From an optimization exercise on the open Yosys and OpenROAD flow, aimed at small area and a short achievable clock period; shortcuts taken in it are not production practice.
At most, simulation tests tie the RTL to the original design; equivalence was not proved.
Not every run is shown, and edits may drop behaviour that the tests do not exercise.
No functional check of the RTL was part of runs 1, 2 and 4.
Power and IR-drop figures of this design are not reliable: the tool's default activity estimate is inflated in some of its runs.

==> design/flow/design.v <==
module clk_ctrl
(
	input  wire        clk_i,
	input  wire        rstn_i,
	input  wire [15:0] freq,
	output wire        dds1_o,
	output wire        dds_o
);
reg  [15:0] fr;
reg  [31:0] cnt;      
reg  [31:0] cnt1;     
reg  [2:0]  pa;       
reg  [3:0]  pb;       
reg         dds;
reg         dds1;
wire [31:0] cnt_n;
wire [31:0] cnt1_n;
wire [2:0]  pa_n;
wire [3:0]  pb_n;
wire        dds_n;
wire        dds1_n;
wire [10:0] gq;       
localparam [31:0] CNT_INV  = 32'h000ff7fe;
localparam [31:0] CNT1_INV = 32'h01fe0000;
always @(posedge clk_i or negedge rstn_i)
	if (rstn_i == 1'b0) begin
		fr   <= 16'd0;
		cnt  <= CNT_INV;
		cnt1 <= CNT1_INV;
		pa   <= 0;
		pb   <= 0;
		dds  <= 1'b0;
		dds1 <= 1'b0;
	end else begin
		fr   <= freq;
		cnt  <= cnt_n;
		cnt1 <= cnt1_n;
		pa   <= pa_n;
		pb   <= pb_n;
		dds  <= dds_n;
		dds1 <= dds1_n;
	end
assign dds_o  = dds;
assign dds1_o = dds1;
wire p3s_1;
wire p3c_2;
wire p3s_3;
wire p3c_4;
wire p3s_5;
wire p3c_6;
wire p3s_7;
wire p3c_8;
wire p3s_9;
wire p3c_10;
wire p3s_11;
wire p3c_12;
wire p3s_13;
wire p3c_14;
wire p3s_15;
wire p3c_16;
wire p3s_17;
wire p3c_18;
wire p3s_19;
wire p3c_20;
wire p3s_21;
wire p3c_22;
wire p3s_23;
wire p3c_24;
wire p3s_25;
wire p3c_26;
wire p3s_27;
wire p3c_28;
wire p3s_29;
wire p3c_30;
wire p3s_31;
wire p3c_32;
wire as_33;
wire ac_34;
wire as_35;
wire ac_36;
wire as_37;
wire ac_38;
wire as_39;
wire ac_40;
wire as_41;
wire ac_42;
wire as_43;
wire ac_44;
wire as_45;
wire ac_46;
wire as_47;
wire ac_48;
wire as_49;
wire ac_50;
wire as_51;
wire ac_52;
wire as_53;
wire ac_54;
wire as_55;
wire ac_56;
wire as_57;
wire ac_58;
wire as_59;
wire ac_60;
wire as_61;
wire ac_62;
wire as_63;
wire ac_64;
wire as_65;
wire ac_66;
wire as_67;
wire ac_68;
wire as_69;
wire ac_70;
wire as_71;
wire ac_72;
wire as_73;
wire ac_74;
wire as_75;
wire ac_76;
wire as_77;
wire ac_78;
wire n_79;
wire as_80;
wire ac_81;
wire n_82;
wire as_83;
wire ac_84;
wire n_85;
wire as_86;
wire ac_87;
wire as_88;
wire ac_89;
wire n_90;
wire as_91;
wire ac_92;
wire as_93;
wire ac_94;
wire n_95;
wire as_96;
wire ac_97;
wire as_98;
wire ac_99;
wire n_100;
wire as_101;
wire ac_102;
wire as_103;
wire ac_104;
wire n_105;
wire as_106;
wire ac_107;
wire as_108;
wire ac_109;
wire n_110;
wire as_111;
wire ac_112;
wire as_113;
wire ac_114;
wire as_115;
wire ac_116;
wire n_117;
wire as_118;
wire ac_119;
wire as_120;
wire ac_121;
wire n_122;
wire as_123;
wire ac_124;
wire n_125;
wire as_126;
wire ac_127;
wire as_128;
wire ac_129;
wire n_130;
wire as_131;
wire ac_132;
wire as_133;
wire ac_134;
wire n_135;
wire as_136;
wire ac_137;
wire as_138;
wire ac_139;
wire n_140;
wire as_141;
wire ac_142;
wire n_143;
wire as_144;
wire ac_145;
wire as_146;
wire ac_147;
wire n_148;
wire as_149;
wire ac_150;
wire as_151;
wire ac_152;
wire n_153;
wire as_154;
wire ac_155;
wire n_156;
wire as_157;
wire ac_158;
wire as_159;
wire ac_160;
wire as_161;
wire ac_162;
wire n_163;
wire as_164;
wire ac_165;
wire n_166;
wire as_167;
wire ac_168;
wire as_169;
wire ac_170;
wire as_171;
wire ac_172;
wire as_173;
wire ac_174;
wire as_175;
wire ac_176;
wire as_177;
wire ac_178;
wire as_179;
wire ac_180;
wire as_181;
wire ac_182;
wire as_183;
wire ac_184;
wire as_185;
wire ac_186;
wire as_187;
wire ac_188;
wire as_189;
wire ac_190;
wire as_191;
wire ac_192;
wire as_193;
wire ac_194;
wire n_195;
wire as_196;
wire ac_197;
wire n_198;
wire as_199;
wire ac_200;
wire n_201;
wire as_202;
wire ac_203;
wire as_204;
wire ac_205;
wire as_206;
wire ac_207;
wire n_208;
wire as_209;
wire ac_210;
wire n_211;
wire as_212;
wire ac_213;
wire n_214;
wire as_215;
wire ac_216;
wire n_217;
wire as_218;
wire ac_219;
wire as_220;
wire ac_221;
wire as_222;
wire ac_223;
wire as_224;
wire ac_225;
wire as_226;
wire ac_227;
wire as_228;
wire ac_229;
wire as_230;
wire ac_231;
wire as_232;
wire ac_233;
wire as_234;
wire ac_235;
wire n_236;
wire as_237;
wire ac_238;
wire as_239;
wire ac_240;
wire as_241;
wire ac_242;
wire as_243;
wire ac_244;
wire as_245;
wire ac_246;
wire as_247;
wire ac_248;
wire as_249;
wire ac_250;
wire as_251;
wire ac_252;
wire as_253;
wire ac_254;
wire n_255;
wire as_256;
wire ac_257;
wire n_258;
wire as_259;
wire ac_260;
wire as_261;
wire ac_262;
wire as_263;
wire ac_264;
wire as_265;
wire ac_266;
wire as_267;
wire ac_268;
wire as_269;
wire ac_270;
wire as_271;
wire ac_272;
wire as_273;
wire ac_274;
wire as_275;
wire ac_276;
wire as_277;
wire ac_278;
wire as_279;
wire ac_280;
wire as_281;
wire ac_282;
wire as_283;
wire ac_284;
wire as_285;
wire ac_286;
wire as_287;
wire ac_288;
wire as_289;
wire ac_290;
wire as_291;
wire ac_292;
wire n_293;
wire as_294;
wire ac_295;
wire n_296;
wire as_297;
wire ac_298;
wire as_299;
wire ac_300;
wire n_301;
wire as_302;
wire ac_303;
wire n_304;
wire as_305;
wire ac_306;
wire n_307;
wire as_308;
wire ac_309;
wire as_310;
wire ac_311;
wire as_312;
wire ac_313;
wire n_314;
wire as_315;
wire ac_316;
wire n_317;
wire as_318;
wire ac_319;
wire n_320;
wire as_321;
wire ac_322;
wire as_323;
wire ac_324;
wire as_325;
wire ac_326;
wire n_327;
wire as_328;
wire ac_329;
wire n_330;
wire as_331;
wire ac_332;
wire as_333;
wire ac_334;
wire n_335;
wire as_336;
wire ac_337;
wire as_338;
wire ac_339;
wire as_340;
wire ac_341;
wire as_342;
wire ac_343;
wire as_344;
wire ac_345;
wire n_346;
wire as_347;
wire ac_348;
wire n_349;
wire as_350;
wire ac_351;
wire as_352;
wire ac_353;
wire as_354;
wire ac_355;
wire as_356;
wire ac_357;
wire as_358;
wire ac_359;
wire as_360;
wire ac_361;
wire n_362;
wire as_363;
wire ac_364;
wire n_365;
wire as_366;
wire ac_367;
wire n_368;
wire as_369;
wire ac_370;
wire n_371;
wire as_372;
wire ac_373;
wire n_374;
wire as_375;
wire ac_376;
wire n_377;
wire as_378;
wire ac_379;
wire as_380;
wire ac_381;
wire as_382;
wire ac_383;
wire as_384;
wire ac_385;
wire as_386;
wire ac_387;
wire as_388;
wire ac_389;
wire as_390;
wire ac_391;
wire as_392;
wire ac_393;
wire as_394;
wire ac_395;
wire n_396;
wire afg_397;
wire afp_398;
wire n_399;
wire afg_400;
wire afp_401;
wire n_402;
wire afg_403;
wire afp_404;
wire n_405;
wire afg_406;
wire afp_407;
wire n_408;
wire n_409;
wire afg_410;
wire afp_411;
wire n_412;
wire afg_413;
wire afp_414;
wire afg_415;
wire afp_416;
wire afg_417;
wire afp_418;
wire afg_419;
wire afp_420;
wire afg_421;
wire afp_422;
wire n_423;
wire afg_424;
wire afp_425;
wire n_426;
wire n_427;
wire afg_428;
wire afp_429;
wire afG_430;
wire afP_431;
wire afG_432;
wire afP_433;
wire afG_434;
wire afP_435;
wire afG_436;
wire afP_437;
wire afG_438;
wire afP_439;
wire afG_440;
wire afP_441;
wire afG_442;
wire afP_443;
wire afG_444;
wire afP_445;
wire afG_446;
wire afP_447;
wire afG_448;
wire afP_449;
wire afG_450;
wire afP_451;
wire ars_452;
wire arc_453;
wire n_454;
wire ars_455;
wire arc_456;
wire ars_457;
wire arc_458;
wire ars_459;
wire arc_460;
wire ars_461;
wire arc_462;
wire ars_463;
wire arc_464;
wire ars_465;
wire arc_466;
wire ars_467;
wire arc_468;
wire ars_469;
wire arc_470;
wire ars_471;
wire arc_472;
wire ars_473;
wire arc_474;
wire ars_475;
wire arc_476;
wire n_477;
wire ars_478;
wire arc_479;
wire ars_480;
wire arc_481;
wire ars_482;
wire arc_483;
wire ars_484;
wire arc_485;
wire ars_486;
wire arc_487;
wire ars_488;
wire arc_489;
wire ars_490;
wire arc_491;
wire n_492;
wire ars_493;
wire arc_494;
wire n_495;
wire ars_496;
wire arc_497;
wire ars_498;
wire arc_499;
wire ars_500;
wire arc_501;
wire ars_502;
wire arc_503;
wire ars_504;
wire arc_505;
wire ars_506;
wire arc_507;
wire ars_508;
wire arc_509;
wire ars_510;
wire arc_511;
wire ars_512;
wire arc_513;
wire ars_514;
wire arc_515;
wire ars_516;
wire arc_517;
wire ars_518;
wire arc_519;
wire qs_520;
wire qc_521;
wire qs_522;
wire qc_523;
wire qs_524;
wire qc_525;
wire qs_526;
wire qc_527;
wire qs_528;
wire qc_529;
wire n_530;
wire qs_531;
wire qc_532;
wire qs_533;
wire qc_534;
wire qs_535;
wire qc_536;
wire qs_537;
wire qc_538;
wire n_539;
wire qs_540;
wire qc_541;
wire qs_542;
wire qc_543;
wire n_544;
wire qs_545;
wire qc_546;
wire qs_547;
wire qc_548;
wire n_549;
wire qs_550;
wire qc_551;
wire qs_552;
wire qc_553;
wire n_554;
wire qs_555;
wire qc_556;
wire qs_557;
wire qc_558;
wire qs_559;
wire qc_560;
wire qs_561;
wire qc_562;
wire qs_563;
wire qc_564;
wire qs_565;
wire qc_566;
wire qs_567;
wire qc_568;
wire qs_569;
wire qc_570;
wire qs_571;
wire qc_572;
wire n_573;
wire qs_574;
wire qc_575;
wire n_576;
wire qs_577;
wire qc_578;
wire qs_579;
wire qc_580;
wire n_581;
wire qs_582;
wire qc_583;
wire n_584;
wire qs_585;
wire qc_586;
wire n_587;
wire qs_588;
wire qc_589;
wire qs_590;
wire qc_591;
wire qs_592;
wire qc_593;
wire qs_594;
wire qc_595;
wire qs_596;
wire qc_597;
wire qs_598;
wire qc_599;
wire qs_600;
wire qc_601;
wire qs_602;
wire qc_603;
wire qs_604;
wire qc_605;
wire qs_606;
wire qc_607;
wire n_608;
wire qs_609;
wire qc_610;
wire n_611;
wire qs_612;
wire qc_613;
wire n_614;
wire qs_615;
wire qc_616;
wire n_617;
wire qs_618;
wire qc_619;
wire n_620;
wire qs_621;
wire qc_622;
wire n_623;
wire qs_624;
wire qc_625;
wire n_626;
wire qs_627;
wire qc_628;
wire qs_629;
wire qc_630;
wire n_631;
wire qs_632;
wire qc_633;
wire n_634;
wire qs_635;
wire qc_636;
wire n_637;
wire qs_638;
wire qc_639;
wire n_640;
wire qs_641;
wire qc_642;
wire n_643;
wire qs_644;
wire qc_645;
wire n_646;
wire qs_647;
wire qc_648;
wire qs_649;
wire qc_650;
wire qs_651;
wire qc_652;
wire qs_653;
wire qc_654;
wire n_655;
wire qfg_656;
wire qfp_657;
wire qfg_658;
wire qfp_659;
wire qfg_660;
wire qfp_661;
wire n_662;
wire qfg_663;
wire qfp_664;
wire n_665;
wire qfg_666;
wire qfp_667;
wire qfg_668;
wire qfp_669;
wire qfg_670;
wire qfp_671;
wire qfG_672;
wire qfP_673;
wire qfG_674;
wire qfP_675;
wire qfG_676;
wire qfP_677;
wire qfG_678;
wire qfP_679;
wire qfG_680;
wire qfP_681;
wire qfG_682;
wire qfP_683;
wire qrs_684;
wire qrc_685;
wire qrs_686;
wire qrc_687;
wire qrs_688;
wire qrc_689;
wire qrs_690;
wire qrc_691;
wire qrs_692;
wire qrc_693;
wire qrs_694;
wire qrc_695;
wire qrs_696;
wire qrc_697;
wire qrs_698;
wire qrc_699;
wire qrs_700;
wire qrc_701;
wire qrs_702;
wire qrc_703;
wire qrs_704;
wire qrc_705;
wire bs_706;
wire bc_707;
wire bs_708;
wire bc_709;
wire bs_710;
wire bc_711;
wire bs_712;
wire bc_713;
wire bs_714;
wire bc_715;
wire n_716;
wire bs_717;
wire bc_718;
wire bs_719;
wire bc_720;
wire bs_721;
wire bc_722;
wire bs_723;
wire bc_724;
wire bs_725;
wire bc_726;
wire bs_727;
wire bc_728;
wire bs_729;
wire bc_730;
wire n_731;
wire bs_732;
wire bc_733;
wire bs_734;
wire bc_735;
wire n_736;
wire bs_737;
wire bc_738;
wire bs_739;
wire bc_740;
wire n_741;
wire bs_742;
wire bc_743;
wire n_744;
wire bs_745;
wire bc_746;
wire bs_747;
wire bc_748;
wire n_749;
wire bs_750;
wire bc_751;
wire n_752;
wire bs_753;
wire bc_754;
wire bs_755;
wire bc_756;
wire bs_757;
wire bc_758;
wire n_759;
wire bs_760;
wire bc_761;
wire bs_762;
wire bc_763;
wire bs_764;
wire bc_765;
wire bs_766;
wire bc_767;
wire bs_768;
wire bc_769;
wire bs_770;
wire bc_771;
wire bs_772;
wire bc_773;
wire bs_774;
wire bc_775;
wire bs_776;
wire bc_777;
wire bs_778;
wire bc_779;
wire n_780;
wire bs_781;
wire bc_782;
wire bs_783;
wire bc_784;
wire n_785;
wire bs_786;
wire bc_787;
wire bs_788;
wire bc_789;
wire n_790;
wire bs_791;
wire bc_792;
wire bs_793;
wire bc_794;
wire bs_795;
wire bc_796;
wire bs_797;
wire bc_798;
wire bs_799;
wire bc_800;
wire bs_801;
wire bc_802;
wire bs_803;
wire bc_804;
wire bs_805;
wire bc_806;
wire bs_807;
wire bc_808;
wire bs_809;
wire bc_810;
wire bs_811;
wire bc_812;
wire bs_813;
wire bc_814;
wire bs_815;
wire bc_816;
wire n_817;
wire bs_818;
wire bc_819;
wire bs_820;
wire bc_821;
wire bs_822;
wire bc_823;
wire bs_824;
wire bc_825;
wire bs_826;
wire bc_827;
wire bs_828;
wire bc_829;
wire n_830;
wire bs_831;
wire bc_832;
wire n_833;
wire bs_834;
wire bc_835;
wire n_836;
wire bs_837;
wire bc_838;
wire bs_839;
wire bc_840;
wire n_841;
wire bs_842;
wire bc_843;
wire n_844;
wire bs_845;
wire bc_846;
wire bs_847;
wire bc_848;
wire n_849;
wire bs_850;
wire bc_851;
wire bs_852;
wire bc_853;
wire bs_854;
wire bc_855;
wire bs_856;
wire bc_857;
wire bs_858;
wire bc_859;
wire n_860;
wire bs_861;
wire bc_862;
wire n_863;
wire bs_864;
wire bc_865;
wire n_866;
wire bs_867;
wire bc_868;
wire n_869;
wire bs_870;
wire bc_871;
wire n_872;
wire bs_873;
wire bc_874;
wire bs_875;
wire bc_876;
wire bs_877;
wire bc_878;
wire n_879;
wire bs_880;
wire bc_881;
wire n_882;
wire bs_883;
wire bc_884;
wire n_885;
wire bs_886;
wire bc_887;
wire n_888;
wire bs_889;
wire bc_890;
wire bs_891;
wire bc_892;
wire bs_893;
wire bc_894;
wire bs_895;
wire bc_896;
wire bs_897;
wire bc_898;
wire bs_899;
wire bc_900;
wire bs_901;
wire bc_902;
wire bs_903;
wire bc_904;
wire bs_905;
wire bc_906;
wire bs_907;
wire bc_908;
wire bs_909;
wire bc_910;
wire bs_911;
wire bc_912;
wire bs_913;
wire bc_914;
wire n_915;
wire bs_916;
wire bc_917;
wire n_918;
wire bs_919;
wire bc_920;
wire bs_921;
wire bc_922;
wire n_923;
wire bs_924;
wire bc_925;
wire bs_926;
wire bc_927;
wire bs_928;
wire bc_929;
wire bs_930;
wire bc_931;
wire bs_932;
wire bc_933;
wire bs_934;
wire bc_935;
wire bs_936;
wire bc_937;
wire bs_938;
wire bc_939;
wire bs_940;
wire bc_941;
wire bs_942;
wire bc_943;
wire bs_944;
wire bc_945;
wire bs_946;
wire bc_947;
wire n_948;
wire bs_949;
wire bc_950;
wire n_951;
wire bs_952;
wire bc_953;
wire n_954;
wire bs_955;
wire bc_956;
wire n_957;
wire bs_958;
wire bc_959;
wire bs_960;
wire bc_961;
wire n_962;
wire bs_963;
wire bc_964;
wire bs_965;
wire bc_966;
wire n_967;
wire bs_968;
wire bc_969;
wire bs_970;
wire bc_971;
wire n_972;
wire bs_973;
wire bc_974;
wire n_975;
wire bs_976;
wire bc_977;
wire n_978;
wire bs_979;
wire bc_980;
wire bs_981;
wire bc_982;
wire bs_983;
wire bc_984;
wire n_985;
wire bs_986;
wire bc_987;
wire n_988;
wire bs_989;
wire bc_990;
wire bs_991;
wire bc_992;
wire bs_993;
wire bc_994;
wire bs_995;
wire bc_996;
wire bs_997;
wire bc_998;
wire bs_999;
wire bc_1000;
wire bs_1001;
wire bc_1002;
wire bs_1003;
wire bc_1004;
wire bfg_1005;
wire bfp_1006;
wire n_1007;
wire bfg_1008;
wire bfp_1009;
wire n_1010;
wire n_1011;
wire bfg_1012;
wire bfp_1013;
wire n_1014;
wire bfg_1015;
wire bfp_1016;
wire n_1017;
wire bfg_1018;
wire bfp_1019;
wire n_1020;
wire n_1021;
wire bfg_1022;
wire bfp_1023;
wire n_1024;
wire bfg_1025;
wire bfp_1026;
wire bfg_1027;
wire bfp_1028;
wire bfg_1029;
wire bfp_1030;
wire bfg_1031;
wire bfp_1032;
wire bfG_1033;
wire bfP_1034;
wire bfG_1035;
wire bfP_1036;
wire bfG_1037;
wire bfP_1038;
wire bfG_1039;
wire bfP_1040;
wire bfG_1041;
wire bfP_1042;
wire bfG_1043;
wire bfP_1044;
wire bfG_1045;
wire bfP_1046;
wire bfG_1047;
wire bfP_1048;
wire bfG_1049;
wire bfP_1050;
wire brs_1051;
wire brc_1052;
wire brs_1053;
wire brc_1054;
wire brs_1055;
wire brc_1056;
wire brs_1057;
wire brc_1058;
wire brs_1059;
wire brc_1060;
wire brs_1061;
wire brc_1062;
wire brs_1063;
wire brc_1064;
wire brs_1065;
wire brc_1066;
wire brs_1067;
wire brc_1068;
wire brs_1069;
wire brc_1070;
wire brs_1071;
wire brc_1072;
wire brs_1073;
wire brc_1074;
wire brs_1075;
wire brc_1076;
wire brs_1077;
wire brc_1078;
wire brs_1079;
wire brc_1080;
wire n_1081;
wire brs_1082;
wire brc_1083;
wire brs_1084;
wire brc_1085;
wire n_1086;
wire brs_1087;
wire brc_1088;
wire brs_1089;
wire brc_1090;
wire brs_1091;
wire brc_1092;
wire brs_1093;
wire brc_1094;
wire brs_1095;
wire brc_1096;
wire brs_1097;
wire brc_1098;
wire brs_1099;
wire brc_1100;
wire brs_1101;
wire brc_1102;
wire brs_1103;
wire brc_1104;
wire brs_1105;
wire brc_1106;
wire brs_1107;
wire brc_1108;
wire brs_1109;
wire brc_1110;
wire brs_1111;
wire brc_1112;
wire brs_1113;
wire brc_1114;
wire brs_1115;
wire brc_1116;
wire n_1117;
wire n_1118;
wire tA_0;
wire tB_0;
wire tA_1;
wire tB_1;
wire tA_2;
wire tB_2;
wire tA_3;
wire tB_3;
wire tA_4;
wire tB_4;
wire tA_5;
wire tB_5;
wire tA_6;
wire tB_6;
wire tA_7;
wire tB_7;
wire tA_8;
wire tB_8;
wire tA_9;
wire tB_9;
wire tA_10;
wire tB_10;
wire tA_11;
wire tB_11;
wire tA_12;
wire tB_12;
wire tA_13;
wire tB_13;
wire tA_14;
wire tB_14;
wire tA_15;
wire tB_15;
wire tA_16;
wire tB_16;
wire tA_17;
wire tB_17;
wire tA_18;
wire tB_18;
wire tA_19;
wire tB_19;
wire tA_20;
wire tB_20;
wire tA_21;
wire tB_21;
wire tA_22;
wire tB_22;
wire tA_23;
wire tB_23;
wire tA_24;
wire tB_24;
wire tA_25;
wire tB_25;
wire tA_26;
wire tB_26;
wire tA_27;
wire tB_27;
wire tA_28;
wire tB_28;
wire tA_29;
wire tB_29;
wire tA_30;
wire tB_30;
wire tA_31;
wire tB_31;
wire dc_1119;
wire dc_1120;
wire dc_1121;
wire dc_1122;
wire dc_1123;
assign p3s_1 = fr[0] ^ fr[1];
assign p3c_2 = fr[0] & fr[1];
cc_fa up3s_3 (.a(fr[1]), .b(fr[2]), .c(p3c_2), .s(p3s_3), .co(p3c_4));
cc_fa up3s_5 (.a(fr[2]), .b(fr[3]), .c(p3c_4), .s(p3s_5), .co(p3c_6));
cc_fa up3s_7 (.a(fr[3]), .b(fr[4]), .c(p3c_6), .s(p3s_7), .co(p3c_8));
cc_fa up3s_9 (.a(fr[4]), .b(fr[5]), .c(p3c_8), .s(p3s_9), .co(p3c_10));
cc_fa up3s_11 (.a(fr[5]), .b(fr[6]), .c(p3c_10), .s(p3s_11), .co(p3c_12));
cc_fa up3s_13 (.a(fr[6]), .b(fr[7]), .c(p3c_12), .s(p3s_13), .co(p3c_14));
cc_fa up3s_15 (.a(fr[7]), .b(fr[8]), .c(p3c_14), .s(p3s_15), .co(p3c_16));
cc_fa up3s_17 (.a(fr[8]), .b(fr[9]), .c(p3c_16), .s(p3s_17), .co(p3c_18));
cc_fa up3s_19 (.a(fr[9]), .b(fr[10]), .c(p3c_18), .s(p3s_19), .co(p3c_20));
cc_fa up3s_21 (.a(fr[10]), .b(fr[11]), .c(p3c_20), .s(p3s_21), .co(p3c_22));
cc_fa up3s_23 (.a(fr[11]), .b(fr[12]), .c(p3c_22), .s(p3s_23), .co(p3c_24));
cc_fa up3s_25 (.a(fr[12]), .b(fr[13]), .c(p3c_24), .s(p3s_25), .co(p3c_26));
cc_fa up3s_27 (.a(fr[13]), .b(fr[14]), .c(p3c_26), .s(p3s_27), .co(p3c_28));
cc_fa up3s_29 (.a(fr[14]), .b(fr[15]), .c(p3c_28), .s(p3s_29), .co(p3c_30));
assign p3s_31 = fr[15] ^ p3c_30;
assign p3c_32 = fr[15] & p3c_30;
assign as_33 = cnt[0] ^ pa[0];
assign ac_34 = cnt[0] & pa[0];
assign as_35 = cnt[1] ^ fr[0];
assign ac_36 = cnt[1] & fr[0];
assign as_37 = cnt[2] ^ fr[1];
assign ac_38 = ~(cnt[2] | fr[1]);
assign as_39 = cnt[3] ^ fr[2];
assign ac_40 = ~(cnt[3] | fr[2]);
assign as_41 = 1'b1 ^ cnt[4];
assign ac_42 = 1'b1 & ~cnt[4];
assign as_43 = 1'b1 ^ cnt[5];
assign ac_44 = 1'b1 & ~cnt[5];
assign as_45 = cnt[6] ^ fr[0];
assign ac_46 = ~(cnt[6] | fr[0]);
assign as_47 = 1'b1 ^ cnt[7];
assign ac_48 = 1'b1 & ~cnt[7];
assign as_49 = 1'b1 ^ cnt[8];
assign ac_50 = 1'b1 & ~cnt[8];
assign as_51 = 1'b1 ^ cnt[9];
assign ac_52 = 1'b1 & ~cnt[9];
assign as_53 = 1'b1 ^ cnt[10];
assign ac_54 = 1'b1 & ~cnt[10];
assign as_55 = ~(cnt[11] ^ pa[1]);
assign ac_56 = cnt[11] | pa[1];
assign as_57 = 1'b1 ^ fr[14];
assign ac_58 = 1'b1 & fr[14];
assign as_59 = fr[15] ^ p3s_3;
assign ac_60 = fr[15] & ~p3s_3;
assign as_61 = 1'b1 ^ fr[0];
assign ac_62 = 1'b1 & ~fr[0];
assign as_63 = p3s_1 ^ p3s_11;
assign ac_64 = ~(p3s_1 | p3s_11);
assign as_65 = p3s_3 ^ p3s_13;
assign ac_66 = ~(p3s_3 | p3s_13);
assign as_67 = fr[0] ^ p3s_5;
assign ac_68 = fr[0] & p3s_5;
assign as_69 = p3s_15 ^ p3s_21;
assign ac_70 = ~(p3s_15 | p3s_21);
cc_fa uas_71 (.a(p3s_1), .b(p3s_7), .c(p3s_17), .s(as_71), .co(ac_72));
assign as_73 = p3s_29 ^ p3s_23;
assign ac_74 = p3s_29 & ~p3s_23;
cc_fa uas_75 (.a(p3s_3), .b(p3s_9), .c(p3s_19), .s(as_75), .co(ac_76));
assign as_77 = p3s_31 ^ p3s_25;
assign ac_78 = p3s_31 & ~p3s_25;
assign n_79 = ~as_33;
cc_fa uas_80 (.a(n_79), .b(p3s_5), .c(p3s_11), .s(as_80), .co(ac_81));
assign n_82 = ~p3c_32;
cc_fa uas_83 (.a(p3s_21), .b(p3s_27), .c(n_82), .s(as_83), .co(ac_84));
assign n_85 = ~ac_34;
cc_fa uas_86 (.a(n_85), .b(as_35), .c(p3s_7), .s(as_86), .co(ac_87));
cc_fa uas_88 (.a(p3s_13), .b(p3s_23), .c(p3s_29), .s(as_88), .co(ac_89));
assign n_90 = ~as_37;
cc_fa uas_91 (.a(ac_36), .b(n_90), .c(p3s_9), .s(as_91), .co(ac_92));
cc_fa uas_93 (.a(p3s_15), .b(p3s_25), .c(p3s_31), .s(as_93), .co(ac_94));
assign n_95 = ~p3s_11;
cc_fa uas_96 (.a(ac_38), .b(as_39), .c(n_95), .s(as_96), .co(ac_97));
cc_fa uas_98 (.a(p3s_17), .b(p3s_27), .c(p3c_32), .s(as_98), .co(ac_99));
assign n_100 = ~ac_40;
cc_fa uas_101 (.a(fr[3]), .b(n_100), .c(as_41), .s(as_101), .co(ac_102));
cc_fa uas_103 (.a(p3s_13), .b(p3s_19), .c(p3s_29), .s(as_103), .co(ac_104));
assign n_105 = ~ac_42;
cc_fa uas_106 (.a(fr[4]), .b(n_105), .c(as_43), .s(as_106), .co(ac_107));
cc_fa uas_108 (.a(p3s_15), .b(p3s_21), .c(p3s_31), .s(as_108), .co(ac_109));
assign n_110 = ~fr[5];
cc_fa uas_111 (.a(n_110), .b(ac_44), .c(as_45), .s(as_111), .co(ac_112));
cc_fa uas_113 (.a(p3s_17), .b(p3s_23), .c(p3c_32), .s(as_113), .co(ac_114));
cc_fa uas_115 (.a(fr[6]), .b(as_47), .c(p3s_1), .s(as_115), .co(ac_116));
assign n_117 = ~ac_46;
cc_fa uas_118 (.a(n_117), .b(p3s_19), .c(p3s_25), .s(as_118), .co(ac_119));
cc_fa uas_120 (.a(fr[7]), .b(as_49), .c(p3s_3), .s(as_120), .co(ac_121));
assign n_122 = ~ac_48;
cc_fa uas_123 (.a(n_122), .b(p3s_21), .c(p3s_27), .s(as_123), .co(ac_124));
assign n_125 = ~ac_50;
cc_fa uas_126 (.a(fr[8]), .b(n_125), .c(as_51), .s(as_126), .co(ac_127));
cc_fa uas_128 (.a(p3s_5), .b(p3s_23), .c(p3s_29), .s(as_128), .co(ac_129));
assign n_130 = ~ac_52;
cc_fa uas_131 (.a(fr[9]), .b(n_130), .c(as_53), .s(as_131), .co(ac_132));
cc_fa uas_133 (.a(p3s_7), .b(p3s_25), .c(p3s_31), .s(as_133), .co(ac_134));
assign n_135 = ~fr[10];
cc_fa uas_136 (.a(n_135), .b(ac_54), .c(as_55), .s(as_136), .co(ac_137));
cc_fa uas_138 (.a(p3s_9), .b(p3s_27), .c(p3c_32), .s(as_138), .co(ac_139));
assign n_140 = ~fr[0];
cc_fa uas_141 (.a(cnt[12]), .b(n_140), .c(fr[11]), .s(as_141), .co(ac_142));
assign n_143 = ~ac_56;
cc_fa uas_144 (.a(n_143), .b(p3s_11), .c(p3s_29), .s(as_144), .co(ac_145));
assign as_146 = cnt[13] ^ fr[12];
assign ac_147 = cnt[13] & fr[12];
assign n_148 = ~p3s_1;
cc_fa uas_149 (.a(n_148), .b(p3s_13), .c(p3s_31), .s(as_149), .co(ac_150));
assign as_151 = cnt[14] ^ fr[13];
assign ac_152 = cnt[14] & fr[13];
assign n_153 = ~p3s_3;
cc_fa uas_154 (.a(n_153), .b(p3s_15), .c(p3c_32), .s(as_154), .co(ac_155));
assign n_156 = ~p3s_5;
cc_fa uas_157 (.a(cnt[15]), .b(fr[14]), .c(n_156), .s(as_157), .co(ac_158));
assign as_159 = cnt[16] ^ fr[15];
assign ac_160 = cnt[16] & fr[15];
assign as_161 = fr[0] ^ cnt[17];
assign ac_162 = fr[0] & ~cnt[17];
assign n_163 = ~cnt[18];
assign as_164 = ~(n_163 ^ fr[1]);
assign ac_165 = n_163 | fr[1];
assign n_166 = ~cnt[19];
assign as_167 = ~(n_166 ^ fr[2]);
assign ac_168 = n_166 | fr[2];
assign as_169 = ~(cnt[20] ^ fr[3]);
assign ac_170 = cnt[20] | fr[3];
assign as_171 = ~(cnt[21] ^ fr[4]);
assign ac_172 = cnt[21] | fr[4];
assign as_173 = ~(cnt[22] ^ fr[5]);
assign ac_174 = cnt[22] | fr[5];
assign as_175 = pa[2] ^ p3s_19;
assign ac_176 = pa[2] & p3s_19;
assign as_177 = ~(cnt[23] ^ fr[6]);
assign ac_178 = cnt[23] | fr[6];
assign as_179 = p3s_21 ^ p3c_32;
assign ac_180 = p3s_21 & ~p3c_32;
assign as_181 = cnt[24] ^ fr[7];
assign ac_182 = cnt[24] & fr[7];
assign as_183 = 1'b1 ^ cnt[25];
assign ac_184 = 1'b1 & cnt[25];
assign as_185 = 1'b1 ^ cnt[26];
assign ac_186 = 1'b1 & cnt[26];
assign as_187 = 1'b1 ^ cnt[27];
assign ac_188 = 1'b1 & cnt[27];
assign as_189 = 1'b1 ^ cnt[28];
assign ac_190 = 1'b1 & cnt[28];
assign as_191 = 1'b1 ^ cnt[29];
assign ac_192 = 1'b1 & cnt[29];
assign as_193 = fr[13] ^ fr[0];
assign ac_194 = fr[13] & ~fr[0];
assign n_195 = ~as_57;
cc_fa uas_196 (.a(n_195), .b(p3s_1), .c(p3s_7), .s(as_196), .co(ac_197));
assign n_198 = ~ac_58;
cc_fa uas_199 (.a(n_198), .b(as_59), .c(p3s_9), .s(as_199), .co(ac_200));
assign n_201 = ~ac_60;
cc_fa uas_202 (.a(n_201), .b(p3s_5), .c(p3s_11), .s(as_202), .co(ac_203));
assign as_204 = p3s_7 ^ p3s_13;
assign ac_205 = ~(p3s_7 | p3s_13);
cc_fa uas_206 (.a(as_61), .b(p3s_9), .c(p3s_15), .s(as_206), .co(ac_207));
assign n_208 = ~p3s_17;
cc_fa uas_209 (.a(ac_62), .b(as_63), .c(n_208), .s(as_209), .co(ac_210));
assign n_211 = ~p3s_19;
cc_fa uas_212 (.a(ac_64), .b(as_65), .c(n_211), .s(as_212), .co(ac_213));
assign n_214 = ~as_67;
cc_fa uas_215 (.a(n_214), .b(ac_66), .c(as_69), .s(as_215), .co(ac_216));
assign n_217 = ~ac_70;
cc_fa uas_218 (.a(ac_68), .b(as_71), .c(n_217), .s(as_218), .co(ac_219));
cc_fa uas_220 (.a(ac_72), .b(as_75), .c(as_77), .s(as_220), .co(ac_221));
cc_fa uas_222 (.a(as_80), .b(ac_76), .c(as_83), .s(as_222), .co(ac_223));
cc_fa uas_224 (.a(as_86), .b(ac_81), .c(ac_84), .s(as_224), .co(ac_225));
cc_fa uas_226 (.a(ac_87), .b(as_91), .c(ac_89), .s(as_226), .co(ac_227));
cc_fa uas_228 (.a(ac_92), .b(ac_94), .c(as_98), .s(as_228), .co(ac_229));
cc_fa uas_230 (.a(as_101), .b(ac_99), .c(as_103), .s(as_230), .co(ac_231));
cc_fa uas_232 (.a(ac_102), .b(as_106), .c(ac_104), .s(as_232), .co(ac_233));
cc_fa uas_234 (.a(ac_107), .b(ac_109), .c(as_113), .s(as_234), .co(ac_235));
assign n_236 = ~ac_112;
cc_fa uas_237 (.a(n_236), .b(as_115), .c(as_118), .s(as_237), .co(ac_238));
cc_fa uas_239 (.a(ac_116), .b(as_120), .c(ac_119), .s(as_239), .co(ac_240));
cc_fa uas_241 (.a(as_126), .b(ac_121), .c(ac_124), .s(as_241), .co(ac_242));
cc_fa uas_243 (.a(ac_127), .b(as_131), .c(ac_129), .s(as_243), .co(ac_244));
cc_fa uas_245 (.a(ac_132), .b(ac_134), .c(as_138), .s(as_245), .co(ac_246));
cc_fa uas_247 (.a(as_141), .b(ac_139), .c(as_144), .s(as_247), .co(ac_248));
cc_fa uas_249 (.a(ac_142), .b(as_146), .c(ac_145), .s(as_249), .co(ac_250));
cc_fa uas_251 (.a(ac_147), .b(as_151), .c(ac_150), .s(as_251), .co(ac_252));
cc_fa uas_253 (.a(ac_152), .b(as_157), .c(p3s_17), .s(as_253), .co(ac_254));
assign n_255 = ~p3s_7;
cc_fa uas_256 (.a(as_159), .b(ac_158), .c(n_255), .s(as_256), .co(ac_257));
assign n_258 = ~p3s_9;
cc_fa uas_259 (.a(ac_160), .b(as_161), .c(n_258), .s(as_259), .co(ac_260));
cc_fa uas_261 (.a(ac_162), .b(as_164), .c(p3s_11), .s(as_261), .co(ac_262));
cc_fa uas_263 (.a(ac_165), .b(as_167), .c(p3s_13), .s(as_263), .co(ac_264));
cc_fa uas_265 (.a(ac_168), .b(as_169), .c(p3s_15), .s(as_265), .co(ac_266));
cc_fa uas_267 (.a(ac_170), .b(as_171), .c(p3s_17), .s(as_267), .co(ac_268));
cc_fa uas_269 (.a(ac_172), .b(as_173), .c(as_175), .s(as_269), .co(ac_270));
cc_fa uas_271 (.a(ac_174), .b(as_177), .c(ac_176), .s(as_271), .co(ac_272));
cc_fa uas_273 (.a(ac_178), .b(as_181), .c(p3s_23), .s(as_273), .co(ac_274));
cc_fa uas_275 (.a(fr[8]), .b(ac_182), .c(as_183), .s(as_275), .co(ac_276));
cc_fa uas_277 (.a(fr[9]), .b(ac_184), .c(as_185), .s(as_277), .co(ac_278));
cc_fa uas_279 (.a(fr[10]), .b(ac_186), .c(as_187), .s(as_279), .co(ac_280));
cc_fa uas_281 (.a(fr[11]), .b(ac_188), .c(as_189), .s(as_281), .co(ac_282));
cc_fa uas_283 (.a(fr[12]), .b(ac_190), .c(as_191), .s(as_283), .co(ac_284));
assign as_285 = ~(cnt[30] ^ fr[13]);
assign ac_286 = cnt[30] | fr[13];
assign as_287 = 1'b1 ^ cnt[31];
assign ac_288 = 1'b1 & cnt[31];
assign as_289 = fr[12] ^ p3s_3;
assign ac_290 = fr[12] & ~p3s_3;
cc_fa uas_291 (.a(as_193), .b(p3s_5), .c(n_95), .s(as_291), .co(ac_292));
assign n_293 = ~as_196;
cc_fa uas_294 (.a(ac_194), .b(n_293), .c(p3s_13), .s(as_294), .co(ac_295));
assign n_296 = ~p3s_15;
cc_fa uas_297 (.a(ac_197), .b(as_199), .c(n_296), .s(as_297), .co(ac_298));
cc_fa uas_299 (.a(ac_200), .b(as_202), .c(n_208), .s(as_299), .co(ac_300));
assign n_301 = ~ac_203;
cc_fa uas_302 (.a(n_301), .b(as_204), .c(p3s_19), .s(as_302), .co(ac_303));
assign n_304 = ~as_206;
cc_fa uas_305 (.a(ac_205), .b(n_304), .c(p3s_21), .s(as_305), .co(ac_306));
assign n_307 = ~ac_207;
cc_fa uas_308 (.a(n_307), .b(as_209), .c(p3s_23), .s(as_308), .co(ac_309));
cc_fa uas_310 (.a(ac_210), .b(as_212), .c(p3s_25), .s(as_310), .co(ac_311));
cc_fa uas_312 (.a(ac_213), .b(as_215), .c(p3s_27), .s(as_312), .co(ac_313));
assign n_314 = ~ac_216;
cc_fa uas_315 (.a(n_314), .b(as_218), .c(as_73), .s(as_315), .co(ac_316));
assign n_317 = ~ac_74;
cc_fa uas_318 (.a(ac_219), .b(n_317), .c(as_220), .s(as_318), .co(ac_319));
assign n_320 = ~ac_78;
cc_fa uas_321 (.a(n_320), .b(ac_221), .c(as_222), .s(as_321), .co(ac_322));
cc_fa uas_323 (.a(as_88), .b(ac_223), .c(as_224), .s(as_323), .co(ac_324));
cc_fa uas_325 (.a(as_93), .b(ac_225), .c(as_226), .s(as_325), .co(ac_326));
assign n_327 = ~as_96;
cc_fa uas_328 (.a(n_327), .b(ac_227), .c(as_228), .s(as_328), .co(ac_329));
assign n_330 = ~ac_97;
cc_fa uas_331 (.a(n_330), .b(ac_229), .c(as_230), .s(as_331), .co(ac_332));
cc_fa uas_333 (.a(as_108), .b(ac_231), .c(as_232), .s(as_333), .co(ac_334));
assign n_335 = ~as_111;
cc_fa uas_336 (.a(n_335), .b(ac_233), .c(as_234), .s(as_336), .co(ac_337));
cc_fa uas_338 (.a(as_237), .b(ac_114), .c(ac_235), .s(as_338), .co(ac_339));
cc_fa uas_340 (.a(ac_238), .b(as_123), .c(as_239), .s(as_340), .co(ac_341));
cc_fa uas_342 (.a(ac_240), .b(as_128), .c(as_241), .s(as_342), .co(ac_343));
cc_fa uas_344 (.a(ac_242), .b(as_133), .c(as_243), .s(as_344), .co(ac_345));
assign n_346 = ~as_136;
cc_fa uas_347 (.a(n_346), .b(ac_244), .c(as_245), .s(as_347), .co(ac_348));
assign n_349 = ~ac_137;
cc_fa uas_350 (.a(n_349), .b(ac_246), .c(as_247), .s(as_350), .co(ac_351));
cc_fa uas_352 (.a(as_149), .b(ac_248), .c(as_249), .s(as_352), .co(ac_353));
cc_fa uas_354 (.a(as_154), .b(ac_250), .c(as_251), .s(as_354), .co(ac_355));
cc_fa uas_356 (.a(as_253), .b(ac_155), .c(ac_252), .s(as_356), .co(ac_357));
cc_fa uas_358 (.a(as_256), .b(ac_254), .c(p3s_19), .s(as_358), .co(ac_359));
cc_fa uas_360 (.a(ac_257), .b(as_259), .c(p3s_21), .s(as_360), .co(ac_361));
assign n_362 = ~as_261;
cc_fa uas_363 (.a(ac_260), .b(n_362), .c(p3s_23), .s(as_363), .co(ac_364));
assign n_365 = ~p3s_25;
cc_fa uas_366 (.a(ac_262), .b(as_263), .c(n_365), .s(as_366), .co(ac_367));
assign n_368 = ~p3s_27;
cc_fa uas_369 (.a(ac_264), .b(as_265), .c(n_368), .s(as_369), .co(ac_370));
assign n_371 = ~p3s_29;
cc_fa uas_372 (.a(ac_266), .b(as_267), .c(n_371), .s(as_372), .co(ac_373));
assign n_374 = ~p3s_31;
cc_fa uas_375 (.a(ac_268), .b(as_269), .c(n_374), .s(as_375), .co(ac_376));
assign n_377 = ~as_179;
cc_fa uas_378 (.a(ac_270), .b(as_271), .c(n_377), .s(as_378), .co(ac_379));
cc_fa uas_380 (.a(ac_272), .b(as_273), .c(ac_180), .s(as_380), .co(ac_381));
cc_fa uas_382 (.a(as_275), .b(ac_274), .c(p3s_25), .s(as_382), .co(ac_383));
cc_fa uas_384 (.a(ac_276), .b(as_277), .c(p3s_27), .s(as_384), .co(ac_385));
cc_fa uas_386 (.a(ac_278), .b(as_279), .c(p3s_29), .s(as_386), .co(ac_387));
cc_fa uas_388 (.a(ac_280), .b(as_281), .c(p3s_31), .s(as_388), .co(ac_389));
cc_fa uas_390 (.a(ac_282), .b(as_283), .c(p3c_32), .s(as_390), .co(ac_391));
cc_fa uas_392 (.a(ac_192), .b(as_285), .c(ac_284), .s(as_392), .co(ac_393));
cc_fa uas_394 (.a(fr[14]), .b(ac_286), .c(as_287), .s(as_394), .co(ac_395));
assign n_396 = ~as_289;
assign afg_397 = n_396 & p3s_9;
assign afp_398 = n_396 | p3s_9;
assign n_399 = ~as_291;
assign afg_400 = ac_290 & n_399;
assign afp_401 = ac_290 | n_399;
assign n_402 = ~ac_292;
assign afg_403 = n_402 & as_294;
assign afp_404 = n_402 | as_294;
assign n_405 = ~as_297;
assign afg_406 = ac_295 & n_405;
assign afp_407 = ac_295 | n_405;
assign n_408 = ~ac_298;
assign n_409 = ~as_299;
assign afg_410 = n_408 & n_409;
assign afp_411 = n_408 | n_409;
assign n_412 = ~ac_300;
assign afg_413 = n_412 & as_302;
assign afp_414 = n_412 | as_302;
assign afg_415 = ac_303 & as_305;
assign afp_416 = ac_303 | as_305;
assign afg_417 = ac_306 & as_308;
assign afp_418 = ac_306 | as_308;
assign afg_419 = ac_309 & as_310;
assign afp_420 = ac_309 | as_310;
assign afg_421 = ac_311 & as_312;
assign afp_422 = ac_311 | as_312;
assign n_423 = ~as_315;
assign afg_424 = ac_313 & n_423;
assign afp_425 = ac_313 | n_423;
assign n_426 = ~ac_316;
assign n_427 = ~as_318;
assign afg_428 = n_426 & n_427;
assign afp_429 = n_426 | n_427;
assign afG_430 = afg_400 | (afp_401 & afg_397);
assign afP_431 = afp_401 & afp_398;
assign afG_432 = afg_406 | (afp_407 & afg_403);
assign afP_433 = afp_407 & afp_404;
assign afG_434 = afg_413 | (afp_414 & afg_410);
assign afP_435 = afp_414 & afp_411;
assign afG_436 = afg_417 | (afp_418 & afg_415);
assign afP_437 = afp_418 & afp_416;
assign afG_438 = afg_421 | (afp_422 & afg_419);
assign afP_439 = afp_422 & afp_420;
assign afG_440 = afg_428 | (afp_429 & afg_424);
assign afP_441 = afp_429 & afp_425;
assign afG_442 = afG_432 | (afP_433 & afG_430);
assign afP_443 = afP_433 & afP_431;
assign afG_444 = afG_436 | (afP_437 & afG_434);
assign afP_445 = afP_437 & afP_435;
assign afG_446 = afG_440 | (afP_441 & afG_438);
assign afP_447 = afP_441 & afP_439;
assign afG_448 = afG_444 | (afP_445 & afG_442);
assign afP_449 = afP_445 & afP_443;
assign afG_450 = afG_446 | (afP_447 & afG_448);
assign afP_451 = afP_447 & afP_449;
assign ars_452 = ac_319 ^ as_321;
assign arc_453 = ~(ac_319 | as_321);
assign n_454 = ~arc_453;
cc_fa uars_455 (.a(ac_322), .b(as_323), .c(n_454), .s(ars_455), .co(arc_456));
cc_fa uars_457 (.a(ac_324), .b(as_325), .c(arc_456), .s(ars_457), .co(arc_458));
cc_fa uars_459 (.a(ac_326), .b(as_328), .c(arc_458), .s(ars_459), .co(arc_460));
cc_fa uars_461 (.a(ac_329), .b(as_331), .c(arc_460), .s(ars_461), .co(arc_462));
cc_fa uars_463 (.a(ac_332), .b(as_333), .c(arc_462), .s(ars_463), .co(arc_464));
cc_fa uars_465 (.a(ac_334), .b(as_336), .c(arc_464), .s(ars_465), .co(arc_466));
cc_fa uars_467 (.a(ac_337), .b(as_338), .c(arc_466), .s(ars_467), .co(arc_468));
cc_fa uars_469 (.a(as_340), .b(ac_339), .c(arc_468), .s(ars_469), .co(arc_470));
cc_fa uars_471 (.a(ac_341), .b(as_342), .c(arc_470), .s(ars_471), .co(arc_472));
cc_fa uars_473 (.a(ac_343), .b(as_344), .c(arc_472), .s(ars_473), .co(arc_474));
assign ars_475 = ac_345 ^ as_347;
assign arc_476 = ~(ac_345 | as_347);
assign n_477 = ~arc_476;
cc_fa uars_478 (.a(ac_348), .b(as_350), .c(n_477), .s(ars_478), .co(arc_479));
cc_fa uars_480 (.a(ac_351), .b(as_352), .c(arc_479), .s(ars_480), .co(arc_481));
cc_fa uars_482 (.a(ac_353), .b(as_354), .c(arc_481), .s(ars_482), .co(arc_483));
cc_fa uars_484 (.a(ac_355), .b(as_356), .c(arc_483), .s(ars_484), .co(arc_485));
cc_fa uars_486 (.a(as_358), .b(ac_357), .c(arc_485), .s(ars_486), .co(arc_487));
cc_fa uars_488 (.a(ac_359), .b(as_360), .c(arc_487), .s(ars_488), .co(arc_489));
cc_fa uars_490 (.a(ac_361), .b(as_363), .c(arc_489), .s(ars_490), .co(arc_491));
assign n_492 = ~as_366;
cc_fa uars_493 (.a(ac_364), .b(n_492), .c(arc_491), .s(ars_493), .co(arc_494));
assign n_495 = ~arc_494;
cc_fa uars_496 (.a(ac_367), .b(as_369), .c(n_495), .s(ars_496), .co(arc_497));
cc_fa uars_498 (.a(ac_370), .b(as_372), .c(arc_497), .s(ars_498), .co(arc_499));
assign ars_500 = ac_373 ^ as_375;
assign arc_501 = ac_373 & as_375;
cc_fa uars_502 (.a(ac_376), .b(as_378), .c(arc_501), .s(ars_502), .co(arc_503));
cc_fa uars_504 (.a(ac_379), .b(as_380), .c(arc_503), .s(ars_504), .co(arc_505));
cc_fa uars_506 (.a(as_382), .b(ac_381), .c(arc_505), .s(ars_506), .co(arc_507));
cc_fa uars_508 (.a(ac_383), .b(as_384), .c(arc_507), .s(ars_508), .co(arc_509));
cc_fa uars_510 (.a(ac_385), .b(as_386), .c(arc_509), .s(ars_510), .co(arc_511));
cc_fa uars_512 (.a(ac_387), .b(as_388), .c(arc_511), .s(ars_512), .co(arc_513));
cc_fa uars_514 (.a(ac_389), .b(as_390), .c(arc_513), .s(ars_514), .co(arc_515));
cc_fa uars_516 (.a(as_392), .b(ac_391), .c(arc_515), .s(ars_516), .co(arc_517));
cc_fa uars_518 (.a(as_394), .b(ac_393), .c(arc_517), .s(ars_518), .co(arc_519));
assign qs_520 = 1'b1 ^ fr[0];
assign qc_521 = 1'b1 & fr[0];
assign qs_522 = 1'b1 ^ fr[10];
assign qc_523 = 1'b1 & ~fr[10];
assign qs_524 = 1'b1 ^ fr[11];
assign qc_525 = 1'b1 & ~fr[11];
assign qs_526 = 1'b1 ^ fr[12];
assign qc_527 = 1'b1 & ~fr[12];
cc_fa uqs_528 (.a(fr[10]), .b(fr[15]), .c(fr[4]), .s(qs_528), .co(qc_529));
assign n_530 = ~fr[11];
cc_fa uqs_531 (.a(n_530), .b(fr[14]), .c(fr[2]), .s(qs_531), .co(qc_532));
cc_fa uqs_533 (.a(fr[12]), .b(fr[6]), .c(qs_520), .s(qs_533), .co(qc_534));
assign qs_535 = fr[15] ^ fr[3];
assign qc_536 = ~(fr[15] | fr[3]);
cc_fa uqs_537 (.a(fr[13]), .b(fr[1]), .c(fr[7]), .s(qs_537), .co(qc_538));
assign n_539 = ~qc_521;
cc_fa uqs_540 (.a(fr[4]), .b(n_539), .c(qs_522), .s(qs_540), .co(qc_541));
cc_fa uqs_542 (.a(fr[14]), .b(fr[2]), .c(fr[8]), .s(qs_542), .co(qc_543));
assign n_544 = ~qc_523;
cc_fa uqs_545 (.a(fr[5]), .b(n_544), .c(qs_524), .s(qs_545), .co(qc_546));
cc_fa uqs_547 (.a(fr[15]), .b(fr[3]), .c(fr[9]), .s(qs_547), .co(qc_548));
assign n_549 = ~qc_525;
cc_fa uqs_550 (.a(fr[6]), .b(n_549), .c(qs_526), .s(qs_550), .co(qc_551));
assign qs_552 = ~(fr[10] ^ fr[4]);
assign qc_553 = fr[10] | fr[4];
assign n_554 = ~qc_527;
cc_fa uqs_555 (.a(fr[13]), .b(fr[7]), .c(n_554), .s(qs_555), .co(qc_556));
assign qs_557 = ~(fr[11] ^ fr[5]);
assign qc_558 = fr[11] | fr[5];
assign qs_559 = fr[14] ^ fr[8];
assign qc_560 = ~(fr[14] | fr[8]);
assign qs_561 = ~(fr[12] ^ fr[6]);
assign qc_562 = fr[12] | fr[6];
assign qs_563 = fr[15] ^ fr[9];
assign qc_564 = ~(fr[15] | fr[9]);
assign qs_565 = fr[13] ^ fr[10];
assign qc_566 = fr[13] & ~fr[10];
assign qs_567 = 1'b1 ^ fr[11];
assign qc_568 = 1'b1 & ~fr[11];
assign qs_569 = 1'b1 ^ fr[12];
assign qc_570 = 1'b1 & ~fr[12];
assign qs_571 = fr[13] ^ fr[1];
assign qc_572 = ~(fr[13] | fr[1]);
assign n_573 = ~fr[8];
cc_fa uqs_574 (.a(fr[5]), .b(n_573), .c(qc_529), .s(qs_574), .co(qc_575));
assign n_576 = ~qs_535;
cc_fa uqs_577 (.a(fr[9]), .b(qc_532), .c(n_576), .s(qs_577), .co(qc_578));
cc_fa uqs_579 (.a(qc_536), .b(qs_537), .c(qc_534), .s(qs_579), .co(qc_580));
assign n_581 = ~qc_541;
cc_fa uqs_582 (.a(qc_538), .b(qs_542), .c(n_581), .s(qs_582), .co(qc_583));
assign n_584 = ~qc_546;
cc_fa uqs_585 (.a(qc_543), .b(qs_547), .c(n_584), .s(qs_585), .co(qc_586));
assign n_587 = ~qc_551;
cc_fa uqs_588 (.a(qc_548), .b(qs_552), .c(n_587), .s(qs_588), .co(qc_589));
cc_fa uqs_590 (.a(qc_553), .b(qs_559), .c(qs_557), .s(qs_590), .co(qc_591));
cc_fa uqs_592 (.a(qc_560), .b(qc_558), .c(qs_563), .s(qs_592), .co(qc_593));
cc_fa uqs_594 (.a(fr[7]), .b(qc_564), .c(qc_562), .s(qs_594), .co(qc_595));
cc_fa uqs_596 (.a(fr[14]), .b(fr[8]), .c(qc_566), .s(qs_596), .co(qc_597));
cc_fa uqs_598 (.a(fr[15]), .b(fr[9]), .c(qc_568), .s(qs_598), .co(qc_599));
assign qs_600 = ~(fr[10] ^ qc_570);
assign qc_601 = fr[10] | qc_570;
assign qs_602 = 1'b1 ^ fr[11];
assign qc_603 = 1'b1 & fr[11];
assign qs_604 = 1'b1 ^ fr[12];
assign qc_605 = 1'b1 & fr[12];
assign qs_606 = qs_571 ^ fr[7];
assign qc_607 = qs_571 & ~fr[7];
assign n_608 = ~qs_531;
cc_fa uqs_609 (.a(qc_572), .b(n_608), .c(qs_574), .s(qs_609), .co(qc_610));
assign n_611 = ~qs_577;
cc_fa uqs_612 (.a(qc_575), .b(qs_533), .c(n_611), .s(qs_612), .co(qc_613));
assign n_614 = ~qs_579;
cc_fa uqs_615 (.a(qc_578), .b(qs_540), .c(n_614), .s(qs_615), .co(qc_616));
assign n_617 = ~qs_545;
cc_fa uqs_618 (.a(n_617), .b(qc_580), .c(qs_582), .s(qs_618), .co(qc_619));
assign n_620 = ~qs_550;
cc_fa uqs_621 (.a(n_620), .b(qc_583), .c(qs_585), .s(qs_621), .co(qc_622));
assign n_623 = ~qs_555;
cc_fa uqs_624 (.a(n_623), .b(qc_586), .c(qs_588), .s(qs_624), .co(qc_625));
assign n_626 = ~qc_556;
cc_fa uqs_627 (.a(n_626), .b(qs_590), .c(qc_589), .s(qs_627), .co(qc_628));
cc_fa uqs_629 (.a(qs_561), .b(qc_591), .c(qs_592), .s(qs_629), .co(qc_630));
assign n_631 = ~qs_565;
cc_fa uqs_632 (.a(n_631), .b(qc_593), .c(qs_594), .s(qs_632), .co(qc_633));
assign n_634 = ~qs_567;
cc_fa uqs_635 (.a(n_634), .b(qc_595), .c(qs_596), .s(qs_635), .co(qc_636));
assign n_637 = ~qs_569;
cc_fa uqs_638 (.a(n_637), .b(qc_597), .c(qs_598), .s(qs_638), .co(qc_639));
assign n_640 = ~fr[13];
cc_fa uqs_641 (.a(n_640), .b(qc_599), .c(qs_600), .s(qs_641), .co(qc_642));
assign n_643 = ~fr[14];
cc_fa uqs_644 (.a(n_643), .b(qs_602), .c(qc_601), .s(qs_644), .co(qc_645));
assign n_646 = ~fr[15];
cc_fa uqs_647 (.a(n_646), .b(qc_603), .c(qs_604), .s(qs_647), .co(qc_648));
assign qs_649 = fr[13] ^ qc_605;
assign qc_650 = fr[13] & qc_605;
assign qs_651 = 1'b1 ^ fr[14];
assign qc_652 = 1'b1 & fr[14];
assign qs_653 = 1'b1 ^ fr[15];
assign qc_654 = 1'b1 & fr[15];
assign n_655 = ~qs_606;
assign qfg_656 = qs_528 & n_655;
assign qfp_657 = qs_528 | n_655;
assign qfg_658 = qc_607 & qs_609;
assign qfp_659 = qc_607 | qs_609;
assign qfg_660 = qc_610 & qs_612;
assign qfp_661 = qc_610 | qs_612;
assign n_662 = ~qs_615;
assign qfg_663 = qc_613 & n_662;
assign qfp_664 = qc_613 | n_662;
assign n_665 = ~qc_616;
assign qfg_666 = n_665 & qs_618;
assign qfp_667 = n_665 | qs_618;
assign qfg_668 = qc_619 & qs_621;
assign qfp_669 = qc_619 | qs_621;
assign qfg_670 = qc_622 & qs_624;
assign qfp_671 = qc_622 | qs_624;
assign qfG_672 = qfg_658 | (qfp_659 & qfg_656);
assign qfP_673 = qfp_659 & qfp_657;
assign qfG_674 = qfg_663 | (qfp_664 & qfg_660);
assign qfP_675 = qfp_664 & qfp_661;
assign qfG_676 = qfg_668 | (qfp_669 & qfg_666);
assign qfP_677 = qfp_669 & qfp_667;
assign qfG_678 = qfG_674 | (qfP_675 & qfG_672);
assign qfP_679 = qfP_675 & qfP_673;
assign qfG_680 = qfg_670 | (qfp_671 & qfG_676);
assign qfP_681 = qfp_671 & qfP_677;
assign qfG_682 = qfG_680 | (qfP_681 & qfG_678);
assign qfP_683 = qfP_681 & qfP_679;
cc_fa uqrs_684 (.a(qc_625), .b(qs_627), .c(qfG_682), .s(qrs_684), .co(qrc_685));
cc_fa uqrs_686 (.a(qc_628), .b(qs_629), .c(qrc_685), .s(qrs_686), .co(qrc_687));
cc_fa uqrs_688 (.a(qc_630), .b(qs_632), .c(qrc_687), .s(qrs_688), .co(qrc_689));
cc_fa uqrs_690 (.a(qc_633), .b(qs_635), .c(qrc_689), .s(qrs_690), .co(qrc_691));
cc_fa uqrs_692 (.a(qc_636), .b(qs_638), .c(qrc_691), .s(qrs_692), .co(qrc_693));
cc_fa uqrs_694 (.a(qc_639), .b(qs_641), .c(qrc_693), .s(qrs_694), .co(qrc_695));
cc_fa uqrs_696 (.a(qc_642), .b(qs_644), .c(qrc_695), .s(qrs_696), .co(qrc_697));
cc_fa uqrs_698 (.a(qs_647), .b(qc_645), .c(qrc_697), .s(qrs_698), .co(qrc_699));
cc_fa uqrs_700 (.a(qs_649), .b(qc_648), .c(qrc_699), .s(qrs_700), .co(qrc_701));
cc_fa uqrs_702 (.a(qs_651), .b(qc_650), .c(qrc_701), .s(qrs_702), .co(qrc_703));
cc_fa uqrs_704 (.a(qc_652), .b(qs_653), .c(qrc_703), .s(qrs_704), .co(qrc_705));
assign gq[0] = qrs_684;
assign gq[1] = qrs_686;
assign gq[2] = qrs_688;
assign gq[3] = qrs_690;
assign gq[4] = qrs_692;
assign gq[5] = qrs_694;
assign gq[6] = qrs_696;
assign gq[7] = qrs_698;
assign gq[8] = qrs_700;
assign gq[9] = qrs_702;
assign gq[10] = qrs_704;
assign bs_706 = 1'b1 ^ cnt1[13];
assign bc_707 = 1'b1 & cnt1[13];
assign bs_708 = 1'b1 ^ cnt1[3];
assign bc_709 = 1'b1 & cnt1[3];
assign bs_710 = ~(cnt1[4] ^ gq[1]);
assign bc_711 = cnt1[4] | gq[1];
assign bs_712 = cnt1[5] ^ gq[0];
assign bc_713 = cnt1[5] & ~gq[0];
assign bs_714 = cnt1[6] ^ gq[1];
assign bc_715 = cnt1[6] & ~gq[1];
assign n_716 = ~gq[2];
cc_fa ubs_717 (.a(cnt1[7]), .b(gq[0]), .c(n_716), .s(bs_717), .co(bc_718));
cc_fa ubs_719 (.a(cnt1[8]), .b(pb[1]), .c(gq[1]), .s(bs_719), .co(bc_720));
assign bs_721 = gq[5] ^ gq[3];
assign bc_722 = gq[5] & ~gq[3];
assign bs_723 = ~(cnt1[9] ^ gq[2]);
assign bc_724 = cnt1[9] | gq[2];
assign bs_725 = gq[6] ^ gq[4];
assign bc_726 = gq[6] & ~gq[4];
assign bs_727 = ~(cnt1[10] ^ gq[3]);
assign bc_728 = cnt1[10] | gq[3];
assign bs_729 = gq[7] ^ gq[5];
assign bc_730 = gq[7] & ~gq[5];
assign n_731 = ~gq[0];
cc_fa ubs_732 (.a(cnt1[11]), .b(n_731), .c(gq[4]), .s(bs_732), .co(bc_733));
assign bs_734 = gq[8] ^ gq[6];
assign bc_735 = gq[8] & ~gq[6];
assign n_736 = ~gq[1];
cc_fa ubs_737 (.a(cnt1[12]), .b(n_736), .c(gq[5]), .s(bs_737), .co(bc_738));
assign bs_739 = gq[9] ^ gq[7];
assign bc_740 = gq[9] & ~gq[7];
assign n_741 = ~bs_706;
cc_fa ubs_742 (.a(n_741), .b(gq[0]), .c(gq[2]), .s(bs_742), .co(bc_743));
assign n_744 = ~gq[8];
cc_fa ubs_745 (.a(gq[6]), .b(n_744), .c(gq[10]), .s(bs_745), .co(bc_746));
cc_fa ubs_747 (.a(cnt1[14]), .b(bc_707), .c(n_736), .s(bs_747), .co(bc_748));
assign n_749 = ~gq[7];
cc_fa ubs_750 (.a(gq[3]), .b(n_749), .c(gq[9]), .s(bs_750), .co(bc_751));
assign n_752 = ~cnt1[15];
cc_fa ubs_753 (.a(n_752), .b(gq[2]), .c(gq[4]), .s(bs_753), .co(bc_754));
assign bs_755 = gq[8] ^ gq[10];
assign bc_756 = gq[8] & ~gq[10];
assign bs_757 = ~(cnt1[16] ^ pb[2]);
assign bc_758 = cnt1[16] | pb[2];
assign n_759 = ~gq[9];
cc_fa ubs_760 (.a(gq[3]), .b(gq[5]), .c(n_759), .s(bs_760), .co(bc_761));
cc_fa ubs_762 (.a(cnt1[17]), .b(gq[0]), .c(gq[4]), .s(bs_762), .co(bc_763));
assign bs_764 = gq[10] ^ gq[6];
assign bc_765 = gq[10] & ~gq[6];
cc_fa ubs_766 (.a(cnt1[18]), .b(gq[1]), .c(gq[5]), .s(bs_766), .co(bc_767));
assign bs_768 = cnt1[19] ^ gq[0];
assign bc_769 = cnt1[19] & gq[0];
assign bs_770 = gq[2] ^ gq[6];
assign bc_771 = ~(gq[2] | gq[6]);
cc_fa ubs_772 (.a(cnt1[20]), .b(gq[1]), .c(gq[3]), .s(bs_772), .co(bc_773));
assign bs_774 = gq[7] ^ gq[9];
assign bc_775 = ~(gq[7] | gq[9]);
cc_fa ubs_776 (.a(cnt1[21]), .b(n_731), .c(gq[2]), .s(bs_776), .co(bc_777));
cc_fa ubs_778 (.a(gq[4]), .b(gq[8]), .c(gq[10]), .s(bs_778), .co(bc_779));
assign n_780 = ~cnt1[22];
assign bs_781 = ~(n_780 ^ gq[1]);
assign bc_782 = n_780 | gq[1];
cc_fa ubs_783 (.a(gq[3]), .b(gq[5]), .c(gq[9]), .s(bs_783), .co(bc_784));
assign n_785 = ~cnt1[23];
assign bs_786 = ~(n_785 ^ gq[2]);
assign bc_787 = n_785 | gq[2];
cc_fa ubs_788 (.a(gq[4]), .b(gq[6]), .c(gq[10]), .s(bs_788), .co(bc_789));
assign n_790 = ~cnt1[24];
cc_fa ubs_791 (.a(n_790), .b(pb[3]), .c(gq[3]), .s(bs_791), .co(bc_792));
assign bs_793 = gq[5] ^ gq[7];
assign bc_794 = ~(gq[5] | gq[7]);
assign bs_795 = ~(cnt1[25] ^ gq[4]);
assign bc_796 = cnt1[25] | gq[4];
assign bs_797 = gq[6] ^ gq[8];
assign bc_798 = ~(gq[6] | gq[8]);
assign bs_799 = ~(cnt1[26] ^ gq[5]);
assign bc_800 = cnt1[26] | gq[5];
assign bs_801 = gq[7] ^ gq[9];
assign bc_802 = ~(gq[7] | gq[9]);
assign bs_803 = ~(cnt1[27] ^ gq[6]);
assign bc_804 = cnt1[27] | gq[6];
assign bs_805 = gq[8] ^ gq[10];
assign bc_806 = ~(gq[8] | gq[10]);
assign bs_807 = cnt1[28] ^ gq[7];
assign bc_808 = cnt1[28] & gq[7];
assign bs_809 = 1'b1 ^ cnt1[29];
assign bc_810 = 1'b1 & cnt1[29];
assign bs_811 = 1'b1 ^ gq[3];
assign bc_812 = 1'b1 & ~gq[3];
assign bs_813 = gq[4] ^ gq[6];
assign bc_814 = ~(gq[4] | gq[6]);
cc_fa ubs_815 (.a(n_731), .b(gq[5]), .c(gq[7]), .s(bs_815), .co(bc_816));
assign n_817 = ~gq[6];
assign bs_818 = ~(gq[1] ^ n_817);
assign bc_819 = gq[1] | n_817;
assign bs_820 = ~(gq[2] ^ n_749);
assign bc_821 = gq[2] | n_749;
assign bs_822 = ~(gq[3] ^ n_744);
assign bc_823 = gq[3] | n_744;
assign bs_824 = ~(n_731 ^ gq[4]);
assign bc_825 = n_731 | gq[4];
assign bs_826 = ~(n_736 ^ gq[5]);
assign bc_827 = n_736 | gq[5];
cc_fa ubs_828 (.a(cnt1[0]), .b(pb[0]), .c(n_716), .s(bs_828), .co(bc_829));
assign n_830 = ~gq[3];
assign bs_831 = ~(cnt1[1] ^ n_830);
assign bc_832 = cnt1[1] | n_830;
assign n_833 = ~gq[4];
assign bs_834 = ~(cnt1[2] ^ n_833);
assign bc_835 = cnt1[2] | n_833;
assign n_836 = ~gq[5];
cc_fa ubs_837 (.a(bs_708), .b(gq[0]), .c(n_836), .s(bs_837), .co(bc_838));
cc_fa ubs_839 (.a(bc_709), .b(bs_710), .c(n_817), .s(bs_839), .co(bc_840));
assign n_841 = ~bs_712;
cc_fa ubs_842 (.a(n_841), .b(gq[2]), .c(bc_711), .s(bs_842), .co(bc_843));
assign n_844 = ~bs_714;
cc_fa ubs_845 (.a(bc_713), .b(n_844), .c(gq[3]), .s(bs_845), .co(bc_846));
cc_fa ubs_847 (.a(bc_715), .b(bs_717), .c(gq[4]), .s(bs_847), .co(bc_848));
assign n_849 = ~bs_721;
cc_fa ubs_850 (.a(bs_719), .b(bc_718), .c(n_849), .s(bs_850), .co(bc_851));
cc_fa ubs_852 (.a(bc_720), .b(bs_723), .c(bc_722), .s(bs_852), .co(bc_853));
cc_fa ubs_854 (.a(bc_724), .b(bs_727), .c(bc_726), .s(bs_854), .co(bc_855));
cc_fa ubs_856 (.a(bc_728), .b(bs_732), .c(bc_730), .s(bs_856), .co(bc_857));
cc_fa ubs_858 (.a(bc_733), .b(bs_737), .c(bc_735), .s(bs_858), .co(bc_859));
assign n_860 = ~bs_742;
cc_fa ubs_861 (.a(n_860), .b(bc_738), .c(bc_740), .s(bs_861), .co(bc_862));
assign n_863 = ~bs_747;
cc_fa ubs_864 (.a(n_863), .b(bc_743), .c(bs_750), .s(bs_864), .co(bc_865));
assign n_866 = ~bc_748;
cc_fa ubs_867 (.a(n_866), .b(bs_753), .c(bc_751), .s(bs_867), .co(bc_868));
assign n_869 = ~bs_757;
cc_fa ubs_870 (.a(n_869), .b(bc_754), .c(bs_760), .s(bs_870), .co(bc_871));
assign n_872 = ~bc_758;
cc_fa ubs_873 (.a(n_872), .b(bs_762), .c(bc_761), .s(bs_873), .co(bc_874));
cc_fa ubs_875 (.a(bc_763), .b(bs_766), .c(gq[7]), .s(bs_875), .co(bc_876));
cc_fa ubs_877 (.a(bs_768), .b(bc_767), .c(gq[8]), .s(bs_877), .co(bc_878));
assign n_879 = ~bc_771;
cc_fa ubs_880 (.a(bc_769), .b(bs_772), .c(n_879), .s(bs_880), .co(bc_881));
assign n_882 = ~bc_775;
cc_fa ubs_883 (.a(bs_776), .b(bc_773), .c(n_882), .s(bs_883), .co(bc_884));
assign n_885 = ~bs_781;
cc_fa ubs_886 (.a(n_885), .b(bc_777), .c(bs_783), .s(bs_886), .co(bc_887));
assign n_888 = ~bc_784;
cc_fa ubs_889 (.a(bc_782), .b(bs_786), .c(n_888), .s(bs_889), .co(bc_890));
cc_fa ubs_891 (.a(bc_787), .b(bs_791), .c(bs_793), .s(bs_891), .co(bc_892));
cc_fa ubs_893 (.a(bc_792), .b(bs_795), .c(bc_794), .s(bs_893), .co(bc_894));
cc_fa ubs_895 (.a(bc_796), .b(bs_799), .c(bc_798), .s(bs_895), .co(bc_896));
cc_fa ubs_897 (.a(bc_800), .b(bs_803), .c(bc_802), .s(bs_897), .co(bc_898));
cc_fa ubs_899 (.a(bc_804), .b(bs_807), .c(n_759), .s(bs_899), .co(bc_900));
cc_fa ubs_901 (.a(bs_809), .b(bc_808), .c(gq[8]), .s(bs_901), .co(bc_902));
assign bs_903 = cnt1[30] ^ bc_810;
assign bc_904 = cnt1[30] & bc_810;
assign bs_905 = 1'b1 ^ cnt1[31];
assign bc_906 = 1'b1 & cnt1[31];
assign bs_907 = gq[1] ^ gq[3];
assign bc_908 = ~(gq[1] | gq[3]);
cc_fa ubs_909 (.a(gq[2]), .b(gq[4]), .c(gq[7]), .s(bs_909), .co(bc_910));
cc_fa ubs_911 (.a(bs_811), .b(gq[5]), .c(gq[8]), .s(bs_911), .co(bc_912));
cc_fa ubs_913 (.a(bc_812), .b(bs_813), .c(n_759), .s(bs_913), .co(bc_914));
assign n_915 = ~bc_814;
cc_fa ubs_916 (.a(n_915), .b(bs_815), .c(gq[10]), .s(bs_916), .co(bc_917));
assign n_918 = ~bs_818;
cc_fa ubs_919 (.a(n_918), .b(gq[8]), .c(bc_816), .s(bs_919), .co(bc_920));
cc_fa ubs_921 (.a(bc_819), .b(bs_820), .c(n_759), .s(bs_921), .co(bc_922));
assign n_923 = ~gq[10];
cc_fa ubs_924 (.a(bc_821), .b(bs_822), .c(n_923), .s(bs_924), .co(bc_925));
cc_fa ubs_926 (.a(bs_824), .b(bc_823), .c(n_759), .s(bs_926), .co(bc_927));
cc_fa ubs_928 (.a(bc_825), .b(bs_826), .c(n_923), .s(bs_928), .co(bc_929));
cc_fa ubs_930 (.a(bs_828), .b(bc_827), .c(gq[6]), .s(bs_930), .co(bc_931));
cc_fa ubs_932 (.a(bc_829), .b(bs_831), .c(gq[7]), .s(bs_932), .co(bc_933));
cc_fa ubs_934 (.a(bc_832), .b(bs_834), .c(gq[8]), .s(bs_934), .co(bc_935));
cc_fa ubs_936 (.a(bc_835), .b(bs_837), .c(gq[9]), .s(bs_936), .co(bc_937));
cc_fa ubs_938 (.a(bc_838), .b(bs_839), .c(gq[10]), .s(bs_938), .co(bc_939));
cc_fa ubs_940 (.a(bs_842), .b(bc_840), .c(n_749), .s(bs_940), .co(bc_941));
cc_fa ubs_942 (.a(bc_843), .b(bs_845), .c(n_744), .s(bs_942), .co(bc_943));
cc_fa ubs_944 (.a(bc_846), .b(bs_847), .c(n_759), .s(bs_944), .co(bc_945));
cc_fa ubs_946 (.a(bc_848), .b(bs_850), .c(n_923), .s(bs_946), .co(bc_947));
assign n_948 = ~bs_725;
cc_fa ubs_949 (.a(bc_851), .b(n_948), .c(bs_852), .s(bs_949), .co(bc_950));
assign n_951 = ~bs_729;
cc_fa ubs_952 (.a(bc_853), .b(n_951), .c(bs_854), .s(bs_952), .co(bc_953));
assign n_954 = ~bs_734;
cc_fa ubs_955 (.a(bc_855), .b(n_954), .c(bs_856), .s(bs_955), .co(bc_956));
assign n_957 = ~bs_739;
cc_fa ubs_958 (.a(bc_857), .b(n_957), .c(bs_858), .s(bs_958), .co(bc_959));
cc_fa ubs_960 (.a(bc_859), .b(bs_861), .c(bs_745), .s(bs_960), .co(bc_961));
assign n_962 = ~bs_864;
cc_fa ubs_963 (.a(bc_862), .b(bc_746), .c(n_962), .s(bs_963), .co(bc_964));
cc_fa ubs_965 (.a(bs_755), .b(bc_865), .c(bs_867), .s(bs_965), .co(bc_966));
assign n_967 = ~bc_756;
cc_fa ubs_968 (.a(n_967), .b(bc_868), .c(bs_870), .s(bs_968), .co(bc_969));
cc_fa ubs_970 (.a(bs_764), .b(bc_871), .c(bs_873), .s(bs_970), .co(bc_971));
assign n_972 = ~bc_765;
cc_fa ubs_973 (.a(bs_875), .b(n_972), .c(bc_874), .s(bs_973), .co(bc_974));
assign n_975 = ~bs_770;
cc_fa ubs_976 (.a(n_975), .b(bc_876), .c(bs_877), .s(bs_976), .co(bc_977));
assign n_978 = ~bs_774;
cc_fa ubs_979 (.a(bs_880), .b(bc_878), .c(n_978), .s(bs_979), .co(bc_980));
cc_fa ubs_981 (.a(bc_881), .b(bs_883), .c(bs_778), .s(bs_981), .co(bc_982));
cc_fa ubs_983 (.a(bc_884), .b(bc_779), .c(bs_886), .s(bs_983), .co(bc_984));
assign n_985 = ~bs_889;
cc_fa ubs_986 (.a(bc_887), .b(bs_788), .c(n_985), .s(bs_986), .co(bc_987));
assign n_988 = ~bc_789;
cc_fa ubs_989 (.a(bs_891), .b(n_988), .c(bc_890), .s(bs_989), .co(bc_990));
cc_fa ubs_991 (.a(bs_797), .b(bc_892), .c(bs_893), .s(bs_991), .co(bc_992));
cc_fa ubs_993 (.a(bc_894), .b(bs_801), .c(bs_895), .s(bs_993), .co(bc_994));
cc_fa ubs_995 (.a(bc_896), .b(bs_805), .c(bs_897), .s(bs_995), .co(bc_996));
cc_fa ubs_997 (.a(bs_899), .b(bc_806), .c(bc_898), .s(bs_997), .co(bc_998));
cc_fa ubs_999 (.a(bs_901), .b(bc_900), .c(n_923), .s(bs_999), .co(bc_1000));
cc_fa ubs_1001 (.a(bs_903), .b(bc_902), .c(gq[9]), .s(bs_1001), .co(bc_1002));
cc_fa ubs_1003 (.a(bs_905), .b(bc_904), .c(gq[10]), .s(bs_1003), .co(bc_1004));
assign bfg_1005 = bs_907 & n_817;
assign bfp_1006 = bs_907 | n_817;
assign n_1007 = ~bs_909;
assign bfg_1008 = bc_908 & n_1007;
assign bfp_1009 = bc_908 | n_1007;
assign n_1010 = ~bc_910;
assign n_1011 = ~bs_911;
assign bfg_1012 = n_1010 & n_1011;
assign bfp_1013 = n_1010 | n_1011;
assign n_1014 = ~bc_912;
assign bfg_1015 = n_1014 & bs_913;
assign bfp_1016 = n_1014 | bs_913;
assign n_1017 = ~bs_916;
assign bfg_1018 = bc_914 & n_1017;
assign bfp_1019 = bc_914 | n_1017;
assign n_1020 = ~bs_919;
assign n_1021 = ~bc_917;
assign bfg_1022 = n_1020 & n_1021;
assign bfp_1023 = n_1020 | n_1021;
assign n_1024 = ~bc_920;
assign bfg_1025 = n_1024 & bs_921;
assign bfp_1026 = n_1024 | bs_921;
assign bfg_1027 = bc_922 & bs_924;
assign bfp_1028 = bc_922 | bs_924;
assign bfg_1029 = bs_926 & bc_925;
assign bfp_1030 = bs_926 | bc_925;
assign bfg_1031 = bc_927 & bs_928;
assign bfp_1032 = bc_927 | bs_928;
assign bfG_1033 = bfg_1008 | (bfp_1009 & bfg_1005);
assign bfP_1034 = bfp_1009 & bfp_1006;
assign bfG_1035 = bfg_1015 | (bfp_1016 & bfg_1012);
assign bfP_1036 = bfp_1016 & bfp_1013;
assign bfG_1037 = bfg_1022 | (bfp_1023 & bfg_1018);
assign bfP_1038 = bfp_1023 & bfp_1019;
assign bfG_1039 = bfg_1027 | (bfp_1028 & bfg_1025);
assign bfP_1040 = bfp_1028 & bfp_1026;
assign bfG_1041 = bfg_1031 | (bfp_1032 & bfg_1029);
assign bfP_1042 = bfp_1032 & bfp_1030;
assign bfG_1043 = bfG_1035 | (bfP_1036 & bfG_1033);
assign bfP_1044 = bfP_1036 & bfP_1034;
assign bfG_1045 = bfG_1039 | (bfP_1040 & bfG_1037);
assign bfP_1046 = bfP_1040 & bfP_1038;
assign bfG_1047 = bfG_1045 | (bfP_1046 & bfG_1043);
assign bfP_1048 = bfP_1046 & bfP_1044;
assign bfG_1049 = bfG_1041 | (bfP_1042 & bfG_1047);
assign bfP_1050 = bfP_1042 & bfP_1048;
assign brs_1051 = bs_930 ^ bc_929;
assign brc_1052 = bs_930 & bc_929;
cc_fa ubrs_1053 (.a(bc_931), .b(bs_932), .c(brc_1052), .s(brs_1053), .co(brc_1054));
cc_fa ubrs_1055 (.a(bc_933), .b(bs_934), .c(brc_1054), .s(brs_1055), .co(brc_1056));
cc_fa ubrs_1057 (.a(bc_935), .b(bs_936), .c(brc_1056), .s(brs_1057), .co(brc_1058));
cc_fa ubrs_1059 (.a(bc_937), .b(bs_938), .c(brc_1058), .s(brs_1059), .co(brc_1060));
cc_fa ubrs_1061 (.a(bs_940), .b(bc_939), .c(brc_1060), .s(brs_1061), .co(brc_1062));
cc_fa ubrs_1063 (.a(bc_941), .b(bs_942), .c(brc_1062), .s(brs_1063), .co(brc_1064));
cc_fa ubrs_1065 (.a(bc_943), .b(bs_944), .c(brc_1064), .s(brs_1065), .co(brc_1066));
assign brs_1067 = bc_945 ^ bs_946;
assign brc_1068 = bc_945 & bs_946;
cc_fa ubrs_1069 (.a(bs_949), .b(bc_947), .c(brc_1068), .s(brs_1069), .co(brc_1070));
cc_fa ubrs_1071 (.a(bc_950), .b(bs_952), .c(brc_1070), .s(brs_1071), .co(brc_1072));
cc_fa ubrs_1073 (.a(bc_953), .b(bs_955), .c(brc_1072), .s(brs_1073), .co(brc_1074));
cc_fa ubrs_1075 (.a(bc_956), .b(bs_958), .c(brc_1074), .s(brs_1075), .co(brc_1076));
cc_fa ubrs_1077 (.a(bc_959), .b(bs_960), .c(brc_1076), .s(brs_1077), .co(brc_1078));
cc_fa ubrs_1079 (.a(bc_961), .b(bs_963), .c(brc_1078), .s(brs_1079), .co(brc_1080));
assign n_1081 = ~bs_965;
cc_fa ubrs_1082 (.a(bc_964), .b(n_1081), .c(brc_1080), .s(brs_1082), .co(brc_1083));
assign brs_1084 = bc_966 ^ bs_968;
assign brc_1085 = ~(bc_966 | bs_968);
assign n_1086 = ~brc_1085;
cc_fa ubrs_1087 (.a(bc_969), .b(bs_970), .c(n_1086), .s(brs_1087), .co(brc_1088));
cc_fa ubrs_1089 (.a(bc_971), .b(bs_973), .c(brc_1088), .s(brs_1089), .co(brc_1090));
cc_fa ubrs_1091 (.a(bs_976), .b(bc_974), .c(brc_1090), .s(brs_1091), .co(brc_1092));
cc_fa ubrs_1093 (.a(bc_977), .b(bs_979), .c(brc_1092), .s(brs_1093), .co(brc_1094));
cc_fa ubrs_1095 (.a(bc_980), .b(bs_981), .c(brc_1094), .s(brs_1095), .co(brc_1096));
cc_fa ubrs_1097 (.a(bc_982), .b(bs_983), .c(brc_1096), .s(brs_1097), .co(brc_1098));
cc_fa ubrs_1099 (.a(bc_984), .b(bs_986), .c(brc_1098), .s(brs_1099), .co(brc_1100));
assign brs_1101 = bs_989 ^ bc_987;
assign brc_1102 = bs_989 & ~bc_987;
cc_fa ubrs_1103 (.a(bs_991), .b(bc_990), .c(brc_1102), .s(brs_1103), .co(brc_1104));
cc_fa ubrs_1105 (.a(bc_992), .b(bs_993), .c(brc_1104), .s(brs_1105), .co(brc_1106));
cc_fa ubrs_1107 (.a(bc_994), .b(bs_995), .c(brc_1106), .s(brs_1107), .co(brc_1108));
cc_fa ubrs_1109 (.a(bc_996), .b(bs_997), .c(brc_1108), .s(brs_1109), .co(brc_1110));
cc_fa ubrs_1111 (.a(bs_999), .b(bc_998), .c(brc_1110), .s(brs_1111), .co(brc_1112));
cc_fa ubrs_1113 (.a(bs_1001), .b(bc_1000), .c(brc_1112), .s(brs_1113), .co(brc_1114));
cc_fa ubrs_1115 (.a(bc_1002), .b(bs_1003), .c(brc_1114), .s(brs_1115), .co(brc_1116));
assign cnt_n[0] = ars_452;
assign cnt_n[1] = ars_455;
assign cnt_n[2] = ars_457;
assign cnt_n[3] = ars_459;
assign cnt_n[4] = ars_461;
assign cnt_n[5] = ars_463;
assign cnt_n[6] = ars_465;
assign cnt_n[7] = ars_467;
assign cnt_n[8] = ars_469;
assign cnt_n[9] = ars_471;
assign cnt_n[10] = ars_473;
assign cnt_n[11] = ars_475;
assign cnt_n[12] = ars_478;
assign cnt_n[13] = ars_480;
assign cnt_n[14] = ars_482;
assign cnt_n[15] = ars_484;
assign cnt_n[16] = ars_486;
assign cnt_n[17] = ars_488;
assign cnt_n[18] = ars_490;
assign cnt_n[19] = ars_493;
assign cnt_n[20] = ars_496;
assign cnt_n[21] = ars_498;
assign cnt_n[22] = ars_500;
assign cnt_n[23] = ars_502;
assign cnt_n[24] = ars_504;
assign cnt_n[25] = ars_506;
assign cnt_n[26] = ars_508;
assign cnt_n[27] = ars_510;
assign cnt_n[28] = ars_512;
assign cnt_n[29] = ars_514;
assign cnt_n[30] = ars_516;
assign cnt_n[31] = ars_518;
assign cnt1_n[0] = brs_1051;
assign cnt1_n[1] = brs_1053;
assign cnt1_n[2] = brs_1055;
assign cnt1_n[3] = brs_1057;
assign cnt1_n[4] = brs_1059;
assign cnt1_n[5] = brs_1061;
assign cnt1_n[6] = brs_1063;
assign cnt1_n[7] = brs_1065;
assign cnt1_n[8] = brs_1067;
assign cnt1_n[9] = brs_1069;
assign cnt1_n[10] = brs_1071;
assign cnt1_n[11] = brs_1073;
assign cnt1_n[12] = brs_1075;
assign cnt1_n[13] = brs_1077;
assign cnt1_n[14] = brs_1079;
assign cnt1_n[15] = brs_1082;
assign cnt1_n[16] = brs_1084;
assign cnt1_n[17] = brs_1087;
assign cnt1_n[18] = brs_1089;
assign cnt1_n[19] = brs_1091;
assign cnt1_n[20] = brs_1093;
assign cnt1_n[21] = brs_1095;
assign cnt1_n[22] = brs_1097;
assign cnt1_n[23] = brs_1099;
assign cnt1_n[24] = brs_1101;
assign cnt1_n[25] = brs_1103;
assign cnt1_n[26] = brs_1105;
assign cnt1_n[27] = brs_1107;
assign cnt1_n[28] = brs_1109;
assign cnt1_n[29] = brs_1111;
assign cnt1_n[30] = brs_1113;
assign cnt1_n[31] = brs_1115;
assign pa_n[0] = afG_450;
assign n_1117 = ~arc_474;
assign pa_n[1] = n_1117;
assign pa_n[2] = arc_499;
assign pb_n[0] = bfG_1049;
assign pb_n[1] = brc_1066;
assign pb_n[2] = brc_1083;
assign n_1118 = ~brc_1100;
assign pb_n[3] = n_1118;
assign tA_0 = cnt_n[0];
assign tB_0 = cnt1_n[0];
assign tA_1 = cnt_n[1] ^ 1'b1;
assign tB_1 = cnt1_n[1];
assign tA_2 = cnt_n[2] ^ 1'b1;
assign tB_2 = cnt1_n[2];
assign tA_3 = cnt_n[3] ^ 1'b1;
assign tB_3 = cnt1_n[3];
assign tA_4 = cnt_n[4] ^ 1'b1;
assign tB_4 = cnt1_n[4];
assign tA_5 = cnt_n[5] ^ 1'b1;
assign tB_5 = cnt1_n[5];
assign tA_6 = cnt_n[6] ^ 1'b1;
assign tB_6 = cnt1_n[6];
assign tA_7 = cnt_n[7] ^ 1'b1;
assign tB_7 = cnt1_n[7];
assign tA_8 = cnt_n[8] ^ 1'b1;
assign tB_8 = cnt1_n[8];
assign tA_9 = cnt_n[9] ^ 1'b1;
assign tB_9 = cnt1_n[9];
assign tA_10 = cnt_n[10] ^ 1'b1;
assign tB_10 = cnt1_n[10];
assign tA_11 = cnt_n[11];
assign tB_11 = cnt1_n[11];
assign tA_12 = cnt_n[12] ^ 1'b1;
assign tB_12 = cnt1_n[12];
assign tA_13 = cnt_n[13] ^ 1'b1;
assign tB_13 = cnt1_n[13];
assign tA_14 = cnt_n[14] ^ 1'b1;
assign tB_14 = cnt1_n[14];
assign tA_15 = cnt_n[15] ^ 1'b1;
assign tB_15 = cnt1_n[15];
assign tA_16 = cnt_n[16] ^ 1'b1;
assign tB_16 = cnt1_n[16];
assign tA_17 = cnt_n[17] ^ 1'b1;
assign tB_17 = cnt1_n[17] ^ 1'b1;
assign tA_18 = cnt_n[18] ^ 1'b1;
assign tB_18 = cnt1_n[18] ^ 1'b1;
assign tA_19 = cnt_n[19] ^ 1'b1;
assign tB_19 = cnt1_n[19] ^ 1'b1;
assign tA_20 = cnt_n[20];
assign tB_20 = cnt1_n[20] ^ 1'b1;
assign tA_21 = cnt_n[21];
assign tB_21 = cnt1_n[21] ^ 1'b1;
assign tA_22 = cnt_n[22];
assign tB_22 = cnt1_n[22] ^ 1'b1;
assign tA_23 = cnt_n[23];
assign tB_23 = cnt1_n[23] ^ 1'b1;
assign tA_24 = cnt_n[24];
assign tB_24 = cnt1_n[24] ^ 1'b1;
assign tA_25 = cnt_n[25];
assign tB_25 = cnt1_n[25];
assign tA_26 = cnt_n[26];
assign tB_26 = cnt1_n[26];
assign tA_27 = cnt_n[27];
assign tB_27 = cnt1_n[27];
assign tA_28 = cnt_n[28];
assign tB_28 = cnt1_n[28];
assign tA_29 = cnt_n[29];
assign tB_29 = cnt1_n[29];
assign tA_30 = cnt_n[30];
assign tB_30 = cnt1_n[30];
assign tA_31 = cnt_n[31];
assign tB_31 = cnt1_n[31];
assign dc_1119 = (pa_n[0] & 1'b0 & (&{tA_1,tA_2,tA_3,tA_4,tA_5,tA_6,tA_7,tA_8,tA_9,tA_10})) | ((pa_n[0] | 1'b0) & (&{tA_0,tA_1,tA_2,tA_3,tA_4,tA_5,tA_6,tA_7,tA_8,tA_9,tA_10}));
assign dc_1120 = (pa_n[1] & dc_1119 & (&{tA_12,tA_13,tA_14,tA_15,tA_16,tA_17,tA_18,tA_19,tA_20,tA_21})) | ((pa_n[1] | dc_1119) & (&{tA_11,tA_12,tA_13,tA_14,tA_15,tA_16,tA_17,tA_18,tA_19,tA_20,tA_21}));
assign dds_n = tA_31 ^ (((pa_n[2] ^ dc_1120) & (&{tA_22,tA_23,tA_24,tA_25,tA_26,tA_27,tA_28,tA_29,tA_30})) | (pa_n[2] & dc_1120 & (&{tA_23,tA_24,tA_25,tA_26,tA_27,tA_28,tA_29,tA_30})));
assign dc_1121 = (pb_n[0] & 1'b0 & (&{tB_1,tB_2,tB_3,tB_4,tB_5,tB_6,tB_7})) | ((pb_n[0] | 1'b0) & (&{tB_0,tB_1,tB_2,tB_3,tB_4,tB_5,tB_6,tB_7}));
assign dc_1122 = (pb_n[1] & dc_1121 & (&{tB_9,tB_10,tB_11,tB_12,tB_13,tB_14,tB_15})) | ((pb_n[1] | dc_1121) & (&{tB_8,tB_9,tB_10,tB_11,tB_12,tB_13,tB_14,tB_15}));
assign dc_1123 = (pb_n[2] & dc_1122 & (&{tB_17,tB_18,tB_19,tB_20,tB_21,tB_22,tB_23})) | ((pb_n[2] | dc_1122) & (&{tB_16,tB_17,tB_18,tB_19,tB_20,tB_21,tB_22,tB_23}));
assign dds1_n = tB_31 ^ (((pb_n[3] ^ dc_1123) & (&{tB_24,tB_25,tB_26,tB_27,tB_28,tB_29,tB_30})) | (pb_n[3] & dc_1123 & (&{tB_25,tB_26,tB_27,tB_28,tB_29,tB_30})));
endmodule
module cc_fa (input wire a, input wire b, input wire c, output wire s, output wire co);
assign s  = a ^ b ^ c;
assign co = (a & b) | (a & c) | (b & c);
endmodule
==> design/flow/run.sh <==
#!/bin/bash
# synth_recipe.tcl (not shown) runs the flow's synth.tcl, then flattens the netlist and writes it again
# the make line also repeats each setting of config.mk as NAME=value (left out here)
make -C /OpenROAD-flow-scripts/flow DESIGN_CONFIG=/design/flow/config.mk WORK_HOME=/design/flow/orfs CLKGATE_MAP_FILE= SYNTH_SCRIPT=/design/flow/synth_recipe.tcl finish
==> design/flow/config.mk <==
export PLATFORM = sky130hd
export DESIGN_NAME = clk_ctrl
export DESIGN_NICKNAME = clk_ctrl
export VERILOG_FILES = /design/flow/design.v
export SDC_FILE = /design/flow/constraint.sdc
export NUM_CORES = 4
export LEC_CHECK = 0
export CAP_MARGIN = 20
export CORE_MARGIN = 2
export CORE_UTILIZATION = 40
export SLEW_MARGIN = 20
export SYNTH_HIERARCHICAL = 1
==> design/flow/constraint.sdc <==
create_clock -name core_clock -period 70.0 [get_ports {clk_i}]
set_input_delay 14.0000 -clock core_clock [delete_from_list [all_inputs] [get_ports {clk_i}]]
set_output_delay 14.0000 -clock core_clock [all_outputs]
set_load 0.01 [all_outputs]
### Sizing map, run 1

Scale: 3 px per um.
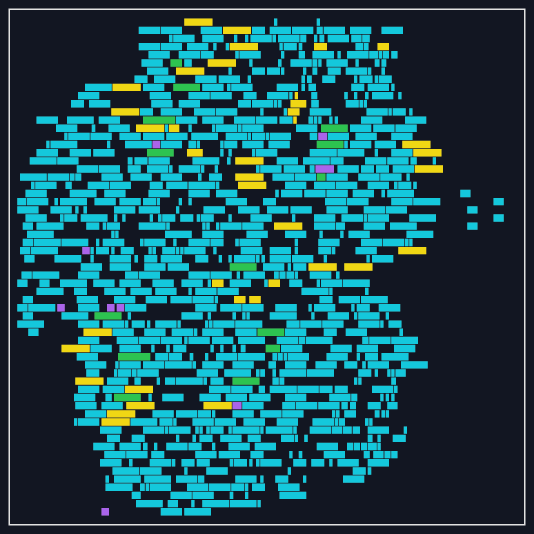
legend:
  drive 3 to 4:
    color: purple
    cells: 9
    share: 1.1%
  drive 1 or less:
    color: cyan
    cells: 789
    share: 93%
  drive 6 and up:
    color: green
    cells: 14
    share: 1.6%
  drive 2:
    color: yellow
    cells: 38
    share: 4.5%

### The metal 2 layer, run 1

Scale: 3 px per um.
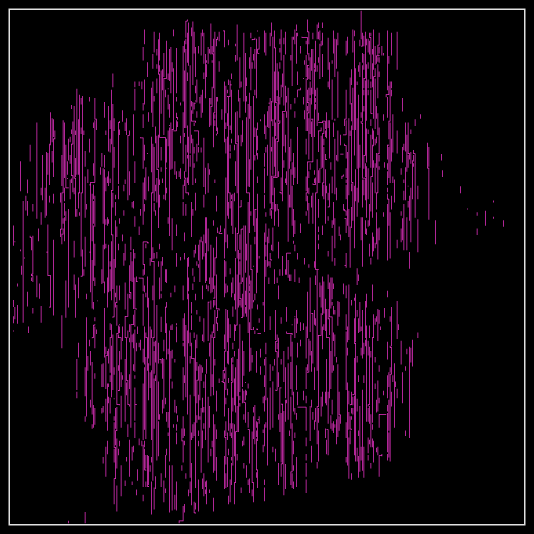
longest straight run: 51.7 um
share of all routed wire: 47%
nets with wire on the layer: 1091
main direction: vertical
wire length on this layer: 11400 um

### Wires at chosen ports, followed through buffers, run 1

Scale: 3 px per um.
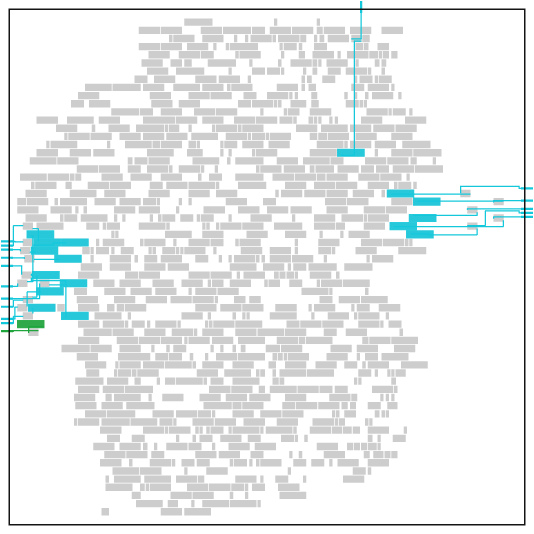
legend:
  `dds_o`:
    color: green
    bits: 1
    direction: output
    edge: west
    end_cells: 1
    buffers: 1
    wire: 16.2 um
  `freq`:
    color: cyan
    bits: 16
    direction: input
    edge: 10 west, 5 east, 1 north
    end_cells: 16
    buffers: 16
    wire: 443 um

### Static IR drop, run 1

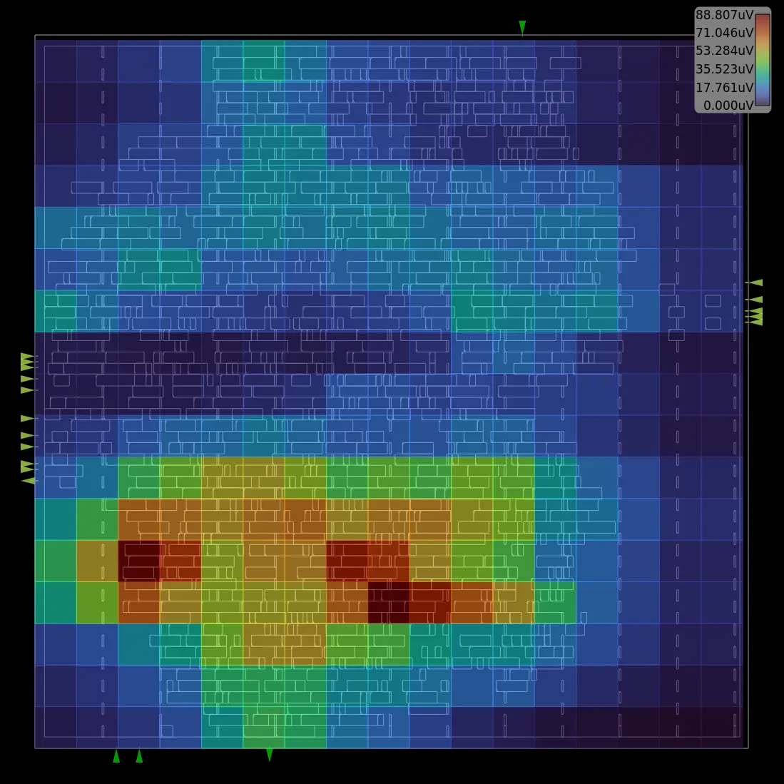

==> results.yml, run 1 <==
synth:
  avgSynthCellArea_sq_um: 13.8
  synth-simple-area-share_pct: 2.84
  synthAdderAreaFrac_pct: 67.6
  yosysMostFrequentCell: "fa_1"
  yosys_warnings: 7
  synthTopCellsByArea: "fa_1 (57%), dfrtp_1 (14%), ha_1 (9.7%)"
  synth_top_family_by_area: "adder cells"
  synth_top_area_share_pct: 56.8
  ys_types: 40
  syn_area_sq_um: 11200
  synthArstFlopShare_pct: 100
  synth_xor_area_share_pct: 0.156
  syn-num-nets: 1233
  synthCells: 810
  synth_compound_area_share_pct: 2.01
  synth_edf_count: 0
  yosysTopAreaCell: "fa_1"
  synthTopCellsByCount: "fa_1 (318), inv_1 (213), ha_1 (87)"
  ys_seq_area_share_pct: 20.2
  synth.mux.area_fraction_pct: 0
sta:
  max_freq_mhz: 65.7
  setup_violations: 0
  clock-skew-final_ns: 0.00868
  relSlewSlack_pct: 50.5
  grt_setup_unrepaired: "no"
  hold_viol: 0
  tightest_slew_ns: 0.741
setup_path:
  crit_required_ns: 56.00
  slowest_stage: "clkdlybuf4s50_1"
  reg2reg_depth: 41
  slowest_delay_ns: 0.53
  critical-path-top-delay-family: "buffers and inverters"
  cp_cell_sequence: "clkdlybuf4s50_1"
  end_kind: "output port"
  rr_startpoint: "fr[0]"
  path_class: "reg2out"
  cp.arrival_ns: 1.21
  crit_fanout: 1
  ff2ff_setup_slack_ns: 55.26
cts:
  cts_root_buffer: "clkbuf_16"
  post_cts_buffers: 0
  cts_buffers: 9
  cts_tree: "built"
  htree_levels: 3
  clk_latency_ns: 0.36
  cts-resized-gates: 0
  clk_pin_slew_ns: 0.07
  cts_sinks: 89
  hold_buffers: 0
  cts_buffer_depth: 2
detailed_routing:
  wl_mm: 24.1
  wl_met3_mm: 1.31
  wire_per_inst_um: 19.6
  wl_met1_mm: 11.1
  avgViaCountPerCell: 4.77
  dr_wl_met2_mm: 11.4
  drc_errors: 0
  vias: 5853
  drt-pass1-iter-count: 4
  highest_layer: "met4"
  ant_nets: 0
final_layout:
  drive_above_1_share_pct: 7.18
  final_common_cell: "fa_1"
  antenna_cells: 0
  fin_cells: 1228
  area_growth_pct: 9.24
  fin_util_pct: 44.2
  fin_nets: 1268
  final_cell_mix: "fa_1 (318), inv_1 (213), ha_1 (87), dfrtp_1 (63), dfstp_2 (26)"
grt:
  grtUsageTotal_pct: 18.9
  met1_usage_pct: 27.7
  grt_util_met2_pct: 29.5
  grt_pass1_wl_mm: 40.2
  grt.overflow.total: 0
  grt.busiest_layer: "met2"
  grt_max_degree: 53
  grt_pass1_vias: 7126
status:
  status: "timing/DRC/antenna clean"
floorplan:
  die-width_um: 171
  rows: 61
  start_util_pct: 40.4
  design.core.area_sq_um: 27700
  dieArea_sq_um: 29400
  die_h_um: 171
placement:
  dp_cells: 1212
  gp_congestion: 0.819
  io_buffers: 19
  dp_slack_ns: 54.78
  dpl.hpwl_mm: 19.6
  placed_area_sq_um: 11900
hold_path:
  hold_end: "cnt[30]"
  hp-class: "reg2reg"
  hp-start: "cnt[29]"
[run 1: final cells by class]
class	instances	area [sq um]	share of cell area [%]
clock buffer	10	239	1.95
clock inverter	6	97.6	0.798
inverter	215	807	6.60
multi-input combinational	506	8130	66.5
sequential	89	2260	18.5
tap	378	473	3.87
timing repair buffer	24	225	1.84
[run 1: worst max path at each step]
stage | slack, ns | cells past startpoint | endpoint | startpoint
after global routing | 54.71 | 42 | dds1 | fr[11]
after detailed placement | 54.78 | 2 | pb[3] | rstn_i
after global placement | 54.81 | 2 | cnt1[13] | rstn_i
final | 54.79 | 1 | dds_o | dds
after CTS | 54.76 | 1 | dds_o | dds
after floorplan | 55.62 | 0 | dds1_o | dds1
[run 1: logic make-up after synthesis]
logic type,Yosys count
AO/OA/AOI/OAI,31
XOR/XNOR,2
adder cells (fa/ha/maj),416
buffers and inverters,215
flip-flops,89
AND/OR/NAND/NOR,57
[run 1: flip-flops by register name, summed over array words and instances, names as in the netlist]
name,cells
pa,3
cnt,32
cnt1,32
pb,4
dds,1
dds1,1
fr,16
[run 1: per-module statistics from Yosys, one instance, submodules excluded]
module    times used  cell area (sq um)
clk_ctrl           1               4830
cc_fa            318               20.0
### Pin placement, run 1

Scale: 3 px per um. Pins as bars across the die edge, other pins in gray.
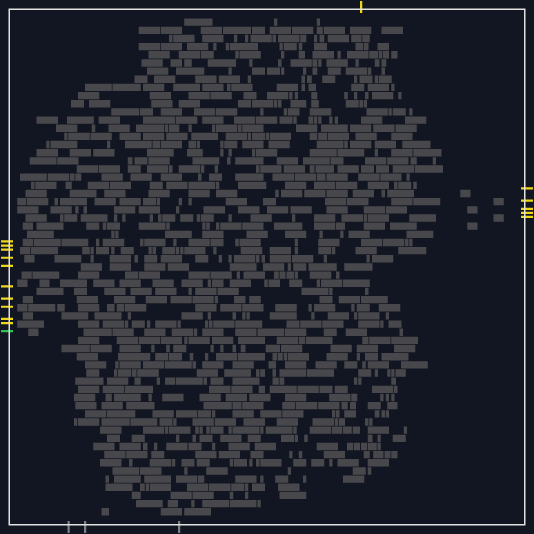

## Run 2: files that changed since run 1, shown whole
==> design/flow/design.v <==
module clk_ctrl
(
	input  wire        clk_i,
	input  wire        rstn_i,
	input  wire [15:0] freq,
	output wire        dds1_o,
	output wire        dds_o
);
reg  [15:0] fr;
reg  [31:0] cnt;      
reg  [31:0] cnt1;     
reg  [1:0]  pa;       
reg  [3:0]  pb;       
reg         dds;
reg         dds1;
wire [31:0] cnt_n;
wire [31:0] cnt1_n;
wire [1:0]  pa_n;
wire [3:0]  pb_n;
wire        dds_n;
wire        dds1_n;
wire [10:0] gq;       
localparam [31:0] CNT_INV  = 32'h0006fffe;
localparam [31:0] CNT1_INV = 32'h01fe0000;
always @(posedge clk_i or negedge rstn_i)
	if (rstn_i == 1'b0) begin
		fr   <= 16'd0;
		cnt  <= CNT_INV;
		cnt1 <= CNT1_INV;
		pa   <= 0;
		pb   <= 0;
		dds  <= 1'b0;
		dds1 <= 1'b0;
	end else begin
		fr   <= freq;
		cnt  <= cnt_n;
		cnt1 <= cnt1_n;
		pa   <= pa_n;
		pb   <= pb_n;
		dds  <= dds_n;
		dds1 <= dds1_n;
	end
assign dds_o  = dds;
assign dds1_o = dds1;
wire p3s_1;
wire p3c_2;
wire p3s_3;
wire p3c_4;
wire p3s_5;
wire p3c_6;
wire p3s_7;
wire p3c_8;
wire p3s_9;
wire p3c_10;
wire p3s_11;
wire p3c_12;
wire p3s_13;
wire p3c_14;
wire p3s_15;
wire p3c_16;
wire p3s_17;
wire p3c_18;
wire p3s_19;
wire p3c_20;
wire p3s_21;
wire p3c_22;
wire p3s_23;
wire p3c_24;
wire p3s_25;
wire p3c_26;
wire p3s_27;
wire p3c_28;
wire p3s_29;
wire p3c_30;
wire p3s_31;
wire p3c_32;
wire as_33;
wire ac_34;
wire as_35;
wire ac_36;
wire as_37;
wire ac_38;
wire as_39;
wire ac_40;
wire as_41;
wire ac_42;
wire as_43;
wire ac_44;
wire as_45;
wire ac_46;
wire as_47;
wire ac_48;
wire as_49;
wire ac_50;
wire as_51;
wire ac_52;
wire as_53;
wire ac_54;
wire as_55;
wire ac_56;
wire as_57;
wire ac_58;
wire as_59;
wire ac_60;
wire as_61;
wire ac_62;
wire as_63;
wire ac_64;
wire as_65;
wire ac_66;
wire as_67;
wire ac_68;
wire as_69;
wire ac_70;
wire as_71;
wire ac_72;
wire as_73;
wire ac_74;
wire as_75;
wire ac_76;
wire as_77;
wire ac_78;
wire n_79;
wire as_80;
wire ac_81;
wire n_82;
wire as_83;
wire ac_84;
wire n_85;
wire as_86;
wire ac_87;
wire as_88;
wire ac_89;
wire n_90;
wire as_91;
wire ac_92;
wire as_93;
wire ac_94;
wire n_95;
wire as_96;
wire ac_97;
wire as_98;
wire ac_99;
wire n_100;
wire as_101;
wire ac_102;
wire as_103;
wire ac_104;
wire n_105;
wire as_106;
wire ac_107;
wire as_108;
wire ac_109;
wire n_110;
wire as_111;
wire ac_112;
wire as_113;
wire ac_114;
wire as_115;
wire ac_116;
wire n_117;
wire as_118;
wire ac_119;
wire as_120;
wire ac_121;
wire n_122;
wire as_123;
wire ac_124;
wire n_125;
wire as_126;
wire ac_127;
wire as_128;
wire ac_129;
wire n_130;
wire as_131;
wire ac_132;
wire as_133;
wire ac_134;
wire n_135;
wire as_136;
wire ac_137;
wire as_138;
wire ac_139;
wire n_140;
wire as_141;
wire ac_142;
wire n_143;
wire as_144;
wire ac_145;
wire as_146;
wire ac_147;
wire n_148;
wire as_149;
wire ac_150;
wire as_151;
wire ac_152;
wire n_153;
wire as_154;
wire ac_155;
wire n_156;
wire as_157;
wire ac_158;
wire as_159;
wire ac_160;
wire as_161;
wire ac_162;
wire n_163;
wire as_164;
wire ac_165;
wire n_166;
wire as_167;
wire ac_168;
wire as_169;
wire ac_170;
wire as_171;
wire ac_172;
wire as_173;
wire ac_174;
wire as_175;
wire ac_176;
wire as_177;
wire ac_178;
wire as_179;
wire ac_180;
wire n_181;
wire as_182;
wire ac_183;
wire n_184;
wire as_185;
wire ac_186;
wire n_187;
wire as_188;
wire ac_189;
wire as_190;
wire ac_191;
wire as_192;
wire ac_193;
wire n_194;
wire as_195;
wire ac_196;
wire n_197;
wire as_198;
wire ac_199;
wire n_200;
wire as_201;
wire ac_202;
wire n_203;
wire as_204;
wire ac_205;
wire as_206;
wire ac_207;
wire as_208;
wire ac_209;
wire as_210;
wire ac_211;
wire as_212;
wire ac_213;
wire as_214;
wire ac_215;
wire as_216;
wire ac_217;
wire as_218;
wire ac_219;
wire as_220;
wire ac_221;
wire n_222;
wire as_223;
wire ac_224;
wire as_225;
wire ac_226;
wire as_227;
wire ac_228;
wire as_229;
wire ac_230;
wire as_231;
wire ac_232;
wire as_233;
wire ac_234;
wire as_235;
wire ac_236;
wire as_237;
wire ac_238;
wire as_239;
wire ac_240;
wire n_241;
wire as_242;
wire ac_243;
wire as_244;
wire ac_245;
wire as_246;
wire ac_247;
wire as_248;
wire ac_249;
wire as_250;
wire ac_251;
wire as_252;
wire ac_253;
wire as_254;
wire ac_255;
wire as_256;
wire ac_257;
wire as_258;
wire ac_259;
wire as_260;
wire ac_261;
wire as_262;
wire ac_263;
wire as_264;
wire ac_265;
wire as_266;
wire ac_267;
wire as_268;
wire ac_269;
wire as_270;
wire ac_271;
wire as_272;
wire ac_273;
wire as_274;
wire ac_275;
wire as_276;
wire ac_277;
wire n_278;
wire as_279;
wire ac_280;
wire n_281;
wire as_282;
wire ac_283;
wire as_284;
wire ac_285;
wire n_286;
wire as_287;
wire ac_288;
wire n_289;
wire as_290;
wire ac_291;
wire n_292;
wire as_293;
wire ac_294;
wire as_295;
wire ac_296;
wire as_297;
wire ac_298;
wire n_299;
wire as_300;
wire ac_301;
wire n_302;
wire as_303;
wire ac_304;
wire n_305;
wire as_306;
wire ac_307;
wire as_308;
wire ac_309;
wire as_310;
wire ac_311;
wire n_312;
wire as_313;
wire ac_314;
wire n_315;
wire as_316;
wire ac_317;
wire as_318;
wire ac_319;
wire n_320;
wire as_321;
wire ac_322;
wire as_323;
wire ac_324;
wire as_325;
wire ac_326;
wire as_327;
wire ac_328;
wire as_329;
wire ac_330;
wire as_331;
wire ac_332;
wire as_333;
wire ac_334;
wire as_335;
wire ac_336;
wire as_337;
wire ac_338;
wire as_339;
wire ac_340;
wire as_341;
wire ac_342;
wire n_343;
wire as_344;
wire ac_345;
wire n_346;
wire as_347;
wire ac_348;
wire n_349;
wire as_350;
wire ac_351;
wire n_352;
wire as_353;
wire ac_354;
wire n_355;
wire as_356;
wire ac_357;
wire n_358;
wire as_359;
wire ac_360;
wire as_361;
wire ac_362;
wire as_363;
wire ac_364;
wire as_365;
wire ac_366;
wire as_367;
wire ac_368;
wire as_369;
wire ac_370;
wire as_371;
wire ac_372;
wire as_373;
wire ac_374;
wire as_375;
wire ac_376;
wire as_377;
wire ac_378;
wire n_379;
wire afg_380;
wire afp_381;
wire n_382;
wire afg_383;
wire afp_384;
wire n_385;
wire afg_386;
wire afp_387;
wire n_388;
wire afg_389;
wire afp_390;
wire n_391;
wire n_392;
wire afg_393;
wire afp_394;
wire n_395;
wire afg_396;
wire afp_397;
wire afg_398;
wire afp_399;
wire afg_400;
wire afp_401;
wire afg_402;
wire afp_403;
wire afg_404;
wire afp_405;
wire n_406;
wire afg_407;
wire afp_408;
wire n_409;
wire n_410;
wire afg_411;
wire afp_412;
wire afG_413;
wire afP_414;
wire afG_415;
wire afP_416;
wire afG_417;
wire afP_418;
wire afG_419;
wire afP_420;
wire afG_421;
wire afP_422;
wire afG_423;
wire afP_424;
wire afG_425;
wire afP_426;
wire afG_427;
wire afP_428;
wire afG_429;
wire afP_430;
wire afG_431;
wire afP_432;
wire afG_433;
wire afP_434;
wire ars_435;
wire arc_436;
wire n_437;
wire ars_438;
wire arc_439;
wire ars_440;
wire arc_441;
wire ars_442;
wire arc_443;
wire ars_444;
wire arc_445;
wire ars_446;
wire arc_447;
wire ars_448;
wire arc_449;
wire ars_450;
wire arc_451;
wire ars_452;
wire arc_453;
wire ars_454;
wire arc_455;
wire ars_456;
wire arc_457;
wire ars_458;
wire arc_459;
wire ars_460;
wire arc_461;
wire ars_462;
wire arc_463;
wire ars_464;
wire arc_465;
wire ars_466;
wire arc_467;
wire ars_468;
wire arc_469;
wire n_470;
wire ars_471;
wire arc_472;
wire n_473;
wire ars_474;
wire arc_475;
wire n_476;
wire ars_477;
wire arc_478;
wire ars_479;
wire arc_480;
wire ars_481;
wire arc_482;
wire ars_483;
wire arc_484;
wire ars_485;
wire arc_486;
wire ars_487;
wire arc_488;
wire ars_489;
wire arc_490;
wire ars_491;
wire arc_492;
wire ars_493;
wire arc_494;
wire ars_495;
wire arc_496;
wire ars_497;
wire arc_498;
wire ars_499;
wire arc_500;
wire ars_501;
wire arc_502;
wire qs_503;
wire qc_504;
wire qs_505;
wire qc_506;
wire qs_507;
wire qc_508;
wire qs_509;
wire qc_510;
wire qs_511;
wire qc_512;
wire n_513;
wire qs_514;
wire qc_515;
wire qs_516;
wire qc_517;
wire qs_518;
wire qc_519;
wire qs_520;
wire qc_521;
wire n_522;
wire qs_523;
wire qc_524;
wire qs_525;
wire qc_526;
wire n_527;
wire qs_528;
wire qc_529;
wire qs_530;
wire qc_531;
wire n_532;
wire qs_533;
wire qc_534;
wire qs_535;
wire qc_536;
wire n_537;
wire qs_538;
wire qc_539;
wire qs_540;
wire qc_541;
wire qs_542;
wire qc_543;
wire qs_544;
wire qc_545;
wire qs_546;
wire qc_547;
wire qs_548;
wire qc_549;
wire qs_550;
wire qc_551;
wire qs_552;
wire qc_553;
wire qs_554;
wire qc_555;
wire n_556;
wire qs_557;
wire qc_558;
wire n_559;
wire qs_560;
wire qc_561;
wire qs_562;
wire qc_563;
wire n_564;
wire qs_565;
wire qc_566;
wire n_567;
wire qs_568;
wire qc_569;
wire n_570;
wire qs_571;
wire qc_572;
wire qs_573;
wire qc_574;
wire qs_575;
wire qc_576;
wire qs_577;
wire qc_578;
wire qs_579;
wire qc_580;
wire qs_581;
wire qc_582;
wire qs_583;
wire qc_584;
wire qs_585;
wire qc_586;
wire qs_587;
wire qc_588;
wire qs_589;
wire qc_590;
wire n_591;
wire qs_592;
wire qc_593;
wire n_594;
wire qs_595;
wire qc_596;
wire n_597;
wire qs_598;
wire qc_599;
wire n_600;
wire qs_601;
wire qc_602;
wire n_603;
wire qs_604;
wire qc_605;
wire n_606;
wire qs_607;
wire qc_608;
wire n_609;
wire qs_610;
wire qc_611;
wire qs_612;
wire qc_613;
wire n_614;
wire qs_615;
wire qc_616;
wire n_617;
wire qs_618;
wire qc_619;
wire n_620;
wire qs_621;
wire qc_622;
wire n_623;
wire qs_624;
wire qc_625;
wire n_626;
wire qs_627;
wire qc_628;
wire n_629;
wire qs_630;
wire qc_631;
wire qs_632;
wire qc_633;
wire qs_634;
wire qc_635;
wire qs_636;
wire qc_637;
wire n_638;
wire qfg_639;
wire qfp_640;
wire qfg_641;
wire qfp_642;
wire qfg_643;
wire qfp_644;
wire n_645;
wire qfg_646;
wire qfp_647;
wire n_648;
wire qfg_649;
wire qfp_650;
wire qfg_651;
wire qfp_652;
wire qfg_653;
wire qfp_654;
wire qfG_655;
wire qfP_656;
wire qfG_657;
wire qfP_658;
wire qfG_659;
wire qfP_660;
wire qfG_661;
wire qfP_662;
wire qfG_663;
wire qfP_664;
wire qfG_665;
wire qfP_666;
wire qrs_667;
wire qrc_668;
wire qrs_669;
wire qrc_670;
wire qrs_671;
wire qrc_672;
wire qrs_673;
wire qrc_674;
wire qrs_675;
wire qrc_676;
wire qrs_677;
wire qrc_678;
wire qrs_679;
wire qrc_680;
wire qrs_681;
wire qrc_682;
wire qrs_683;
wire qrc_684;
wire qrs_685;
wire qrc_686;
wire qrs_687;
wire qrc_688;
wire bs_689;
wire bc_690;
wire bs_691;
wire bc_692;
wire bs_693;
wire bc_694;
wire bs_695;
wire bc_696;
wire bs_697;
wire bc_698;
wire n_699;
wire bs_700;
wire bc_701;
wire bs_702;
wire bc_703;
wire bs_704;
wire bc_705;
wire bs_706;
wire bc_707;
wire bs_708;
wire bc_709;
wire bs_710;
wire bc_711;
wire bs_712;
wire bc_713;
wire n_714;
wire bs_715;
wire bc_716;
wire bs_717;
wire bc_718;
wire n_719;
wire bs_720;
wire bc_721;
wire bs_722;
wire bc_723;
wire n_724;
wire bs_725;
wire bc_726;
wire n_727;
wire bs_728;
wire bc_729;
wire bs_730;
wire bc_731;
wire n_732;
wire bs_733;
wire bc_734;
wire n_735;
wire bs_736;
wire bc_737;
wire bs_738;
wire bc_739;
wire bs_740;
wire bc_741;
wire n_742;
wire bs_743;
wire bc_744;
wire bs_745;
wire bc_746;
wire bs_747;
wire bc_748;
wire bs_749;
wire bc_750;
wire bs_751;
wire bc_752;
wire bs_753;
wire bc_754;
wire bs_755;
wire bc_756;
wire bs_757;
wire bc_758;
wire bs_759;
wire bc_760;
wire bs_761;
wire bc_762;
wire n_763;
wire bs_764;
wire bc_765;
wire bs_766;
wire bc_767;
wire n_768;
wire bs_769;
wire bc_770;
wire bs_771;
wire bc_772;
wire n_773;
wire bs_774;
wire bc_775;
wire bs_776;
wire bc_777;
wire bs_778;
wire bc_779;
wire bs_780;
wire bc_781;
wire bs_782;
wire bc_783;
wire bs_784;
wire bc_785;
wire bs_786;
wire bc_787;
wire bs_788;
wire bc_789;
wire bs_790;
wire bc_791;
wire bs_792;
wire bc_793;
wire bs_794;
wire bc_795;
wire bs_796;
wire bc_797;
wire bs_798;
wire bc_799;
wire n_800;
wire bs_801;
wire bc_802;
wire bs_803;
wire bc_804;
wire bs_805;
wire bc_806;
wire bs_807;
wire bc_808;
wire bs_809;
wire bc_810;
wire bs_811;
wire bc_812;
wire n_813;
wire bs_814;
wire bc_815;
wire n_816;
wire bs_817;
wire bc_818;
wire n_819;
wire bs_820;
wire bc_821;
wire bs_822;
wire bc_823;
wire n_824;
wire bs_825;
wire bc_826;
wire n_827;
wire bs_828;
wire bc_829;
wire bs_830;
wire bc_831;
wire n_832;
wire bs_833;
wire bc_834;
wire bs_835;
wire bc_836;
wire bs_837;
wire bc_838;
wire bs_839;
wire bc_840;
wire bs_841;
wire bc_842;
wire n_843;
wire bs_844;
wire bc_845;
wire n_846;
wire bs_847;
wire bc_848;
wire n_849;
wire bs_850;
wire bc_851;
wire n_852;
wire bs_853;
wire bc_854;
wire n_855;
wire bs_856;
wire bc_857;
wire bs_858;
wire bc_859;
wire bs_860;
wire bc_861;
wire n_862;
wire bs_863;
wire bc_864;
wire n_865;
wire bs_866;
wire bc_867;
wire n_868;
wire bs_869;
wire bc_870;
wire n_871;
wire bs_872;
wire bc_873;
wire bs_874;
wire bc_875;
wire bs_876;
wire bc_877;
wire bs_878;
wire bc_879;
wire bs_880;
wire bc_881;
wire bs_882;
wire bc_883;
wire bs_884;
wire bc_885;
wire bs_886;
wire bc_887;
wire bs_888;
wire bc_889;
wire bs_890;
wire bc_891;
wire bs_892;
wire bc_893;
wire bs_894;
wire bc_895;
wire bs_896;
wire bc_897;
wire n_898;
wire bs_899;
wire bc_900;
wire n_901;
wire bs_902;
wire bc_903;
wire bs_904;
wire bc_905;
wire n_906;
wire bs_907;
wire bc_908;
wire bs_909;
wire bc_910;
wire bs_911;
wire bc_912;
wire bs_913;
wire bc_914;
wire bs_915;
wire bc_916;
wire bs_917;
wire bc_918;
wire bs_919;
wire bc_920;
wire bs_921;
wire bc_922;
wire bs_923;
wire bc_924;
wire bs_925;
wire bc_926;
wire bs_927;
wire bc_928;
wire bs_929;
wire bc_930;
wire n_931;
wire bs_932;
wire bc_933;
wire n_934;
wire bs_935;
wire bc_936;
wire n_937;
wire bs_938;
wire bc_939;
wire n_940;
wire bs_941;
wire bc_942;
wire bs_943;
wire bc_944;
wire n_945;
wire bs_946;
wire bc_947;
wire bs_948;
wire bc_949;
wire n_950;
wire bs_951;
wire bc_952;
wire bs_953;
wire bc_954;
wire n_955;
wire bs_956;
wire bc_957;
wire n_958;
wire bs_959;
wire bc_960;
wire n_961;
wire bs_962;
wire bc_963;
wire bs_964;
wire bc_965;
wire bs_966;
wire bc_967;
wire n_968;
wire bs_969;
wire bc_970;
wire n_971;
wire bs_972;
wire bc_973;
wire bs_974;
wire bc_975;
wire bs_976;
wire bc_977;
wire bs_978;
wire bc_979;
wire bs_980;
wire bc_981;
wire bs_982;
wire bc_983;
wire bs_984;
wire bc_985;
wire bs_986;
wire bc_987;
wire bfg_988;
wire bfp_989;
wire n_990;
wire bfg_991;
wire bfp_992;
wire n_993;
wire n_994;
wire bfg_995;
wire bfp_996;
wire n_997;
wire bfg_998;
wire bfp_999;
wire n_1000;
wire bfg_1001;
wire bfp_1002;
wire n_1003;
wire n_1004;
wire bfg_1005;
wire bfp_1006;
wire n_1007;
wire bfg_1008;
wire bfp_1009;
wire bfg_1010;
wire bfp_1011;
wire bfg_1012;
wire bfp_1013;
wire bfg_1014;
wire bfp_1015;
wire bfG_1016;
wire bfP_1017;
wire bfG_1018;
wire bfP_1019;
wire bfG_1020;
wire bfP_1021;
wire bfG_1022;
wire bfP_1023;
wire bfG_1024;
wire bfP_1025;
wire bfG_1026;
wire bfP_1027;
wire bfG_1028;
wire bfP_1029;
wire bfG_1030;
wire bfP_1031;
wire bfG_1032;
wire bfP_1033;
wire brs_1034;
wire brc_1035;
wire brs_1036;
wire brc_1037;
wire brs_1038;
wire brc_1039;
wire brs_1040;
wire brc_1041;
wire brs_1042;
wire brc_1043;
wire brs_1044;
wire brc_1045;
wire brs_1046;
wire brc_1047;
wire brs_1048;
wire brc_1049;
wire brs_1050;
wire brc_1051;
wire brs_1052;
wire brc_1053;
wire brs_1054;
wire brc_1055;
wire brs_1056;
wire brc_1057;
wire brs_1058;
wire brc_1059;
wire brs_1060;
wire brc_1061;
wire brs_1062;
wire brc_1063;
wire n_1064;
wire brs_1065;
wire brc_1066;
wire brs_1067;
wire brc_1068;
wire n_1069;
wire brs_1070;
wire brc_1071;
wire brs_1072;
wire brc_1073;
wire brs_1074;
wire brc_1075;
wire brs_1076;
wire brc_1077;
wire brs_1078;
wire brc_1079;
wire brs_1080;
wire brc_1081;
wire brs_1082;
wire brc_1083;
wire brs_1084;
wire brc_1085;
wire brs_1086;
wire brc_1087;
wire brs_1088;
wire brc_1089;
wire brs_1090;
wire brc_1091;
wire brs_1092;
wire brc_1093;
wire brs_1094;
wire brc_1095;
wire brs_1096;
wire brc_1097;
wire brs_1098;
wire brc_1099;
wire n_1100;
wire n_1101;
wire tA_0;
wire tB_0;
wire tA_1;
wire tB_1;
wire tA_2;
wire tB_2;
wire tA_3;
wire tB_3;
wire tA_4;
wire tB_4;
wire tA_5;
wire tB_5;
wire tA_6;
wire tB_6;
wire tA_7;
wire tB_7;
wire tA_8;
wire tB_8;
wire tA_9;
wire tB_9;
wire tA_10;
wire tB_10;
wire tA_11;
wire tB_11;
wire tA_12;
wire tB_12;
wire tA_13;
wire tB_13;
wire tA_14;
wire tB_14;
wire tA_15;
wire tB_15;
wire tA_16;
wire tB_16;
wire tA_17;
wire tB_17;
wire tA_18;
wire tB_18;
wire tA_19;
wire tB_19;
wire tA_20;
wire tB_20;
wire tA_21;
wire tB_21;
wire tA_22;
wire tB_22;
wire tA_23;
wire tB_23;
wire tA_24;
wire tB_24;
wire tA_25;
wire tB_25;
wire tA_26;
wire tB_26;
wire tA_27;
wire tB_27;
wire tA_28;
wire tB_28;
wire tA_29;
wire tB_29;
wire tA_30;
wire tB_30;
wire tA_31;
wire tB_31;
wire dc_1102;
wire dc_1103;
wire dc_1104;
wire dc_1105;
assign p3s_1 = fr[0] ^ fr[1];
assign p3c_2 = fr[0] & fr[1];
cc_fa up3s_3 (.a(fr[1]), .b(fr[2]), .c(p3c_2), .s(p3s_3), .co(p3c_4));
cc_fa up3s_5 (.a(fr[2]), .b(fr[3]), .c(p3c_4), .s(p3s_5), .co(p3c_6));
cc_fa up3s_7 (.a(fr[3]), .b(fr[4]), .c(p3c_6), .s(p3s_7), .co(p3c_8));
cc_fa up3s_9 (.a(fr[4]), .b(fr[5]), .c(p3c_8), .s(p3s_9), .co(p3c_10));
cc_fa up3s_11 (.a(fr[5]), .b(fr[6]), .c(p3c_10), .s(p3s_11), .co(p3c_12));
cc_fa up3s_13 (.a(fr[6]), .b(fr[7]), .c(p3c_12), .s(p3s_13), .co(p3c_14));
cc_fa up3s_15 (.a(fr[7]), .b(fr[8]), .c(p3c_14), .s(p3s_15), .co(p3c_16));
cc_fa up3s_17 (.a(fr[8]), .b(fr[9]), .c(p3c_16), .s(p3s_17), .co(p3c_18));
cc_fa up3s_19 (.a(fr[9]), .b(fr[10]), .c(p3c_18), .s(p3s_19), .co(p3c_20));
cc_fa up3s_21 (.a(fr[10]), .b(fr[11]), .c(p3c_20), .s(p3s_21), .co(p3c_22));
cc_fa up3s_23 (.a(fr[11]), .b(fr[12]), .c(p3c_22), .s(p3s_23), .co(p3c_24));
cc_fa up3s_25 (.a(fr[12]), .b(fr[13]), .c(p3c_24), .s(p3s_25), .co(p3c_26));
cc_fa up3s_27 (.a(fr[13]), .b(fr[14]), .c(p3c_26), .s(p3s_27), .co(p3c_28));
cc_fa up3s_29 (.a(fr[14]), .b(fr[15]), .c(p3c_28), .s(p3s_29), .co(p3c_30));
assign p3s_31 = fr[15] ^ p3c_30;
assign p3c_32 = fr[15] & p3c_30;
assign as_33 = cnt[0] ^ pa[0];
assign ac_34 = cnt[0] & pa[0];
assign as_35 = cnt[1] ^ fr[0];
assign ac_36 = cnt[1] & fr[0];
assign as_37 = cnt[2] ^ fr[1];
assign ac_38 = ~(cnt[2] | fr[1]);
assign as_39 = cnt[3] ^ fr[2];
assign ac_40 = ~(cnt[3] | fr[2]);
assign as_41 = 1'b1 ^ cnt[4];
assign ac_42 = 1'b1 & ~cnt[4];
assign as_43 = 1'b1 ^ cnt[5];
assign ac_44 = 1'b1 & ~cnt[5];
assign as_45 = cnt[6] ^ fr[0];
assign ac_46 = ~(cnt[6] | fr[0]);
assign as_47 = 1'b1 ^ cnt[7];
assign ac_48 = 1'b1 & ~cnt[7];
assign as_49 = 1'b1 ^ cnt[8];
assign ac_50 = 1'b1 & ~cnt[8];
assign as_51 = 1'b1 ^ cnt[9];
assign ac_52 = 1'b1 & ~cnt[9];
assign as_53 = 1'b1 ^ cnt[10];
assign ac_54 = 1'b1 & ~cnt[10];
assign as_55 = 1'b1 ^ cnt[11];
assign ac_56 = 1'b1 & ~cnt[11];
assign as_57 = 1'b1 ^ fr[14];
assign ac_58 = 1'b1 & fr[14];
assign as_59 = fr[15] ^ p3s_3;
assign ac_60 = fr[15] & ~p3s_3;
assign as_61 = 1'b1 ^ fr[0];
assign ac_62 = 1'b1 & ~fr[0];
assign as_63 = p3s_1 ^ p3s_11;
assign ac_64 = ~(p3s_1 | p3s_11);
assign as_65 = p3s_3 ^ p3s_13;
assign ac_66 = ~(p3s_3 | p3s_13);
assign as_67 = fr[0] ^ p3s_5;
assign ac_68 = fr[0] & p3s_5;
assign as_69 = p3s_15 ^ p3s_21;
assign ac_70 = ~(p3s_15 | p3s_21);
cc_fa uas_71 (.a(p3s_1), .b(p3s_7), .c(p3s_17), .s(as_71), .co(ac_72));
assign as_73 = p3s_29 ^ p3s_23;
assign ac_74 = p3s_29 & ~p3s_23;
cc_fa uas_75 (.a(p3s_3), .b(p3s_9), .c(p3s_19), .s(as_75), .co(ac_76));
assign as_77 = p3s_31 ^ p3s_25;
assign ac_78 = p3s_31 & ~p3s_25;
assign n_79 = ~as_33;
cc_fa uas_80 (.a(n_79), .b(p3s_5), .c(p3s_11), .s(as_80), .co(ac_81));
assign n_82 = ~p3c_32;
cc_fa uas_83 (.a(p3s_21), .b(p3s_27), .c(n_82), .s(as_83), .co(ac_84));
assign n_85 = ~ac_34;
cc_fa uas_86 (.a(n_85), .b(as_35), .c(p3s_7), .s(as_86), .co(ac_87));
cc_fa uas_88 (.a(p3s_13), .b(p3s_23), .c(p3s_29), .s(as_88), .co(ac_89));
assign n_90 = ~as_37;
cc_fa uas_91 (.a(ac_36), .b(n_90), .c(p3s_9), .s(as_91), .co(ac_92));
cc_fa uas_93 (.a(p3s_15), .b(p3s_25), .c(p3s_31), .s(as_93), .co(ac_94));
assign n_95 = ~p3s_11;
cc_fa uas_96 (.a(ac_38), .b(as_39), .c(n_95), .s(as_96), .co(ac_97));
cc_fa uas_98 (.a(p3s_17), .b(p3s_27), .c(p3c_32), .s(as_98), .co(ac_99));
assign n_100 = ~ac_40;
cc_fa uas_101 (.a(fr[3]), .b(n_100), .c(as_41), .s(as_101), .co(ac_102));
cc_fa uas_103 (.a(p3s_13), .b(p3s_19), .c(p3s_29), .s(as_103), .co(ac_104));
assign n_105 = ~ac_42;
cc_fa uas_106 (.a(fr[4]), .b(n_105), .c(as_43), .s(as_106), .co(ac_107));
cc_fa uas_108 (.a(p3s_15), .b(p3s_21), .c(p3s_31), .s(as_108), .co(ac_109));
assign n_110 = ~fr[5];
cc_fa uas_111 (.a(n_110), .b(ac_44), .c(as_45), .s(as_111), .co(ac_112));
cc_fa uas_113 (.a(p3s_17), .b(p3s_23), .c(p3c_32), .s(as_113), .co(ac_114));
cc_fa uas_115 (.a(fr[6]), .b(as_47), .c(p3s_1), .s(as_115), .co(ac_116));
assign n_117 = ~ac_46;
cc_fa uas_118 (.a(n_117), .b(p3s_19), .c(p3s_25), .s(as_118), .co(ac_119));
cc_fa uas_120 (.a(fr[7]), .b(as_49), .c(p3s_3), .s(as_120), .co(ac_121));
assign n_122 = ~ac_48;
cc_fa uas_123 (.a(n_122), .b(p3s_21), .c(p3s_27), .s(as_123), .co(ac_124));
assign n_125 = ~ac_50;
cc_fa uas_126 (.a(fr[8]), .b(n_125), .c(as_51), .s(as_126), .co(ac_127));
cc_fa uas_128 (.a(p3s_5), .b(p3s_23), .c(p3s_29), .s(as_128), .co(ac_129));
assign n_130 = ~ac_52;
cc_fa uas_131 (.a(fr[9]), .b(n_130), .c(as_53), .s(as_131), .co(ac_132));
cc_fa uas_133 (.a(p3s_7), .b(p3s_25), .c(p3s_31), .s(as_133), .co(ac_134));
assign n_135 = ~ac_54;
cc_fa uas_136 (.a(fr[10]), .b(n_135), .c(as_55), .s(as_136), .co(ac_137));
cc_fa uas_138 (.a(p3s_9), .b(p3s_27), .c(p3c_32), .s(as_138), .co(ac_139));
assign n_140 = ~fr[0];
cc_fa uas_141 (.a(cnt[12]), .b(n_140), .c(fr[11]), .s(as_141), .co(ac_142));
assign n_143 = ~ac_56;
cc_fa uas_144 (.a(n_143), .b(p3s_11), .c(p3s_29), .s(as_144), .co(ac_145));
assign as_146 = cnt[13] ^ fr[12];
assign ac_147 = cnt[13] & fr[12];
assign n_148 = ~p3s_1;
cc_fa uas_149 (.a(n_148), .b(p3s_13), .c(p3s_31), .s(as_149), .co(ac_150));
assign as_151 = cnt[14] ^ fr[13];
assign ac_152 = cnt[14] & fr[13];
assign n_153 = ~p3s_3;
cc_fa uas_154 (.a(n_153), .b(p3s_15), .c(p3c_32), .s(as_154), .co(ac_155));
assign n_156 = ~p3s_5;
cc_fa uas_157 (.a(cnt[15]), .b(fr[14]), .c(n_156), .s(as_157), .co(ac_158));
assign as_159 = ~(cnt[16] ^ pa[1]);
assign ac_160 = cnt[16] | pa[1];
assign as_161 = p3s_7 ^ fr[15];
assign ac_162 = p3s_7 & ~fr[15];
assign n_163 = ~cnt[17];
cc_fa uas_164 (.a(n_163), .b(fr[0]), .c(p3s_9), .s(as_164), .co(ac_165));
assign n_166 = ~cnt[18];
assign as_167 = ~(n_166 ^ fr[1]);
assign ac_168 = n_166 | fr[1];
assign as_169 = ~(cnt[19] ^ fr[2]);
assign ac_170 = cnt[19] | fr[2];
assign as_171 = ~(cnt[20] ^ fr[3]);
assign ac_172 = cnt[20] | fr[3];
assign as_173 = ~(cnt[21] ^ fr[4]);
assign ac_174 = cnt[21] | fr[4];
assign as_175 = ~(cnt[22] ^ fr[5]);
assign ac_176 = cnt[22] | fr[5];
assign as_177 = ~(cnt[23] ^ fr[6]);
assign ac_178 = cnt[23] | fr[6];
assign as_179 = fr[13] ^ fr[0];
assign ac_180 = fr[13] & ~fr[0];
assign n_181 = ~as_57;
cc_fa uas_182 (.a(n_181), .b(p3s_1), .c(p3s_7), .s(as_182), .co(ac_183));
assign n_184 = ~ac_58;
cc_fa uas_185 (.a(n_184), .b(as_59), .c(p3s_9), .s(as_185), .co(ac_186));
assign n_187 = ~ac_60;
cc_fa uas_188 (.a(n_187), .b(p3s_5), .c(p3s_11), .s(as_188), .co(ac_189));
assign as_190 = p3s_7 ^ p3s_13;
assign ac_191 = ~(p3s_7 | p3s_13);
cc_fa uas_192 (.a(as_61), .b(p3s_9), .c(p3s_15), .s(as_192), .co(ac_193));
assign n_194 = ~p3s_17;
cc_fa uas_195 (.a(ac_62), .b(as_63), .c(n_194), .s(as_195), .co(ac_196));
assign n_197 = ~p3s_19;
cc_fa uas_198 (.a(ac_64), .b(as_65), .c(n_197), .s(as_198), .co(ac_199));
assign n_200 = ~as_67;
cc_fa uas_201 (.a(n_200), .b(ac_66), .c(as_69), .s(as_201), .co(ac_202));
assign n_203 = ~ac_70;
cc_fa uas_204 (.a(ac_68), .b(as_71), .c(n_203), .s(as_204), .co(ac_205));
cc_fa uas_206 (.a(ac_72), .b(as_75), .c(as_77), .s(as_206), .co(ac_207));
cc_fa uas_208 (.a(as_80), .b(ac_76), .c(as_83), .s(as_208), .co(ac_209));
cc_fa uas_210 (.a(as_86), .b(ac_81), .c(ac_84), .s(as_210), .co(ac_211));
cc_fa uas_212 (.a(ac_87), .b(as_91), .c(ac_89), .s(as_212), .co(ac_213));
cc_fa uas_214 (.a(ac_92), .b(ac_94), .c(as_98), .s(as_214), .co(ac_215));
cc_fa uas_216 (.a(as_101), .b(ac_99), .c(as_103), .s(as_216), .co(ac_217));
cc_fa uas_218 (.a(ac_102), .b(as_106), .c(ac_104), .s(as_218), .co(ac_219));
cc_fa uas_220 (.a(ac_107), .b(ac_109), .c(as_113), .s(as_220), .co(ac_221));
assign n_222 = ~ac_112;
cc_fa uas_223 (.a(n_222), .b(as_115), .c(as_118), .s(as_223), .co(ac_224));
cc_fa uas_225 (.a(ac_116), .b(as_120), .c(ac_119), .s(as_225), .co(ac_226));
cc_fa uas_227 (.a(as_126), .b(ac_121), .c(ac_124), .s(as_227), .co(ac_228));
cc_fa uas_229 (.a(ac_127), .b(as_131), .c(ac_129), .s(as_229), .co(ac_230));
cc_fa uas_231 (.a(ac_132), .b(as_136), .c(ac_134), .s(as_231), .co(ac_232));
cc_fa uas_233 (.a(as_141), .b(ac_137), .c(ac_139), .s(as_233), .co(ac_234));
cc_fa uas_235 (.a(ac_142), .b(as_146), .c(ac_145), .s(as_235), .co(ac_236));
cc_fa uas_237 (.a(ac_147), .b(as_151), .c(ac_150), .s(as_237), .co(ac_238));
cc_fa uas_239 (.a(ac_152), .b(as_157), .c(p3s_17), .s(as_239), .co(ac_240));
assign n_241 = ~as_159;
cc_fa uas_242 (.a(n_241), .b(ac_158), .c(as_161), .s(as_242), .co(ac_243));
cc_fa uas_244 (.a(ac_160), .b(ac_162), .c(as_164), .s(as_244), .co(ac_245));
cc_fa uas_246 (.a(as_167), .b(ac_165), .c(p3s_11), .s(as_246), .co(ac_247));
cc_fa uas_248 (.a(ac_168), .b(as_169), .c(p3s_13), .s(as_248), .co(ac_249));
cc_fa uas_250 (.a(ac_170), .b(as_171), .c(p3s_15), .s(as_250), .co(ac_251));
cc_fa uas_252 (.a(ac_172), .b(as_173), .c(p3s_17), .s(as_252), .co(ac_253));
cc_fa uas_254 (.a(ac_174), .b(as_175), .c(p3s_19), .s(as_254), .co(ac_255));
cc_fa uas_256 (.a(ac_176), .b(as_177), .c(p3s_21), .s(as_256), .co(ac_257));
cc_fa uas_258 (.a(cnt[24]), .b(fr[7]), .c(ac_178), .s(as_258), .co(ac_259));
assign as_260 = ~(cnt[25] ^ fr[8]);
assign ac_261 = cnt[25] | fr[8];
assign as_262 = ~(cnt[26] ^ fr[9]);
assign ac_263 = cnt[26] | fr[9];
assign as_264 = ~(cnt[27] ^ fr[10]);
assign ac_265 = cnt[27] | fr[10];
assign as_266 = ~(cnt[28] ^ fr[11]);
assign ac_267 = cnt[28] | fr[11];
assign as_268 = ~(cnt[29] ^ fr[12]);
assign ac_269 = cnt[29] | fr[12];
assign as_270 = 1'b1 ^ cnt[30];
assign ac_271 = 1'b1 & cnt[30];
assign as_272 = 1'b1 ^ cnt[31];
assign ac_273 = 1'b1 & cnt[31];
assign as_274 = fr[12] ^ p3s_3;
assign ac_275 = fr[12] & ~p3s_3;
cc_fa uas_276 (.a(as_179), .b(p3s_5), .c(n_95), .s(as_276), .co(ac_277));
assign n_278 = ~as_182;
cc_fa uas_279 (.a(ac_180), .b(n_278), .c(p3s_13), .s(as_279), .co(ac_280));
assign n_281 = ~p3s_15;
cc_fa uas_282 (.a(ac_183), .b(as_185), .c(n_281), .s(as_282), .co(ac_283));
cc_fa uas_284 (.a(ac_186), .b(as_188), .c(n_194), .s(as_284), .co(ac_285));
assign n_286 = ~ac_189;
cc_fa uas_287 (.a(n_286), .b(as_190), .c(p3s_19), .s(as_287), .co(ac_288));
assign n_289 = ~as_192;
cc_fa uas_290 (.a(ac_191), .b(n_289), .c(p3s_21), .s(as_290), .co(ac_291));
assign n_292 = ~ac_193;
cc_fa uas_293 (.a(n_292), .b(as_195), .c(p3s_23), .s(as_293), .co(ac_294));
cc_fa uas_295 (.a(ac_196), .b(as_198), .c(p3s_25), .s(as_295), .co(ac_296));
cc_fa uas_297 (.a(ac_199), .b(as_201), .c(p3s_27), .s(as_297), .co(ac_298));
assign n_299 = ~ac_202;
cc_fa uas_300 (.a(n_299), .b(as_204), .c(as_73), .s(as_300), .co(ac_301));
assign n_302 = ~ac_74;
cc_fa uas_303 (.a(ac_205), .b(n_302), .c(as_206), .s(as_303), .co(ac_304));
assign n_305 = ~ac_78;
cc_fa uas_306 (.a(n_305), .b(ac_207), .c(as_208), .s(as_306), .co(ac_307));
cc_fa uas_308 (.a(as_88), .b(ac_209), .c(as_210), .s(as_308), .co(ac_309));
cc_fa uas_310 (.a(as_93), .b(ac_211), .c(as_212), .s(as_310), .co(ac_311));
assign n_312 = ~as_96;
cc_fa uas_313 (.a(n_312), .b(ac_213), .c(as_214), .s(as_313), .co(ac_314));
assign n_315 = ~ac_97;
cc_fa uas_316 (.a(n_315), .b(ac_215), .c(as_216), .s(as_316), .co(ac_317));
cc_fa uas_318 (.a(as_108), .b(ac_217), .c(as_218), .s(as_318), .co(ac_319));
assign n_320 = ~as_111;
cc_fa uas_321 (.a(n_320), .b(ac_219), .c(as_220), .s(as_321), .co(ac_322));
cc_fa uas_323 (.a(as_223), .b(ac_114), .c(ac_221), .s(as_323), .co(ac_324));
cc_fa uas_325 (.a(ac_224), .b(as_123), .c(as_225), .s(as_325), .co(ac_326));
cc_fa uas_327 (.a(ac_226), .b(as_128), .c(as_227), .s(as_327), .co(ac_328));
cc_fa uas_329 (.a(ac_228), .b(as_133), .c(as_229), .s(as_329), .co(ac_330));
cc_fa uas_331 (.a(as_138), .b(ac_230), .c(as_231), .s(as_331), .co(ac_332));
cc_fa uas_333 (.a(as_144), .b(ac_232), .c(as_233), .s(as_333), .co(ac_334));
cc_fa uas_335 (.a(as_149), .b(ac_234), .c(as_235), .s(as_335), .co(ac_336));
cc_fa uas_337 (.a(as_154), .b(ac_236), .c(as_237), .s(as_337), .co(ac_338));
cc_fa uas_339 (.a(as_239), .b(ac_155), .c(ac_238), .s(as_339), .co(ac_340));
cc_fa uas_341 (.a(as_242), .b(ac_240), .c(p3s_19), .s(as_341), .co(ac_342));
assign n_343 = ~as_244;
cc_fa uas_344 (.a(ac_243), .b(n_343), .c(p3s_21), .s(as_344), .co(ac_345));
assign n_346 = ~p3s_23;
cc_fa uas_347 (.a(ac_245), .b(as_246), .c(n_346), .s(as_347), .co(ac_348));
assign n_349 = ~p3s_25;
cc_fa uas_350 (.a(ac_247), .b(as_248), .c(n_349), .s(as_350), .co(ac_351));
assign n_352 = ~p3s_27;
cc_fa uas_353 (.a(ac_249), .b(as_250), .c(n_352), .s(as_353), .co(ac_354));
assign n_355 = ~p3s_29;
cc_fa uas_356 (.a(ac_251), .b(as_252), .c(n_355), .s(as_356), .co(ac_357));
assign n_358 = ~p3s_31;
cc_fa uas_359 (.a(ac_253), .b(as_254), .c(n_358), .s(as_359), .co(ac_360));
cc_fa uas_361 (.a(ac_255), .b(as_256), .c(n_82), .s(as_361), .co(ac_362));
cc_fa uas_363 (.a(as_258), .b(ac_257), .c(p3s_23), .s(as_363), .co(ac_364));
cc_fa uas_365 (.a(as_260), .b(ac_259), .c(p3s_25), .s(as_365), .co(ac_366));
cc_fa uas_367 (.a(ac_261), .b(as_262), .c(p3s_27), .s(as_367), .co(ac_368));
cc_fa uas_369 (.a(ac_263), .b(as_264), .c(p3s_29), .s(as_369), .co(ac_370));
cc_fa uas_371 (.a(ac_265), .b(as_266), .c(p3s_31), .s(as_371), .co(ac_372));
cc_fa uas_373 (.a(ac_267), .b(as_268), .c(p3c_32), .s(as_373), .co(ac_374));
cc_fa uas_375 (.a(fr[13]), .b(ac_269), .c(as_270), .s(as_375), .co(ac_376));
cc_fa uas_377 (.a(fr[14]), .b(ac_271), .c(as_272), .s(as_377), .co(ac_378));
assign n_379 = ~as_274;
assign afg_380 = n_379 & p3s_9;
assign afp_381 = n_379 | p3s_9;
assign n_382 = ~as_276;
assign afg_383 = ac_275 & n_382;
assign afp_384 = ac_275 | n_382;
assign n_385 = ~ac_277;
assign afg_386 = n_385 & as_279;
assign afp_387 = n_385 | as_279;
assign n_388 = ~as_282;
assign afg_389 = ac_280 & n_388;
assign afp_390 = ac_280 | n_388;
assign n_391 = ~ac_283;
assign n_392 = ~as_284;
assign afg_393 = n_391 & n_392;
assign afp_394 = n_391 | n_392;
assign n_395 = ~ac_285;
assign afg_396 = n_395 & as_287;
assign afp_397 = n_395 | as_287;
assign afg_398 = ac_288 & as_290;
assign afp_399 = ac_288 | as_290;
assign afg_400 = ac_291 & as_293;
assign afp_401 = ac_291 | as_293;
assign afg_402 = ac_294 & as_295;
assign afp_403 = ac_294 | as_295;
assign afg_404 = ac_296 & as_297;
assign afp_405 = ac_296 | as_297;
assign n_406 = ~as_300;
assign afg_407 = ac_298 & n_406;
assign afp_408 = ac_298 | n_406;
assign n_409 = ~ac_301;
assign n_410 = ~as_303;
assign afg_411 = n_409 & n_410;
assign afp_412 = n_409 | n_410;
assign afG_413 = afg_383 | (afp_384 & afg_380);
assign afP_414 = afp_384 & afp_381;
assign afG_415 = afg_389 | (afp_390 & afg_386);
assign afP_416 = afp_390 & afp_387;
assign afG_417 = afg_396 | (afp_397 & afg_393);
assign afP_418 = afp_397 & afp_394;
assign afG_419 = afg_400 | (afp_401 & afg_398);
assign afP_420 = afp_401 & afp_399;
assign afG_421 = afg_404 | (afp_405 & afg_402);
assign afP_422 = afp_405 & afp_403;
assign afG_423 = afg_411 | (afp_412 & afg_407);
assign afP_424 = afp_412 & afp_408;
assign afG_425 = afG_415 | (afP_416 & afG_413);
assign afP_426 = afP_416 & afP_414;
assign afG_427 = afG_419 | (afP_420 & afG_417);
assign afP_428 = afP_420 & afP_418;
assign afG_429 = afG_423 | (afP_424 & afG_421);
assign afP_430 = afP_424 & afP_422;
assign afG_431 = afG_427 | (afP_428 & afG_425);
assign afP_432 = afP_428 & afP_426;
assign afG_433 = afG_429 | (afP_430 & afG_431);
assign afP_434 = afP_430 & afP_432;
assign ars_435 = ac_304 ^ as_306;
assign arc_436 = ~(ac_304 | as_306);
assign n_437 = ~arc_436;
cc_fa uars_438 (.a(ac_307), .b(as_308), .c(n_437), .s(ars_438), .co(arc_439));
cc_fa uars_440 (.a(ac_309), .b(as_310), .c(arc_439), .s(ars_440), .co(arc_441));
cc_fa uars_442 (.a(ac_311), .b(as_313), .c(arc_441), .s(ars_442), .co(arc_443));
cc_fa uars_444 (.a(ac_314), .b(as_316), .c(arc_443), .s(ars_444), .co(arc_445));
cc_fa uars_446 (.a(ac_317), .b(as_318), .c(arc_445), .s(ars_446), .co(arc_447));
cc_fa uars_448 (.a(ac_319), .b(as_321), .c(arc_447), .s(ars_448), .co(arc_449));
cc_fa uars_450 (.a(ac_322), .b(as_323), .c(arc_449), .s(ars_450), .co(arc_451));
cc_fa uars_452 (.a(as_325), .b(ac_324), .c(arc_451), .s(ars_452), .co(arc_453));
cc_fa uars_454 (.a(ac_326), .b(as_327), .c(arc_453), .s(ars_454), .co(arc_455));
cc_fa uars_456 (.a(ac_328), .b(as_329), .c(arc_455), .s(ars_456), .co(arc_457));
cc_fa uars_458 (.a(ac_330), .b(as_331), .c(arc_457), .s(ars_458), .co(arc_459));
cc_fa uars_460 (.a(ac_332), .b(as_333), .c(arc_459), .s(ars_460), .co(arc_461));
cc_fa uars_462 (.a(ac_334), .b(as_335), .c(arc_461), .s(ars_462), .co(arc_463));
cc_fa uars_464 (.a(ac_336), .b(as_337), .c(arc_463), .s(ars_464), .co(arc_465));
cc_fa uars_466 (.a(ac_338), .b(as_339), .c(arc_465), .s(ars_466), .co(arc_467));
assign ars_468 = as_341 ^ ac_340;
assign arc_469 = ~(as_341 | ac_340);
assign n_470 = ~arc_469;
cc_fa uars_471 (.a(ac_342), .b(as_344), .c(n_470), .s(ars_471), .co(arc_472));
assign n_473 = ~as_347;
cc_fa uars_474 (.a(ac_345), .b(n_473), .c(arc_472), .s(ars_474), .co(arc_475));
assign n_476 = ~arc_475;
cc_fa uars_477 (.a(ac_348), .b(as_350), .c(n_476), .s(ars_477), .co(arc_478));
cc_fa uars_479 (.a(ac_351), .b(as_353), .c(arc_478), .s(ars_479), .co(arc_480));
cc_fa uars_481 (.a(ac_354), .b(as_356), .c(arc_480), .s(ars_481), .co(arc_482));
cc_fa uars_483 (.a(ac_357), .b(as_359), .c(arc_482), .s(ars_483), .co(arc_484));
cc_fa uars_485 (.a(ac_360), .b(as_361), .c(arc_484), .s(ars_485), .co(arc_486));
cc_fa uars_487 (.a(as_363), .b(ac_362), .c(arc_486), .s(ars_487), .co(arc_488));
cc_fa uars_489 (.a(ac_364), .b(as_365), .c(arc_488), .s(ars_489), .co(arc_490));
cc_fa uars_491 (.a(ac_366), .b(as_367), .c(arc_490), .s(ars_491), .co(arc_492));
cc_fa uars_493 (.a(ac_368), .b(as_369), .c(arc_492), .s(ars_493), .co(arc_494));
cc_fa uars_495 (.a(ac_370), .b(as_371), .c(arc_494), .s(ars_495), .co(arc_496));
cc_fa uars_497 (.a(ac_372), .b(as_373), .c(arc_496), .s(ars_497), .co(arc_498));
cc_fa uars_499 (.a(as_375), .b(ac_374), .c(arc_498), .s(ars_499), .co(arc_500));
cc_fa uars_501 (.a(ac_376), .b(as_377), .c(arc_500), .s(ars_501), .co(arc_502));
assign qs_503 = 1'b1 ^ fr[0];
assign qc_504 = 1'b1 & fr[0];
assign qs_505 = 1'b1 ^ fr[10];
assign qc_506 = 1'b1 & ~fr[10];
assign qs_507 = 1'b1 ^ fr[11];
assign qc_508 = 1'b1 & ~fr[11];
assign qs_509 = 1'b1 ^ fr[12];
assign qc_510 = 1'b1 & ~fr[12];
cc_fa uqs_511 (.a(fr[10]), .b(fr[15]), .c(fr[4]), .s(qs_511), .co(qc_512));
assign n_513 = ~fr[11];
cc_fa uqs_514 (.a(n_513), .b(fr[14]), .c(fr[2]), .s(qs_514), .co(qc_515));
cc_fa uqs_516 (.a(fr[12]), .b(fr[6]), .c(qs_503), .s(qs_516), .co(qc_517));
assign qs_518 = fr[15] ^ fr[3];
assign qc_519 = ~(fr[15] | fr[3]);
cc_fa uqs_520 (.a(fr[13]), .b(fr[1]), .c(fr[7]), .s(qs_520), .co(qc_521));
assign n_522 = ~qc_504;
cc_fa uqs_523 (.a(fr[4]), .b(n_522), .c(qs_505), .s(qs_523), .co(qc_524));
cc_fa uqs_525 (.a(fr[14]), .b(fr[2]), .c(fr[8]), .s(qs_525), .co(qc_526));
assign n_527 = ~qc_506;
cc_fa uqs_528 (.a(fr[5]), .b(n_527), .c(qs_507), .s(qs_528), .co(qc_529));
cc_fa uqs_530 (.a(fr[15]), .b(fr[3]), .c(fr[9]), .s(qs_530), .co(qc_531));
assign n_532 = ~qc_508;
cc_fa uqs_533 (.a(fr[6]), .b(n_532), .c(qs_509), .s(qs_533), .co(qc_534));
assign qs_535 = ~(fr[10] ^ fr[4]);
assign qc_536 = fr[10] | fr[4];
assign n_537 = ~qc_510;
cc_fa uqs_538 (.a(fr[13]), .b(fr[7]), .c(n_537), .s(qs_538), .co(qc_539));
assign qs_540 = ~(fr[11] ^ fr[5]);
assign qc_541 = fr[11] | fr[5];
assign qs_542 = fr[14] ^ fr[8];
assign qc_543 = ~(fr[14] | fr[8]);
assign qs_544 = ~(fr[12] ^ fr[6]);
assign qc_545 = fr[12] | fr[6];
assign qs_546 = fr[15] ^ fr[9];
assign qc_547 = ~(fr[15] | fr[9]);
assign qs_548 = fr[13] ^ fr[10];
assign qc_549 = fr[13] & ~fr[10];
assign qs_550 = 1'b1 ^ fr[11];
assign qc_551 = 1'b1 & ~fr[11];
assign qs_552 = 1'b1 ^ fr[12];
assign qc_553 = 1'b1 & ~fr[12];
assign qs_554 = fr[13] ^ fr[1];
assign qc_555 = ~(fr[13] | fr[1]);
assign n_556 = ~fr[8];
cc_fa uqs_557 (.a(fr[5]), .b(n_556), .c(qc_512), .s(qs_557), .co(qc_558));
assign n_559 = ~qs_518;
cc_fa uqs_560 (.a(fr[9]), .b(qc_515), .c(n_559), .s(qs_560), .co(qc_561));
cc_fa uqs_562 (.a(qc_519), .b(qs_520), .c(qc_517), .s(qs_562), .co(qc_563));
assign n_564 = ~qc_524;
cc_fa uqs_565 (.a(qc_521), .b(qs_525), .c(n_564), .s(qs_565), .co(qc_566));
assign n_567 = ~qc_529;
cc_fa uqs_568 (.a(qc_526), .b(qs_530), .c(n_567), .s(qs_568), .co(qc_569));
assign n_570 = ~qc_534;
cc_fa uqs_571 (.a(qc_531), .b(qs_535), .c(n_570), .s(qs_571), .co(qc_572));
cc_fa uqs_573 (.a(qc_536), .b(qs_542), .c(qs_540), .s(qs_573), .co(qc_574));
cc_fa uqs_575 (.a(qc_543), .b(qc_541), .c(qs_546), .s(qs_575), .co(qc_576));
cc_fa uqs_577 (.a(fr[7]), .b(qc_547), .c(qc_545), .s(qs_577), .co(qc_578));
cc_fa uqs_579 (.a(fr[14]), .b(fr[8]), .c(qc_549), .s(qs_579), .co(qc_580));
cc_fa uqs_581 (.a(fr[15]), .b(fr[9]), .c(qc_551), .s(qs_581), .co(qc_582));
assign qs_583 = ~(fr[10] ^ qc_553);
assign qc_584 = fr[10] | qc_553;
assign qs_585 = 1'b1 ^ fr[11];
assign qc_586 = 1'b1 & fr[11];
assign qs_587 = 1'b1 ^ fr[12];
assign qc_588 = 1'b1 & fr[12];
assign qs_589 = qs_554 ^ fr[7];
assign qc_590 = qs_554 & ~fr[7];
assign n_591 = ~qs_514;
cc_fa uqs_592 (.a(qc_555), .b(n_591), .c(qs_557), .s(qs_592), .co(qc_593));
assign n_594 = ~qs_560;
cc_fa uqs_595 (.a(qc_558), .b(qs_516), .c(n_594), .s(qs_595), .co(qc_596));
assign n_597 = ~qs_562;
cc_fa uqs_598 (.a(qc_561), .b(qs_523), .c(n_597), .s(qs_598), .co(qc_599));
assign n_600 = ~qs_528;
cc_fa uqs_601 (.a(n_600), .b(qc_563), .c(qs_565), .s(qs_601), .co(qc_602));
assign n_603 = ~qs_533;
cc_fa uqs_604 (.a(n_603), .b(qc_566), .c(qs_568), .s(qs_604), .co(qc_605));
assign n_606 = ~qs_538;
cc_fa uqs_607 (.a(n_606), .b(qc_569), .c(qs_571), .s(qs_607), .co(qc_608));
assign n_609 = ~qc_539;
cc_fa uqs_610 (.a(n_609), .b(qs_573), .c(qc_572), .s(qs_610), .co(qc_611));
cc_fa uqs_612 (.a(qs_544), .b(qc_574), .c(qs_575), .s(qs_612), .co(qc_613));
assign n_614 = ~qs_548;
cc_fa uqs_615 (.a(n_614), .b(qc_576), .c(qs_577), .s(qs_615), .co(qc_616));
assign n_617 = ~qs_550;
cc_fa uqs_618 (.a(n_617), .b(qc_578), .c(qs_579), .s(qs_618), .co(qc_619));
assign n_620 = ~qs_552;
cc_fa uqs_621 (.a(n_620), .b(qc_580), .c(qs_581), .s(qs_621), .co(qc_622));
assign n_623 = ~fr[13];
cc_fa uqs_624 (.a(n_623), .b(qc_582), .c(qs_583), .s(qs_624), .co(qc_625));
assign n_626 = ~fr[14];
cc_fa uqs_627 (.a(n_626), .b(qs_585), .c(qc_584), .s(qs_627), .co(qc_628));
assign n_629 = ~fr[15];
cc_fa uqs_630 (.a(n_629), .b(qc_586), .c(qs_587), .s(qs_630), .co(qc_631));
assign qs_632 = fr[13] ^ qc_588;
assign qc_633 = fr[13] & qc_588;
assign qs_634 = 1'b1 ^ fr[14];
assign qc_635 = 1'b1 & fr[14];
assign qs_636 = 1'b1 ^ fr[15];
assign qc_637 = 1'b1 & fr[15];
assign n_638 = ~qs_589;
assign qfg_639 = qs_511 & n_638;
assign qfp_640 = qs_511 | n_638;
assign qfg_641 = qc_590 & qs_592;
assign qfp_642 = qc_590 | qs_592;
assign qfg_643 = qc_593 & qs_595;
assign qfp_644 = qc_593 | qs_595;
assign n_645 = ~qs_598;
assign qfg_646 = qc_596 & n_645;
assign qfp_647 = qc_596 | n_645;
assign n_648 = ~qc_599;
assign qfg_649 = n_648 & qs_601;
assign qfp_650 = n_648 | qs_601;
assign qfg_651 = qc_602 & qs_604;
assign qfp_652 = qc_602 | qs_604;
assign qfg_653 = qc_605 & qs_607;
assign qfp_654 = qc_605 | qs_607;
assign qfG_655 = qfg_641 | (qfp_642 & qfg_639);
assign qfP_656 = qfp_642 & qfp_640;
assign qfG_657 = qfg_646 | (qfp_647 & qfg_643);
assign qfP_658 = qfp_647 & qfp_644;
assign qfG_659 = qfg_651 | (qfp_652 & qfg_649);
assign qfP_660 = qfp_652 & qfp_650;
assign qfG_661 = qfG_657 | (qfP_658 & qfG_655);
assign qfP_662 = qfP_658 & qfP_656;
assign qfG_663 = qfg_653 | (qfp_654 & qfG_659);
assign qfP_664 = qfp_654 & qfP_660;
assign qfG_665 = qfG_663 | (qfP_664 & qfG_661);
assign qfP_666 = qfP_664 & qfP_662;
cc_fa uqrs_667 (.a(qc_608), .b(qs_610), .c(qfG_665), .s(qrs_667), .co(qrc_668));
cc_fa uqrs_669 (.a(qc_611), .b(qs_612), .c(qrc_668), .s(qrs_669), .co(qrc_670));
cc_fa uqrs_671 (.a(qc_613), .b(qs_615), .c(qrc_670), .s(qrs_671), .co(qrc_672));
cc_fa uqrs_673 (.a(qc_616), .b(qs_618), .c(qrc_672), .s(qrs_673), .co(qrc_674));
cc_fa uqrs_675 (.a(qc_619), .b(qs_621), .c(qrc_674), .s(qrs_675), .co(qrc_676));
cc_fa uqrs_677 (.a(qc_622), .b(qs_624), .c(qrc_676), .s(qrs_677), .co(qrc_678));
cc_fa uqrs_679 (.a(qc_625), .b(qs_627), .c(qrc_678), .s(qrs_679), .co(qrc_680));
cc_fa uqrs_681 (.a(qs_630), .b(qc_628), .c(qrc_680), .s(qrs_681), .co(qrc_682));
cc_fa uqrs_683 (.a(qs_632), .b(qc_631), .c(qrc_682), .s(qrs_683), .co(qrc_684));
cc_fa uqrs_685 (.a(qs_634), .b(qc_633), .c(qrc_684), .s(qrs_685), .co(qrc_686));
cc_fa uqrs_687 (.a(qc_635), .b(qs_636), .c(qrc_686), .s(qrs_687), .co(qrc_688));
assign gq[0] = qrs_667;
assign gq[1] = qrs_669;
assign gq[2] = qrs_671;
assign gq[3] = qrs_673;
assign gq[4] = qrs_675;
assign gq[5] = qrs_677;
assign gq[6] = qrs_679;
assign gq[7] = qrs_681;
assign gq[8] = qrs_683;
assign gq[9] = qrs_685;
assign gq[10] = qrs_687;
assign bs_689 = 1'b1 ^ cnt1[13];
assign bc_690 = 1'b1 & cnt1[13];
assign bs_691 = 1'b1 ^ cnt1[3];
assign bc_692 = 1'b1 & cnt1[3];
assign bs_693 = ~(cnt1[4] ^ gq[1]);
assign bc_694 = cnt1[4] | gq[1];
assign bs_695 = cnt1[5] ^ gq[0];
assign bc_696 = cnt1[5] & ~gq[0];
assign bs_697 = cnt1[6] ^ gq[1];
assign bc_698 = cnt1[6] & ~gq[1];
assign n_699 = ~gq[2];
cc_fa ubs_700 (.a(cnt1[7]), .b(gq[0]), .c(n_699), .s(bs_700), .co(bc_701));
cc_fa ubs_702 (.a(cnt1[8]), .b(pb[1]), .c(gq[1]), .s(bs_702), .co(bc_703));
assign bs_704 = gq[5] ^ gq[3];
assign bc_705 = gq[5] & ~gq[3];
assign bs_706 = ~(cnt1[9] ^ gq[2]);
assign bc_707 = cnt1[9] | gq[2];
assign bs_708 = gq[6] ^ gq[4];
assign bc_709 = gq[6] & ~gq[4];
assign bs_710 = ~(cnt1[10] ^ gq[3]);
assign bc_711 = cnt1[10] | gq[3];
assign bs_712 = gq[7] ^ gq[5];
assign bc_713 = gq[7] & ~gq[5];
assign n_714 = ~gq[0];
cc_fa ubs_715 (.a(cnt1[11]), .b(n_714), .c(gq[4]), .s(bs_715), .co(bc_716));
assign bs_717 = gq[8] ^ gq[6];
assign bc_718 = gq[8] & ~gq[6];
assign n_719 = ~gq[1];
cc_fa ubs_720 (.a(cnt1[12]), .b(n_719), .c(gq[5]), .s(bs_720), .co(bc_721));
assign bs_722 = gq[9] ^ gq[7];
assign bc_723 = gq[9] & ~gq[7];
assign n_724 = ~bs_689;
cc_fa ubs_725 (.a(n_724), .b(gq[0]), .c(gq[2]), .s(bs_725), .co(bc_726));
assign n_727 = ~gq[8];
cc_fa ubs_728 (.a(gq[6]), .b(n_727), .c(gq[10]), .s(bs_728), .co(bc_729));
cc_fa ubs_730 (.a(cnt1[14]), .b(bc_690), .c(n_719), .s(bs_730), .co(bc_731));
assign n_732 = ~gq[7];
cc_fa ubs_733 (.a(gq[3]), .b(n_732), .c(gq[9]), .s(bs_733), .co(bc_734));
assign n_735 = ~cnt1[15];
cc_fa ubs_736 (.a(n_735), .b(gq[2]), .c(gq[4]), .s(bs_736), .co(bc_737));
assign bs_738 = gq[8] ^ gq[10];
assign bc_739 = gq[8] & ~gq[10];
assign bs_740 = ~(cnt1[16] ^ pb[2]);
assign bc_741 = cnt1[16] | pb[2];
assign n_742 = ~gq[9];
cc_fa ubs_743 (.a(gq[3]), .b(gq[5]), .c(n_742), .s(bs_743), .co(bc_744));
cc_fa ubs_745 (.a(cnt1[17]), .b(gq[0]), .c(gq[4]), .s(bs_745), .co(bc_746));
assign bs_747 = gq[10] ^ gq[6];
assign bc_748 = gq[10] & ~gq[6];
cc_fa ubs_749 (.a(cnt1[18]), .b(gq[1]), .c(gq[5]), .s(bs_749), .co(bc_750));
assign bs_751 = cnt1[19] ^ gq[0];
assign bc_752 = cnt1[19] & gq[0];
assign bs_753 = gq[2] ^ gq[6];
assign bc_754 = ~(gq[2] | gq[6]);
cc_fa ubs_755 (.a(cnt1[20]), .b(gq[1]), .c(gq[3]), .s(bs_755), .co(bc_756));
assign bs_757 = gq[7] ^ gq[9];
assign bc_758 = ~(gq[7] | gq[9]);
cc_fa ubs_759 (.a(cnt1[21]), .b(n_714), .c(gq[2]), .s(bs_759), .co(bc_760));
cc_fa ubs_761 (.a(gq[4]), .b(gq[8]), .c(gq[10]), .s(bs_761), .co(bc_762));
assign n_763 = ~cnt1[22];
assign bs_764 = ~(n_763 ^ gq[1]);
assign bc_765 = n_763 | gq[1];
cc_fa ubs_766 (.a(gq[3]), .b(gq[5]), .c(gq[9]), .s(bs_766), .co(bc_767));
assign n_768 = ~cnt1[23];
assign bs_769 = ~(n_768 ^ gq[2]);
assign bc_770 = n_768 | gq[2];
cc_fa ubs_771 (.a(gq[4]), .b(gq[6]), .c(gq[10]), .s(bs_771), .co(bc_772));
assign n_773 = ~cnt1[24];
cc_fa ubs_774 (.a(n_773), .b(pb[3]), .c(gq[3]), .s(bs_774), .co(bc_775));
assign bs_776 = gq[5] ^ gq[7];
assign bc_777 = ~(gq[5] | gq[7]);
assign bs_778 = ~(cnt1[25] ^ gq[4]);
assign bc_779 = cnt1[25] | gq[4];
assign bs_780 = gq[6] ^ gq[8];
assign bc_781 = ~(gq[6] | gq[8]);
assign bs_782 = ~(cnt1[26] ^ gq[5]);
assign bc_783 = cnt1[26] | gq[5];
assign bs_784 = gq[7] ^ gq[9];
assign bc_785 = ~(gq[7] | gq[9]);
assign bs_786 = ~(cnt1[27] ^ gq[6]);
assign bc_787 = cnt1[27] | gq[6];
assign bs_788 = gq[8] ^ gq[10];
assign bc_789 = ~(gq[8] | gq[10]);
assign bs_790 = cnt1[28] ^ gq[7];
assign bc_791 = cnt1[28] & gq[7];
assign bs_792 = 1'b1 ^ cnt1[29];
assign bc_793 = 1'b1 & cnt1[29];
assign bs_794 = 1'b1 ^ gq[3];
assign bc_795 = 1'b1 & ~gq[3];
assign bs_796 = gq[4] ^ gq[6];
assign bc_797 = ~(gq[4] | gq[6]);
cc_fa ubs_798 (.a(n_714), .b(gq[5]), .c(gq[7]), .s(bs_798), .co(bc_799));
assign n_800 = ~gq[6];
assign bs_801 = ~(gq[1] ^ n_800);
assign bc_802 = gq[1] | n_800;
assign bs_803 = ~(gq[2] ^ n_732);
assign bc_804 = gq[2] | n_732;
assign bs_805 = ~(gq[3] ^ n_727);
assign bc_806 = gq[3] | n_727;
assign bs_807 = ~(n_714 ^ gq[4]);
assign bc_808 = n_714 | gq[4];
assign bs_809 = ~(n_719 ^ gq[5]);
assign bc_810 = n_719 | gq[5];
cc_fa ubs_811 (.a(cnt1[0]), .b(pb[0]), .c(n_699), .s(bs_811), .co(bc_812));
assign n_813 = ~gq[3];
assign bs_814 = ~(cnt1[1] ^ n_813);
assign bc_815 = cnt1[1] | n_813;
assign n_816 = ~gq[4];
assign bs_817 = ~(cnt1[2] ^ n_816);
assign bc_818 = cnt1[2] | n_816;
assign n_819 = ~gq[5];
cc_fa ubs_820 (.a(bs_691), .b(gq[0]), .c(n_819), .s(bs_820), .co(bc_821));
cc_fa ubs_822 (.a(bc_692), .b(bs_693), .c(n_800), .s(bs_822), .co(bc_823));
assign n_824 = ~bs_695;
cc_fa ubs_825 (.a(n_824), .b(gq[2]), .c(bc_694), .s(bs_825), .co(bc_826));
assign n_827 = ~bs_697;
cc_fa ubs_828 (.a(bc_696), .b(n_827), .c(gq[3]), .s(bs_828), .co(bc_829));
cc_fa ubs_830 (.a(bc_698), .b(bs_700), .c(gq[4]), .s(bs_830), .co(bc_831));
assign n_832 = ~bs_704;
cc_fa ubs_833 (.a(bs_702), .b(bc_701), .c(n_832), .s(bs_833), .co(bc_834));
cc_fa ubs_835 (.a(bc_703), .b(bs_706), .c(bc_705), .s(bs_835), .co(bc_836));
cc_fa ubs_837 (.a(bc_707), .b(bs_710), .c(bc_709), .s(bs_837), .co(bc_838));
cc_fa ubs_839 (.a(bc_711), .b(bs_715), .c(bc_713), .s(bs_839), .co(bc_840));
cc_fa ubs_841 (.a(bc_716), .b(bs_720), .c(bc_718), .s(bs_841), .co(bc_842));
assign n_843 = ~bs_725;
cc_fa ubs_844 (.a(n_843), .b(bc_721), .c(bc_723), .s(bs_844), .co(bc_845));
assign n_846 = ~bs_730;
cc_fa ubs_847 (.a(n_846), .b(bc_726), .c(bs_733), .s(bs_847), .co(bc_848));
assign n_849 = ~bc_731;
cc_fa ubs_850 (.a(n_849), .b(bs_736), .c(bc_734), .s(bs_850), .co(bc_851));
assign n_852 = ~bs_740;
cc_fa ubs_853 (.a(n_852), .b(bc_737), .c(bs_743), .s(bs_853), .co(bc_854));
assign n_855 = ~bc_741;
cc_fa ubs_856 (.a(n_855), .b(bs_745), .c(bc_744), .s(bs_856), .co(bc_857));
cc_fa ubs_858 (.a(bc_746), .b(bs_749), .c(gq[7]), .s(bs_858), .co(bc_859));
cc_fa ubs_860 (.a(bs_751), .b(bc_750), .c(gq[8]), .s(bs_860), .co(bc_861));
assign n_862 = ~bc_754;
cc_fa ubs_863 (.a(bc_752), .b(bs_755), .c(n_862), .s(bs_863), .co(bc_864));
assign n_865 = ~bc_758;
cc_fa ubs_866 (.a(bs_759), .b(bc_756), .c(n_865), .s(bs_866), .co(bc_867));
assign n_868 = ~bs_764;
cc_fa ubs_869 (.a(n_868), .b(bc_760), .c(bs_766), .s(bs_869), .co(bc_870));
assign n_871 = ~bc_767;
cc_fa ubs_872 (.a(bc_765), .b(bs_769), .c(n_871), .s(bs_872), .co(bc_873));
cc_fa ubs_874 (.a(bc_770), .b(bs_774), .c(bs_776), .s(bs_874), .co(bc_875));
cc_fa ubs_876 (.a(bc_775), .b(bs_778), .c(bc_777), .s(bs_876), .co(bc_877));
cc_fa ubs_878 (.a(bc_779), .b(bs_782), .c(bc_781), .s(bs_878), .co(bc_879));
cc_fa ubs_880 (.a(bc_783), .b(bs_786), .c(bc_785), .s(bs_880), .co(bc_881));
cc_fa ubs_882 (.a(bc_787), .b(bs_790), .c(n_742), .s(bs_882), .co(bc_883));
cc_fa ubs_884 (.a(bs_792), .b(bc_791), .c(gq[8]), .s(bs_884), .co(bc_885));
assign bs_886 = cnt1[30] ^ bc_793;
assign bc_887 = cnt1[30] & bc_793;
assign bs_888 = 1'b1 ^ cnt1[31];
assign bc_889 = 1'b1 & cnt1[31];
assign bs_890 = gq[1] ^ gq[3];
assign bc_891 = ~(gq[1] | gq[3]);
cc_fa ubs_892 (.a(gq[2]), .b(gq[4]), .c(gq[7]), .s(bs_892), .co(bc_893));
cc_fa ubs_894 (.a(bs_794), .b(gq[5]), .c(gq[8]), .s(bs_894), .co(bc_895));
cc_fa ubs_896 (.a(bc_795), .b(bs_796), .c(n_742), .s(bs_896), .co(bc_897));
assign n_898 = ~bc_797;
cc_fa ubs_899 (.a(n_898), .b(bs_798), .c(gq[10]), .s(bs_899), .co(bc_900));
assign n_901 = ~bs_801;
cc_fa ubs_902 (.a(n_901), .b(gq[8]), .c(bc_799), .s(bs_902), .co(bc_903));
cc_fa ubs_904 (.a(bc_802), .b(bs_803), .c(n_742), .s(bs_904), .co(bc_905));
assign n_906 = ~gq[10];
cc_fa ubs_907 (.a(bc_804), .b(bs_805), .c(n_906), .s(bs_907), .co(bc_908));
cc_fa ubs_909 (.a(bs_807), .b(bc_806), .c(n_742), .s(bs_909), .co(bc_910));
cc_fa ubs_911 (.a(bc_808), .b(bs_809), .c(n_906), .s(bs_911), .co(bc_912));
cc_fa ubs_913 (.a(bs_811), .b(bc_810), .c(gq[6]), .s(bs_913), .co(bc_914));
cc_fa ubs_915 (.a(bc_812), .b(bs_814), .c(gq[7]), .s(bs_915), .co(bc_916));
cc_fa ubs_917 (.a(bc_815), .b(bs_817), .c(gq[8]), .s(bs_917), .co(bc_918));
cc_fa ubs_919 (.a(bc_818), .b(bs_820), .c(gq[9]), .s(bs_919), .co(bc_920));
cc_fa ubs_921 (.a(bc_821), .b(bs_822), .c(gq[10]), .s(bs_921), .co(bc_922));
cc_fa ubs_923 (.a(bs_825), .b(bc_823), .c(n_732), .s(bs_923), .co(bc_924));
cc_fa ubs_925 (.a(bc_826), .b(bs_828), .c(n_727), .s(bs_925), .co(bc_926));
cc_fa ubs_927 (.a(bc_829), .b(bs_830), .c(n_742), .s(bs_927), .co(bc_928));
cc_fa ubs_929 (.a(bc_831), .b(bs_833), .c(n_906), .s(bs_929), .co(bc_930));
assign n_931 = ~bs_708;
cc_fa ubs_932 (.a(bc_834), .b(n_931), .c(bs_835), .s(bs_932), .co(bc_933));
assign n_934 = ~bs_712;
cc_fa ubs_935 (.a(bc_836), .b(n_934), .c(bs_837), .s(bs_935), .co(bc_936));
assign n_937 = ~bs_717;
cc_fa ubs_938 (.a(bc_838), .b(n_937), .c(bs_839), .s(bs_938), .co(bc_939));
assign n_940 = ~bs_722;
cc_fa ubs_941 (.a(bc_840), .b(n_940), .c(bs_841), .s(bs_941), .co(bc_942));
cc_fa ubs_943 (.a(bc_842), .b(bs_844), .c(bs_728), .s(bs_943), .co(bc_944));
assign n_945 = ~bs_847;
cc_fa ubs_946 (.a(bc_845), .b(bc_729), .c(n_945), .s(bs_946), .co(bc_947));
cc_fa ubs_948 (.a(bs_738), .b(bc_848), .c(bs_850), .s(bs_948), .co(bc_949));
assign n_950 = ~bc_739;
cc_fa ubs_951 (.a(n_950), .b(bc_851), .c(bs_853), .s(bs_951), .co(bc_952));
cc_fa ubs_953 (.a(bs_747), .b(bc_854), .c(bs_856), .s(bs_953), .co(bc_954));
assign n_955 = ~bc_748;
cc_fa ubs_956 (.a(bs_858), .b(n_955), .c(bc_857), .s(bs_956), .co(bc_957));
assign n_958 = ~bs_753;
cc_fa ubs_959 (.a(n_958), .b(bc_859), .c(bs_860), .s(bs_959), .co(bc_960));
assign n_961 = ~bs_757;
cc_fa ubs_962 (.a(bs_863), .b(bc_861), .c(n_961), .s(bs_962), .co(bc_963));
cc_fa ubs_964 (.a(bc_864), .b(bs_866), .c(bs_761), .s(bs_964), .co(bc_965));
cc_fa ubs_966 (.a(bc_867), .b(bc_762), .c(bs_869), .s(bs_966), .co(bc_967));
assign n_968 = ~bs_872;
cc_fa ubs_969 (.a(bc_870), .b(bs_771), .c(n_968), .s(bs_969), .co(bc_970));
assign n_971 = ~bc_772;
cc_fa ubs_972 (.a(bs_874), .b(n_971), .c(bc_873), .s(bs_972), .co(bc_973));
cc_fa ubs_974 (.a(bs_780), .b(bc_875), .c(bs_876), .s(bs_974), .co(bc_975));
cc_fa ubs_976 (.a(bc_877), .b(bs_784), .c(bs_878), .s(bs_976), .co(bc_977));
cc_fa ubs_978 (.a(bc_879), .b(bs_788), .c(bs_880), .s(bs_978), .co(bc_979));
cc_fa ubs_980 (.a(bs_882), .b(bc_789), .c(bc_881), .s(bs_980), .co(bc_981));
cc_fa ubs_982 (.a(bs_884), .b(bc_883), .c(n_906), .s(bs_982), .co(bc_983));
cc_fa ubs_984 (.a(bs_886), .b(bc_885), .c(gq[9]), .s(bs_984), .co(bc_985));
cc_fa ubs_986 (.a(bs_888), .b(bc_887), .c(gq[10]), .s(bs_986), .co(bc_987));
assign bfg_988 = bs_890 & n_800;
assign bfp_989 = bs_890 | n_800;
assign n_990 = ~bs_892;
assign bfg_991 = bc_891 & n_990;
assign bfp_992 = bc_891 | n_990;
assign n_993 = ~bc_893;
assign n_994 = ~bs_894;
assign bfg_995 = n_993 & n_994;
assign bfp_996 = n_993 | n_994;
assign n_997 = ~bc_895;
assign bfg_998 = n_997 & bs_896;
assign bfp_999 = n_997 | bs_896;
assign n_1000 = ~bs_899;
assign bfg_1001 = bc_897 & n_1000;
assign bfp_1002 = bc_897 | n_1000;
assign n_1003 = ~bs_902;
assign n_1004 = ~bc_900;
assign bfg_1005 = n_1003 & n_1004;
assign bfp_1006 = n_1003 | n_1004;
assign n_1007 = ~bc_903;
assign bfg_1008 = n_1007 & bs_904;
assign bfp_1009 = n_1007 | bs_904;
assign bfg_1010 = bc_905 & bs_907;
assign bfp_1011 = bc_905 | bs_907;
assign bfg_1012 = bs_909 & bc_908;
assign bfp_1013 = bs_909 | bc_908;
assign bfg_1014 = bc_910 & bs_911;
assign bfp_1015 = bc_910 | bs_911;
assign bfG_1016 = bfg_991 | (bfp_992 & bfg_988);
assign bfP_1017 = bfp_992 & bfp_989;
assign bfG_1018 = bfg_998 | (bfp_999 & bfg_995);
assign bfP_1019 = bfp_999 & bfp_996;
assign bfG_1020 = bfg_1005 | (bfp_1006 & bfg_1001);
assign bfP_1021 = bfp_1006 & bfp_1002;
assign bfG_1022 = bfg_1010 | (bfp_1011 & bfg_1008);
assign bfP_1023 = bfp_1011 & bfp_1009;
assign bfG_1024 = bfg_1014 | (bfp_1015 & bfg_1012);
assign bfP_1025 = bfp_1015 & bfp_1013;
assign bfG_1026 = bfG_1018 | (bfP_1019 & bfG_1016);
assign bfP_1027 = bfP_1019 & bfP_1017;
assign bfG_1028 = bfG_1022 | (bfP_1023 & bfG_1020);
assign bfP_1029 = bfP_1023 & bfP_1021;
assign bfG_1030 = bfG_1028 | (bfP_1029 & bfG_1026);
assign bfP_1031 = bfP_1029 & bfP_1027;
assign bfG_1032 = bfG_1024 | (bfP_1025 & bfG_1030);
assign bfP_1033 = bfP_1025 & bfP_1031;
assign brs_1034 = bs_913 ^ bc_912;
assign brc_1035 = bs_913 & bc_912;
cc_fa ubrs_1036 (.a(bc_914), .b(bs_915), .c(brc_1035), .s(brs_1036), .co(brc_1037));
cc_fa ubrs_1038 (.a(bc_916), .b(bs_917), .c(brc_1037), .s(brs_1038), .co(brc_1039));
cc_fa ubrs_1040 (.a(bc_918), .b(bs_919), .c(brc_1039), .s(brs_1040), .co(brc_1041));
cc_fa ubrs_1042 (.a(bc_920), .b(bs_921), .c(brc_1041), .s(brs_1042), .co(brc_1043));
cc_fa ubrs_1044 (.a(bs_923), .b(bc_922), .c(brc_1043), .s(brs_1044), .co(brc_1045));
cc_fa ubrs_1046 (.a(bc_924), .b(bs_925), .c(brc_1045), .s(brs_1046), .co(brc_1047));
cc_fa ubrs_1048 (.a(bc_926), .b(bs_927), .c(brc_1047), .s(brs_1048), .co(brc_1049));
assign brs_1050 = bc_928 ^ bs_929;
assign brc_1051 = bc_928 & bs_929;
cc_fa ubrs_1052 (.a(bs_932), .b(bc_930), .c(brc_1051), .s(brs_1052), .co(brc_1053));
cc_fa ubrs_1054 (.a(bc_933), .b(bs_935), .c(brc_1053), .s(brs_1054), .co(brc_1055));
cc_fa ubrs_1056 (.a(bc_936), .b(bs_938), .c(brc_1055), .s(brs_1056), .co(brc_1057));
cc_fa ubrs_1058 (.a(bc_939), .b(bs_941), .c(brc_1057), .s(brs_1058), .co(brc_1059));
cc_fa ubrs_1060 (.a(bc_942), .b(bs_943), .c(brc_1059), .s(brs_1060), .co(brc_1061));
cc_fa ubrs_1062 (.a(bc_944), .b(bs_946), .c(brc_1061), .s(brs_1062), .co(brc_1063));
assign n_1064 = ~bs_948;
cc_fa ubrs_1065 (.a(bc_947), .b(n_1064), .c(brc_1063), .s(brs_1065), .co(brc_1066));
assign brs_1067 = bc_949 ^ bs_951;
assign brc_1068 = ~(bc_949 | bs_951);
assign n_1069 = ~brc_1068;
cc_fa ubrs_1070 (.a(bc_952), .b(bs_953), .c(n_1069), .s(brs_1070), .co(brc_1071));
cc_fa ubrs_1072 (.a(bc_954), .b(bs_956), .c(brc_1071), .s(brs_1072), .co(brc_1073));
cc_fa ubrs_1074 (.a(bs_959), .b(bc_957), .c(brc_1073), .s(brs_1074), .co(brc_1075));
cc_fa ubrs_1076 (.a(bc_960), .b(bs_962), .c(brc_1075), .s(brs_1076), .co(brc_1077));
cc_fa ubrs_1078 (.a(bc_963), .b(bs_964), .c(brc_1077), .s(brs_1078), .co(brc_1079));
cc_fa ubrs_1080 (.a(bc_965), .b(bs_966), .c(brc_1079), .s(brs_1080), .co(brc_1081));
cc_fa ubrs_1082 (.a(bc_967), .b(bs_969), .c(brc_1081), .s(brs_1082), .co(brc_1083));
assign brs_1084 = bs_972 ^ bc_970;
assign brc_1085 = bs_972 & ~bc_970;
cc_fa ubrs_1086 (.a(bs_974), .b(bc_973), .c(brc_1085), .s(brs_1086), .co(brc_1087));
cc_fa ubrs_1088 (.a(bc_975), .b(bs_976), .c(brc_1087), .s(brs_1088), .co(brc_1089));
cc_fa ubrs_1090 (.a(bc_977), .b(bs_978), .c(brc_1089), .s(brs_1090), .co(brc_1091));
cc_fa ubrs_1092 (.a(bc_979), .b(bs_980), .c(brc_1091), .s(brs_1092), .co(brc_1093));
cc_fa ubrs_1094 (.a(bs_982), .b(bc_981), .c(brc_1093), .s(brs_1094), .co(brc_1095));
cc_fa ubrs_1096 (.a(bs_984), .b(bc_983), .c(brc_1095), .s(brs_1096), .co(brc_1097));
cc_fa ubrs_1098 (.a(bc_985), .b(bs_986), .c(brc_1097), .s(brs_1098), .co(brc_1099));
assign cnt_n[0] = ars_435;
assign cnt_n[1] = ars_438;
assign cnt_n[2] = ars_440;
assign cnt_n[3] = ars_442;
assign cnt_n[4] = ars_444;
assign cnt_n[5] = ars_446;
assign cnt_n[6] = ars_448;
assign cnt_n[7] = ars_450;
assign cnt_n[8] = ars_452;
assign cnt_n[9] = ars_454;
assign cnt_n[10] = ars_456;
assign cnt_n[11] = ars_458;
assign cnt_n[12] = ars_460;
assign cnt_n[13] = ars_462;
assign cnt_n[14] = ars_464;
assign cnt_n[15] = ars_466;
assign cnt_n[16] = ars_468;
assign cnt_n[17] = ars_471;
assign cnt_n[18] = ars_474;
assign cnt_n[19] = ars_477;
assign cnt_n[20] = ars_479;
assign cnt_n[21] = ars_481;
assign cnt_n[22] = ars_483;
assign cnt_n[23] = ars_485;
assign cnt_n[24] = ars_487;
assign cnt_n[25] = ars_489;
assign cnt_n[26] = ars_491;
assign cnt_n[27] = ars_493;
assign cnt_n[28] = ars_495;
assign cnt_n[29] = ars_497;
assign cnt_n[30] = ars_499;
assign cnt_n[31] = ars_501;
assign cnt1_n[0] = brs_1034;
assign cnt1_n[1] = brs_1036;
assign cnt1_n[2] = brs_1038;
assign cnt1_n[3] = brs_1040;
assign cnt1_n[4] = brs_1042;
assign cnt1_n[5] = brs_1044;
assign cnt1_n[6] = brs_1046;
assign cnt1_n[7] = brs_1048;
assign cnt1_n[8] = brs_1050;
assign cnt1_n[9] = brs_1052;
assign cnt1_n[10] = brs_1054;
assign cnt1_n[11] = brs_1056;
assign cnt1_n[12] = brs_1058;
assign cnt1_n[13] = brs_1060;
assign cnt1_n[14] = brs_1062;
assign cnt1_n[15] = brs_1065;
assign cnt1_n[16] = brs_1067;
assign cnt1_n[17] = brs_1070;
assign cnt1_n[18] = brs_1072;
assign cnt1_n[19] = brs_1074;
assign cnt1_n[20] = brs_1076;
assign cnt1_n[21] = brs_1078;
assign cnt1_n[22] = brs_1080;
assign cnt1_n[23] = brs_1082;
assign cnt1_n[24] = brs_1084;
assign cnt1_n[25] = brs_1086;
assign cnt1_n[26] = brs_1088;
assign cnt1_n[27] = brs_1090;
assign cnt1_n[28] = brs_1092;
assign cnt1_n[29] = brs_1094;
assign cnt1_n[30] = brs_1096;
assign cnt1_n[31] = brs_1098;
assign pa_n[0] = afG_433;
assign n_1100 = ~arc_467;
assign pa_n[1] = n_1100;
assign pb_n[0] = bfG_1032;
assign pb_n[1] = brc_1049;
assign pb_n[2] = brc_1066;
assign n_1101 = ~brc_1083;
assign pb_n[3] = n_1101;
assign tA_0 = cnt_n[0];
assign tB_0 = cnt1_n[0];
assign tA_1 = cnt_n[1] ^ 1'b1;
assign tB_1 = cnt1_n[1];
assign tA_2 = cnt_n[2] ^ 1'b1;
assign tB_2 = cnt1_n[2];
assign tA_3 = cnt_n[3] ^ 1'b1;
assign tB_3 = cnt1_n[3];
assign tA_4 = cnt_n[4] ^ 1'b1;
assign tB_4 = cnt1_n[4];
assign tA_5 = cnt_n[5] ^ 1'b1;
assign tB_5 = cnt1_n[5];
assign tA_6 = cnt_n[6] ^ 1'b1;
assign tB_6 = cnt1_n[6];
assign tA_7 = cnt_n[7] ^ 1'b1;
assign tB_7 = cnt1_n[7];
assign tA_8 = cnt_n[8] ^ 1'b1;
assign tB_8 = cnt1_n[8];
assign tA_9 = cnt_n[9] ^ 1'b1;
assign tB_9 = cnt1_n[9];
assign tA_10 = cnt_n[10] ^ 1'b1;
assign tB_10 = cnt1_n[10];
assign tA_11 = cnt_n[11] ^ 1'b1;
assign tB_11 = cnt1_n[11];
assign tA_12 = cnt_n[12] ^ 1'b1;
assign tB_12 = cnt1_n[12];
assign tA_13 = cnt_n[13] ^ 1'b1;
assign tB_13 = cnt1_n[13];
assign tA_14 = cnt_n[14] ^ 1'b1;
assign tB_14 = cnt1_n[14];
assign tA_15 = cnt_n[15] ^ 1'b1;
assign tB_15 = cnt1_n[15];
assign tA_16 = cnt_n[16];
assign tB_16 = cnt1_n[16];
assign tA_17 = cnt_n[17] ^ 1'b1;
assign tB_17 = cnt1_n[17] ^ 1'b1;
assign tA_18 = cnt_n[18] ^ 1'b1;
assign tB_18 = cnt1_n[18] ^ 1'b1;
assign tA_19 = cnt_n[19];
assign tB_19 = cnt1_n[19] ^ 1'b1;
assign tA_20 = cnt_n[20];
assign tB_20 = cnt1_n[20] ^ 1'b1;
assign tA_21 = cnt_n[21];
assign tB_21 = cnt1_n[21] ^ 1'b1;
assign tA_22 = cnt_n[22];
assign tB_22 = cnt1_n[22] ^ 1'b1;
assign tA_23 = cnt_n[23];
assign tB_23 = cnt1_n[23] ^ 1'b1;
assign tA_24 = cnt_n[24];
assign tB_24 = cnt1_n[24] ^ 1'b1;
assign tA_25 = cnt_n[25];
assign tB_25 = cnt1_n[25];
assign tA_26 = cnt_n[26];
assign tB_26 = cnt1_n[26];
assign tA_27 = cnt_n[27];
assign tB_27 = cnt1_n[27];
assign tA_28 = cnt_n[28];
assign tB_28 = cnt1_n[28];
assign tA_29 = cnt_n[29];
assign tB_29 = cnt1_n[29];
assign tA_30 = cnt_n[30];
assign tB_30 = cnt1_n[30];
assign tA_31 = cnt_n[31];
assign tB_31 = cnt1_n[31];
assign dc_1102 = (pa_n[0] & 1'b0 & (&{tA_1,tA_2,tA_3,tA_4,tA_5,tA_6,tA_7,tA_8,tA_9,tA_10,tA_11,tA_12,tA_13,tA_14,tA_15})) | ((pa_n[0] | 1'b0) & (&{tA_0,tA_1,tA_2,tA_3,tA_4,tA_5,tA_6,tA_7,tA_8,tA_9,tA_10,tA_11,tA_12,tA_13,tA_14,tA_15}));
assign dds_n = tA_31 ^ (((pa_n[1] ^ dc_1102) & (&{tA_16,tA_17,tA_18,tA_19,tA_20,tA_21,tA_22,tA_23,tA_24,tA_25,tA_26,tA_27,tA_28,tA_29,tA_30})) | (pa_n[1] & dc_1102 & (&{tA_17,tA_18,tA_19,tA_20,tA_21,tA_22,tA_23,tA_24,tA_25,tA_26,tA_27,tA_28,tA_29,tA_30})));
assign dc_1103 = (pb_n[0] & 1'b0 & (&{tB_1,tB_2,tB_3,tB_4,tB_5,tB_6,tB_7})) | ((pb_n[0] | 1'b0) & (&{tB_0,tB_1,tB_2,tB_3,tB_4,tB_5,tB_6,tB_7}));
assign dc_1104 = (pb_n[1] & dc_1103 & (&{tB_9,tB_10,tB_11,tB_12,tB_13,tB_14,tB_15})) | ((pb_n[1] | dc_1103) & (&{tB_8,tB_9,tB_10,tB_11,tB_12,tB_13,tB_14,tB_15}));
assign dc_1105 = (pb_n[2] & dc_1104 & (&{tB_17,tB_18,tB_19,tB_20,tB_21,tB_22,tB_23})) | ((pb_n[2] | dc_1104) & (&{tB_16,tB_17,tB_18,tB_19,tB_20,tB_21,tB_22,tB_23}));
assign dds1_n = tB_31 ^ (((pb_n[3] ^ dc_1105) & (&{tB_24,tB_25,tB_26,tB_27,tB_28,tB_29,tB_30})) | (pb_n[3] & dc_1105 & (&{tB_25,tB_26,tB_27,tB_28,tB_29,tB_30})));
endmodule
module cc_fa (input wire a, input wire b, input wire c, output wire s, output wire co);
assign s  = a ^ b ^ c;
assign co = (a & b) | (a & c) | (b & c);
endmodule
### Pin placement, run 2

Scale: 3 px per um. Pins as bars across the die edge, other pins in gray.
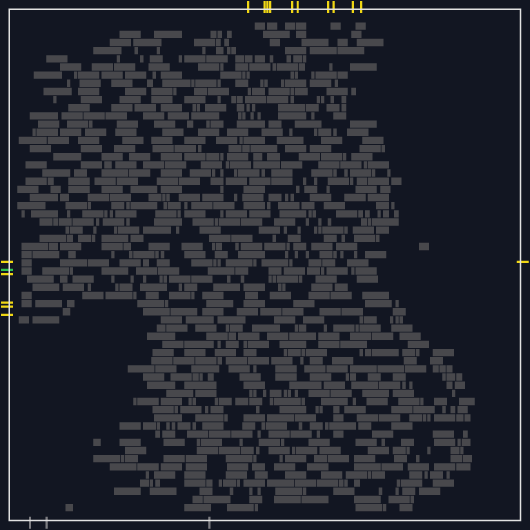
legend:
  `freq`:
    color: yellow
    pins: 16
    direction: input
    edge: 10 north, 5 west, 1 east
  `dds_o`:
    color: green
    pins: 1
    direction: output
    edge: west

### Wires at chosen ports, followed through buffers, run 2

Scale: 3 px per um.
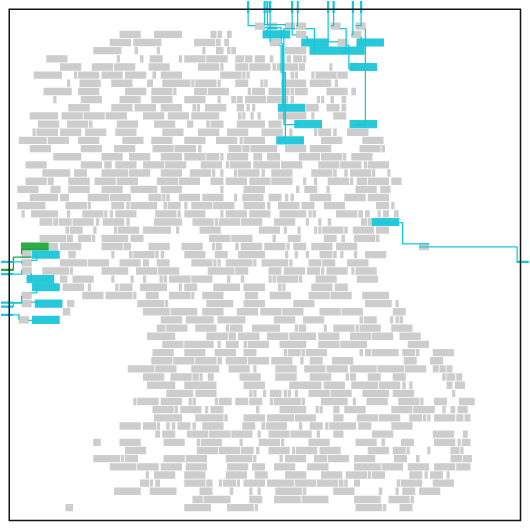
legend:
  `freq`:
    color: cyan
    bits: 16
    direction: input
    edge: 10 north, 5 west, 1 east
    end_cells: 16
    buffers: 16
    wire: 369 um
  `dds_o`:
    color: green
    bits: 1
    direction: output
    edge: west
    end_cells: 1
    buffers: 1
    wire: 21.4 um

### Sizing map, run 2

Scale: 3 px per um.
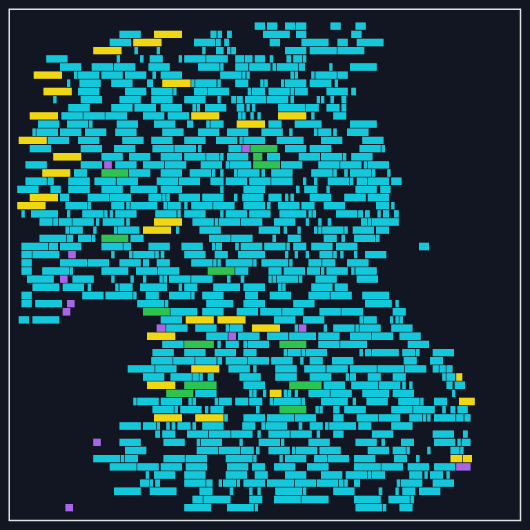
legend:
  drive 3 to 4:
    color: purple
    cells: 12
    share: 1.4%
  drive 2:
    color: yellow
    cells: 30
    share: 3.6%
  drive 6 and up:
    color: green
    cells: 13
    share: 1.5%
  drive 1 or less:
    color: cyan
    cells: 784
    share: 93%

==> run 2 against run 1 <==
- still clean
- non-clock buffer count rose by 3
- via count fell by 1.8%
- global-route usage increased by 0.17 points
- critical path type is now reg2reg
- critical endpoint is now dds
==> results.yml, run 2 <==
sta:
  grt_setup_unrepaired: "no"
  slew_violations: 0
  setup_violations: 0
  fin_crit_sh_pct: 22.2
  tightest_slew_ns: 0.820
  max_freq_mhz: 64.3
  timing.hold.ws_ns: 0.836
  clock-skew-final_ns: 0.0147
  hold_viol: 0
  finalWorstSetupSlack_ns: 54.44
  tns_ns: 0
  relSlewSlack_pct: 45.3
  fin_crit_ns: 15.56
grt:
  antenna_found_initial: 0
  grt_pass1_vias: 6879
  grt_util_met2_pct: 29.7
  grtUsageTotal_pct: 19.0
  grt.busiest_layer: "met2"
  grt.overflow.total: 0
  grt_util_met3_pct: 2.81
  grt_max_degree: 74
  grt_pass1_wl_mm: 40.1
  met1_usage_pct: 28.7
final_layout:
  area_growth_pct: 9.22
  fin_nets: 1253
  fin_area_sq_um: 12000
  fin_util_pct: 44.5
  drive_above_1_share_pct: 6.56
  antenna_cells: 0
  fin_cells: 1180
  top_regs: "cnt1: 32 flops, cnt: 32 flops, fr: 16 flops"
  final_common_cell: "fa_1"
  final_cell_mix: "fa_1 (315), inv_1 (220), ha_1 (86), dfrtp_1 (63), dfstp_2 (25)"
  fillers: 2486
synth:
  synth_top_area_share_pct: 57.2
  avgSynthCellArea_sq_um: 13.8
  synthTopCellsByCount: "fa_1 (315), inv_1 (220), ha_1 (86)"
  yosysMostFrequentCell: "fa_1"
  synthCells: 796
  ys_seq_area_share_pct: 20.3
  yosysTopAreaCell: "fa_1"
  synthArstFlopShare_pct: 100
  synthTopCellsByArea: "fa_1 (57%), dfrtp_1 (14%), ha_1 (9.8%)"
  synth-seq-cells: 88
  yosys_warnings: 7
  synth_edf_count: 0
  synth_flop_cell: "dfrtp_1"
  syn-num-nets: 1215
  syn_area_sq_um: 11000
  ys_types: 39
cts:
  cts_tree: "built"
  htree_levels: 3
  cts_sinks: 88
  post_cts_buffers: 0
  clk_latency_ns: 0.36
  cts_buffer_depth: 2
  hold_buffers: 0
  cts_root_buffer: "clkbuf_16"
  cts-resized-gates: 0
  clk_pin_slew_ns: 0.08
  cts_buffers: 9
detailed_routing:
  wl_mm: 23.8
  highest_layer: "met4"
  drt-pass1-iter-count: 6
  wl_met3_mm: 1.18
  wire_per_inst_um: 20.2
  vias: 5746
  dr_wl_met2_mm: 11.5
  ant_nets: 0
  drc_errors: 0
  avgViaCountPerCell: 4.87
  wl_met1_mm: 10.9
  drtIter0Drc: 344
placement:
  gp_congestion: 0.870
  dp_slack_ns: 54.50
  dp_cells: 1163
  dpl.hpwl_mm: 19.9
  io_buffers: 19
  placed_area_sq_um: 11700
hold_path:
  hp-class: "reg2reg"
  hp-start: "cnt[30]"
floorplan:
  design.core.area_sq_um: 27000
  die_h_um: 170
  rows: 60
  die-width_um: 170
  start_util_pct: 40.8
  io_pins: 20
  dieArea_sq_um: 28900
setup_path:
  crit_path_start: "fr[1]"
  start_kind: "flip-flop"
  cp.arrival_ns: 15.84
  crit_buf_inv: 3
  crit_fanout: 6
  cp_common_cell: "fa_1"
  slowest_delay_ns: 0.51
  path_class: "reg2reg"
  slowest_stage: "fa_1"
  end_kind: "flip-flop"
  rr_startpoint: "fr[1]"
  crit_required_ns: 70.27
  critical-path-top-delay-family: "adder cells"
status:
  status: "timing/DRC/antenna clean"
job:
  max_cap_viol_count: 0
-- run 2: cell count changes in the layout (fill, tap and decap cells not counted), sizes merged, moves of 4 or more --
cell	previous run	this run
nor3	8	2
a21oi	6	10
inv	217	221
nand2b	6	2
-- run 2: kinds of logic after synthesis --
logic type	after synthesis	synth area share, %
flops	88	20.3
compound gates	34	2.10
xor+xnor	2	0.159
fa+ha+maj	409	67.8
simple gates	43	2.20
buf+inv	220	7.50
-- run 2: modules after synthesis (local to each module, per instance) --
| module | times used | cells | flops+latches |
|---|---|---|---|
| cc_fa | 315 | 1 | 0 |
| clk_ctrl | 1 | 481 | 88 |
-- run 2: layout make-up --
class,instances,area (sq um),share of cell area (%)
tap,341,427,3.55
clock inverter,6,92.6,0.770
timing repair buffer,27,268,2.23
multi-input combinational,488,7960,66.1
clock buffer,10,229,1.90
inverter,220,826,6.86
sequential,88,2230,18.6
-- run 2: final timing paths --
check | endpoint | cells after the start | slack (ns)
worst max-delay path | dds | 45 | 54.44
worst min register to register | cnt[31] | 2 | 0.84
max in group asynchronous | cnt[7] | 3 | 55.54
min in group asynchronous | cnt1[26] | 1 | 13.49
worst max register to register | dds | 45 | 54.44
worst min-delay path | cnt[31] | 2 | 0.84
### The metal 2 layer, run 2

Scale: 3 px per um.
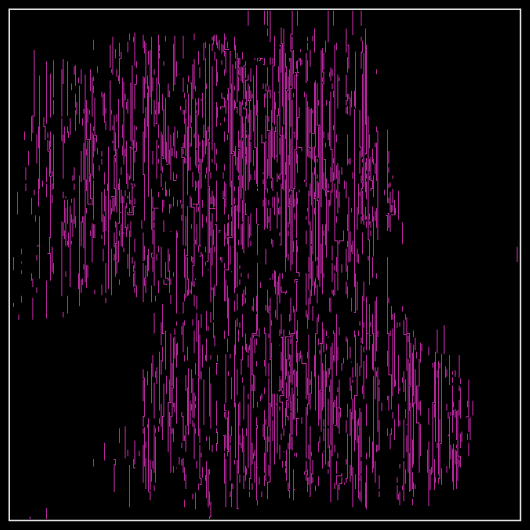

--- run 3: outline of the changes from run 2 ---
design/flow/design.v: 2155 -> 1966 lines; modules unchanged: 0
  clk_ctrl: edited, 2151 -> 1966 lines
  removed: cc_fa
--- a/design/flow/config.mk
+++ b/design/flow/config.mk
@@ -10,3 +10,2 @@
 export CORE_UTILIZATION = 40
 export SLEW_MARGIN = 20
-export SYNTH_HIERARCHICAL = 1
### The metal 2 layer, run 3

Scale: 3 px per um.
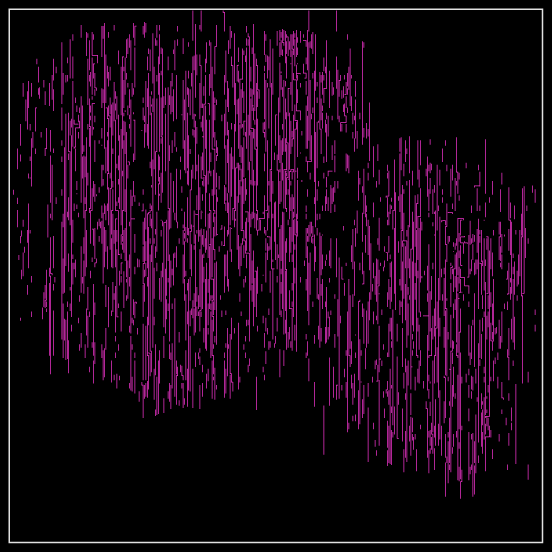
main direction: vertical
longest straight run: 62.6 um
nets with wire on the layer: 1198
wire length on this layer: 13300 um
share of all routed wire: 53%

### Pin placement, run 3

Scale: 3 px per um. Pins as bars across the die edge, other pins in gray.
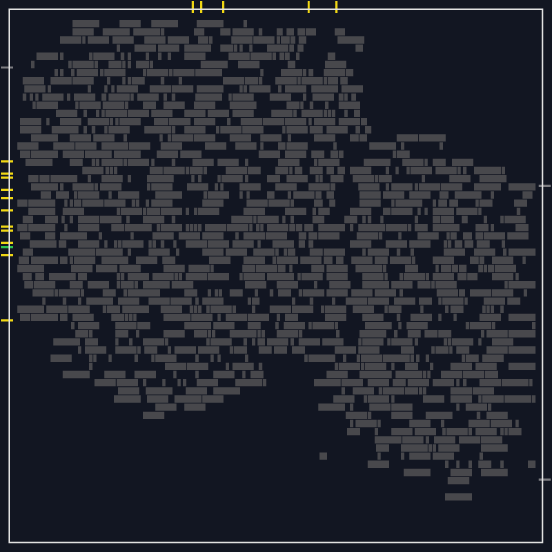
legend:
  `dds_o`:
    color: green
    pins: 1
    direction: output
    edge: west
  `freq`:
    color: yellow
    pins: 16
    direction: input
    edge: 11 west, 5 north

### Static IR drop, run 3

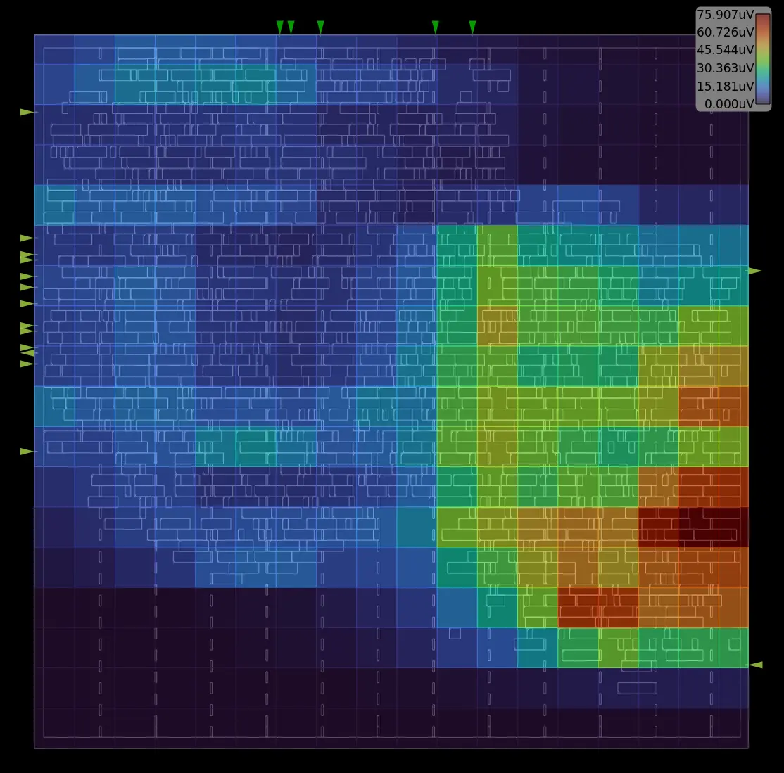

==> run 3 against run 2 <==
- first-iteration DRC count shrank 17%
- utilization decreased by 0.28 points
- die area grew 8.8%
- routed wire length is 5.0% higher
- global-route usage down 0.56 points
- register-to-register slack lost 6.3 ns
- non-clock buffer count increased by 6
- hold slack got worse by 0.35 ns
- clock skew fell by 0.0065 ns
- critical path depth grew 21
- largest cell class unchanged
==> results.yml, run 3 <==
placement:
  gp_congestion: 0.828
  placed_area_sq_um: 12800
  dpl.hpwl_mm: 20.1
  io_buffers: 19
setup_path:
  cp_common_cell: "fa_1"
  slowest_delay_ns: 0.76
  critical-path-top-delay-family: "adder cells"
  cp-endpoint: "cnt1[31]"
  end_kind: "flip-flop"
  crit_path_start: "fr[3]"
  path_class: "reg2reg"
  crit_fanout: 11
  rr_startpoint: "fr[3]"
  start_kind: "flip-flop"
  crit_required_ns: 70.28
  cp.arrival_ns: 22.18
  crit_cells: 66
  r2r_end: "cnt1[31]"
  ff2ff_setup_slack_ns: 48.11
  slowest_stage: "dfrtp_1"
  reg2reg_depth: 66
  crit_buf_inv: 6
grt:
  grt_pass1_wl_mm: 42.8
  grt_max_degree: 51
  grt.overflow.total: 0
  grtUsageTotal_pct: 18.5
  antenna_found_initial: 0
  grt_pass1_vias: 7773
cts:
  clk_latency_ns: 0.36
  hold_buffers: 0
  cts_root_buffer: "clkbuf_16"
  cts_sinks: 80
  cts_tree: "built"
  cts_buffer_depth: 2
  post_cts_buffers: 0
  cts_buffers: 9
  clk_pin_slew_ns: 0.06
  htree_levels: 3
  cts-resized-gates: 0
detailed_routing:
  drt-pass1-iter-count: 4
  ant_nets: 0
  wl_mm: 25.0
  vias: 6300
  wire_per_inst_um: 17.9
  drtIter0Drc: 287
  drc_errors: 0
  avgViaCountPerCell: 4.51
sta:
  clock-skew-final_ns: 0.00822
  fin_crit_sh_pct: 31.3
  relSlewSlack_pct: 44.2
  fin_crit_ns: 21.89
  hold_viol: 0
  max_freq_mhz: 45.7
  grt_setup_unrepaired: "no"
  setup_violations: 0
  slew_violations: 0
  tightest_slew_ns: 0.837
  tns_ns: 0
final_layout:
  antenna_cells: 0
  final_common_cell: "inv_1"
  final_cell_mix: "inv_1 (368), fa_1 (356), dfrtp_1 (80), ha_1 (79), clkdlybuf4s50_1 (18)"
  area_growth_pct: 9.19
  fin_area_sq_um: 13100
  top_regs: "cnt1: 32 flops, cnt: 32 flops, fr: 16 flops"
  fillers: 2799
  fin_nets: 1454
  drive_above_1_share_pct: 3.38
synth:
  synth_top_area_share_pct: 59.3
  syn-num-nets: 1410
  ys_types: 37
  syn_area_sq_um: 12000
  ys_seq_area_share_pct: 16.7
  synth_flop_cell: "dfrtp_1"
  synthCells: 957
  avgSynthCellArea_sq_um: 12.5
  synth-seq-cells: 80
  yosys_warnings: 1
  synthTopCellsByArea: "fa_1 (59%), dfrtp_1 (17%), inv_1 (12%)"
  synthArstFlopShare_pct: 100
  yosysMostFrequentCell: "inv_1"
  yosysTopAreaCell: "fa_1"
  synth_edf_count: 0
  synthTopCellsByCount: "inv_1 (368), fa_1 (356), dfrtp_1 (80)"
hold_path:
  worst_hold_path.num_cells: 1
  hp-start: "cnt[31]"
  hp-class: "reg2reg"
  hold_end: "cnt[31]"
floorplan:
  die_h_um: 177
  start_util_pct: 40.5
  design.core.area_sq_um: 29600
  die-width_um: 177
  rows: 63
  dieArea_sq_um: 31400
  io_pins: 20
job:
  max_cap_viol_count: 0
status:
  status: "timing/DRC/antenna clean"
[run 3: routing by layer]
metal  GRT usage, %  share of wire, %
met5              0                 0
met4           3.55               1.1
met3           3.09               3.0
met2           32.2                53
met1           24.6                43
[run 3: through the flow]
step           setup slack [ns]  hold slack, ns  std cells  utilization [%]
2_1_floorplan             48.61           0.507        957                -
3_3_place_gp              48.34           0.469       1380             43.2
3_5_place_dp              48.10           0.470       1380             43.2
4_1_cts                   48.09           0.484       1396             44.2
5_1_grt                   47.20           0.510       1396             44.2
6_report                  48.11           0.482       1396             44.2
[run 3: logic make-up after synthesis]
logic type | count (synthesis) | share of synthesized area, %
AOI/OAI and AO/OA | 31 | 1.90
DFF | 80 | 16.7
xor gates and xnor gates | 8 | 0.583
adders and majority gates | 438 | 67.8
buffers and inverters | 368 | 11.5
and+or+nand+nor | 32 | 1.51
[run 3: layout make-up]
type                       count  area (sq um)  area share, %
timing repair buffer          33           293           2.23
clock inverter                 5          80.1          0.611
multi-input combinational    509          8630           65.8
clock buffer                  11           243           1.85
sequential                    80          2000           15.3
tap                          390           488           3.72
inverter                     368          1380           10.5
### Wires at chosen ports, followed through buffers, run 3

Scale: 3 px per um.
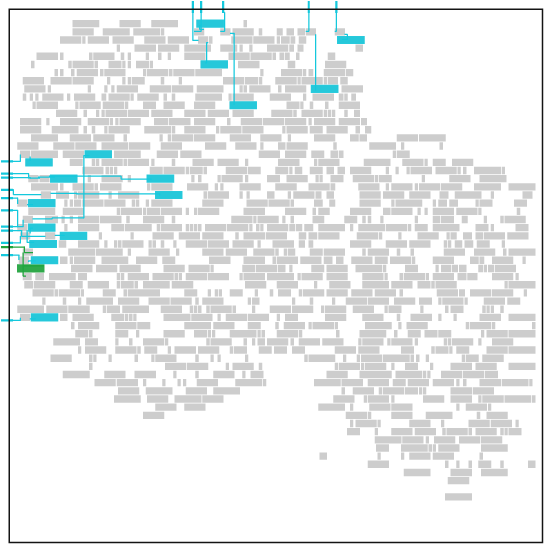

==> run 4: too many edits to list; what changed since run 3 <==
design/flow/design.v: 1966 -> 2761 lines; modules unchanged: 0
  clk_ctrl: edited, 1966 -> 2761 lines
### Wires at chosen ports, followed through buffers, run 4

Scale: 2 px per um.
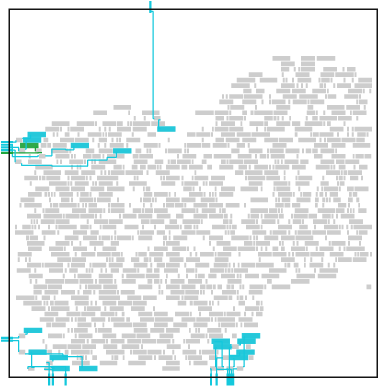
legend:
  `dds_o`:
    color: green
    bits: 1
    direction: output
    edge: west
    end_cells: 1
    buffers: 1
    wire: 19.0 um
  `freq`:
    color: cyan
    bits: 16
    direction: input
    edge: 9 south, 6 west, 1 north
    end_cells: 16
    buffers: 16
    wire: 401 um

### The metal 2 layer, run 4

Scale: 2 px per um.
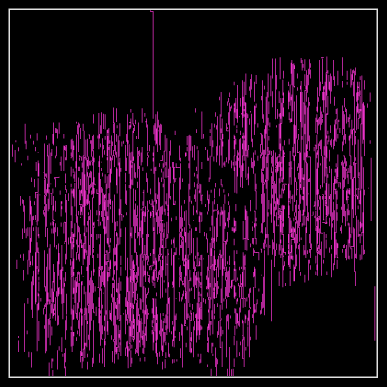
wire length on this layer: 13900 um
longest straight run: 58.5 um
main direction: vertical
nets with wire on the layer: 1296

### Static IR drop, run 4

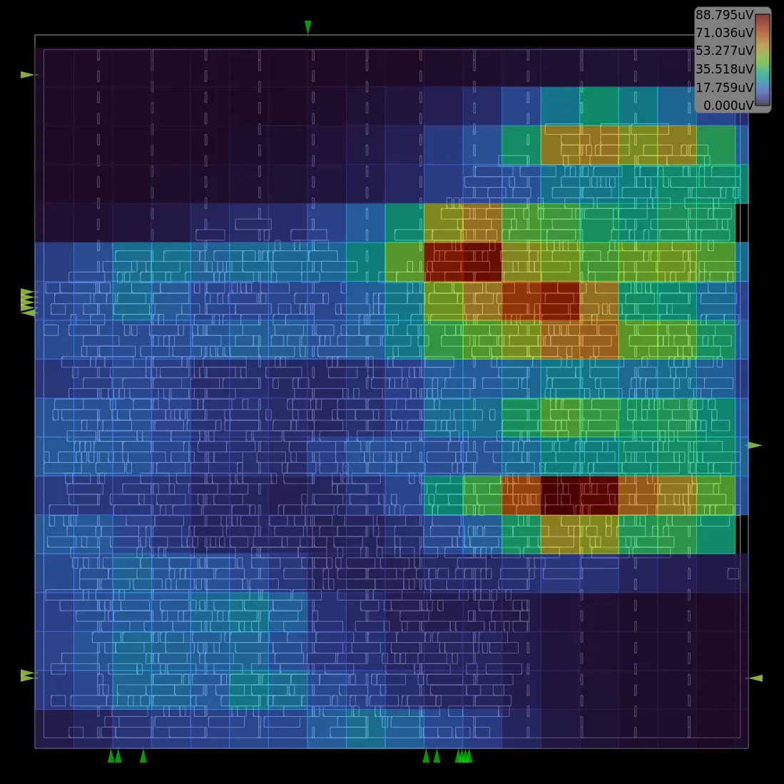

==> run 4 against run 3 <==
- via count up 13%
- non-clock buffer count unchanged
- first-iteration DRC count grew 23%
- design area increased by 6.5%
- utilization down 0.10 points
- cell count rose by 10%
- critical endpoint is now dds1
- routed wire length is 13% higher
- clock-buffer cell count up 1
- clock skew is essentially flat
- highest routed layer unchanged
==> results.yml, run 4 <==
status:
  status: "timing/DRC/antenna clean"
synth:
  syn_area_sq_um: 12900
  yosysMostFrequentCell: "inv_1"
  synth-seq-cells: 87
  synthCells: 1087
  synthTopCellsByCount: "inv_1 (453), fa_1 (358), ha_1 (89)"
  synthTopCellsByArea: "fa_1 (56%), inv_1 (13%), dfrtp_1 (11%)"
  avgSynthCellArea_sq_um: 11.8
  ys_seq_area_share_pct: 17.2
  synth_flop_cell: "dfrtp_1"
  synth_edf_count: 0
  synth_top_area_share_pct: 55.7
  syn-num-nets: 1552
  yosys_warnings: 1
cts:
  cts-resized-gates: 0
  hold_buffers: 0
  clk_pin_slew_ns: 0.06
  post_cts_buffers: 0
  cts_buffers: 9
  cts_buffer_depth: 2
  cts_sinks: 87
floorplan:
  io_pins: 20
  die_h_um: 183
  die-width_um: 183
  rows: 65
  design.core.area_sq_um: 31600
  dieArea_sq_um: 33600
final_layout:
  top_regs: "cnt1: 32 flops, cnt: 32 flops, fr: 16 flops"
  drive_above_1_share_pct: 5.46
  antenna_cells: 0
  area_growth_pct: 8.59
  fin_util_pct: 44.1
  fin_area_sq_um: 14000
detailed_routing:
  wl_mm: 28.2
  drtIter0Drc: 353
  avgViaCountPerCell: 4.61
  highest_layer: "met4"
  wl_met1_mm: 12.9
  vias: 7096
  wl_met3_mm: 1.09
  drc_errors: 0
  drt-pass1-iter-count: 4
  dr_wl_met2_mm: 13.9
  wire_per_inst_um: 18.3
sta:
  hold_viol: 0
  finalWorstSetupSlack_ns: 54.28
  max_freq_mhz: 63.6
  grt_setup_unrepaired: "no"
  tightest_slew_ns: 0.942
  tns_ns: 0
  fin_crit_ns: 15.72
placement:
  placed_area_sq_um: 13700
  dp_slack_ns: 54.23
  dp_cells: 1522
  dpl.hpwl_mm: 22.8
  gp_congestion: 0.827
setup_path:
  crit_required_ns: 70.24
  end_kind: "flip-flop"
  crit_buf_inv: 11
  crit_fanout: 12
  cp_common_cell: "fa_1"
  slowest_stage: "dfrtp_1"
  cp.arrival_ns: 15.96
  ff2ff_setup_slack_ns: 54.28
  critical-path-top-delay-family: "adder cells"
  start_kind: "flip-flop"
grt:
  grt_pass1_wl_mm: 48.0
  grt_util_met3_pct: 3.32
  antenna_found_initial: 0
  grt_pass1_vias: 8577
  grt.overflow.total: 0
  grtUsageTotal_pct: 19.2
hold_path:
  hp-class: "reg2reg"
[run 4: kinds of logic (layout without fill, tap and decap cells)]
group                      count (synthesis)  in the layout  synth area share [%]
adders and majority gates                453            453                  64.9
buffers and inverters                    453            502                  13.2
DFF                                       87             87                  17.2
and+or+nand+nor                           50             50                  2.04
AOI/OAI and AO/OA                         32             32                  1.81
xor gates and xnor gates                  12             12                 0.817
[run 4: final timing paths]
check                              start        to  cells past startpoint
worst max-delay path              fr[14]      dds1                     50
min in group asynchronous         rstn_i   cnt1[7]                      1
worst min-delay path            cnt1[31]  cnt1[31]                      3
worst min register to register  cnt1[31]  cnt1[31]                      3
max in group asynchronous         rstn_i   cnt[26]                      2
worst max register to register    fr[14]      dds1                     50
[run 4: final cells by class]
| class | count | area, sq um |
|---|---|---|
| sequential | 87 | 2210 |
| clock buffer | 12 | 236 |
| tap | 402 | 503 |
| multi-input combinational | 547 | 8940 |
| timing repair buffer | 33 | 293 |
| fill | 2916 | 17700 |
| clock inverter | 4 | 72.6 |
| inverter | 453 | 1700 |

## what the ideal ports hide
Ports are ideal in the flow. The routed layouts listed here were re-timed in OpenROAD. Step 1 sets driving cells, clkbuf_16 on the clock port and buf_2 on the other inputs (assumed; they add their load-dependent delay and slew). Step 2 times the ports against the registers' clock, not the clock port: input delays grow and output delays shrink by t, the midpoint of the rising clock arrivals with the driver on. Three values: ideal ports, drivers, drivers and shift; two values: the first two.
run	t (ns)	slack for setup (ns)	slew at the worst register clock pin (ns)	worst slew at a driven data input, ns
run 1	0.401	54.785 / 54.740 / 54.891	0.07 / 0.07	0.04
run 2	0.395	54.438 / 54.438 / 54.438	0.08 / 0.08	0.04
run 3	0.410	48.105 / 48.105 / 48.105	0.07 / 0.07	0.03
run 4	0.412	54.279 / 54.279 / 54.279	0.07 / 0.07	0.05
After both steps setup and hold are still met in every run listed. Setup slack includes reset recovery checks.
